This is an optimization exercise on Yosys and OpenROAD, whose aim is small area, not a production implementation. Function was checked by simulation only, so behaviour that the tests miss may differ from the original. The series may have gaps, and a smaller design here may also do less where the tests do not look. No activity file was given, so power comes from the tool's default toggle rates.

==> run_1/density.png <==
27 x 27 tiles, from dark purple (low) to yellow (high), 0 to 100% covered.
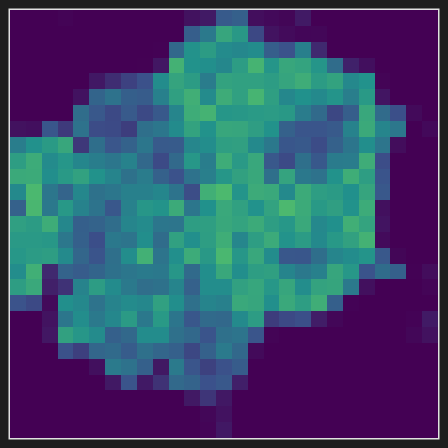
==> run_1/met2.png <==
Scale bar: 200 um.
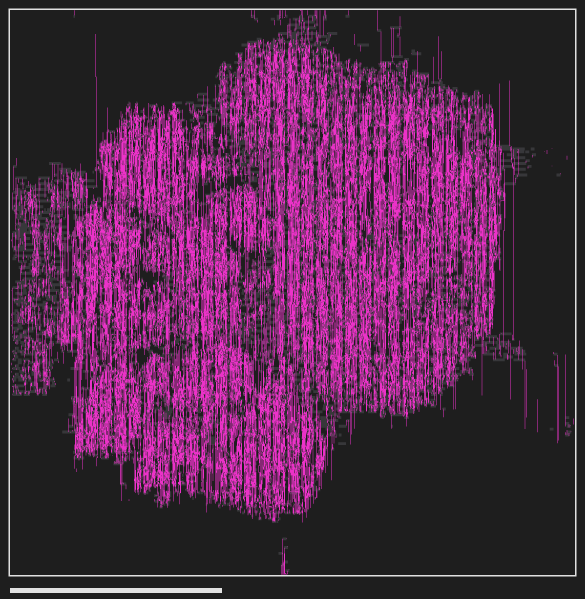
==> run_1/final_ir_drop.png <==
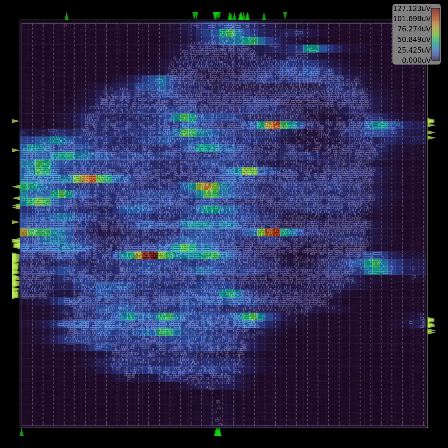
**flow/run.sh**
```bash
#!/bin/bash
# synth_recipe.tcl (not shown) runs the flow's synth.tcl, then flattens the netlist and writes it again
# the make line also repeats each setting of config.mk as NAME=value (left out here)
make -C /OpenROAD-flow-scripts/flow DESIGN_CONFIG=/design/flow/config.mk WORK_HOME=/design/flow/orfs CLKGATE_MAP_FILE= SYNTH_SCRIPT=/design/flow/synth_recipe.tcl finish
```
**flow/config.mk**
```make
export PLATFORM = sky130hd
export DESIGN_NAME = GraphicDriver
export DESIGN_NICKNAME = GraphicDriver
export VERILOG_FILES = /design/flow/design.v
export SDC_FILE = /design/flow/constraint.sdc
export NUM_CORES = 4
export LEC_CHECK = 0
export CAP_MARGIN = 20
export CORE_MARGIN = 2
export CORE_UTILIZATION = 25
export SLEW_MARGIN = 20
```
**flow/constraint.sdc**
```tcl
create_clock -name core_clock -period 10.0 [get_ports {clk}]
set_input_delay 2.0000 -clock core_clock [delete_from_list [all_inputs] [get_ports {clk}]]
set_output_delay 2.0000 -clock core_clock [all_outputs]
set_load 0.01 [all_outputs]
```
**flow/design.v**
```verilog
module altera_up_avalon_video_vga_timing (
	clk,
	ce,
	reset,
	red_to_vga_display,
	green_to_vga_display,
	blue_to_vga_display,
	color_select,
	read_enable,
	end_of_active_frame,
	end_of_frame,
	vga_blank,					 
	vga_c_sync,					 
	vga_h_sync,					 
	vga_v_sync,					 
	vga_data_enable,			 
	vga_red,						 
	vga_green,	 				 
	vga_blue,	   			 
	vga_color_data	   		 
);
parameter CW								= 9;
parameter H_ACTIVE 						= 640;
parameter H_FRONT_PORCH					=  16;
parameter H_SYNC							=  96;
parameter H_BACK_PORCH 					=  48;
parameter H_TOTAL 						= 800;
parameter V_ACTIVE 						= 480;
parameter V_FRONT_PORCH					=  10;
parameter V_SYNC							=   2;
parameter V_BACK_PORCH 					=  33;
parameter V_TOTAL							= 525;
parameter PW								= 10;			 
parameter PIXEL_COUNTER_INCREMENT	= 10'h001;
parameter LW								= 10;			 
parameter LINE_COUNTER_INCREMENT		= 10'h001;
input						clk;
input						ce;
input						reset;
input			[CW: 0]	red_to_vga_display;
input			[CW: 0]	green_to_vga_display;
input			[CW: 0]	blue_to_vga_display;
input			[ 3: 0]	color_select;
output					read_enable;
output reg				end_of_active_frame;
output reg				end_of_frame;
output reg				vga_blank;			 
output reg				vga_c_sync;			 
output reg				vga_h_sync;			 
output reg				vga_v_sync;			 
output reg				vga_data_enable;	 
output reg	[CW: 0]	vga_red;				 
output reg	[CW: 0]	vga_green;			 
output reg	[CW: 0]	vga_blue;  	 		 
output reg	[CW: 0]	vga_color_data;	 
reg			[PW:1]	pixel_counter;
reg			[LW:1]	line_counter;
reg						early_hsync_pulse;
reg						early_vsync_pulse;
reg						hsync_pulse;
reg						vsync_pulse;
reg						csync_pulse;
reg						hblanking_pulse;
reg						vblanking_pulse;
reg						blanking_pulse;
always @ (posedge clk) if (ce)
begin
	if (reset)
	begin
		vga_c_sync			<= 1'b1;
		vga_blank			<= 1'b1;
		vga_h_sync			<= 1'b1;
		vga_v_sync			<= 1'b1;
		vga_red				<= {(CW + 1){1'b0}};
		vga_green			<= {(CW + 1){1'b0}};
		vga_blue				<= {(CW + 1){1'b0}};
		vga_color_data		<= {(CW + 1){1'b0}};
	end
	else
	begin
		vga_blank			<= ~blanking_pulse;
		vga_c_sync			<= ~csync_pulse;
		vga_h_sync			<= ~hsync_pulse;
		vga_v_sync			<= ~vsync_pulse;
		vga_data_enable	<= ~blanking_pulse;
		if (blanking_pulse)
		begin
			vga_red			<= {(CW + 1){1'b0}};
			vga_green		<= {(CW + 1){1'b0}};
			vga_blue			<= {(CW + 1){1'b0}};
			vga_color_data	<= {(CW + 1){1'b0}};
		end
		else
		begin
			vga_red			<= red_to_vga_display;
			vga_green		<= green_to_vga_display;
			vga_blue			<= blue_to_vga_display;
			vga_color_data	<= ({(CW + 1){color_select[0]}} & red_to_vga_display) |
									({(CW + 1){color_select[1]}} & green_to_vga_display) |
									({(CW + 1){color_select[2]}} & blue_to_vga_display);
		end
	end
end
always @ (posedge clk) if (ce)
begin
	if (reset)
	begin
		pixel_counter	<= H_TOTAL - 3;  
		line_counter	<= V_TOTAL - 1;  
	end
	else
	begin
		if (pixel_counter == (H_TOTAL - 1))
		begin
			pixel_counter <= {PW{1'b0}};
			if (line_counter == (V_TOTAL - 1))
				line_counter <= {LW{1'b0}};
			else
				line_counter <= line_counter + LINE_COUNTER_INCREMENT;
		end
		else 
			pixel_counter <= pixel_counter + PIXEL_COUNTER_INCREMENT;
	end
end
always @ (posedge clk) if (ce) 
begin
	if (reset)
	begin
		end_of_active_frame <= 1'b0;
		end_of_frame		<= 1'b0;
	end
	else
	begin
		if ((line_counter == (V_ACTIVE - 1)) &&
			(pixel_counter == (H_ACTIVE - 2)))
			end_of_active_frame <= 1'b1;
		else
			end_of_active_frame <= 1'b0;
		if ((line_counter == (V_TOTAL - 1)) && 
			(pixel_counter == (H_TOTAL - 2)))
			end_of_frame <= 1'b1;
		else
			end_of_frame <= 1'b0;
	end
end
always @ (posedge clk) if (ce) 
begin
	if (reset)
	begin
		early_hsync_pulse <= 1'b0;
		early_vsync_pulse <= 1'b0;
		hsync_pulse <= 1'b0;
		vsync_pulse <= 1'b0;
		csync_pulse	<= 1'b0;
	end
	else
	begin
		if (pixel_counter == (H_ACTIVE + H_FRONT_PORCH - 2))
			early_hsync_pulse <= 1'b1;	
		else if (pixel_counter == (H_TOTAL - H_BACK_PORCH - 2))
			early_hsync_pulse <= 1'b0;	
		if ((line_counter == (V_ACTIVE + V_FRONT_PORCH - 1)) && 
				(pixel_counter == (H_TOTAL - 2)))
			early_vsync_pulse <= 1'b1;
		else if ((line_counter == (V_TOTAL - V_BACK_PORCH - 1)) && 
				(pixel_counter == (H_TOTAL - 2)))
			early_vsync_pulse <= 1'b0;
		hsync_pulse <= early_hsync_pulse;
		vsync_pulse <= early_vsync_pulse;
		csync_pulse <= early_hsync_pulse ^ early_vsync_pulse;
	end
end
always @ (posedge clk) if (ce) 
begin
	if (reset)
	begin
		hblanking_pulse	<= 1'b1;
		vblanking_pulse	<= 1'b1;
		blanking_pulse	<= 1'b1;
	end
	else
	begin
		if (pixel_counter == (H_ACTIVE - 2))
			hblanking_pulse	<= 1'b1;
		else if (pixel_counter == (H_TOTAL - 2))
			hblanking_pulse	<= 1'b0;
		if ((line_counter == (V_ACTIVE - 1)) &&
				(pixel_counter == (H_TOTAL - 2))) 
			vblanking_pulse	<= 1'b1;
		else if ((line_counter == (V_TOTAL - 1)) &&
				(pixel_counter == (H_TOTAL - 2))) 
			vblanking_pulse	<= 1'b0;
		blanking_pulse		<= hblanking_pulse | vblanking_pulse;
	end
end
assign read_enable = ~blanking_pulse;
endmodule
module video_driver
	#(parameter WIDTH = 640, parameter HEIGHT = 480)
	(CLOCK_50, reset, x, y, r, g, b, VGA_R, VGA_G, VGA_B, VGA_BLANK_N, VGA_CLK, VGA_HS, VGA_SYNC_N, VGA_VS); 
	input CLOCK_50;
	input reset;
	output reg [9:0] x;
	output reg [8:0] y;
	input [7:0] r, g, b;
	output [7:0] VGA_R;
	output [7:0] VGA_G;
	output [7:0] VGA_B;
	output VGA_BLANK_N;
	output VGA_CLK;
	output VGA_HS;
	output VGA_SYNC_N;
	output VGA_VS;
	localparam integer X_BLOCK = 640 / WIDTH;
	localparam integer Y_BLOCK = 480 / HEIGHT;
	localparam integer BLOCK = X_BLOCK < Y_BLOCK ? X_BLOCK : Y_BLOCK;
	localparam integer X_SPAN = WIDTH * BLOCK;
	localparam integer Y_SPAN = HEIGHT * BLOCK;
	localparam integer X_START = (640 - X_SPAN) / 2;
	localparam integer Y_START = (480 - Y_SPAN) / 2;
	localparam integer X_STOP = X_START + X_SPAN;
	localparam integer Y_STOP = Y_START + Y_SPAN;
	localparam integer BLOCK_STOP = BLOCK - 1;
	wire read_enable;
	wire end_of_active_frame;
	wire end_of_frame;
	wire vga_blank;
	wire vga_c_sync;
	wire vga_h_sync;
	wire vga_v_sync;
	wire vga_data_enable;
	wire [9:0] vga_red10, vga_green10, vga_blue10;
	reg read_enable_last;
	reg CLOCK_25;
	reg [9:0] xt;
	reg [8:0] yt;
	reg [9:0] xd;
	reg [8:0] yd;
	always @(posedge CLOCK_50)
		if(reset)
			CLOCK_25 <= 1'b0;
		else
			CLOCK_25 <= ~CLOCK_25;
	wire pix_ce = ~CLOCK_25;
	always @(posedge CLOCK_50) if(pix_ce) begin
		if(reset) begin
			xt <= 0;
			yt <= 0;
			xd <= 0;
			yd <= 0;
			x <= 0;
			y <= 0;
			read_enable_last <= 1'b0;
		end else begin
			read_enable_last <= read_enable;
			if(read_enable) begin
				xt <= xt + 1'b1;
				if(xt >= X_START && xt < X_STOP) begin
					if(xd == BLOCK_STOP) begin
						xd <= 10'b0;
						x <= x + 1'b1;
					end else begin
						xd <= xd + 1'b1;
					end
				end else begin
					xd <= 10'b0;
					x <= 10'b0;
				end
			end else begin
				xt <= 10'b0;
				xd <= 10'b0;
				x <= 10'b0;
			end
			if(end_of_active_frame) begin
				yt <= 9'b111111111;
				yd <= 9'b0;
				y <= 9'b0;
			end else begin
				if(read_enable_last & ~read_enable) begin
					yt <= yt + 1'b1;
					if(yt >= Y_START && yt < Y_STOP) begin
						if(yd == BLOCK_STOP) begin
							yd <= 9'b0;
							y <= y + 1'b1;
						end else begin
							yd <= yd + 1'b1;
						end
					end else begin
						yd <= 9'b0;
						y <= 9'b0;
					end
				end
			end
		end
	end
	assign VGA_BLANK_N = vga_blank;
	assign VGA_CLK = CLOCK_25;
	assign VGA_HS = vga_h_sync;
	assign VGA_SYNC_N = 1'b0;
	assign VGA_VS = vga_v_sync;
	assign VGA_R = vga_red10[9:2];
	assign VGA_G = vga_green10[9:2];
	assign VGA_B = vga_blue10[9:2];
	reg [7:0] rout, gout, bout;
	always @(posedge CLOCK_50) if(pix_ce) begin
		if(xt >= X_START && xt < X_STOP && yt >= Y_START && yt < Y_STOP) begin
			rout <= r;
			gout <= g;
			bout <= b;
		end else begin
			rout <= 8'b0;
			gout <= 8'b0;
			bout <= 8'b0;
		end
	end
	altera_up_avalon_video_vga_timing video (
		.clk(CLOCK_50),
		.ce(pix_ce),
		.reset(reset),
		.red_to_vga_display({rout,2'b00}),
		.green_to_vga_display({gout,2'b00}),
		.blue_to_vga_display({bout,2'b00}),
		.color_select(4'b1111),
		.read_enable(read_enable),
		.end_of_active_frame(end_of_active_frame),
		.end_of_frame(end_of_frame),
		.vga_blank(vga_blank),					 
		.vga_c_sync(vga_c_sync),				 
		.vga_h_sync(vga_h_sync),				 
		.vga_v_sync(vga_v_sync),				 
		.vga_data_enable(vga_data_enable),			 
		.vga_red(vga_red10),			 
		.vga_green(vga_green10),	 	 
		.vga_blue(vga_blue10),	   	 
		.vga_color_data()	   	 
	);
endmodule
module user_input(pressed, clk, button);
   output reg pressed;
	input clk, button;
   reg ps;
	reg ns;
	parameter off = 1'b0, on = 1'b1;
	always @(*)
	   case(ps)
		   off: if (button) ns = on;
			     else ns = off;
			on: if (button) ns = on;
			    else ns = off;
			default ns = off;
		endcase	
	always @(posedge clk) begin
	   pressed <= (~ps & button);
	   ps <= ns;
	end
endmodule
module pikachu(clk, rst, x, y, r, g, b, x0, y0, chosen);
	input clk, rst, chosen;
	input [9:0] x, x0;
	input [8:0] y, y0;
	output reg [7:0] r, g, b;
	parameter scale = 11;
	always @(posedge clk) if(rst) begin
		r <= 8'b11111111;
		g <= 8'b11111111;
		b <= 8'b11111111;
	end else begin
		if(chosen) begin
			if(x <= x0 + 10'b0011001000 & x > x0 & y <= y0 + 9'b011001000 & y > y0) begin
				if(y > y0 & y <= y0 + scale) begin
					if((x > x0 + scale*2 & x <= x0 + scale*4) | (x > x0 + 11*scale & x <= x0 + 13*scale)) begin
						r <= 8'b00001111;
						g <= 8'b00001111;
						b <= 8'b00001111;
					end else begin 
						r <= 8'b11111111;
						g <= 8'b11111111;
						b <= 8'b11111111;
					end
				end else if(y > y0 + scale & y <= y0 + scale*2) begin
					if((x > x0 + scale*2 & x <= x0 + 3*scale) | (x > x0 + scale*4 & x <= x0 + 5*scale) | 
							(x > x0 + 10*scale & x <= x0 + 11*scale) | (x > x0 + 12*scale & x <= x0 + 13*scale)) begin
						r <= 8'b00001111;  
						g <= 8'b00001111;
						b <= 8'b00001111;
					end else if((x > x0 + 3*scale & x <= x0 + scale*4) | (x > x0 + 11*scale & x <= x0 + 12*scale)) begin
						r <= 8'b11111111;  
						g <= 8'b11111111;
						b <= 8'b00000000;
					end else begin 
						r <= 8'b11111111;
						g <= 8'b11111111;
						b <= 8'b11111111;
					end 
				end else if(y > y0 + scale*2 & y <= y0 + 3*scale) begin
					if((x <= x0 + 3*scale) | (x > x0 + 5*scale & x <= x0 + 10*scale) | (x > x0 + 12*scale & x <= x0 + 13*scale)) begin
						r <= 8'b00001111;  
						g <= 8'b00001111;
						b <= 8'b00001111;
					end else if((x > x0 + 3*scale & x <= x0 + 5*scale) | (x > x0 + 10*scale & x <= x0 + 12*scale)) begin
						r <= 8'b11111111;  
						g <= 8'b11111111;
						b <= 8'b00000000;
					end else begin 
						r <= 8'b11111111;
						g <= 8'b11111111;
						b <= 8'b11111111;
					end
				end else if(y > y0 + 3*scale & y <= y0 + scale*4) begin
					if((x <= x0 + scale) | (x > x0 + scale*2 & x <= x0+ scale*4) | (x > x0 + 11*scale & x <= x0 + 12*scale)) begin
						r <= 8'b00001111;  
						g <= 8'b00001111;
						b <= 8'b00001111;
					end else if((x > x0 + scale & x <= x0 + scale*2) | (x > x0 + scale*4 & x <= x0 + 11*scale)) begin 
						r <= 8'b11111111;  
						g <= 8'b11111111;
						b <= 8'b00000000;
					end else begin 
						r <= 8'b11111111;
						g <= 8'b11111111;
						b <= 8'b11111111;
					end
				end else if(y > y0 + scale*4 & y <= y0 + 5*scale) begin
					if((x <= x0 + scale) | (x > x0 + 3*scale & x <= x0 + scale*4) | (x > x0 + 5*scale & x <= x0 + 6*scale) | 
							(x > x0 + 9*scale & x <= x0 + 10*scale) | (x > x0 + 11*scale & x <= x0 + 12*scale)) begin
						r <= 8'b00001111;  
						g <= 8'b00001111;
						b <= 8'b00001111;
					end else if((x > x0 + scale & x <= x0 + 3*scale) | (x > x0 + scale*4 & x <= x0 + 5*scale) | (x > x0 + 6*scale & x <= x0 + 9*scale) |
										(x > x0 + 10*scale & x <= x0 + 11*scale)) begin
						r <= 8'b11111111;  
						g <= 8'b11111111;
						b <= 8'b00000000;		
					end else begin 
						r <= 8'b11111111;
						g <= 8'b11111111;
						b <= 8'b11111111;
					end 
				end else if(y > y0 + 5*scale & y <= y0 + 6*scale) begin
					if((x > x0 + scale & x <= x0 + scale*4) | (x > x0 + 7*scale & x <= x0 + 8*scale) | (x > x0 + 11*scale & x <= x0 + 13*scale)) begin
						r <= 8'b00001111;
						g <= 8'b00001111;
						b <= 8'b00001111;
					end else if ((x > x0 + scale*4 & x <= x0 + 7*scale) | (x > x0 + 8*scale & x <= x0 + 11*scale)) begin
						r <= 8'b11111111;
						g <= 8'b11111111;
						b <= 8'b00000000;
					end else begin 
						r <= 8'b11111111;
						g <= 8'b11111111;
						b <= 8'b11111111;
					end
				end else if(y > y0 + 6*scale & y <= y0 + 7*scale) begin
					if((x > x0 + scale*2 & x <= x0 + 3*scale) | (x > x0 + 6*scale & x <= x0 + 9*scale) | (x > x0 + 12*scale & x <= x0 + 13*scale)) begin
						r <= 8'b00001111;
						g <= 8'b00001111;
						b <= 8'b00001111;
					end else if ((x > x0 + 3*scale & x <= x0 + scale*4) | (x > x0 + 5*scale & x <= x0 + 6*scale) | (x > x0 + 9*scale & x <= x0 + 10*scale) | (x > x0 + 11*scale & x <= x0 + 12*scale)) begin
						r <= 8'b11111111;
						g <= 8'b11111111;
						b <= 8'b00000000;
					end else if ((x > x0 + scale*4 & x <= x0 + 5*scale) | (x > x0 + 10*scale & x <= x0 + 11*scale)) begin
						r <= 8'b11111111;  
						g <= 8'b00000000;
						b <= 8'b00000000;
					end else begin 
						r <= 8'b11111111;
						g <= 8'b11111111;
						b <= 8'b11111111;
					end
				end else if(y > y0 + 7*scale & y <= y0 + 8*scale) begin
					if((x > x0 + scale*2 & x <= x0 + 3*scale) | (x > x0 + 12*scale & x <= x0 + 13*scale)) begin
						r <= 8'b00001111;
						g <= 8'b00001111;
						b <= 8'b00001111;
					end else if (x > x0 + 3*scale & x <= x0 + 12*scale) begin
						r <= 8'b11111111;
						g <= 8'b11111111;
						b <= 8'b00000000;
					end else begin 
						r <= 8'b11111111;
						g <= 8'b11111111;
						b <= 8'b11111111;
					end
				end else if(y > y0 + 8*scale & y <= y0 + 9*scale) begin
					if((x > x0 + scale*2 & x <= x0 + 3*scale) | (x > x0 + 5*scale & x <= x0 + 6*scale) | (x > x0 + 9*scale & x <= x0 + 10*scale) | (x > x0 + 12*scale & x <= x0 + 13*scale)) begin
						r <= 8'b00001111;
						g <= 8'b00001111;
						b <= 8'b00001111;
					end else if ((x > x0 + 3*scale & x <= x0 + 5*scale) | (x > x0 + 6*scale & x <= x0 + 9*scale) | (x > x0 + 10*scale & x <= x0 + 12*scale)) begin
						r <= 8'b11111111;
						g <= 8'b11111111;
						b <= 8'b00000000;
					end else begin 
						r <= 8'b11111111;
						g <= 8'b11111111;
						b <= 8'b11111111;
					end
				end else if(y > y0 + 9*scale & y <= y0 + 10*scale) begin
					if((x > x0 + scale*2 & x <= x0 + 3*scale) | (x > x0 + scale*4 & x <= x0 + 6*scale) | (x > x0 + 9*scale & x <= x0 + 11*scale) | (x > x0 + 12*scale & x <= x0 + 13*scale)) begin
						r <= 8'b00001111;
						g <= 8'b00001111;
						b <= 8'b00001111;
					end else if ((x > x0 + 3*scale & x <= x0 + scale*4) | (x > x0 + 6*scale & x <= x0 + 9*scale) | (x > x0 + 11*scale & x <= x0 + 12*scale)) begin
						r <= 8'b11111111;
						g <= 8'b11111111;
						b <= 8'b00000000;
					end else begin 
						r <= 8'b11111111;
						g <= 8'b11111111;
						b <= 8'b11111111;
					end
				end else if(y > y0 + 10*scale & y <= y0 + 11*scale) begin
					if((x > x0 + scale*2 & x <= x0 + 3*scale) | (x > x0 + 12*scale & x <= x0 + 13*scale)) begin
						r <= 8'b00001111;
						g <= 8'b00001111;
						b <= 8'b00001111;
					end else if (x > x0 + 3*scale & x <= x0 + 12*scale) begin
						r <= 8'b11111111;
						g <= 8'b11111111;
						b <= 8'b00000000;
					end else begin 
						r <= 8'b11111111;
						g <= 8'b11111111;
						b <= 8'b11111111;
					end
				end else if(y > y0 + 11*scale & y <= y0 + 12*scale) begin
					if((x > x0 + 3*scale & x <= x0 +scale*4) | (x > x0 + 6*scale & x <= x0 + 9*scale) | (x > x0 + 11*scale & x <= x0 + 12*scale)) begin
						r <= 8'b00001111;
						g <= 8'b00001111;
						b <= 8'b00001111;
					end else if ((x > x0 + scale*4 & x <= x0 + 6*scale) | (x > x0 + 9*scale & x <= x0 + 11*scale)) begin
						r <= 8'b11111111;
						g <= 8'b11111111;
						b <= 8'b00000000;
					end else begin 
						r <= 8'b11111111;
						g <= 8'b11111111;
						b <= 8'b11111111;
					end
				end else if(y > y0 + 12*scale & y <= y0 + 13*scale) begin
					if((x > x0 + scale*4 & x <= x0 + 6*scale) | (x > x0 + 9*scale & x <= x0 + 11*scale)) begin
						r <= 8'b00001111;
						g <= 8'b00001111;
						b <= 8'b00001111;
					end else begin 
						r <= 8'b11111111;
						g <= 8'b11111111;
						b <= 8'b11111111;
					end 
				end 
			end 
		end else begin 
			r <= 8'b11111111;
			g <= 8'b11111111;
			b <= 8'b11111111;
		end
	end 
endmodule 
module mushroom(clk, rst, x, y, r, g, b, x0, y0, chosen);
	input clk, rst, chosen;
	input [9:0] x, x0;
	input [8:0] y, y0;
	output reg [7:0] r, g, b;
	parameter scale = 8;
	always @(posedge clk) if(rst) begin
		r <= 8'b11111111;
		g <= 8'b11111111;
		b <= 8'b11111111;
	end else begin
		if(chosen) begin
			if(x <= x0 + 10'b0011001000 & x > x0 & y <= y0 + 9'b011001000 & y > y0) begin
				if(y > y0 & y <= y0 + scale) begin
					if(x > x0 + 5*scale & x <= x0 + 11*scale) begin
						r <= 8'b00001111;
						g <= 8'b00001111;
						b <= 8'b00001111;
					end else begin
						r <= 8'b11111111;
						g <= 8'b11111111;
						b <= 8'b11111111;
					end
				end else if (y > y0 + scale & y <= y0 + 2*scale) begin
					if((x > x0 + 3*scale & x <= x0 + 6*scale) | (x > x0 + 10*scale & x <= x0 + 13*scale)) begin
						r <= 8'b00001111;
						g <= 8'b00001111;
						b <= 8'b00001111;
					end else if (x > x0 + 7*scale & x <= x0 + 9*scale) begin
						r <= 8'b00001111;
						g <= 8'b10011001;
						b <= 8'b00001111;
					end else begin
						r <= 8'b11111111;
						g <= 8'b11111111;
						b <= 8'b11111111;
					end
				end else if (y > y0 + 2*scale & y <= y0 + 3*scale) begin
					if((x > x0 + 2*scale & x <= x0 + 4*scale) | (x > x0 + 12*scale & x <= x0 + 14*scale)) begin
						r <= 8'b00001111;
						g <= 8'b00001111;
						b <= 8'b00001111;
					end else if (x > x0 + 7*scale & x <= x0 + 9*scale) begin
						r <= 8'b00001111;
						g <= 8'b10011001;
						b <= 8'b00001111;
					end else begin
						r <= 8'b11111111;
						g <= 8'b11111111;
						b <= 8'b11111111;
					end
				end else if (y > y0 + 3*scale & y <= y0 + 4*scale) begin
					if((x > x0 + scale & x <= x0 + 3*scale) | (x > x0 + 13*scale & x <= x0 + 15*scale)) begin
						r <= 8'b00001111;
						g <= 8'b00001111;
						b <= 8'b00001111;
					end else if ((x > x0 + 3*scale & x <= x0 + 4*scale) | (x > x0 + 6*scale & x <= x0 + 10*scale) | (x > x0 + 12*scale & x <= x0 + 13*scale)) begin
						r <= 8'b00001111;
						g <= 8'b10011001;
						b <= 8'b00001111;
					end else begin
						r <= 8'b11111111;
						g <= 8'b11111111;
						b <= 8'b11111111;
					end
				end else if (y > y0 + 4*scale & y <= y0 + 5*scale) begin
					if((x > x0 + scale & x <= x0 + 2*scale) | (x > x0 + 14*scale & x <= x0 + 15*scale)) begin
						r <= 8'b00001111;
						g <= 8'b00001111;
						b <= 8'b00001111;
					end else if (x > x0 + 3*scale & x <= x0 + 13*scale) begin
						r <= 8'b00001111;
						g <= 8'b10011001;
						b <= 8'b00001111;
					end else begin
						r <= 8'b11111111;
						g <= 8'b11111111;
						b <= 8'b11111111;
					end
				end else if (y > y0 + 5*scale & y <= y0 + 6*scale) begin
					if((x > x0 & x <= x0 + 2*scale) | (x > x0 + 14*scale & x <= x0 + 16*scale)) begin
						r <= 8'b00001111;
						g <= 8'b00001111;
						b <= 8'b00001111;
					end else if ((x > x0 + 4*scale & x <= x0 + 6*scale) | (x > x0 + 10*scale & x <= x0 + 12*scale)) begin
						r <= 8'b00001111;
						g <= 8'b10011001;
						b <= 8'b00001111;
					end else begin
						r <= 8'b11111111;
						g <= 8'b11111111;
						b <= 8'b11111111;
					end
				end else if (y > y0 + 6*scale & y <= y0 + 9*scale) begin
					if((x > x0 & x <= x0 + 1*scale) | (x > x0 + 15*scale & x <= x0 + 16*scale)) begin
						r <= 8'b00001111;
						g <= 8'b00001111;
						b <= 8'b00001111;
					end else if ((x > x0 + 4*scale & x <= x0 + 5*scale) | (x > x0 + 11*scale & x <= x0 + 12*scale)) begin
						r <= 8'b00001111;
						g <= 8'b10011001;
						b <= 8'b00001111;
					end else begin
						r <= 8'b11111111;
						g <= 8'b11111111;
						b <= 8'b11111111;
					end
				end else if (y > y0 + 9*scale & y <= y0 + 10*scale) begin
					if((x > x0 & x <= x0 + 1*scale) | (x > x0 + 15*scale & x <= x0 + 16*scale)) begin
						r <= 8'b00001111;
						g <= 8'b00001111;
						b <= 8'b00001111;
					end else if ((x > x0 + scale & x <= x0 + 6*scale) | (x > x0 + 10*scale & x <= x0 + 15*scale)) begin
						r <= 8'b00001111;
						g <= 8'b10011001;
						b <= 8'b00001111;
					end else begin
						r <= 8'b11111111;
						g <= 8'b11111111;
						b <= 8'b11111111;
					end
				end else if (y > y0 + 10*scale & y <= y0 + 11*scale) begin
					if((x > x0 & x <= x0 + 1*scale) | (x > x0 + 3*scale & x <= x0 + 13*scale) | (x > x0 + 15*scale & x <= x0 + 16*scale)) begin
						r <= 8'b00001111;
						g <= 8'b00001111;
						b <= 8'b00001111;
					end else if ((x > x0 + scale & x <= x0 + 3*scale) | (x > x0 + 13*scale & x <= x0 + 15*scale)) begin
						r <= 8'b00001111;
						g <= 8'b10011001;
						b <= 8'b00001111;
					end else begin
						r <= 8'b11111111;
						g <= 8'b11111111;
						b <= 8'b11111111;
					end
				end else if (y > y0 + 11*scale & y <= y0 + 12*scale) begin
					if((x > x0 & x <= x0 + 4*scale) | (x > x0 + 6*scale & x <= x0 + 7*scale) | (x > x0 + 9*scale & x <= x0 + 10*scale) | (x > x0 + 12*scale & x <= x0 + 16*scale)) begin
						r <= 8'b00001111;
						g <= 8'b00001111;
						b <= 8'b00001111;
					end else if ((x > x0 + 4*scale & x <= x0 + 6*scale) | (x > x0 + 7*scale & x <= x0 + 9*scale) | (x > x0 + 10*scale & x <= x0 + 12*scale)) begin
						r <= 8'b11111111;  
						g <= 8'b11101101;
						b <= 8'b11001100;
					end else begin
						r <= 8'b11111111;
						g <= 8'b11111111;
						b <= 8'b11111111;
					end
				end else if (y > y0 + 12*scale & y <= y0 + 13*scale) begin
					if((x > x0 + scale & x <= x0 + 3*scale) | (x > x0 + 6*scale & x <= x0 + 7*scale) | (x > x0 + 9*scale & x <= x0 + 10*scale) | (x > x0 + 13*scale & x <= x0 + 15*scale)) begin
						r <= 8'b00001111;
						g <= 8'b00001111;
						b <= 8'b00001111;
					end else if ((x > x0 + 3*scale & x <= x0 + 6*scale) | (x > x0 + 7*scale & x <= x0 + 9*scale) | (x > x0 + 10*scale & x <= x0 + 13*scale)) begin
						r <= 8'b11111111;  
						g <= 8'b11101101;
						b <= 8'b11001100;
					end else begin
						r <= 8'b11111111;
						g <= 8'b11111111;
						b <= 8'b11111111;
					end
				end else if (y > y0 + 13*scale & y <= y0 + 14*scale) begin
					if((x > x0 + 2*scale & x <= x0 + 3*scale) | (x > x0 + 13*scale & x <= x0 + 14*scale)) begin
						r <= 8'b00001111;
						g <= 8'b00001111;
						b <= 8'b00001111;
					end else if (x > x0 + 3*scale & x <= x0 + 13*scale) begin
						r <= 8'b11111111;  
						g <= 8'b11101101;
						b <= 8'b11001100;
					end else begin
						r <= 8'b11111111;
						g <= 8'b11111111;
						b <= 8'b11111111;
					end
				end else if (y > y0 + 14*scale & y <= y0 + 15*scale) begin
					if((x > x0 + 2*scale & x <= x0 + 4*scale) | (x > x0 + 12*scale & x <= x0 + 14*scale)) begin
						r <= 8'b00001111;
						g <= 8'b00001111;
						b <= 8'b00001111;
					end else if (x > x0 + 4*scale & x <= x0 + 12*scale) begin
						r <= 8'b11111111;  
						g <= 8'b11101101;
						b <= 8'b11001100;
					end else begin
						r <= 8'b11111111;
						g <= 8'b11111111;
						b <= 8'b11111111;
					end
				end else if (y > y0 + 15*scale & y <= y0 + 16*scale) begin
					if(x > x0 + 3*scale & x <= x0 + 13*scale) begin
						r <= 8'b00001111;
						g <= 8'b00001111;
						b <= 8'b00001111;
					end else begin
						r <= 8'b11111111;
						g <= 8'b11111111;
						b <= 8'b11111111;
					end
				end
			end 
		end else begin
			r <= 8'b11111111;
			g <= 8'b11111111;
			b <= 8'b11111111;
		end
	end 
endmodule 
module kirby(clk, rst, x, y, r, g, b, x0, y0, chosen);
	input clk, rst, chosen;
	input [9:0] x, x0;
	input [8:0] y, y0;
	output reg [7:0] r, g, b;
	parameter scale = 8;
always @(posedge clk) if(rst) begin
		r <= 8'b11111111;
		g <= 8'b11111111;
		b <= 8'b11111111;
	end else begin
		if(chosen) begin
			if(x <= x0 + 10'b0011001000 & x > x0 & y <= y0 + 9'b011001000 & y > y0) begin
				if(y > y0 & y <= y0 + scale) begin
					if((x > x0 + 2*scale & x <= x0 + 4*scale) | (x > x0 + 5*scale & x <= x0 + 10*scale)) begin
						r <= 8'b00001111;
						g <= 8'b00001111;
						b <= 8'b00001111;
					end else begin
						r <= 8'b11111111;
						g <= 8'b11111111;
						b <= 8'b11111111;
					end
				end else if (y > y0 + scale & y <= y0 + 2*scale) begin
					if((x > x0 + 1*scale & x <= x0 + 2*scale) | (x > x0 + 4*scale & x <= x0 + 5*scale) | (x > x0 + 10*scale & x <= x0 + 12*scale)) begin
						r <= 8'b00001111;
						g <= 8'b00001111;
						b <= 8'b00001111;
					end else if ((x > x0 + 2*scale & x <= x0 + 4*scale) | (x > x0 + 5*scale & x <= x0 + 10*scale)) begin
						r <= 8'b11111111;
						g <= 8'b00110011;
						b <= 8'b00110011;
					end else begin
						r <= 8'b11111111;
						g <= 8'b11111111;
						b <= 8'b11111111;
					end
				end else if (y > y0 + 2*scale & y <= y0 + 3*scale) begin
					if((x > x0 & x <= x0 + scale) | (x > x0 + 3*scale & x <= x0 + 4*scale) | (x > x0 + 12*scale & x <= x0 + 13*scale)) begin
						r <= 8'b00001111;
						g <= 8'b00001111;
						b <= 8'b00001111;
					end else if ((x > x0 + scale & x <= x0 + 3*scale) | (x > x0 + 4*scale & x <= x0 + 12*scale)) begin
						r <= 8'b11111111;
						g <= 8'b00110011;
						b <= 8'b00110011;
					end else begin
						r <= 8'b11111111;
						g <= 8'b11111111;
						b <= 8'b11111111;
					end
				end else if (y > y0 + 3*scale & y <= y0 + 5*scale) begin
					if((x > x0 & x <= x0 + scale) | (x > x0 + 6*scale & x <= x0 + 7*scale) | (x > x0 + 8*scale & x <= x0 + 9*scale) | (x > x0 + 13*scale & x <= x0 + 14*scale)) begin
						r <= 8'b00001111;
						g <= 8'b00001111;
						b <= 8'b00001111;
					end else if ((x > x0 + scale & x <= x0 + 6*scale) | (x > x0 + 7*scale & x <= x0 + 8*scale) | (x > x0 + 9*scale & x <= x0 + 13*scale)) begin
						r <= 8'b11111111;
						g <= 8'b00110011;
						b <= 8'b00110011;
					end else begin
						r <= 8'b11111111;
						g <= 8'b11111111;
						b <= 8'b11111111;
					end
				end else if (y > y0 + 5*scale & y <= y0 + 6*scale) begin
					if((x > x0 & x <= x0 + scale) | (x > x0 + 6*scale & x <= x0 + 7*scale) | (x > x0 + 8*scale & x <= x0 + 9*scale) | (x > x0 + 14*scale & x <= x0 + 15*scale)) begin
						r <= 8'b00001111;
						g <= 8'b00001111;
						b <= 8'b00001111;
					end else if ((x > x0 + scale & x <= x0 + 6*scale) | (x > x0 + 7*scale & x <= x0 + 8*scale) | (x > x0 + 9*scale & x <= x0 + 14*scale)) begin
						r <= 8'b11111111;
						g <= 8'b00110011;
						b <= 8'b00110011;
					end else begin
						r <= 8'b11111111;
						g <= 8'b11111111;
						b <= 8'b11111111;
					end
				end else if (y > y0 + 6*scale & y <= y0 + 7*scale) begin
					if((x > x0 & x <= x0 + scale) | (x > x0 + 15*scale & x <= x0 + 16*scale)) begin
						r <= 8'b00001111;
						g <= 8'b00001111;
						b <= 8'b00001111;
					end else if ((x > x0 + scale & x <= x0 + 4*scale) | (x > x0 + 6*scale & x <= x0 + 9*scale) | (x > x0 + 11*scale & x <= x0 + 15*scale)) begin
						r <= 8'b11111111;
						g <= 8'b00110011;
						b <= 8'b00110011;
					end else if ((x > x0 + 4*scale & x <= x0 + 6*scale) | (x > x0 + 9*scale & x <= x0 + 11*scale)) begin
						r <= 8'b11111111;
						g <= 8'b00001111;
						b <= 8'b00001111;
					end else begin
						r <= 8'b11111111;
						g <= 8'b11111111;
						b <= 8'b11111111;
					end
				end else if (y > y0 + 7*scale & y <= y0 + 8*scale) begin
					if((x > x0 & x <= x0 + scale) | (x > x0 + 7*scale & x <= x0 + 8*scale) | (x > x0 + 15*scale & x <= x0 + 16*scale)) begin
						r <= 8'b00001111;
						g <= 8'b00001111;
						b <= 8'b00001111;
					end else if ((x > x0 + scale & x <= x0 + 7*scale) | (x > x0 + 8*scale & x <= x0 + 15*scale)) begin
						r <= 8'b11111111;
						g <= 8'b00110011;
						b <= 8'b00110011;
					end else begin
						r <= 8'b11111111;
						g <= 8'b11111111;
						b <= 8'b11111111;
					end
				end else if (y > y0 + 8*scale & y <= y0 + 9*scale) begin
					if((x > x0 + scale & x <= x0 + 2*scale) | (x > x0 + 7*scale & x <= x0 + 8*scale) | (x > x0 + 15*scale & x <= x0 + 16*scale)) begin
						r <= 8'b00001111;
						g <= 8'b00001111;
						b <= 8'b00001111;
					end else if ((x > x0 + 2*scale & x <= x0 + 7*scale) | (x > x0 + 8*scale & x <= x0 + 15*scale)) begin
						r <= 8'b11111111;
						g <= 8'b00110011;
						b <= 8'b00110011;
					end else begin
						r <= 8'b11111111;
						g <= 8'b11111111;
						b <= 8'b11111111;
					end
				end else if (y > y0 + 9*scale & y <= y0 + 10*scale) begin
					if((x > x0 + scale & x <= x0 + 2*scale) | (x > x0 + 12*scale & x <= x0 + 15*scale)) begin
						r <= 8'b00001111;
						g <= 8'b00001111;
						b <= 8'b00001111;
					end else if (x > x0 + 2*scale & x <= x0 + 12*scale) begin
						r <= 8'b11111111;
						g <= 8'b00110011;
						b <= 8'b00110011;
					end else begin
						r <= 8'b11111111;
						g <= 8'b11111111;
						b <= 8'b11111111;
					end	
				end else if (y > y0 + 10*scale & y <= y0 + 11*scale) begin
					if((x > x0 + scale & x <= x0 + 2*scale) | (x > x0 + 11*scale & x <= x0 + 12*scale) | (x > x0 + 15*scale & x <= x0 + 16*scale)) begin
						r <= 8'b00001111;
						g <= 8'b00001111;
						b <= 8'b00001111;
					end else if (x > x0 + 2*scale & x <= x0 + 11*scale) begin
						r <= 8'b11111111;
						g <= 8'b00110011;
						b <= 8'b00110011;
					end else if (x > x0 + 12*scale & x <= x0 + 15*scale) begin
						r <= 8'b11111111;
						g <= 8'b00001111;
						b <= 8'b00001111;
					end else begin
						r <= 8'b11111111;
						g <= 8'b11111111;
						b <= 8'b11111111;
					end	
				end else if (y > y0 + 11*scale & y <= y0 + 12*scale) begin
					if((x > x0 + 2*scale & x <= x0 + 3*scale) | (x > x0 + 10*scale & x <= x0 + 11*scale) | (x > x0 + 15*scale & x <= x0 + 16*scale)) begin
						r <= 8'b00001111;
						g <= 8'b00001111;
						b <= 8'b00001111;
					end else if (x > x0 + 3*scale & x <= x0 + 10*scale) begin
						r <= 8'b11111111;
						g <= 8'b00110011;
						b <= 8'b00110011;
					end else if (x > x0 + 11*scale & x <= x0 + 15*scale) begin
						r <= 8'b11111111;
						g <= 8'b00001111;
						b <= 8'b00001111;
					end else begin
						r <= 8'b11111111;
						g <= 8'b11111111;
						b <= 8'b11111111;
					end				
				end else if (y > y0 + 12*scale & y <= y0 + 13*scale) begin
					if((x > x0 + 2*scale & x <= x0 + 4*scale) | (x > x0 + 10*scale & x <= x0 + 11*scale) | (x > x0 + 15*scale & x <= x0 + 16*scale)) begin
						r <= 8'b00001111;
						g <= 8'b00001111;
						b <= 8'b00001111;
					end else if (x > x0 + 4*scale & x <= x0 + 10*scale) begin
						r <= 8'b11111111;
						g <= 8'b00110011;
						b <= 8'b00110011;
					end else if (x > x0 + 11*scale & x <= x0 + 15*scale) begin
						r <= 8'b11111111;
						g <= 8'b00001111;
						b <= 8'b00001111;
					end else begin
						r <= 8'b11111111;
						g <= 8'b11111111;
						b <= 8'b11111111;
					end		
				end else if (y > y0 + 13*scale & y <= y0 + 14*scale) begin
					if((x > x0 + scale & x <= x0 + 2*scale) | (x > x0 + 4*scale & x <= x0 + 6*scale) | (x > x0 + 9*scale & x <= x0 + 10*scale) | (x > x0 + 14*scale & x <= x0 + 15*scale)) begin
						r <= 8'b00001111;
						g <= 8'b00001111;
						b <= 8'b00001111;
					end else if (x > x0 + 6*scale & x <= x0 + 9*scale) begin
						r <= 8'b11111111;
						g <= 8'b00110011;
						b <= 8'b00110011;
					end else if ((x > x0 + 2*scale & x <= x0 + 4*scale) | (x > x0 + 10*scale & x <= x0 + 14*scale)) begin
						r <= 8'b11111111;
						g <= 8'b00001111;
						b <= 8'b00001111;
					end else begin
						r <= 8'b11111111;
						g <= 8'b11111111;
						b <= 8'b11111111;
					end	
				end else if (y > y0 + 14*scale & y <= y0 + 15*scale) begin
					if((x > x0 & x <= x0 + scale) | (x > x0 + 6*scale & x <= x0 + 11*scale) | (x > x0 + 13*scale & x <= x0 + 14*scale)) begin
						r <= 8'b00001111;
						g <= 8'b00001111;
						b <= 8'b00001111;
					end else if ((x > x0 + scale & x <= x0 + 6*scale) | (x > x0 + 11*scale & x <= x0 + 13*scale)) begin
						r <= 8'b11111111;
						g <= 8'b00001111;
						b <= 8'b00001111;
					end else begin
						r <= 8'b11111111;
						g <= 8'b11111111;
						b <= 8'b11111111;
					end	
				end else if (y > y0 + 15*scale & y <= y0 + 16*scale) begin
					if((x > x0 + scale & x <= x0 + 7*scale) | (x > x0 + 10*scale & x <= x0 + 13*scale)) begin
						r <= 8'b00001111;
						g <= 8'b00001111;
						b <= 8'b00001111;
					end else begin
						r <= 8'b11111111;
						g <= 8'b11111111;
						b <= 8'b11111111;
					end	
				end
			end 
		end else begin
			r <= 8'b11111111;
			g <= 8'b11111111;
			b <= 8'b11111111;
		end
	end 
endmodule 
module squirtle(clk, rst, x, y, r, g, b, x0, y0, chosen);
	input clk, rst, chosen;
	input [9:0] x, x0;
	input [8:0] y, y0;
	output reg [7:0] r, g, b;
	parameter scale = 6;
always @(posedge clk) if(rst) begin
		r <= 8'b11111111;
		g <= 8'b11111111;
		b <= 8'b11111111;
	end else begin
		if(chosen) begin
			if(x <= x0 + 10'b0011001000 & x > x0 & y <= y0 + 9'b011001000 & y > y0) begin
				if(y > y0 & y <= y0 + scale) begin
					if((x > x0 + 2*scale & x <= x0 + 5*scale) | (x > x0 + 14*scale & x <= x0 + 18*scale)) begin
						r <= 8'b00001111;
						g <= 8'b00001111;
						b <= 8'b00001111;
					end else begin
						r <= 8'b11111111;
						g <= 8'b11111111;
						b <= 8'b11111111;
					end
				end else if (y > y0 + scale & y <= y0 + 2*scale) begin
					if((x > x0 + 1*scale & x <= x0 + 2*scale) | (x > x0 + 5*scale & x <= x0 + 6*scale) | (x > x0 + 12*scale & x <= x0 + 14*scale) | (x > x0 + 18*scale & x <= x0 + 19*scale)) begin
						r <= 8'b00001111;
						g <= 8'b00001111;
						b <= 8'b00001111;
					end else if ((x > x0 + 2*scale & x <= x0 + 5*scale) | (x > x0 + 14*scale & x <= x0 + 18*scale)) begin
						r <= 8'b00000000;
						g <= 8'b11111111;
						b <= 8'b11111111;
					end else begin
						r <= 8'b11111111;
						g <= 8'b11111111;
						b <= 8'b11111111;
					end
				end else if (y > y0 + 2*scale & y <= y0 + 3*scale) begin
					if((x > x0 & x <= x0 + scale) | (x > x0 + 6*scale & x <= x0 + 7*scale) | (x > x0 + 10*scale & x <= x0 + 12*scale) | (x > x0 + 19*scale & x <= x0 + 20*scale)) begin
						r <= 8'b00001111;
						g <= 8'b00001111;
						b <= 8'b00001111;
					end else if ((x > x0 + scale & x <= x0 + 6*scale) | (x > x0 + 12*scale & x <= x0 + 19*scale)) begin
						r <= 8'b00000000;
						g <= 8'b11111111;
						b <= 8'b11111111;
					end else begin
						r <= 8'b11111111;
						g <= 8'b11111111;
						b <= 8'b11111111;
					end
				end else if (y > y0 + 3*scale & y <= y0 + 4*scale) begin
					if((x > x0 & x <= x0 + scale) | (x > x0 + 2*scale & x <= x0 + 3*scale) | (x > x0 + 6*scale & x <= x0 + 7*scale) | (x > x0 + 8*scale & x <= x0 + 10*scale) | (x > x0 + 11*scale & x <= x0 + 12*scale) | (x > x0 + 19*scale & x <= x0 + 20*scale)) begin
						r <= 8'b00001111;
						g <= 8'b00001111;
						b <= 8'b00001111;
					end else if ((x > x0 + scale & x <= x0 + 2*scale) | (x > x0 + 3*scale & x <= x0 + 6*scale) | (x > x0 + 12*scale & x <= x0 + 19*scale)) begin
						r <= 8'b00000000;
						g <= 8'b11111111;
						b <= 8'b11111111;
					end else if (x > x0 + 10*scale & x <= x0 + 11*scale) begin
						r <= 8'b11111111;  
						g <= 8'b11001100;
						b <= 8'b00000000;
					end else begin
						r <= 8'b11111111;
						g <= 8'b11111111;
						b <= 8'b11111111;
					end
				end else if (y > y0 + 4*scale & y <= y0 + 5*scale) begin
					if((x > x0 & x <= x0 + scale) | (x > x0 + 3*scale & x <= x0 + 4*scale) | (x > x0 + 7*scale & x <= x0 + 8*scale) | (x > x0 + 20*scale & x <= x0 + 21*scale)) begin
						r <= 8'b00001111;
						g <= 8'b00001111;
						b <= 8'b00001111;
					end else if ((x > x0 + scale & x <= x0 + 3*scale) | (x > x0 + 4*scale & x <= x0 + 7*scale) | (x > x0 + 11*scale & x <= x0 + 19*scale)) begin
						r <= 8'b00000000;
						g <= 8'b11111111;
						b <= 8'b11111111;
					end else if ((x > x0 + 8*scale & x <= x0 + 11*scale) | (x > x0 + 19*scale & x <= x0 + 20*scale)) begin
						r <= 8'b11111111;  
						g <= 8'b11001100;
						b <= 8'b00000000;
					end else begin
						r <= 8'b11111111;
						g <= 8'b11111111;
						b <= 8'b11111111;
					end
				end else if (y > y0 + 5*scale & y <= y0 + 6*scale) begin
					if((x > x0 + scale & x <= x0 + 2*scale) | (x > x0 + 3*scale & x <= x0 + 4*scale) | (x > x0 + 6*scale & x <= x0 + 7*scale) | (x > x0 + 20*scale & x <= x0 + 21*scale)) begin
						r <= 8'b00001111;
						g <= 8'b00001111;
						b <= 8'b00001111;
					end else if ((x > x0 + 2*scale & x <= x0 + 3*scale) | (x > x0 + 4*scale & x <= x0 + 6*scale) | (x > x0 + 10*scale & x <= x0 + 14*scale) | (x > x0 + 16*scale & x <= x0 + 20*scale)) begin
						r <= 8'b00000000;
						g <= 8'b11111111;
						b <= 8'b11111111;
					end else if ((x > x0 + 7*scale & x <= x0 + 10*scale) | (x > x0 + 14*scale & x <= x0 + 15*scale)) begin
						r <= 8'b11111111;  
						g <= 8'b11001100;
						b <= 8'b00000000;
					end else begin
						r <= 8'b11111111;
						g <= 8'b11111111;
						b <= 8'b11111111;
					end
				end else if (y > y0 + 6*scale & y <= y0 + 7*scale) begin
					if((x > x0 + 2*scale & x <= x0 + 5*scale) | (x > x0 + 6*scale & x <= x0 + 7*scale) | (x > x0 + 15*scale & x <= x0 + 16*scale) | (x > x0 + 20*scale & x <= x0 + 21*scale)) begin
						r <= 8'b00001111;
						g <= 8'b00001111;
						b <= 8'b00001111;
					end else if ((x > x0 + 5*scale & x <= x0 + 6*scale) | (x > x0 + 10*scale & x <= x0 + 14*scale) | (x > x0 + 16*scale & x <= x0 + 20*scale)) begin
						r <= 8'b00000000;
						g <= 8'b11111111;
						b <= 8'b11111111;
					end else if ((x > x0 + 7*scale & x <= x0 + 10*scale) | (x > x0 + 14*scale & x <= x0 + 15*scale)) begin
						r <= 8'b11111111;  
						g <= 8'b11001100;
						b <= 8'b00000000;
					end else begin
						r <= 8'b11111111;
						g <= 8'b11111111;
						b <= 8'b11111111;
					end
				end else if (y > y0 + 7*scale & y <= y0 + 8*scale) begin
					if((x > x0 + 4*scale & x <= x0 +6*scale) | (x > x0 + 10*scale & x <= x0 + 11*scale) | (x > x0 + 15*scale & x <= x0 + 16*scale) | (x > x0 + 19*scale & x <= x0 + 20*scale)) begin
						r <= 8'b00001111;
						g <= 8'b00001111;
						b <= 8'b00001111;
					end else if ((x > x0 + 9*scale & x <= x0 + 10*scale) | (x > x0 + 11*scale & x <= x0 + 14*scale) | (x > x0 + 16*scale & x <= x0 + 19*scale)) begin
						r <= 8'b00000000;
						g <= 8'b11111111;
						b <= 8'b11111111;
					end else if ((x > x0 + 6*scale & x <= x0 + 9*scale) | (x > x0 + 14*scale & x <= x0 + 15*scale)) begin
						r <= 8'b11111111;  
						g <= 8'b11001100;
						b <= 8'b00000000;
					end else begin
						r <= 8'b11111111;
						g <= 8'b11111111;
						b <= 8'b11111111;
					end
				end else if (y > y0 + 8*scale & y <= y0 + 9*scale) begin
					if((x > x0 + 5*scale & x <= x0 + 6*scale) | (x > x0 + 11*scale & x <= x0 + 13*scale) | (x > x0 + 17*scale & x <= x0 + 19*scale)) begin
						r <= 8'b00001111;
						g <= 8'b00001111;
						b <= 8'b00001111;
					end else if ((x > x0 + 8*scale & x <= x0 + 11*scale) | (x > x0 + 13*scale & x <= x0 +17*scale)) begin
						r <= 8'b00000000;
						g <= 8'b11111111;
						b <= 8'b11111111;
					end else if (x > x0 + 6*scale & x <= x0 + 8*scale) begin
						r <= 8'b11111111;  
						g <= 8'b11001100;
						b <= 8'b00000000;
					end else begin
						r <= 8'b11111111;
						g <= 8'b11111111;
						b <= 8'b11111111;
					end
				end else if (y > y0 + 9*scale & y <= y0 + 10*scale) begin
					if((x > x0 + 5*scale & x <= x0 + 6*scale) | (x > x0 + 13*scale & x <= x0 + 17*scale) | (x > x0 + 18*scale & x <= x0 + 19*scale)) begin
						r <= 8'b00001111;
						g <= 8'b00001111;
						b <= 8'b00001111;
					end else if ((x > x0 + 8*scale & x <= x0 + 13*scale) | (x > x0 + 17*scale & x <= x0 +18*scale)) begin
						r <= 8'b00000000;
						g <= 8'b11111111;
						b <= 8'b11111111;
					end else if (x > x0 + 6*scale & x <= x0 + 8*scale) begin
						r <= 8'b11111111;  
						g <= 8'b11001100;
						b <= 8'b00000000;
					end else begin
						r <= 8'b11111111;
						g <= 8'b11111111;
						b <= 8'b11111111;
					end
				end else if (y > y0 + 10*scale & y <= y0 + 11*scale) begin
					if((x > x0 + 5*scale & x <= x0 + 6*scale) | (x > x0 + 9*scale & x <= x0 + 10*scale) | (x > x0 + 13*scale & x <= x0 + 15*scale) | (x > x0 + 17*scale & x <= x0 + 18*scale)) begin
						r <= 8'b00001111;
						g <= 8'b00001111;
						b <= 8'b00001111;
					end else if ((x > x0 + 8*scale & x <= x0 + 9*scale) | (x > x0 + 10*scale & x <= x0 +13*scale)) begin
						r <= 8'b00000000;
						g <= 8'b11111111;
						b <= 8'b11111111;
					end else if (x > x0 + 6*scale & x <= x0 + 8*scale) begin
						r <= 8'b11111111;  
						g <= 8'b11001100;
						b <= 8'b00000000;
					end else if (x > x0 + 15*scale & x <= x0 + 17*scale) begin
						r <= 8'b11111111;
						g <= 8'b11111111;
						b <= 8'b00000000;
					end else begin
						r <= 8'b11111111;
						g <= 8'b11111111;
						b <= 8'b11111111;
					end
				end else if (y > y0 + 11*scale & y <= y0 + 12*scale) begin
					if((x > x0 + 5*scale & x <= x0 + 6*scale) | (x > x0 + 9*scale & x <= x0 + 13*scale) | (x > x0 + 16*scale & x <= x0 + 17*scale)) begin
						r <= 8'b00001111;
						g <= 8'b00001111;
						b <= 8'b00001111;
					end else if ((x > x0 + 8*scale & x <= x0 + 9*scale)) begin
						r <= 8'b00000000;
						g <= 8'b11111111;
						b <= 8'b11111111;
					end else if (x > x0 + 6*scale & x <= x0 + 8*scale) begin
						r <= 8'b11111111;  
						g <= 8'b11001100;
						b <= 8'b00000000;
					end else if (x > x0 + 13*scale & x <= x0 + 16*scale) begin
						r <= 8'b11111111;
						g <= 8'b11111111;
						b <= 8'b00000000;
					end else begin
						r <= 8'b11111111;
						g <= 8'b11111111;
						b <= 8'b11111111;
					end
				end else if (y > y0 + 12*scale & y <= y0 + 13*scale) begin
					if((x > x0 + 6*scale & x <= x0 + 7*scale) | (x > x0 + 8*scale & x <= x0 + 9*scale) | (x > x0 + 14*scale & x <= x0 + 16*scale) | (x > x0 + 17*scale & x <= x0 + 18*scale)) begin
						r <= 8'b00001111;
						g <= 8'b00001111;
						b <= 8'b00001111;
					end else if ((x > x0 + 7*scale & x <= x0 + 8*scale) | (x > x0 + 16*scale & x <= x0 + 17*scale)) begin
						r <= 8'b00000000;
						g <= 8'b11111111;
						b <= 8'b11111111;
					end else if (x > x0 + 9*scale & x <= x0 + 14*scale) begin
						r <= 8'b11111111;
						g <= 8'b11111111;
						b <= 8'b00000000;
					end else begin
						r <= 8'b11111111;
						g <= 8'b11111111;
						b <= 8'b11111111;
					end
				end else if (y > y0 + 13*scale & y <= y0 + 14*scale) begin
					if((x > x0 + 6*scale & x <= x0 + 7*scale) | (x > x0 + 8*scale & x <= x0 + 9*scale) | (x > x0 + 12*scale & x <= x0 + 17*scale)) begin
						r <= 8'b00001111;
						g <= 8'b00001111;
						b <= 8'b00001111;
					end else if ((x > x0 + 7*scale & x <= x0 + 8*scale) | (x > x0 + 9*scale & x <= x0 + 10*scale)) begin
						r <= 8'b00000000;
						g <= 8'b11111111;
						b <= 8'b11111111;
					end else if (x > x0 + 10*scale & x <= x0 + 12*scale) begin
						r <= 8'b11111111;
						g <= 8'b11111111;
						b <= 8'b00000000;
					end else begin
						r <= 8'b11111111;
						g <= 8'b11111111;
						b <= 8'b11111111;
					end
				end else if (y > y0 + 14*scale & y <= y0 + 15*scale) begin
					if((x > x0 + 7*scale & x <= x0 + 9*scale) | (x > x0 + 10*scale & x <= x0 + 13*scale)) begin
						r <= 8'b00001111;
						g <= 8'b00001111;
						b <= 8'b00001111;
					end else if (x > x0 + 9*scale & x <= x0 + 10*scale) begin
						r <= 8'b00000000;
						g <= 8'b11111111;
						b <= 8'b11111111;
					end else begin
						r <= 8'b11111111;
						g <= 8'b11111111;
						b <= 8'b11111111;
					end
				end else if (y > y0 + 15*scale & y <= y0 + 16*scale) begin
					if((x > x0 + 7*scale & x <= x0 + 8*scale) | (x > x0 + 11*scale & x <= x0 + 12*scale)) begin
						r <= 8'b00001111;
						g <= 8'b00001111;
						b <= 8'b00001111;
					end else if (x > x0 + 8*scale & x <= x0 + 11*scale) begin
						r <= 8'b00000000;
						g <= 8'b11111111;
						b <= 8'b11111111;
					end else begin
						r <= 8'b11111111;
						g <= 8'b11111111;
						b <= 8'b11111111;
					end
				end else if (y > y0 + 16*scale & y <= y0 + 17*scale) begin
					if(x > x0 + 7*scale & x <= x0 + 12*scale) begin
						r <= 8'b00001111;
						g <= 8'b00001111;
						b <= 8'b00001111;
					end else begin
						r <= 8'b11111111;
						g <= 8'b11111111;
						b <= 8'b11111111;
					end	
				end
			end 
		end else begin
			r <= 8'b11111111;
			g <= 8'b11111111;
			b <= 8'b11111111;
		end
	end 
endmodule 
module hulk(clk, rst, x, y, r, g, b, x0, y0, chosen);
	input clk, rst, chosen;
	input [9:0] x, x0;
	input [8:0] y, y0;
	output reg [7:0] r, g, b;
	parameter scale = 6;
always @(posedge clk) if(rst) begin
		r <= 8'b11111111;
		g <= 8'b11111111;
		b <= 8'b11111111;
	end else begin
		if(chosen) begin
			if(x <= x0 + 10'b0011001000 & x > x0 & y <= y0 + 9'b011001000 & y > y0) begin
				if(y > y0 & y <= y0 + scale) begin
					if((x > x0 + 4*scale & x <= x0 + 12*scale)) begin
						r <= 8'b00001111;
						g <= 8'b00001111;
						b <= 8'b00001111;
					end else begin
						r <= 8'b11111111;
						g <= 8'b11111111;
						b <= 8'b11111111;
					end
				end else if (y > y0 + scale & y <= y0 + 2*scale) begin
					if((x > x0 + 3*scale & x <= x0 + 4*scale) | (x > x0 + 12*scale & x <= x0 + 13*scale)) begin
						r <= 8'b00001111;
						g <= 8'b00001111;
						b <= 8'b00001111;
					end else if ((x > x0 + 4*scale & x <= x0 + 12*scale)) begin
						r <= 8'b01000000;
						g <= 8'b01000000;
						b <= 8'b01000000;
					end else begin
						r <= 8'b11111111;
						g <= 8'b11111111;
						b <= 8'b11111111;
					end
				end else if (y > y0 + 2*scale & y <= y0 + 4*scale) begin
					if((x > x0 + 2*scale & x <= x0 + 3*scale) | (x > x0 + 13*scale & x <= x0 + 14*scale)) begin
						r <= 8'b00001111;
						g <= 8'b00001111;
						b <= 8'b00001111;
					end else if ((x > x0 + 3*scale & x <= x0 + 13*scale)) begin
						r <= 8'b01000000;
						g <= 8'b01000000;
						b <= 8'b01000000;
					end else begin
						r <= 8'b11111111;
						g <= 8'b11111111;
						b <= 8'b11111111;
					end
				end else if (y > y0 + 4*scale & y <= y0 + 5*scale) begin
					if((x > x0 + 2*scale & x <= x0 + 3*scale) | (x > x0 + 13*scale & x <= x0 + 14*scale)) begin
						r <= 8'b00001111;
						g <= 8'b00001111;
						b <= 8'b00001111;
					end else if ((x > x0 + 3*scale & x <= x0 + 4*scale) | (x > x0 + 10*scale & x <= x0 + 13*scale)) begin
						r <= 8'b01000000;
						g <= 8'b01000000;
						b <= 8'b01000000;
					end else if ((x > x0 + 4*scale & x <= x0 + 10*scale)) begin
						r <= 8'b00000000;
						g <= 8'b01100110;
						b <= 8'b00000000;
					end else begin
						r <= 8'b11111111;
						g <= 8'b11111111;
						b <= 8'b11111111;
					end
				end else if (y > y0 + 5*scale & y <= y0 + 6*scale) begin
					if((x > x0 + 2*scale & x <= x0 + 3*scale) | (x > x0 + 13*scale & x <= x0 + 14*scale)) begin
						r <= 8'b00001111;
						g <= 8'b00001111;
						b <= 8'b00001111;
					end else if ((x > x0 + 3*scale & x <= x0 + 4*scale) | (x > x0 + 11*scale & x <= x0 + 13*scale)) begin
						r <= 8'b01000000;
						g <= 8'b01000000;
						b <= 8'b01000000;
					end else if ((x > x0 + 4*scale & x <= x0 + 11*scale)) begin
						r <= 8'b00000000;
						g <= 8'b01100110;
						b <= 8'b00000000;
					end else begin
						r <= 8'b11111111;
						g <= 8'b11111111;
						b <= 8'b11111111;
					end
				end else if (y > y0 + 6*scale & y <= y0 + 7*scale) begin
					if((x > x0 + 2*scale & x <= x0 + 3*scale) | (x > x0 + 5*scale & x <= x0 + 6*scale) | (x > x0 + 9*scale & x <= x0 + 10*scale) | (x > x0 + 13*scale & x <= x0 + 14*scale)) begin
						r <= 8'b00001111;
						g <= 8'b00001111;
						b <= 8'b00001111;
					end else if ((x > x0 + 3*scale & x <= x0 + 4*scale) | (x > x0 + 11*scale & x <= x0 + 12*scale)) begin
						r <= 8'b01000000;
						g <= 8'b01000000;
						b <= 8'b01000000;
					end else if ((x > x0 + 4*scale & x <= x0 + 5*scale) | (x > x0 + 6*scale & x <= x0 + 9*scale) | (x > x0 + 10*scale & x <= x0 + 11*scale) | (x > x0 + 12*scale & x <= x0 + 13*scale)) begin
						r <= 8'b00000000;
						g <= 8'b01100110;
						b <= 8'b00000000;
					end else begin
						r <= 8'b11111111;
						g <= 8'b11111111;
						b <= 8'b11111111;
					end
				end else if (y > y0 + 7*scale & y <= y0 + 8*scale) begin
					if((x > x0 + 2*scale & x <= x0 + 3*scale) | (x > x0 + 13*scale & x <= x0 + 14*scale)) begin
						r <= 8'b00001111;
						g <= 8'b00001111;
						b <= 8'b00001111;
					end else if ((x > x0 + 3*scale & x <= x0 + 13*scale)) begin
						r <= 8'b00000000;
						g <= 8'b01100110;
						b <= 8'b00000000;
					end else begin
						r <= 8'b11111111;
						g <= 8'b11111111;
						b <= 8'b11111111;
					end
				end else if (y > y0 + 8*scale & y <= y0 + 9*scale) begin
					if((x > x0 + 2*scale & x <= x0 + 3*scale) | (x > x0 + 5*scale & x <= x0 + 10*scale) | (x > x0 + 13*scale & x <= x0 + 14*scale)) begin
						r <= 8'b00001111;
						g <= 8'b00001111;
						b <= 8'b00001111;
					end else if ((x > x0 + 3*scale & x <= x0 + 5*scale) | (x > x0 + 10*scale & x <= x0 + 13*scale)) begin
						r <= 8'b00000000;
						g <= 8'b01100110;
						b <= 8'b00000000;
					end else begin
						r <= 8'b11111111;
						g <= 8'b11111111;
						b <= 8'b11111111;
					end
				end else if (y > y0 + 9*scale & y <= y0 + 10*scale) begin
					if((x > x0 + 2*scale & x <= x0 + 3*scale) | (x > x0 + 13*scale & x <= x0 + 14*scale)) begin
						r <= 8'b00001111;
						g <= 8'b00001111;
						b <= 8'b00001111;
					end else if ((x > x0 + 3*scale & x <= x0 + 13*scale)) begin
						r <= 8'b00000000;
						g <= 8'b01100110;
						b <= 8'b00000000;
					end else begin
						r <= 8'b11111111;
						g <= 8'b11111111;
						b <= 8'b11111111;
					end	
				end else if (y > y0 + 10*scale & y <= y0 + 11*scale) begin
					if((x > x0 + 2*scale & x <= x0 + 4*scale) | (x > x0 + 12*scale & x <= x0 + 14*scale)) begin
						r <= 8'b00001111;
						g <= 8'b00001111;
						b <= 8'b00001111;
					end else if ((x > x0 + 4*scale & x <= x0 + 12*scale)) begin
						r <= 8'b00000000;
						g <= 8'b01100110;
						b <= 8'b00000000;
					end else begin
						r <= 8'b11111111;
						g <= 8'b11111111;
						b <= 8'b11111111;
					end	
				end else if (y > y0 + 11*scale & y <= y0 + 12*scale) begin
					if((x > x0 + 2*scale & x <= x0 + 3*scale) | (x > x0 + 4*scale & x <= x0 + 12*scale) | (x > x0 + 13*scale & x <= x0 + 14*scale)) begin
						r <= 8'b00001111;
						g <= 8'b00001111;
						b <= 8'b00001111;
					end else if ((x > x0 + 3*scale & x <= x0 + 4*scale) | (x > x0 + 12*scale & x <= x0 + 13*scale)) begin
						r <= 8'b00000000;
						g <= 8'b01100110;
						b <= 8'b00000000;
					end else begin
						r <= 8'b11111111;
						g <= 8'b11111111;
						b <= 8'b11111111;
					end
				end else if (y > y0 + 12*scale & y <= y0 + 13*scale) begin
					if((x > x0 + 1*scale & x <= x0 + 2*scale) | (x > x0 + 14*scale & x <= x0 + 15*scale)) begin
						r <= 8'b00001111;
						g <= 8'b00001111;
						b <= 8'b00001111;
					end else if ((x > x0 + 2*scale & x <= x0 + 14*scale)) begin
						r <= 8'b00000000;
						g <= 8'b01100110;
						b <= 8'b00000000;
					end else begin
						r <= 8'b11111111;
						g <= 8'b11111111;
						b <= 8'b11111111;
					end
				end else if (y > y0 + 13*scale & y <= y0 + 14*scale) begin
					if((x > x0 & x <= x0 + scale) | (x > x0 + 11*scale & x <= x0 + 12*scale) | (x > x0 + 15*scale & x <= x0 + 16*scale)) begin
						r <= 8'b00001111;
						g <= 8'b00001111;
						b <= 8'b00001111;
					end else if ((x > x0 + scale & x <= x0 + 11*scale) | (x > x0 + 12*scale & x <= x0 + 15*scale)) begin
						r <= 8'b00000000;
						g <= 8'b01100110;
						b <= 8'b00000000;
					end else begin
						r <= 8'b11111111;
						g <= 8'b11111111;
						b <= 8'b11111111;
					end
				end else if (y > y0 + 14*scale & y <= y0 + 15*scale) begin
					if((x > x0 & x <= x0 + scale) | (x > x0 + 3*scale & x <= x0 + 5*scale) | (x > x0 + 11*scale & x <= x0 + 13*scale) | (x > x0 + 15*scale & x <= x0 + 16*scale)) begin
						r <= 8'b00001111;
						g <= 8'b00001111;
						b <= 8'b00001111;
					end else if ((x > x0 + scale & x <= x0 + 3*scale) | (x > x0 + 5*scale & x <= x0 + 11*scale) | (x > x0 + 13*scale & x <= x0 + 15*scale)) begin
						r <= 8'b00000000;
						g <= 8'b01100110;
						b <= 8'b00000000;
					end else begin
						r <= 8'b11111111;
						g <= 8'b11111111;
						b <= 8'b11111111;
					end
				end else if (y > y0 + 15*scale & y <= y0 + 16*scale) begin
					if((x > x0 & x <= x0 + scale) | (x > x0 + 4*scale & x <= x0 + 5*scale) | (x > x0 + 11*scale & x <= x0 + 12*scale) | (x > x0 + 15*scale & x <= x0 + 16*scale)) begin
						r <= 8'b00001111;
						g <= 8'b00001111;
						b <= 8'b00001111;
					end else if ((x > x0 + scale & x <= x0 + 4*scale) | (x > x0 + 5*scale & x <= x0 + 11*scale) | (x > x0 + 12*scale & x <= x0 + 15*scale)) begin
						r <= 8'b00000000;
						g <= 8'b01100110;
						b <= 8'b00000000;
					end else begin
						r <= 8'b11111111;
						g <= 8'b11111111;
						b <= 8'b11111111;
					end
				end else if (y > y0 + 16*scale & y <= y0 + 17*scale) begin
					if((x > x0 & x <= x0 + scale) | (x > x0 + 4*scale & x <= x0 + 5*scale) | (x > x0 + 11*scale & x <= x0 + 12*scale) | (x > x0 + 15*scale & x <= x0 + 16*scale)) begin
						r <= 8'b00001111;
						g <= 8'b00001111;
						b <= 8'b00001111;
					end else if ((x > x0 + scale & x <= x0 + 4*scale) | (x > x0 + 12*scale & x <= x0 + 15*scale)) begin
						r <= 8'b00000000;
						g <= 8'b01100110;
						b <= 8'b00000000;
					end else if ((x > x0 + 5*scale & x <= x0 + 11*scale)) begin
						r <= 8'b00110011;
						g <= 8'b00110011;
						b <= 8'b11111111;
					end else begin
						r <= 8'b11111111;
						g <= 8'b11111111;
						b <= 8'b11111111;
					end	
				end else if (y > y0 + 17*scale & y <= y0 + 18*scale) begin
					if((x > x0 + scale & x <= x0 + 5*scale) | (x > x0 + 11*scale & x <= x0 + 15*scale)) begin
						r <= 8'b00001111;
						g <= 8'b00001111;
						b <= 8'b00001111;
					end else if ((x > x0 + 5*scale & x <= x0 + 11*scale)) begin
						r <= 8'b00110011;
						g <= 8'b00110011;
						b <= 8'b11111111;
					end else begin
						r <= 8'b11111111;
						g <= 8'b11111111;
						b <= 8'b11111111;
					end	
				end else if (y > y0 + 18*scale & y <= y0 + 19*scale) begin
					if((x > x0 + 4*scale & x <= x0 + 5*scale) | (x > x0 + 7*scale & x <= x0 + 9*scale) | (x > x0 + 11*scale & x <= x0 + 12*scale)) begin
						r <= 8'b00001111;
						g <= 8'b00001111;
						b <= 8'b00001111;
					end else if ((x > x0 + 5*scale & x <= x0 + 7*scale) | (x > x0 + 9*scale & x <= x0 + 11*scale)) begin
						r <= 8'b00110011;
						g <= 8'b00110011;
						b <= 8'b11111111;
					end else begin
						r <= 8'b11111111;
						g <= 8'b11111111;
						b <= 8'b11111111;
					end		
				end else if (y > y0 + 19*scale & y <= y0 + 20*scale) begin
					if((x > x0 + 4*scale & x <= x0 + 7*scale) | (x > x0 + 9*scale & x <= x0 + 12*scale)) begin
						r <= 8'b00001111;
						g <= 8'b00001111;
						b <= 8'b00001111;
					end else begin
						r <= 8'b11111111;
						g <= 8'b11111111;
						b <= 8'b11111111;
					end	
				end
			end 
		end else begin
			r <= 8'b11111111;
			g <= 8'b11111111;
			b <= 8'b11111111;
		end
	end 
endmodule 
module ironman(clk, rst, x, y, r, g, b, x0, y0, chosen);
	input clk, rst, chosen;
	input [9:0] x, x0;
	input [8:0] y, y0;
	output reg [7:0] r, g, b;
	parameter scale = 6;
always @(posedge clk) if(rst) begin
		r <= 8'b11111111;
		g <= 8'b11111111;
		b <= 8'b11111111;
	end else begin
		if(chosen) begin
			if(x <= x0 + 10'b0011001000 & x > x0 & y <= y0 + 9'b011001000 & y > y0) begin
				if(y > y0 & y <= y0 + scale) begin
					if((x > x0 + 11*scale & x <= x0 + 17*scale)) begin
						r <= 8'b00001111;
						g <= 8'b00001111;
						b <= 8'b00001111;
					end else begin
						r <= 8'b11111111;
						g <= 8'b11111111;
						b <= 8'b11111111;
					end
				end else if (y > y0 + scale & y <= y0 + 2*scale) begin
					if((x > x0 + 10*scale & x <= x0 + 11*scale) | (x > x0 + 17*scale & x <= x0 + 18*scale)) begin
						r <= 8'b00001111;
						g <= 8'b00001111;
						b <= 8'b00001111;
					end else if ((x > x0 + 11*scale & x <= x0 + 17*scale)) begin
						r <= 8'b11111111;
						g <= 8'b00000000;
						b <= 8'b00000000;
					end else begin
						r <= 8'b11111111;
						g <= 8'b11111111;
						b <= 8'b11111111;
					end
				end else if (y > y0 + 2*scale & y <= y0 + 3*scale) begin
					if((x > x0 + 9*scale & x <= x0 + 10*scale) | (x > x0 + 18*scale & x <= x0 + 19*scale)) begin
						r <= 8'b00001111;
						g <= 8'b00001111;
						b <= 8'b00001111;
					end else if ((x > x0 + 10*scale & x <= x0 + 13*scale) | (x > x0 + 16*scale & x <= x0 + 18*scale)) begin
						r <= 8'b11111111;
						g <= 8'b00000000;
						b <= 8'b00000000;
					end else if ((x > x0 + 13*scale & x <= x0 + 16*scale)) begin
						r <= 8'b11111111;
						g <= 8'b11111111;
						b <= 8'b00000000;
					end else begin
						r <= 8'b11111111;
						g <= 8'b11111111;
						b <= 8'b11111111;
					end
				end else if (y > y0 + 3*scale & y <= y0 + 4*scale) begin
					if((x > x0 + 9*scale & x <= x0 + 10*scale) | (x > x0 + 19*scale & x <= x0 + 20*scale)) begin
						r <= 8'b00001111;
						g <= 8'b00001111;
						b <= 8'b00001111;
					end else if ((x > x0 + 10*scale & x <= x0 + 13*scale) | (x > x0 + 16*scale & x <= x0 + 18*scale)) begin
						r <= 8'b11111111;
						g <= 8'b00000000;
						b <= 8'b00000000;
					end else if ((x > x0 + 13*scale & x <= x0 + 16*scale) | (x > x0 + 18*scale & x <= x0 + 19*scale)) begin
						r <= 8'b11111111;
						g <= 8'b11111111;
						b <= 8'b00000000;
					end else begin
						r <= 8'b11111111;
						g <= 8'b11111111;
						b <= 8'b11111111;
					end
				end else if (y > y0 + 4*scale & y <= y0 + 5*scale) begin
					if((x > x0 + 8*scale & x <= x0 + 9*scale) | (x > x0 + 19*scale & x <= x0 + 20*scale)) begin
						r <= 8'b00001111;
						g <= 8'b00001111;
						b <= 8'b00001111;
					end else if ((x > x0 + 9*scale & x <= x0 + 13*scale) | (x > x0 + 16*scale & x <= x0 + 18*scale)) begin
						r <= 8'b11111111;
						g <= 8'b00000000;
						b <= 8'b00000000;
					end else if ((x > x0 + 13*scale & x <= x0 + 16*scale) | (x > x0 + 18*scale & x <= x0 + 19*scale)) begin
						r <= 8'b11111111;
						g <= 8'b11111111;
						b <= 8'b00000000;
					end else begin
						r <= 8'b11111111;
						g <= 8'b11111111;
						b <= 8'b11111111;
					end
				end else if (y > y0 + 5*scale & y <= y0 + 6*scale) begin
					if((x > x0 + 6*scale & x <= x0 + 9*scale) | (x > x0 + 19*scale & x <= x0 + 20*scale)) begin
						r <= 8'b00001111;
						g <= 8'b00001111;
						b <= 8'b00001111;
					end else if ((x > x0 + 9*scale & x <= x0 + 12*scale)) begin
						r <= 8'b11111111;
						g <= 8'b00000000;
						b <= 8'b00000000;
					end else if ((x > x0 + 12*scale & x <= x0 + 19*scale)) begin
						r <= 8'b11111111;
						g <= 8'b11111111;
						b <= 8'b00000000;
					end else begin
						r <= 8'b11111111;
						g <= 8'b11111111;
						b <= 8'b11111111;
					end
				end else if (y > y0 + 6*scale & y <= y0 + 7*scale) begin
					if((x > x0 + 4*scale & x <= x0 + 6*scale) | (x > x0 + 8*scale & x <= x0 + 9*scale) | (x > x0 + 14*scale & x <= x0 + 16*scale) | (x > x0 + 17*scale & x <= x0 + 18*scale) | (x > x0 + 19*scale & x <= x0 + 20*scale) | (x > x0 + 26*scale & x <= x0 + 28*scale)) begin
						r <= 8'b00001111;
						g <= 8'b00001111;
						b <= 8'b00001111;
					end else if ((x > x0 + 7*scale & x <= x0 + 8*scale) | (x > x0 + 9*scale & x <= x0 + 12*scale)) begin
						r <= 8'b11111111;
						g <= 8'b00000000;
						b <= 8'b00000000;
					end else if ((x > x0 + 6*scale & x <= x0 + 7*scale) | (x > x0 + 12*scale & x <= x0 + 14*scale) | (x > x0 + 16*scale & x <= x0 + 17*scale) | (x > x0 + 18*scale & x <= x0 + 19*scale)) begin
						r <= 8'b11111111;
						g <= 8'b11111111;
						b <= 8'b00000000;
					end else begin
						r <= 8'b11111111;
						g <= 8'b11111111;
						b <= 8'b11111111;
					end
				end else if (y > y0 + 7*scale & y <= y0 + 8*scale) begin
					if((x > x0 + 3*scale & x <= x0 + 4*scale) | (x > x0 + 9*scale & x <= x0 + 10*scale) | (x > x0 + 19*scale & x <= x0 + 20*scale) | (x > x0 + 25*scale & x <= x0 + 26*scale) | (x > x0 + 28*scale & x <= x0 + 29*scale)) begin
						r <= 8'b00001111;
						g <= 8'b00001111;
						b <= 8'b00001111;
					end else if ((x > x0 + 7*scale & x <= x0 + 9*scale) | (x > x0 + 10*scale & x <= x0 + 12*scale) | (x > x0 + 26*scale & x <= x0 + 28*scale)) begin
						r <= 8'b11111111;
						g <= 8'b00000000;
						b <= 8'b00000000;
					end else if ((x > x0 + 4*scale & x <= x0 + 7*scale) | (x > x0 + 12*scale & x <= x0 + 19*scale)) begin
						r <= 8'b11111111;
						g <= 8'b11111111;
						b <= 8'b00000000;
					end else begin
						r <= 8'b11111111;
						g <= 8'b11111111;
						b <= 8'b11111111;
					end
				end else if (y > y0 + 8*scale & y <= y0 + 9*scale) begin
					if((x > x0 + 2*scale & x <= x0 + 3*scale) | (x > x0 + 9*scale & x <= x0 + 10*scale) | (x > x0 + 19*scale & x <= x0 + 25*scale) | (x > x0 + 28*scale & x <= x0 + 29*scale)) begin
						r <= 8'b00001111;
						g <= 8'b00001111;
						b <= 8'b00001111;
					end else if ((x > x0 + 3*scale & x <= x0 + 4*scale) | (x > x0 + 6*scale & x <= x0 + 9*scale) | (x > x0 + 10*scale & x <= x0 + 13*scale) | (x > x0 + 18*scale & x <= x0 + 19*scale) | (x > x0 + 25*scale & x <= x0 + 26*scale)) begin
						r <= 8'b11111111;
						g <= 8'b00000000;
						b <= 8'b00000000;
					end else if ((x > x0 + 4*scale & x <= x0 + 6*scale) | (x > x0 + 13*scale & x <= x0 + 18*scale)) begin
						r <= 8'b11111111;
						g <= 8'b11111111;
						b <= 8'b00000000;
					end else begin
						r <= 8'b11111111;
						g <= 8'b11111111;
						b <= 8'b11111111;
					end
				end else if (y > y0 + 9*scale & y <= y0 + 10*scale) begin
					if((x > x0 + 2*scale & x <= x0 + 3*scale) | (x > x0 + 7*scale & x <= x0 + 8*scale) | (x > x0 + 10*scale & x <= x0 + 11*scale) | (x > x0 + 14*scale & x <= x0 + 17*scale) | (x > x0 + 18*scale & x <= x0 + 20*scale) | (x > x0 + 22*scale & x <= x0 + 23*scale) | (x > x0 + 28*scale & x <= x0 + 29*scale)) begin
						r <= 8'b00001111;
						g <= 8'b00001111;
						b <= 8'b00001111;
					end else if ((x > x0 + 3*scale & x <= x0 + 7*scale) | (x > x0 + 8*scale & x <= x0 + 10*scale) | (x > x0 + 11*scale & x <= x0 + 13*scale) | (x > x0 + 23*scale & x <= x0 + 26*scale)) begin
						r <= 8'b11111111;
						g <= 8'b00000000;
						b <= 8'b00000000;
					end else if ((x > x0 + 13*scale & x <= x0 + 14*scale) | (x > x0 + 17*scale & x <= x0 + 18*scale) | (x > x0 + 20*scale & x <= x0 + 22*scale)) begin
						r <= 8'b11111111;
						g <= 8'b11111111;
						b <= 8'b00000000;
					end else begin
						r <= 8'b11111111;
						g <= 8'b11111111;
						b <= 8'b11111111;
					end
				end else if (y > y0 + 10*scale & y <= y0 + 11*scale) begin
					if((x > x0 + 2*scale & x <= x0 + 3*scale) | (x > x0 + 6*scale & x <= x0 + 7*scale) | (x > x0 + 8*scale & x <= x0 + 9*scale) | (x > x0 + 11*scale & x <= x0 + 12*scale) | (x > x0 + 17*scale & x <= x0 + 18*scale) | (x > x0 + 22*scale & x <= x0 + 23*scale) | (x > x0 + 28*scale & x <= x0 + 29*scale)) begin
						r <= 8'b00001111;
						g <= 8'b00001111;
						b <= 8'b00001111;
					end else if ((x > x0 + 3*scale & x <= x0 + 6*scale) | (x > x0 + 7*scale & x <= x0 + 8*scale) | (x > x0 + 9*scale & x <= x0 + 11*scale) | (x > x0 + 12*scale & x <= x0 + 13*scale) | (x > x0 + 18*scale & x <= x0 + 20*scale) | (x > x0 + 23*scale & x <= x0 + 26*scale)) begin
						r <= 8'b11111111;
						g <= 8'b00000000;
						b <= 8'b00000000;
					end else if ((x > x0 + 13*scale & x <= x0 + 17*scale) | (x > x0 + 20*scale & x <= x0 + 22*scale)) begin
						r <= 8'b11111111;
						g <= 8'b11111111;
						b <= 8'b00000000;
					end else begin
						r <= 8'b11111111;
						g <= 8'b11111111;
						b <= 8'b11111111;
					end
				end else if (y > y0 + 11*scale & y <= y0 + 12*scale) begin
					if((x > x0 + 3*scale & x <= x0 + 4*scale) | (x > x0 + 6*scale & x <= x0 + 7*scale) | (x > x0 + 9*scale & x <= x0 + 10*scale) | (x > x0 + 12*scale & x <= x0 + 17*scale) | (x > x0 + 22*scale & x <= x0 + 23*scale) | (x > x0 + 28*scale & x <= x0 + 29*scale)) begin
						r <= 8'b00001111;
						g <= 8'b00001111;
						b <= 8'b00001111;
					end else if ((x > x0 + 4*scale & x <= x0 + 6*scale) | (x > x0 + 7*scale & x <= x0 + 9*scale) | (x > x0 + 10*scale & x <= x0 + 12*scale) | (x > x0 + 17*scale & x <= x0 + 22*scale) | (x > x0 + 23*scale & x <= x0 + 28*scale)) begin
						r <= 8'b11111111;
						g <= 8'b00000000;
						b <= 8'b00000000;
					end else begin
						r <= 8'b11111111;
						g <= 8'b11111111;
						b <= 8'b11111111;
					end
				end else if (y > y0 + 12*scale & y <= y0 + 13*scale) begin
					if((x > x0 + 4*scale & x <= x0 + 5*scale) | (x > x0 + 9*scale & x <= x0 + 10*scale) | (x > x0 + 17*scale & x <= x0 + 28*scale)) begin
						r <= 8'b00001111;
						g <= 8'b00001111;
						b <= 8'b00001111;
					end else if ((x > x0 + 5*scale & x <= x0 + 9*scale) | (x > x0 + 10*scale & x <= x0 + 13*scale) | (x > x0 + 16*scale & x <= x0 + 17*scale)) begin
						r <= 8'b11111111;
						g <= 8'b00000000;
						b <= 8'b00000000;
					end else begin
						r <= 8'b11111111;
						g <= 8'b11111111;
						b <= 8'b11111111;
					end
				end else if (y > y0 + 13*scale & y <= y0 + 14*scale) begin
					if((x > x0 + 5*scale & x <= x0 + 6*scale) | (x > x0 + 8*scale & x <= x0 + 9*scale) | (x > x0 + 17*scale & x <= x0 + 18*scale)) begin
						r <= 8'b00001111;
						g <= 8'b00001111;
						b <= 8'b00001111;
					end else if ((x > x0 + 6*scale & x <= x0 + 8*scale) | (x > x0 + 9*scale & x <= x0 + 14*scale) | (x > x0 + 15*scale & x <= x0 + 17*scale)) begin
						r <= 8'b11111111;
						g <= 8'b00000000;
						b <= 8'b00000000;
					end else begin
						r <= 8'b11111111;
						g <= 8'b11111111;
						b <= 8'b11111111;
					end
				end else if (y > y0 + 14*scale & y <= y0 + 15*scale) begin
					if((x > x0 + 6*scale & x <= x0 + 8*scale) | (x > x0 + 16*scale & x <= x0 + 17*scale)) begin
						r <= 8'b00001111;
						g <= 8'b00001111;
						b <= 8'b00001111;
					end else if ((x > x0 + 8*scale & x <= x0 + 16*scale)) begin
						r <= 8'b11111111;
						g <= 8'b00000000;
						b <= 8'b00000000;
					end else begin
						r <= 8'b11111111;
						g <= 8'b11111111;
						b <= 8'b11111111;
					end
				end else if (y > y0 + 15*scale & y <= y0 + 16*scale) begin
					if((x > x0 + 8*scale & x <= x0 + 9*scale) | (x > x0 + 16*scale & x <= x0 + 17*scale)) begin
						r <= 8'b00001111;
						g <= 8'b00001111;
						b <= 8'b00001111;
					end else if ((x > x0 + 9*scale & x <= x0 + 16*scale)) begin
						r <= 8'b11111111;
						g <= 8'b00000000;
						b <= 8'b00000000;
					end else begin
						r <= 8'b11111111;
						g <= 8'b11111111;
						b <= 8'b11111111;
					end
				end else if (y > y0 + 16*scale & y <= y0 + 17*scale) begin
					if((x > x0 + 7*scale & x <= x0 + 8*scale) | (x > x0 + 16*scale & x <= x0 + 17*scale)) begin
						r <= 8'b00001111;
						g <= 8'b00001111;
						b <= 8'b00001111;
					end else if ((x > x0 + 9*scale & x <= x0 + 15*scale)) begin
						r <= 8'b11111111;
						g <= 8'b00000000;
						b <= 8'b00000000;
					end else if ((x > x0 + 8*scale & x <= x0 + 9*scale) | (x > x0 + 15*scale & x <= x0 + 16*scale)) begin
						r <= 8'b11111111;
						g <= 8'b11111111;
						b <= 8'b00000000;
					end else begin
						r <= 8'b11111111;
						g <= 8'b11111111;
						b <= 8'b11111111;
					end
				end else if (y > y0 + 17*scale & y <= y0 + 18*scale) begin
					if((x > x0 + 6*scale & x <= x0 + 7*scale) | (x > x0 + 17*scale & x <= x0 + 18*scale)) begin
						r <= 8'b00001111;
						g <= 8'b00001111;
						b <= 8'b00001111;
					end else if ((x > x0 + 10*scale & x <= x0 + 14*scale)) begin
						r <= 8'b11111111;
						g <= 8'b00000000;
						b <= 8'b00000000;
					end else if ((x > x0 + 7*scale & x <= x0 + 10*scale) | (x > x0 + 14*scale & x <= x0 + 17*scale)) begin
						r <= 8'b11111111;
						g <= 8'b11111111;
						b <= 8'b00000000;
					end else begin
						r <= 8'b11111111;
						g <= 8'b11111111;
						b <= 8'b11111111;
					end
				end else if (y > y0 + 18*scale & y <= y0 + 19*scale) begin
					if((x > x0 + 5*scale & x <= x0 + 6*scale) | (x > x0 + 11*scale & x <= x0 + 13*scale) | (x > x0 + 18*scale & x <= x0 + 19*scale)) begin
						r <= 8'b00001111;
						g <= 8'b00001111;
						b <= 8'b00001111;
					end else if ((x > x0 + 6*scale & x <= x0 + 7*scale) | (x > x0 + 16*scale & x <= x0 + 18*scale)) begin
						r <= 8'b11111111;
						g <= 8'b00000000;
						b <= 8'b00000000;
					end else if ((x > x0 + 7*scale & x <= x0 + 11*scale) | (x > x0 + 13*scale & x <= x0 + 16*scale)) begin
						r <= 8'b11111111;
						g <= 8'b11111111;
						b <= 8'b00000000;
					end else begin
						r <= 8'b11111111;
						g <= 8'b11111111;
						b <= 8'b11111111;
					end
				end else if (y > y0 + 19*scale & y <= y0 + 20*scale) begin
					if((x > x0 + 3*scale & x <= x0 + 5*scale) | (x > x0 + 10*scale & x <= x0 + 11*scale) | (x > x0 + 13*scale & x <= x0 + 14*scale) | (x > x0 + 18*scale & x <= x0 + 19*scale)) begin
						r <= 8'b00001111;
						g <= 8'b00001111;
						b <= 8'b00001111;
					end else if ((x > x0 + 5*scale & x <= x0 + 8*scale) | (x > x0 + 14*scale & x <= x0 + 18*scale)) begin
						r <= 8'b11111111;
						g <= 8'b00000000;
						b <= 8'b00000000;
					end else if ((x > x0 + 8*scale & x <= x0 + 10*scale)) begin
						r <= 8'b11111111;
						g <= 8'b11111111;
						b <= 8'b00000000;
					end else begin
						r <= 8'b11111111;
						g <= 8'b11111111;
						b <= 8'b11111111;
					end
				end else if (y > y0 + 20*scale & y <= y0 + 21*scale) begin
					if((x > x0 + 1*scale & x <= x0 + 3*scale) | (x > x0 + 9*scale & x <= x0 + 10*scale) | (x > x0 + 13*scale & x <= x0 + 14*scale) | (x > x0 + 17*scale & x <= x0 + 20*scale)) begin
						r <= 8'b00001111;
						g <= 8'b00001111;
						b <= 8'b00001111;
					end else if ((x > x0 + 3*scale & x <= x0 + 9*scale) | (x > x0 + 14*scale & x <= x0 + 17*scale)) begin
						r <= 8'b11111111;
						g <= 8'b00000000;
						b <= 8'b00000000;
					end else begin
						r <= 8'b11111111;
						g <= 8'b11111111;
						b <= 8'b11111111;
					end
				end else if (y > y0 + 21*scale & y <= y0 + 22*scale) begin
					if((x > x0 & x <= x0 + scale) | (x > x0 + 8*scale & x <= x0 + 9*scale) | (x > x0 + 12*scale & x <= x0 + 13*scale) | (x > x0 + 20*scale & x <= x0 + 21*scale)) begin
						r <= 8'b00001111;
						g <= 8'b00001111;
						b <= 8'b00001111;
					end else if ((x > x0 + scale & x <= x0 + 8*scale) | (x > x0 + 13*scale & x <= x0 + 20*scale)) begin
						r <= 8'b11111111;
						g <= 8'b00000000;
						b <= 8'b00000000;
					end else begin
						r <= 8'b11111111;
						g <= 8'b11111111;
						b <= 8'b11111111;
					end
				end else if (y > y0 + 22*scale & y <= y0 + 23*scale) begin
					if((x > x0 & x <= x0 + 9*scale) | (x > x0 + 12*scale & x <= x0 + 21*scale)) begin
						r <= 8'b00001111;
						g <= 8'b00001111;
						b <= 8'b00001111;
					end else begin
						r <= 8'b11111111;
						g <= 8'b11111111;
						b <= 8'b11111111;
					end
				end
			end 
		end else begin
			r <= 8'b11111111;
			g <= 8'b11111111;
			b <= 8'b11111111;
		end
	end 
endmodule 
module mp(clk, rst, x, y, r, g, b, x0, y0, magic);
	input clk, rst;
	input [9:0] x, x0;
	input [8:0] y, y0;
	input [9:0] magic;
	output reg [7:0] r, g, b;
	always @(posedge clk) if(rst) begin
		r <= 8'b11111111;
		g <= 8'b11111111;
		b <= 8'b11111111;
	end else begin
		if(x <= x0 + 10'b0011001000 & x > x0 & y <= y0 + 9'b011001000 & y > y0) begin
			if(y > y0 & y <= y0 + 2) begin
				if((x > x0 & x <= x0 + 124)) begin
					r <= 8'b00001111;
					g <= 8'b00001111;
					b <= 8'b00001111;
				end else begin 
					r <= 8'b11111111;
					g <= 8'b11111111;
					b <= 8'b11111111;
				end
			end else if(y > y0 + 2 & y <= y0 + 12) begin
				if((x > x0 & x <= x0 + 2) | (x > x0 + 122 & x <= x0 + 124)) begin
					r <= 8'b00001111;
					g <= 8'b00001111;
					b <= 8'b00001111;
				end else if (x > x0 + 2 & x <= x0 + magic) begin
					r <= 8'b00000000;
					g <= 8'b00000000;
					b <= 8'b11111111;
				end else begin			
					r <= 8'b11111111;
					g <= 8'b11111111;
					b <= 8'b11111111;
				end
			end else if(y > y0 + 12 & y <= y0 + 14) begin
				if((x > x0 & x <= x0 + 124)) begin
					r <= 8'b00001111;
					g <= 8'b00001111;
					b <= 8'b00001111;
				end else begin 
					r <= 8'b11111111;
					g <= 8'b11111111;
					b <= 8'b11111111;
				end
			end	
		end else begin 
			r <= 8'b11111111;
			g <= 8'b11111111;
			b <= 8'b11111111;
		end
	end 
endmodule 
module blood_bar(clk, rst, x, y, r, g, b, x0, y0, blood);
	input clk, rst;
	input [9:0] x, x0;
	input [8:0] y, y0;
	input [9:0] blood;
	output reg [7:0] r, g, b;
	always @(posedge clk) if(rst) begin
		r <= 8'b11111111;
		g <= 8'b11111111;
		b <= 8'b11111111;
	end else begin
		if(x <= x0 + 10'b0011001000 & x > x0 & y <= y0 + 9'b011001000 & y > y0) begin
			if(y > y0 & y <= y0 + 2) begin
				if((x > x0 & x <= x0 + 124)) begin
					r <= 8'b00001111;
					g <= 8'b00001111;
					b <= 8'b00001111;
				end else begin 
					r <= 8'b11111111;
					g <= 8'b11111111;
					b <= 8'b11111111;
				end
			end else if(y > y0 + 2 & y <= y0 + 12) begin
				if((x > x0 & x <= x0 + 2) | (x > x0 + 122 & x <= x0 + 124)) begin
					r <= 8'b00001111;
					g <= 8'b00001111;
					b <= 8'b00001111;
				end else if (x > x0 + 2 & x <= x0 + blood) begin
					r <= 8'b11111111;
					g <= 8'b00000000;
					b <= 8'b00000000;
				end else begin			
					r <= 8'b11111111;
					g <= 8'b11111111;
					b <= 8'b11111111;
				end
			end else if(y > y0 + 12 & y <= y0 + 14) begin
				if((x > x0 & x <= x0 + 124)) begin
					r <= 8'b00001111;
					g <= 8'b00001111;
					b <= 8'b00001111;
				end else begin 
					r <= 8'b11111111;
					g <= 8'b11111111;
					b <= 8'b11111111;
				end
			end	
		end else begin 
			r <= 8'b11111111;
			g <= 8'b11111111;
			b <= 8'b11111111;
		end
	end 
endmodule 
module Menu(clk, rst, x, y, r, g, b, x0, y0);
	input clk, rst;
	input [9:0] x, x0;
	input [8:0] y, y0;
	output reg [7:0] r, g, b;
	always @(posedge clk) if(rst) begin
		r <= 8'b11111111;
		g <= 8'b11111111;
		b <= 8'b11111111;
	end else begin
		if(x <= x0 + 10'b0011001000 & x > x0 & y <= y0 + 9'b011001000 & y > y0) begin
			if(y > y0 & y <= y0 + 2) begin
				if((x > x0 & x <= x0 + 179)) begin
					r <= 8'b00000000;
					g <= 8'b00000000;
					b <= 8'b00000000;
				end else begin 
					r <= 8'b11111111;
					g <= 8'b11111111;
					b <= 8'b11111111;
				end
			end else if(y > y0 + 2 & y <= y0 + 17) begin
				if((x > x0 & x <= x0 + 2) | (x > x0 + 177 & x <= x0 + 179)) begin
					r <= 8'b00000000;
					g <= 8'b00000000;
					b <= 8'b00000000;
				end else begin			
					r <= 8'b11111111;
					g <= 8'b11111111;
					b <= 8'b11111111;
				end
			end else if(y > y0 + 17 & y <= y0 + 42) begin
				if((x > x0 & x <= x0 + 2) | (x > x0 + 177 & x <= x0 + 179)) begin
					r <= 8'b00000000;
					g <= 8'b00000000;
					b <= 8'b00000000;
				end else if((x > x0 + 97 & x <= x0 + 122)) begin
					r <= 8'b11111111;
					g <= 8'b00000000;
					b <= 8'b00000000;
				end else if (x > x0 + 137 & x <= x0 + 162) begin
					r <= 8'b00000000;
					g <= 8'b00000000;
					b <= 8'b11111111;
				end else begin			
					r <= 8'b11111111;
					g <= 8'b11111111;
					b <= 8'b11111111;
				end
			end else if(y > y0 + 42 & y <= y0 + 57) begin
				if((x > x0 & x <= x0 + 2) | (x > x0 + 177 & x <= x0 + 179)) begin
					r <= 8'b00000000;
					g <= 8'b00000000;
					b <= 8'b00000000;
				end else begin			
					r <= 8'b11111111;
					g <= 8'b11111111;
					b <= 8'b11111111;
				end
			end else if(y > y0 + 57 & y <= y0 + 82) begin
				if((x > x0 & x <= x0 + 2) | (x > x0 + 177 & x <= x0 + 179)) begin
					r <= 8'b00000000;
					g <= 8'b00000000;
					b <= 8'b00000000;
				end else if((x > x0 + 17 & x <= x0 + 42)) begin
					r <= 8'b00101111;
					g <= 8'b00101111;
					b <= 8'b00101111;
				end else if((x > x0 + 57 & x <= x0 + 82)) begin
					r <= 8'b00011111;
					g <= 8'b00011111;
					b <= 8'b00011111;
				end else if((x > x0 + 97 & x <= x0 + 122)) begin
					r <= 8'b00010011;
					g <= 8'b00010011;
					b <= 8'b00010011;
				end else if((x > x0 + 137 & x <= x0 + 162)) begin
					r <= 8'b00001100;
					g <= 8'b00001100;
					b <= 8'b00001100;
				end else begin 
					r <= 8'b11111111;
					g <= 8'b11111111;
					b <= 8'b11111111;
				end
			end else if(y > y0 + 82 & y <= y0 + 97) begin
				if((x > x0 & x <= x0 + 2) | (x > x0 + 177 & x <= x0 + 179)) begin
					r <= 8'b00000000;
					g <= 8'b00000000;
					b <= 8'b00000000;
				end else begin 
					r <= 8'b11111111;
					g <= 8'b11111111;
					b <= 8'b11111111;
				end
			end else if(y > y0 + 97 & y <= y0 + 99) begin
				if((x > x0 & x <= x0 + 179)) begin
					r <= 8'b00000000;
					g <= 8'b00000000;
					b <= 8'b00000000;
				end else begin 
					r <= 8'b11111111;
					g <= 8'b11111111;
					b <= 8'b11111111;
				end
			end
		end else begin 
			r <= 8'b11111111;
			g <= 8'b11111111;
			b <= 8'b11111111;
		end
	end 
endmodule 
module pointer_locat(clk, rst, toLeft, toRight, x, y, enter, command);
	input clk, rst;
	input toLeft, toRight;
	output reg [9:0] x;
	output reg [8:0] y;
	input enter;
	output reg [5:0] command;
	parameter case_blood = 3'b000, case_magic = 3'b001, case_1 = 3'b010, case_2 = 3'b011,
					case_3 = 3'b100, case_4 = 3'b101;
	reg [3:0] ps, ns;
	always @ (*)
		case (ps)
			case_blood: if(toLeft & ~toRight & ~enter) begin
								ns = case_4;
								command = 6'b000000;
							end else if (toRight & ~toLeft & ~enter) begin 
								ns = case_magic;
								command = 6'b000000;
							end else if (~toRight & ~toLeft & enter) begin
								ns = case_blood;
								command = 6'b010000;
							end else begin
								ns = ps;
								command = 6'b000000;
							end
			case_magic: if(toLeft & ~toRight & ~enter) begin
								ns = case_blood;
								command = 6'b000000;
							end else if (toRight & ~toLeft & ~enter) begin 
								ns = case_1;
								command = 6'b000000;
							end else if (~toRight & ~toLeft & enter) begin
								ns = case_magic;
								command = 6'b100000;
							end else begin
								ns = ps;
								command = 6'b000000;
							end
			case_1: if(toLeft & ~toRight & ~enter) begin
							ns = case_magic;
							command = 6'b000000;
						end else if (toRight & ~toLeft & ~enter) begin 
							ns = case_2;
							command = 6'b000000;
						end else if (~toRight & ~toLeft & enter) begin
							ns = case_1;
							command = 6'b000001;
						end else begin
							ns = ps;
							command = 6'b000000;
						end
			case_2: if(toLeft & ~toRight & ~enter) begin
							ns = case_1;
							command = 6'b000000;
						end else if (toRight & ~toLeft & ~enter) begin 
							ns = case_3;
							command = 6'b000000;
						end else if (~toRight & ~toLeft & enter) begin
							ns = case_2;
							command = 6'b000010;
						end else begin
							ns = ps;
							command = 6'b000000;
						end
			case_3: if(toLeft & ~toRight & ~enter) begin
							ns = case_2;
							command = 6'b000000;
						end else if (toRight & ~toLeft & ~enter) begin 
							ns = case_4;
							command = 6'b000000;
						end else if (~toRight & ~toLeft & enter) begin
							ns = case_3;
							command = 6'b000100;
						end else begin
							ns = ps;
							command = 6'b000000;
						end
			case_4: if(toLeft & ~toRight & ~enter) begin
							ns = case_3;
							command = 6'b000000;
						end else if (toRight & ~toLeft & ~enter) begin 
							ns = case_blood;
							command = 6'b000000;
						end else if (~toRight & ~toLeft & enter) begin
							ns = case_4;
							command = 6'b001000;
						end else begin
							ns = ps;
							command = 6'b000000;
						end
			default begin
						ns = case_blood;
						command = 6'b000000;
					end
		endcase
	always @ (*)
		case (ps)
			case_blood: begin 
							x = 88;
							y = 22;
							end
			case_magic: begin 
							x = 128;
							y = 22;
							end
			case_1: begin 
							x = 8;
							y = 62;
							end				
			case_2: begin 
							x = 48;
							y = 62;
							end	
			case_3: begin 
							x = 88;
							y = 62;
							end
			case_4: begin 
							x = 128;
							y = 62;
							end
			default begin 
						x = 88;
						y = 22;
					end
		endcase
		always @(posedge clk)
			if (rst)
				ps <= case_blood;
			else 
				ps <= ns;
endmodule
module pointer(clk, rst, x, y, r, g, b, x0, y0);
	input clk, rst;
	input [9:0] x, x0;
	input [8:0] y, y0;
	output reg [7:0] r, g, b;
	parameter scale = 2;
	always @(posedge clk) if(rst) begin
		r <= 8'b11111111;
		g <= 8'b11111111;
		b <= 8'b11111111;
	end else begin
		if(x <= x0 + 10'b0000001000 & x > x0 & y <= y0 + 9'b000001110 & y > y0) begin
			if(y > y0 & y <= y0 + scale) begin
				if((x > x0 & x <= x0 + scale)) begin
					r <= 8'b11111111;
					g <= 8'b10011001;
					b <= 8'b11001100;
				end else begin 
					r <= 8'b11111111;
					g <= 8'b11111111;
					b <= 8'b11111111;
				end
			end else if(y > y0 + scale & y <= y0 + 2*scale) begin
				if((x > x0 & x <= x0 + 2*scale)) begin
					r <= 8'b11111111;
					g <= 8'b10011001;
					b <= 8'b11001100;
				end else begin 
					r <= 8'b11111111;
					g <= 8'b11111111;
					b <= 8'b11111111;
				end
			end else if(y > y0 + 2*scale & y <= y0 + 3*scale) begin
				if((x > x0 & x <= x0 + 3*scale)) begin
					r <= 8'b11111111;
					g <= 8'b10011001;
					b <= 8'b11001100;
				end else begin 
					r <= 8'b11111111;
					g <= 8'b11111111;
					b <= 8'b11111111;
				end
			end else if(y > y0 + 3*scale & y <= y0 + 4*scale) begin
				if((x > x0 & x <= x0 + 4*scale)) begin
					r <= 8'b11111111;
					g <= 8'b10011001;
					b <= 8'b11001100;
				end else begin 
					r <= 8'b11111111;
					g <= 8'b11111111;
					b <= 8'b11111111;
				end
			end else if(y > y0 + 4*scale & y <= y0 + 5*scale) begin
				if((x > x0 & x <= x0 + 3*scale)) begin
					r <= 8'b11111111;
					g <= 8'b10011001;
					b <= 8'b11001100;
				end else begin 
					r <= 8'b11111111;
					g <= 8'b11111111;
					b <= 8'b11111111;
				end
			end else if(y > y0 + 5*scale & y <= y0 + 6*scale) begin
				if((x > x0 & x <= x0 + 2*scale)) begin
					r <= 8'b11111111;
					g <= 8'b10011001;
					b <= 8'b11001100;
				end else begin 
					r <= 8'b11111111;
					g <= 8'b11111111;
					b <= 8'b11111111;
				end	
			end else if(y > y0 + 6*scale & y <= y0 + 7*scale) begin
				if((x > x0 & x <= x0 + scale)) begin
					r <= 8'b11111111;
					g <= 8'b10011001;
					b <= 8'b11001100;
				end else begin 
					r <= 8'b11111111;
					g <= 8'b11111111;
					b <= 8'b11111111;
				end
			end
		end else begin 
			r <= 8'b11111111;
			g <= 8'b11111111;
			b <= 8'b11111111;
		end
	end 
endmodule 
module pokeball(clk, rst, x, y, r, g, b, x0, y0, enable);
	input clk, rst, enable;
	input [9:0] x, x0;
	input [8:0] y, y0;
	output reg [7:0] r, g, b;
	always @(posedge clk) if(rst) begin
		r <= 8'b11111111;
		g <= 8'b11111111;
		b <= 8'b11111111;
	end else begin
		if(enable) begin
			if(x <= x0 + 10'b0000001110 & x > x0 & y <= y0 + 9'b000001110 & y > y0) begin
				if(y > y0 & y <= y0 + 1) begin
					if(x > x0 + 5 & x <= x0 + 9) begin
						r <= 8'b00001111;
						g <= 8'b00001111;
						b <= 8'b00001111;
					end else begin
						r <= 8'b11111111;
						g <= 8'b11111111;
						b <= 8'b11111111;
					end
				end else if (y > y0 + 1 & y <= y0 + 2) begin
					if((x > x0 + 3 & x <= x0 + 5) | (x > x0 + 10 & x <= x0 + 11)) begin
						r <= 8'b00001111;
						g <= 8'b00001111;
						b <= 8'b00001111;
					end else if (x > x0 + 5 & x <= x0 + 10) begin
						r <= 8'b11111111;
						g <= 8'b00000000;
						b <= 8'b00000000;
					end else begin
						r <= 8'b11111111;
						g <= 8'b11111111;
						b <= 8'b11111111;
					end
				end else if (y > y0 + 2 & y <= y0 + 3) begin
					if((x > x0 + 2 & x <= x0 + 3) | (x > x0 + 11 & x <= x0 + 12)) begin
						r <= 8'b00001111;
						g <= 8'b00001111;
						b <= 8'b00001111;
					end else if (x > x0 + 3 & x <= x0 + 11) begin
						r <= 8'b11111111;
						g <= 8'b00000000;
						b <= 8'b00000000;
					end else begin
						r <= 8'b11111111;
						g <= 8'b11111111;
						b <= 8'b11111111;
					end
				end else if (y > y0 + 3 & y <= y0 + 5) begin
					if((x > x0 + 1 & x <= x0 + 2) | (x > x0 + 12 & x <= x0 + 13)) begin
						r <= 8'b00001111;
						g <= 8'b00001111;
						b <= 8'b00001111;
					end else if (x > x0 + 2 & x <= x0 + 12) begin
						r <= 8'b11111111;
						g <= 8'b00000000;
						b <= 8'b00000000;
					end else begin
						r <= 8'b11111111;
						g <= 8'b11111111;
						b <= 8'b11111111;
					end
				end else if (y > y0 + 5 & y <= y0 + 6) begin
					if((x > x0 & x <= x0 + 1) | (x > x0 + 6 & x <= x0 + 8) | (x > x0 + 13 & x <= x0 + 14)) begin
						r <= 8'b00001111;
						g <= 8'b00001111;
						b <= 8'b00001111;
					end else if ((x > x0 + 1 & x <= x0 + 6) |  (x > x0 + 8 & x <= x0 + 13))begin
						r <= 8'b11111111;
						g <= 8'b00000000;
						b <= 8'b00000000;
					end else begin
						r <= 8'b11111111;
						g <= 8'b11111111;
						b <= 8'b11111111;
					end
				end else if (y > y0 + 6 & y <= y0 + 7) begin
					if((x > x0 & x <= x0 + 1) | (x > x0 + 5 & x <= x0 + 6) | (x > x0 + 8 & x <= x0 + 9) | (x > x0 + 13 & x <= x0 + 14)) begin
						r <= 8'b00001111;
						g <= 8'b00001111;
						b <= 8'b00001111;
					end else if ((x > x0 + 1 & x <= x0 + 5) |  (x > x0 + 9 & x <= x0 + 13))begin
						r <= 8'b11111111;
						g <= 8'b00000000;
						b <= 8'b00000000;
					end else begin
						r <= 8'b11111111;
						g <= 8'b11111111;
						b <= 8'b11111111;
					end
				end else if (y > y0 + 7 & y <= y0 + 8) begin
					if((x > x0 & x <= x0 + 6) | (x > x0 + 9 & x <= x0 + 14)) begin
						r <= 8'b00001111;
						g <= 8'b00001111;
						b <= 8'b00001111;
					end else begin
						r <= 8'b11111111;
						g <= 8'b11111111;
						b <= 8'b11111111;
					end
				end else if (y > y0 + 8 & y <= y0 + 9) begin
					if((x > x0 & x <= x0 + 1) | (x > x0 + 6 & x <= x0 + 8) | (x > x0 + 13 & x <= x0 + 14)) begin
						r <= 8'b00001111;
						g <= 8'b00001111;
						b <= 8'b00001111;
					end else begin
						r <= 8'b11111111;
						g <= 8'b11111111;
						b <= 8'b11111111;
					end
				end else if (y > y0 + 9 & y <= y0 + 11) begin
					if((x > x0 + 1 & x <= x0 + 2) | (x > x0 + 12 & x <= x0 + 13)) begin
						r <= 8'b00001111;
						g <= 8'b00001111;
						b <= 8'b00001111;
					end else begin
						r <= 8'b11111111;
						g <= 8'b11111111;
						b <= 8'b11111111;
					end
				end else if (y > y0 + 11 & y <= y0 + 12) begin
					if((x > x0 + 2 & x <= x0 + 3) | (x > x0 + 11 & x <= x0 + 12)) begin
						r <= 8'b00001111;
						g <= 8'b00001111;
						b <= 8'b00001111;
					end else begin
						r <= 8'b11111111;
						g <= 8'b11111111;
						b <= 8'b11111111;
					end
				end else if (y > y0 + 12 & y <= y0 + 13) begin
					if((x > x0 + 3 & x <= x0 + 5) | (x > x0 + 9 & x <= x0 + 11)) begin
						r <= 8'b00001111;
						g <= 8'b00001111;
						b <= 8'b00001111;
					end else begin
						r <= 8'b11111111;
						g <= 8'b11111111;
						b <= 8'b11111111;
					end
				end else if(y > y0 + 13& y <= y0 + 14) begin
					if(x > x0 + 5 & x <= x0 + 9) begin
						r <= 8'b00001111;
						g <= 8'b00001111;
						b <= 8'b00001111;
					end else begin
						r <= 8'b11111111;
						g <= 8'b11111111;
						b <= 8'b11111111;
					end
				end
			end else begin
				r <= 8'b11111111;
				g <= 8'b11111111;
				b <= 8'b11111111;
			end
		end else begin
			r <= 8'b11111111;
			g <= 8'b11111111;
			b <= 8'b11111111;
		end
	end 
endmodule 
module GraphicDriver(clk, reset, VGA_HS, VGA_VS, VGA_R, VGA_G, VGA_B, VGA_SYNC_N, VGA_BLANK_N, VGA_CLK, KEY, enable, getAttack, blood1, blood2, magic, life, command);
	input clk, reset, getAttack;
	input [3:0] KEY;
	input [11:0] enable;
	input [9:0] blood1, blood2, magic;
	input [2:0] life;
	output VGA_HS, VGA_VS;
	output VGA_CLK;
	output reg  VGA_BLANK_N;
	output reg VGA_SYNC_N;
	output reg [7:0] VGA_R, VGA_G, VGA_B;
	output [5:0] command;
	wire [9:0] x;
	wire [8:0] y;
	wire [7:0] r1, g1, b1, r2, g2, b2, r3, g3, b3, r4, g4, b4, r5, g5, b5, r6, g6, b6, r7, g7, b7, r8, g8, b8, 
					r9, g9, b9, r10, g10, b10, r11, g11, b11, r12, g12, b12, r13, g13, b13, r14, g14, b14, r15, g15, b15,
					r16, g16, b16, r17, g17, b17, r18, g18, b18, r19, g19, b19, r20, g20, b20;
	reg [7:0] r, g, b;
	wire pressed1, pressed2, pressed3;
	wire [9:0] point_x;
	wire [8:0] point_y;
	reg [7:0] offset, offset2;
	video_driver vd(clk, reset, x, y, r, g, b, VGA_R, VGA_G, VGA_B, VGA_BLANK_N, VGA_CLK, VGA_HS, VGA_SYNC_N, VGA_VS);
	user_input u1 (pressed1, clk, KEY[2]);  
	user_input u2 (pressed2, clk, KEY[3]);  
	user_input u3 (pressed3, clk, KEY[0]);  
	pikachu p1(clk, reset, x, y, r1, g1, b1, 60 + offset, 275 - offset, enable[0]);
	mushroom m1(clk, reset, x, y, r3, g3, b3, 60 + offset, 275 - offset, enable[1]);
	kirby k1(clk, reset, x, y, r5, g5, b5, 60 + offset, 275 - offset, enable[2]);
	squirtle s1(clk, reset, x, y, r7, g7, b7, 60 + offset, 275 - offset, enable[3]);
	hulk h1(clk, reset, x, y, r9, g9, b9, 60 + offset, 275 - offset, enable[4]);
	ironman i1(clk, reset, x, y, r11, g11, b11, 60 + offset, 275 - offset, enable[5]);
	pikachu p2(clk, reset, x, y, r2, g2, b2, 380 - offset2, 75 + offset2, enable[6]);
	mushroom m2(clk, reset, x, y, r4, g4, b4, 380 - offset2, 75 + offset2, enable[7]);
	kirby k2(clk, reset, x, y, r6, g6, b6, 380 - offset2, 75 + offset2, enable[8]);
	squirtle s2(clk, reset, x, y, r8, g8, b8, 380 - offset2, 75 + offset2, enable[9]);
	hulk h2(clk, reset, x, y, r10, g10, b10, 380 - offset2, 75 + offset2, enable[10]);
	ironman i2(clk, reset, x, y, r12, g12, b12, 380 - offset2, 75 + offset2, enable[11]);
	mp mp(clk, reset, x, y, r13, g13, b13, 60, 244, magic);
	blood_bar bb1(clk, reset, x, y, r14, g14, b14, 380, 30, blood1);
	blood_bar bb2(clk, reset, x, y, r15, g15, b15, 60, 230, blood2);
	Menu m(clk, reset, x, y, r16, g16, b16, 350, 300);
	pointer_locat pl(clk, reset, pressed2, pressed1, point_x, point_y, ~KEY[0], command);
	pointer p(clk, reset, x, y, r17, g17, b17, 350 + point_x, 300 + point_y);
	pokeball pb1(clk, reset, x, y, r18, g18, b18, 362, 317, life[0]);
	pokeball pb2(clk, reset, x, y, r19, g19, b19, 386, 317, life[1]);
	pokeball pb3(clk, reset, x, y, r20, g20, b20, 410, 317, life[2]);
	always @(posedge clk)
		if(reset) begin
			offset <= 8'b0;
			offset2 <= 8'b0;
		end else if(enable[11:6] == 6'b000000) 
			offset <= 8'b10000000;
		else if(enable[5:0] == 6'b000000) 
			offset2 <= 8'b10000000;
		else if(~KEY[0]) 
			offset <= 8'b00001000;
		else begin
			offset <= 8'b0;
			offset2 <= 8'b0;
			end
	always @(*) 
		if(getAttack) 
			r = 8'b11111111;
		else begin
			if(r1 > r2 & r3 > r2 & r4 > r2 & r5 > r2 & r6 > r2 & r7 > r2 & r8 > r2 & r9 > r2 & r10 > r2 & r11 > r2 & r12 > r2 & r13 > r2 & r14 > r2 & r15 > r2 & r16 > r2 & r17 > r2 & r18 > r2 & r19 > r2 & r20 > r2) 
				r = r2;
			else if(r2 > r1 & r3 > r1 & r4 > r1 & r5 > r1 & r6 > r1 & r7 > r1 & r8 > r1 & r9 > r1 & r10 > r1 & r11 > r1 & r12 > r1 & r13 > r1 & r14 > r1 & r15 > r1 & r16 > r1 & r17 > r1 & r18 > r1 & r19 > r1 & r20 > r1)
				r = r1;
			else if(r1 > r3 & r2 > r3 & r4 > r3 & r5 > r3 & r6 > r3 & r7 > r3 & r8 > r3 & r9 > r3 & r10 > r3 & r11 > r3 & r12 > r3 & r13 > r3 & r14 > r3 & r15 > r3 & r16 > r3 & r17 > r3 & r18 > r3 & r19 > r3 & r20 > r3)
				r = r3;
			else if(r1 > r4 & r2 > r4 & r3 > r4 & r5 > r4 & r6 > r4 & r7 > r4 & r8 > r4 & r9 > r4 & r10 > r4 & r11 > r4 & r12 > r4 & r13 > r4 & r14 > r4 & r15 > r4 & r16 > r4 & r17 > r4 & r18 > r4 & r19 > r4 & r20 > r4)
				r = r4;
			else if(r1 > r5 & r2 > r5 & r3 > r5 & r4 > r5 & r6 > r5 & r7 > r5 & r8 > r5 & r9 > r5 & r10 > r5 & r11 > r5 & r12 > r5 & r13 > r5 & r14 > r5 & r15 > r5 & r16 > r5 & r17 > r5 & r18 > r5 & r19 > r5 & r20 > r5)
				r = r5;
			else if(r1 > r6 & r2 > r6 & r3 > r6 & r4 > r6 & r5 > r6 & r7 > r6 & r8 > r6 & r9 > r6 & r10 > r6 & r11 > r6 & r12 > r6 & r13 > r6 & r14 > r6 & r15 > r6 & r16 > r6 & r17 > r6 & r18 > r6 & r19 > r6 & r20 > r6)
				r = r6;
			else if(r1 > r7 & r2 > r7 & r3 > r7 & r4 > r7 & r5 > r7 & r6 > r7 & r8 > r7 & r9 > r7 & r10 > r7 & r11 > r7 & r12 > r7 & r13 > r7 & r14 > r7 & r15 > r7 & r16 > r7 & r17 > r7 & r18 > r7 & r19 > r7 & r20 > r7)
				r = r7;
			else if(r1 > r8 & r2 > r8 & r3 > r8 & r4 > r8 & r5 > r8 & r6 > r8 & r7 > r8 & r9 > r8 & r10 > r8 & r11 > r8 & r12 > r8 & r13 > r8 & r14 > r8 & r15 > r8 & r16 > r8 & r17 > r8 & r18 > r8 & r19 > r8 & r20 > r8)
				r = r8;
			else if(r1 > r9 & r2 > r9 & r3 > r9 & r4 > r9 & r5 > r9 & r6 > r9 & r7 > r9 & r8 > r9 & r10 > r9 & r11 > r9 & r12 > r9 & r13 > r9 & r14 > r9 & r15 > r9 & r16 > r9 & r17 > r9 & r18 > r9 & r19 > r9 & r20 > r9)
				r = r9;
			else if(r1 > r10 & r2 > r10 & r3 > r10 & r4 > r10 & r5 > r10 & r6 > r10 & r7 > r10 & r8 > r10 & r9 > r10 & r11 > r10 & r12 > r10 & r13 > r10 & r14 > r10 & r15 > r10 & r16 > r10 & r17 > r10 & r18 > r10 & r19 > r10 & r20 > r10)
				r = r10;
			else if(r1 > r11 & r2 > r11 & r3 > r11 & r4 > r11 & r5 > r11 & r6 > r11 & r7 > r11 & r8 > r11 & r9 > r11 & r10 > r11 & r12 > r11 & r13 > r11 & r14 > r11 & r15 > r11 & r16 > r11 & r17 > r11 & r18 > r11 & r19 > r11 & r20 > r11)
				r = r11;
			else if(r1 > r12 & r2 > r12 & r3 > r12 & r4 > r12 & r5 > r12 & r6 > r12 & r7 > r12 & r8 > r12 & r9 > r12 & r10 > r12 & r11 > r12 & r13 > r12 & r14 > r12 & r15 > r12 & r16 > r12 & r17 > r12 & r18 > r12 & r19 > r12 & r20 > r12)
				r = r12;
			else if(r1 > r13 & r2 > r13 & r3 > r13 & r4 > r13 & r5 > r13 & r6 > r13 & r7 > r13 & r8 > r13 & r9 > r13 & r10 > r13 & r11 > r13 & r12 > r13 & r14 > r13 & r15 > r13 & r16 > r13 & r17 > r13 & r18 > r13 & r19 > r13 & r20 > r13)
				r = r13;
			else if(r1 > r14 & r2 > r14 & r3 > r14 & r4 > r14 & r5 > r14 & r6 > r14 & r7 > r14 & r8 > r14 & r9 > r14 & r10 > r14 & r11 > r14 & r12 > r14 & r13 > r14 & r15 > r14 & r16 > r14 & r17 > r14 & r18 > r14 & r19 > r14 & r20 > r14)
				r = r14;
			else if(r1 > r15 & r2 > r15 & r3 > r15 & r4 > r15 & r5 > r15 & r6 > r15 & r7 > r15 & r8 > r15 & r9 > r15 & r10 > r15 & r11 > r15 & r12 > r15 & r13 > r15 & r14 > r15 & r16 > r15 & r17 > r15 & r18 > r15 & r19 > r15 & r20 > r15)
				r = r15;
			else if(r1 > r16 & r2 > r16 & r3 > r16 & r4 > r16 & r5 > r16 & r6 > r16 & r7 > r16 & r8 > r16 & r9 > r16 & r10 > r16 & r11 > r16 & r12 > r16 & r13 > r16 & r14 > r16 & r15 > r16 & r17 > r16 & r18 > r16 & r19 > r16 & r20 > r16)
				r = r16;
			else if(r1 > r17 & r2 > r17 & r3 > r17 & r4 > r17 & r5 > r17 & r6 > r17 & r7 > r17 & r8 > r17 & r9 > r17 & r10 > r17 & r11 > r17 & r12 > r17 & r13 > r17 & r14 > r17 & r15 > r17 & r16 > r17 & r18 > r17 & r19 > r17 & r20 > r17)
				r = r17;
			else if(r1 > r18 & r2 > r18 & r3 > r18 & r4 > r18 & r5 > r18 & r6 > r18 & r7 > r18 & r8 > r18 & r9 > r18 & r10 > r18 & r11 > r18 & r12 > r18 & r13 > r18 & r14 > r18 & r15 > r18 & r16 > r18 & r17 > r18 & r19 > r18 & r20 > r18)
				r = r18;
			else if(r1 > r19 & r2 > r19 & r3 > r19 & r4 > r19 & r5 > r19 & r6 > r19 & r7 > r19 & r8 > r19 & r9 > r19 & r10 > r19 & r11 > r19 & r12 > r19 & r13 > r19 & r14 > r19 & r15 > r19 & r16 > r19 & r17 > r19 & r18 > r19 & r20 > r19)
				r = r19;
			else 
				r = r20;
		end
	always @(*) 
		if(getAttack) 
			g = 8'b00001111;
		else begin
			if(g1 > g2 & g3 > g2 & g4 > g2 & g5 > g2 & g6 > g2 & g7 > g2 & g8 > g2 & g9 > g2 & g10 > g2 & g11 > g2 & g12 > g2 & g13 > g2 & g14 > g2 & g15 > g2 & g16 > g2 & g17 > g2 & g18 > g2 & g19 > g2 & g20 > g2) 
				g = g2;
			else if(g2 > g1 & g3 > g1 & g4 > g1 & g5 > g1 & g6 > g1 & g7 > g1 & g8 > g1 & g9 > g1 & g10 > g1 & g11 > g1 & g12 > g1 & g13 > g1 & g14 > g1 & g15 > g1 & g16 > g1 & g17 > g1 & g18 > g1 & g19 > g1 & g20 > g1)
				g = g1;
			else if(g1 > g3 & g2 > g3 & g4 > g3 & g5 > g3 & g6 > g3 & g7 > g3 & g8 > g3 & g9 > g3 & g10 > g3 & g11 > g3 & g12 > g3 & g13 > g3 & g14 > g3 & g15 > g3 & g16 > g3 & g17 > g3 & g18 > g3 & g19 > g3 & g20 > g3)
				g = g3;
			else if(g1 > g4 & g2 > g4 & g3 > g4 & g5 > g4 & g6 > g4 & g7 > g4 & g8 > g4 & g9 > g4 & g10 > g4 & g11 > g4 & g12 > g4 & g13 > g4 & g14 > g4 & g15 > g4 & g16 > g4 & g17 > g4 & g18 > g4 & g19 > g4 & g20 > g4)
				g = g4;
			else if(g1 > g5 & g2 > g5 & g3 > g5 & g4 > g5 & g6 > g5 & g7 > g5 & g8 > g5 & g9 > g5 & g10 > g5 & g11 > g5 & g12 > g5 & g13 > g5 & g14 > g5 & g15 > g5 & g16 > g5 & g17 > g5 & g18 > g5 & g19 > g5 & g20 > g5)
				g = g5;
			else if(g1 > g6 & g2 > g6 & g3 > g6 & g4 > g6 & g5 > g6 & g7 > g6 & g8 > g6 & g9 > g6 & g10 > g6 & g11 > g6 & g12 > g6 & g13 > g6 & g14 > g6 & g15 > g6 & g16 > g6 & g17 > g6 & g18 > g6 & g19 > g6 & g20 > g6)
				g = g6;
			else if(g1 > g7 & g2 > g7 & g3 > g7 & g4 > g7 & g5 > g7 & g6 > g7 & g8 > g7 & g9 > g7 & g10 > g7 & g11 > g7 & g12 > g7 & g13 > g7 & g14 > g7 & g15 > g7 & g16 > g7 & g17 > g7 & g18 > g7 & g19 > g7 & g20 > g7)
				g = g7;
			else if(g1 > g8 & g2 > g8 & g3 > g8 & g4 > g8 & g5 > g8 & g6 > g8 & g7 > g8 & g9 > g8 & g10 > g8 & g11 > g8 & g12 > g8 & g13 > g8 & g14 > g8 & g15 > g8 & g16 > g8 & g17 > g8 & g18 > g8 & g19 > g8 & g20 > g8)
				g = g8;
			else if(g1 > g9 & g2 > g9 & g3 > g9 & g4 > g9 & g5 > g9 & g6 > g9 & g7 > g9 & g8 > g9 & g10 > g9 & g11 > g9 & g12 > g9 & g13 > g9 & g14 > g9 & g15 > g9 & g16 > g9 & g17 > g9 & g18 > g9 & g19 > g9 & g20 > g9)
				g = g9;
			else if(g1 > g10 & g2 > g10 & g3 > g10 & g4 > g10 & g5 > g10 & g6 > g10 & g7 > g10 & g8 > g10 & g9 > g10 & g11 > g10 & g12 > g10 & g13 > g10 & g14 > g10 & g15 > g10 & g16 > g10 & g17 > g10 & g18 > g10 & g19 > g10 & g20 > g10)
				g = g10;
			else if(g1 > g11 & g2 > g11 & g3 > g11 & g4 > g11 & g5 > g11 & g6 > g11 & g7 > g11 & g8 > g11 & g9 > g11 & g10 > g11 & g12 > g11 & g13 > g11 & g14 > g11 & g15 > g11 & g16 > g11 & g17 > g11 & g18 > g11 & g19 > g11 & g20 > g11)
				g = g11;
			else if(g1 > g12 & g2 > g12 & g3 > g12 & g4 > g12 & g5 > g12 & g6 > g12 & g7 > g12 & g8 > g12 & g9 > g12 & g10 > g12 & g11 > g12 & g13 > g12 & g14 > g12 & g15 > g12 & g16 > g12 & g17 > g12 & g18 > g12 & g19 > g12 & g20 > g12)
				g = g12;
			else if(g1 > g13 & g2 > g13 & g3 > g13 & g4 > g13 & g5 > g13 & g6 > g13 & g7 > g13 & g8 > g13 & g9 > g13 & g10 > g13 & g11 > g13 & g12 > g13 & g14 > g13 & g15 > g13 & g16 > g13 & g17 > g13 & g18 > g13 & g19 > g13 & g20 > g13)
				g = g13;
			else if(g1 > g14 & g2 > g14 & g3 > g14 & g4 > g14 & g5 > g14 & g6 > g14 & g7 > g14 & g8 > g14 & g9 > g14 & g10 > g14 & g11 > g14 & g12 > g14 & g13 > g14 & g15 > g14 & g16 > g14 & g17 > g14 & g18 > g14 & g19 > g14 & g20 > g14)
				g = g14;
			else if(g1 > g15 & g2 > g15 & g3 > g15 & g4 > g15 & g5 > g15 & g6 > g15 & g7 > g15 & g8 > g15 & g9 > g15 & g10 > g15 & g11 > g15 & g12 > g15 & g13 > g15 & g14 > g15 & g16 > g15 & g17 > g15 & g18 > g15 & g19 > g15 & g20 > g15)
				g = g15;
			else if(g1 > g16 & g2 > g16 & g3 > g16 & g4 > g16 & g5 > g16 & g6 > g16 & g7 > g16 & g8 > g16 & g9 > g16 & g10 > g16 & g11 > g16 & g12 > g16 & g13 > g16 & g14 > g16 & g15 > g16 & g17 > g16 & g18 > g16 & g19 > g16 & g20 > g16)
				g = g16;
			else if(g1 > g17 & g2 > g17 & g3 > g17 & g4 > g17 & g5 > g17 & g6 > g17 & g7 > g17 & g8 > g17 & g9 > g17 & g10 > g17 & g11 > g17 & g12 > g17 & g13 > g17 & g14 > g17 & g15 > g17 & g16 > g17 & g18 > g17 & g19 > g17 & g20 > g17)
				g = g17;
			else if(g1 > g18 & g2 > g18 & g3 > g18 & g4 > g18 & g5 > g18 & g6 > g18 & g7 > g18 & g8 > g18 & g9 > g18 & g10 > g18 & g11 > g18 & g12 > g18 & g13 > g18 & g14 > g18 & g15 > g18 & g16 > g18 & g17 > g18 & g19 > g18 & g20 > g18)
				g = g18;
			else if(g1 > g19 & g2 > g19 & g3 > g19 & g4 > g19 & g5 > g19 & g6 > g19 & g7 > g19 & g8 > g19 & g9 > g19 & g10 > g19 & g11 > g19 & g12 > g19 & g13 > g19 & g14 > g19 & g15 > g19 & g16 > g19 & g17 > g19 & g18 > g19 & g20 > g19)
				g = g19;
			else 
				g = g20;
		end
	always @(*) 
		if(getAttack) 
			b = 8'b00001111;
		else begin
			if(b1 > b2 & b3 > b2 & b4 > b2 & b5 > b2 & b6 > b2 & b7 > b2 & b8 > b2 & b9 > b2 & b10 > b2 & b11 > b2 & b12 > b2 & b13 > b2 & b14 > b2 & b15 > b2 & b16 > b2 & b17 > b2 & b18 > b2 & b19 > b2 & b20 > b2) 
				b = b2;
			else if(b2 > b1 & b3 > b1 & b4 > b1 & b5 > b1 & b6 > b1 & b7 > b1 & b8 > b1 & b9 > b1 & b10 > b1 & b11 > b1 & b12 > b1 & b13 > b1 & b14 > b1 & b15 > b1 & b16 > b1 & b17 > b1 & b18 > b1 & b19 > b1 & b20 > b1)
				b = b1;
			else if(b1 > b3 & b2 > b3 & b4 > b3 & b5 > b3 & b6 > b3 & b7 > b3 & b8 > b3 & b9 > b3 & b10 > b3 & b11 > b3 & b12 > b3 & b13 > b3 & b14 > b3 & b15 > b3 & b16 > b3 & b17 > b3 & b18 > b3 & b19 > b3 & b20 > b3)
				b = b3;
			else if(b1 > b4 & b2 > b4 & b3 > b4 & b5 > b4 & b6 > b4 & b7 > b4 & b8 > b4 & b9 > b4 & b10 > b4 & b11 > b4 & b12 > b4 & b13 > b4 & b14 > b4 & b15 > b4 & b16 > b4 & b17 > b4 & b18 > b4 & b19 > b4 & b20 > b4)
				b = b4;
			else if(b1 > b5 & b2 > b5 & b3 > b5 & b4 > b5 & b6 > b5 & b7 > b5 & b8 > b5 & b9 > b5 & b10 > b5 & b11 > b5 & b12 > b5 & b13 > b5 & b14 > b5 & b15 > b5 & b16 > b5 & b17 > b5 & b18 > b5 & b19 > b5 & b20 > b5)
				b = b5;
			else if(b1 > b6 & b2 > b6 & b3 > b6 & b4 > b6 & b5 > b6 & b7 > b6 & b8 > b6 & b9 > b6 & b10 > b6 & b11 > b6 & b12 > b6 & b13 > b6 & b14 > b6 & b15 > b6 & b16 > b6 & b17 > b6 & b18 > b6 & b19 > b6 & b20 > b6)
				b = b6;
			else if(b1 > b7 & b2 > b7 & b3 > b7 & b4 > b7 & b5 > b7 & b6 > b7 & b8 > b7 & b9 > b7 & b10 > b7 & b11 > b7 & b12 > b7 & b13 > b7 & b14 > b7 & b15 > b7 & b16 > b7 & b17 > b7 & b18 > b7 & b19 > b7 & b20 > b7)
				b = b7;
			else if(b1 > b8 & b2 > b8 & b3 > b8 & b4 > b8 & b5 > b8 & b6 > b8 & b7 > b8 & b9 > b8 & b10 > b8 & b11 > b8 & b12 > b8 & b13 > b8 & b14 > b8 & b15 > b8 & b16 > b8 & b17 > b8 & b18 > b8 & b19 > b8 & b20 > b8)
				b = b8;
			else if(b1 > b9 & b2 > b9 & b3 > b9 & b4 > b9 & b5 > b9 & b6 > b9 & b7 > b9 & b8 > b9 & b10 > b9 & b11 > b9 & b12 > b9 & b13 > b9 & b14 > b9 & b15 > b9 & b16 > b9 & b17 > b9 & b18 > b9 & b19 > b9 & b20 > b9)
				b = b9;
			else if(b1 > b10 & b2 > b10 & b3 > b10 & b4 > b10 & b5 > b10 & b6 > b10 & b7 > b10 & b8 > b10 & b9 > b10 & b11 > b10 & b12 > b10 & b13 > b10 & b14 > b10 & b15 > b10 & b16 > b10 & b17 > b10 & b18 > b10 & b19 > b10 & b20 > b10)
				b = b10;
			else if(b1 > b11 & b2 > b11 & b3 > b11 & b4 > b11 & b5 > b11 & b6 > b11 & b7 > b11 & b8 > b11 & b9 > b11 & b10 > b11 & b12 > b11 & b13 > b11 & b14 > b11 & b15 > b11 & b16 > b11 & b17 > b11 & b18 > b11 & b19 > b11 & b20 > b11)
				b = b11;
			else if(b1 > b12 & b2 > b12 & b3 > b12 & b4 > b12 & b5 > b12 & b6 > b12 & b7 > b12 & b8 > b12 & b9 > b12 & b10 > b12 & b11 > b12 & b13 > b12 & b14 > b12 & b15 > b12 & b16 > b12 & b17 > b12 & b18 > b12 & b19 > b12 & b20 > b12)
				b = b12;
			else if(b1 > b13 & b2 > b13 & b3 > b13 & b4 > b13 & b5 > b13 & b6 > b13 & b7 > b13 & b8 > b13 & b9 > b13 & b10 > b13 & b11 > b13 & b12 > b13 & b14 > b13 & b15 > b13 & b16 > b13 & b17 > b13 & b18 > b13 & b19 > b13 & b20 > b13)
				b = b13;
			else if(b1 > b14 & b2 > b14 & b3 > b14 & b4 > b14 & b5 > b14 & b6 > b14 & b7 > b14 & b8 > b14 & b9 > b14 & b10 > b14 & b11 > b14 & b12 > b14 & b13 > b14 & b15 > b14 & b16 > b14 & b17 > b14 & b18 > b14 & b19 > b14 & b20 > b14)
				b = b14;
			else if(b1 > b15 & b2 > b15 & b3 > b15 & b4 > b15 & b5 > b15 & b6 > b15 & b7 > b15 & b8 > b15 & b9 > b15 & b10 > b15 & b11 > b15 & b12 > b15 & b13 > b15 & b14 > b15 & b16 > b15 & b17 > b15 & b18 > b15 & b19 > b15 & b20 > b15)
				b = b15;
			else if(b1 > b16 & b2 > b16 & b3 > b16 & b4 > b16 & b5 > b16 & b6 > b16 & b7 > b16 & b8 > b16 & b9 > b16 & b10 > b16 & b11 > b16 & b12 > b16 & b13 > b16 & b14 > b16 & b15 > b16 & b17 > b16 & b18 > b16 & b19 > b16 & b20 > b16)
				b = b16;
			else if(b1 > b17 & b2 > b17 & b3 > b17 & b4 > b17 & b5 > b17 & b6 > b17 & b7 > b17 & b8 > b17 & b9 > b17 & b10 > b17 & b11 > b17 & b12 > b17 & b13 > b17 & b14 > b17 & b15 > b17 & b16 > b17 & b18 > b17 & b19 > b17 & b20 > b17)
				b = b17;
			else if(b1 > b18 & b2 > b18 & b3 > b18 & b4 > b18 & b5 > b18 & b6 > b18 & b7 > b18 & b8 > b18 & b9 > b18 & b10 > b18 & b11 > b18 & b12 > b18 & b13 > b18 & b14 > b18 & b15 > b18 & b16 > b18 & b17 > b18 & b19 > b18 & b20 > b18)
				b = b18;
			else if(b1 > b19 & b2 > b19 & b3 > b19 & b4 > b19 & b5 > b19 & b6 > b19 & b7 > b19 & b8 > b19 & b9 > b19 & b10 > b19 & b11 > b19 & b12 > b19 & b13 > b19 & b14 > b19 & b15 > b19 & b16 > b19 & b17 > b19 & b18 > b19 & b20 > b19)
				b = b19;
			else 
				b = b20;
		end
endmodule
```
==> flow_summary_export.csv, run 1 <==
group,metric,value,unit
setup_path,crit_chain,"ha_1 > nand2_1 > ha_1 > nand3_1 > nor4_1 > o22a_1 > nand2_1 > o2111ai_1 > a2bb2oi_1 > nor2_1 > a22oi_1 > nand4_1 > nand2_1 > a31oi_1",
detailed_routing,drt_pass1_iterations,7,
setup_path,max_stage_delay,850,ps
global_routing,grt_pass1_vias,75650,
placement,numPortBuffers,84,
worst_hold_path,min_path_type,"reg -> reg",
outcome,outcome,"finished clean",
clock_tree,cts_root_buffer,"clkbuf_16",
clock_tree,cts_buffers,37,
yosys,syn_inst,9373,
timing,rsz0062_at_grt,"no",
timing,fin_skew,38.50,ps
detailed_routing,post_drt_wl_per_cell,28.44,um
yosys,synthArstFlopShare,0,%
clock_tree,max-clock-path-buffers,3,
placement,routabilityCongestion,1.053,
setup_path,cp_max_fo,17,
detailed_routing,route.detailed.drc,0,
layout,fillers,30530,
detailed_routing,via_count,82160,
detailed_routing,drt_iter0_markers,10770,
timing,layout_min_cycle_time,6324,ps
yosys,synth_top_area_share,26.38,%
setup_path,crit_slowest_cell,"nor4_1",
yosys,yosysWarnings,56,
placement,place_area,0.07579,mm2
floorplanning,design.portCount,87,
-- density.png (at the start) --
- fullest tile: 68%
- emptiest ninth of the die: lower right
- mean over tiles: 26%

-- met2.png (at the start) --
- wire length on this layer: 151 mm
- share of all routed wire: 40%

-- final_ir_drop.png (at the start) --
switching pwr: 3.897 mW
total power: 7.305 mW

-- run 1: where the power goes --
| part | leakage (nW) | total, mW | internal [mW] | switching (mW) |
|---|---|---|---|---|
| Combinational | 29.3 | 4.63 | 1.44 | 3.19 |
| Clock | 0.629 | 1.47 | 0.827 | 0.639 |
| Sequential | 2.27 | 1.21 | 1.14 | 0.0675 |
-- run 1: cells in the mapped netlist (41+ instances only) --
library cell and number:
clkbuf_1 158, a21o_1 333, nand4_1 280, or3_1 86, o2111ai_1 50, o31ai_1 47
o211ai_1 109, inv_1 350, and3_1 149, and2_1 100, a21oi_1 684, o21a_1 102
dfxtp_1 121, nand2b_1 204, buf_2 105, a221oi_1 48, and4_1 41, a211o_1 47
nor2b_1 251, o22ai_1 130, nor4_1 175, nand3_1 451, o21ai_0 547, nor3_1 256
ha_1 1470, nand2_1 755, a31oi_1 119, a22oi_1 82, nor2_1 694, edfxtp_1 129
a211oi_1 103, or2_2 64
-- run 1: stage by stage --
stage	total power [mW]	instances	setup WS [ps]	utilization [%]	hold slack, ps
2_1_floorplan	3.987	9374	5131	-	367.4
3_3_place_gp	5.643	13120	3995	27.36	371.3
3_5_place_dp	5.621	13120	4018	27.36	375.1
4_1_cts	7.121	13190	3987	27.83	405.0
5_1_grt	7.623	13190	3625	27.85	413.8
6_report	7.305	13190	3676	27.85	383.2
-- run 1: worst max-delay path, delay by kind of cell, from the launching register on --
family / cells / cell delay [ps]
flops: 1 / 730
compound gates: 5 / 1830
fa+ha+maj: 2 / 1300
simple gates: 7 / 2300
-- run 1: registers in the layout, indices dropped and copies added (netlist names), 9 cells and up --
name	flops
vd.xt	10
vd.yd	9
vd.xd	10
vd.yt	9
vd.x	10
vd.video.pixel_counter	10
vd.y	9
vd.video.line_counter	10
-- run 1: cell type report --
cell class,count,area [um2],area share (%)
antenna,5,12.51,0.01622
clock buffer,44,985.9,1.278
clock inverter,24,314.1,0.4071
inverter,361,1358,1.760
multi-input combinational,8438,60560,78.51
sequential,250,6325,8.199
tap,3705,4636,6.009
timing repair buffer,365,2948,3.821
-- run 1: metal layers --
layer  part of all wire [%]  GRT usage [%]  vias to the layer above
met3                     12          6.246                     1242
met4                    7.5          15.51                       20
met1                     40          32.73                    38910
met5                  0.034              0                        -
li1                       -              -                    36760
met2                     40          36.84                     5225
-- run 1: path summary, 6_finish.rpt --
kind	startpoint	to	slack, ps	cells past startpoint
max	offset[7]	i1.b[6]	3680	14
min	u2.ps	u2.pressed	380	1
max reg2reg	offset[7]	i1.b[6]	3680	14
min reg2reg	u2.ps	u2.pressed	380	1
-- run 1: logic make-up after synthesis --
logic type	after synthesis	share of synthesized area, %
AO/OA/AOI/OAI	3013	29.40
flip-flops	250	9.029
buffers and inverters	686	4.254
XOR/XNOR	78	0.9797
adder cells (fa/ha/maj)	1470	26.38
other	2	0.01077
AND/OR/NAND/NOR	3852	29.62
multiplexers	22	0.3301
--- run 2: outline of the changes from run 1 ---
flow/design.v: 2806 -> 1604 lines; modules unchanged: 0
  GraphicDriver: edited, 197 -> 1604 lines
  removed: altera_up_avalon_video_vga_timing, video_driver, user_input, pikachu, mushroom, kirby, squirtle, hulk, ironman, mp, blood_bar, Menu, pointer_locat, pointer, pokeball
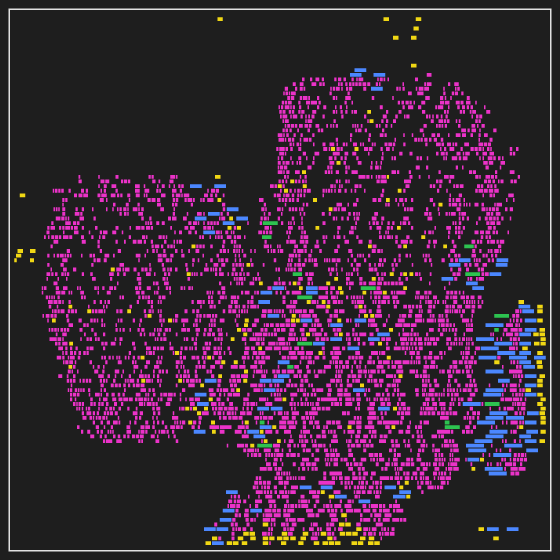
(run_2/cell_classes.png)
- green: clock drivers and dummy loads (cells 16)
- blue: flip-flops (cells 111)
- yellow: other buffers and delay cells (cells 198)
- magenta: all other logic (cells 3,499)

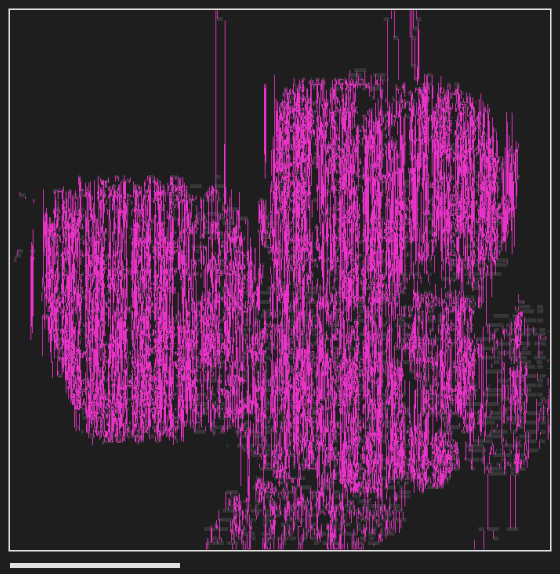
(run_2/met2.png)
Scale bar: 100 um.
- wire length on this layer: 58.7 mm
- longest straight run: 108 um
- share of all routed wire: 41%
- main direction: vertical
- nets with wire on the layer: 3,336

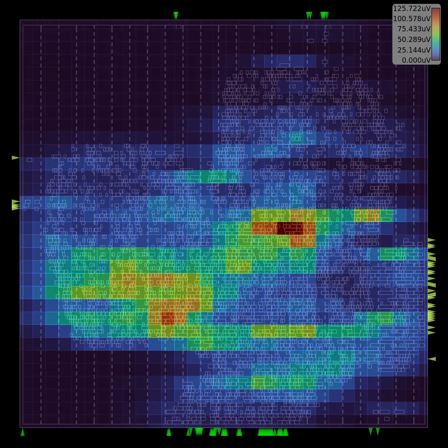
(run_2/final_ir_drop.png)
switching pwr: 3.255 mW
Power Dens Cells: 184.1 mW/mm2
Pint: 1.730 mW

==> run 2 against run 1 <==
  * Largest power group unchanged
  * Die area fell by 65%
  * First-iteration DRC count fell by 52%
  * Area after synthesis decreased by 65%
  * Clock skew down 11 ps
  * Critical path depth up 2
  * Largest cell class unchanged
  * Power is 32% lower
==> flow_summary_export.csv, run 2 <==
group,metric,value,unit
outcome,outcome,"finished clean",
setup_path,r2r_cells,16,
detailed_routing,drt_iter0_markers,5117,
timing,layout_min_cycle_time,6967,ps
yosys,yosysSeqAreaShare,10.06,%
timing,fin_skew,27.72,ps
layout,fillers,10900,
detailed_routing,vias_per_cell,6.522,
timing,rsz0062_at_grt,"no",
setup_path,crit_chain,"buf_4 > inv_1 > ha_1 > buf_4 > nor2b_1 > or4_1 > nand2_2 > nor3_1 > nor3_1 > buf_4 > o311ai_0 > o21ai_0 > a221oi_1 > nor3_1 > nor4bb_1 > o221ai_1",
setup_path,max_stage_delay,740,ps
floorplanning,design.portCount,87,
global_routing,antenna_found_initial,2,
detailed_routing,post_drt_wl_per_cell,27.75,um
yosys,yosysWarnings,1,
placement,routabilityCongestion,1.072,
setup_path,reg2reg_to,"ironman1_s[0]",
global_routing,grt_pass1_vias,30090,
detailed_routing,route.detailed.drc,0,
setup_path,cp_max_fo,33,
worst_hold_path,hold_end,"r_pr",
worst_hold_path,worstHoldPathCells,1,
yosys,ys_top_cells_by_count,"430 x nor2_1, 429 x nand2_1, 384 x a21oi_1",
setup_path,reg2reg_slack,3030,ps
setup_path,cp_num_cells,16,
layout,final_cells,5100,
worst_hold_path,min_path_type,"reg -> reg",
yosys,synth_top_area_share,7.855,%
setup_path,crit_family,"simple AND/OR/NAND/NOR gates",
yosys,synthArstFlopShare,0,%
clock_tree,cts_root_buffer,"clkbuf_16",
yosys,ys_seq_elements,111,
detailed_routing,drt_pass1_iterations,7,
placement,dp.cells,5083,
placement,numPortBuffers,84,
clock_tree,max-clock-path-buffers,2,
setup_path,timing.critical_path.buf_inv,4,
yosys,synth_most_common_cell,"nor2_1",
setup_path,timing.rr.start,"pc[1]",
pwr,power,4.985,mW
yosys,syn_inst,3852,
detailed_routing,via_count,33260,
worst_hold_path,worstHoldStart,"r_ps",
## run 2: cell types whose count changed in the layout (fill, tap and decap cells not counted), sizes merged, moves of 132 or more
| cell | previous run | this run |
|---|---|---|
| a21o | 333 | 47 |
| a21oi | 687 | 388 |
| buf | 280 | 114 |
| ha | 1470 | 131 |
| inv | 359 | 105 |
| nand2 | 762 | 430 |
| nand2b | 204 | 56 |
| nand3 | 451 | 180 |
| nand4 | 281 | 47 |
| nor2 | 704 | 434 |
| nor2b | 252 | 66 |
| nor4 | 191 | 59 |
| o21ai | 579 | 352 |
## run 2: report_power, final
group          internal, mW  switching (mW)
logic                  1.06            2.99
registers             0.486          0.0243
clock network         0.180           0.240
## run 2: through the flow
stage	instance area [um2]	hold WS [ps]	setup WS (ps)	utilization, %
floorplan	24470	367.4	5299	-
global placement	26750	372.1	3492	27.62
detailed placement	26750	374.2	3398	27.62
CTS	27060	388.4	3392	27.94
global route	27080	410.0	2879	27.96
finish	27080	385.4	3033	27.96
## run 2: cell families after synthesis
group,after synthesis,share of synthesized area [%]
AO/OA/AOI/OAI,1454,38.56
flip-flops,111,10.06
adder cells (fa/ha/maj),140,7.068
buffers and inverters,346,5.983
multiplexers,24,1.146
AND/OR/NAND/NOR,1677,33.25
XOR/XNOR,99,3.912
other,1,0.01533
## run 2: worst max-delay path by stage
stage,startpoint,end
after global placement,pc[1],ironman1_s[0]
after floorplan,KEY[0],command[4]
final,pc[1],ironman1_s[0]
after detailed placement,pc[1],ironman1_s[0]
after global routing,pc[1],ironman1_s[0]
after CTS,pc[1],ironman1_s[0]
## run 2: layer usage
metal / vias to the layer above / routed length (um) / global-route usage (%)
li1: 14490 / - / -
met3: 550 / 17330 / 6.606
met5: - / 10 / 0
met4: 2 / 9781 / 15.24
met2: 2566 / 58650 / 40.39
met1: 15650 / 55770 / 35.23
## run 2: cell type report
type / count / area, um2 / share of cell area, %
clock buffers: 9 / 225.2 / 0.8317
multi-input cells: 3395 / 20620 / 76.17
flip-flops and latches: 111 / 2466 / 9.107
clock inverters: 7 / 86.33 / 0.3188
inverters: 104 / 390.4 / 1.442
repair buffers: 198 / 1689 / 6.238
well taps: 1276 / 1597 / 5.896

-- static timing again, ports no longer ideal --
Ports are ideal in the flow. The routed layouts listed here were re-timed in OpenROAD.
Step 1 (the two cells are an assumption about what drives the block):
set clk [get_ports {clk}]
set_driving_cell -lib_cell sky130_fd_sc_hd__clkbuf_16 $clk
set_driving_cell -lib_cell sky130_fd_sc_hd__buf_2 [delete_from_list [all_inputs] $clk]
Step 2, shift: input delay + t, output delay - t, t = (earliest + latest rising clock arrival at the registers) / 2. This alone moves slack from input paths to output paths.
a / b / c = no drivers / after step 1 / after step 2; a / b = the first two.
run	t, ns	setup WS [ns]	worst hold slack (ns)	worst slew at a driven data input, ns	pins driven straight from the clock port
run 1	0.751	3.676 / 3.676 / 3.676	0.383 / 0.383 / 0.383	0.05	1
run 2	0.460	3.033 / 3.033 / 3.033	0.385 / 0.385 / 0.385	0.07	1
After both steps setup and hold are still met in every run listed.
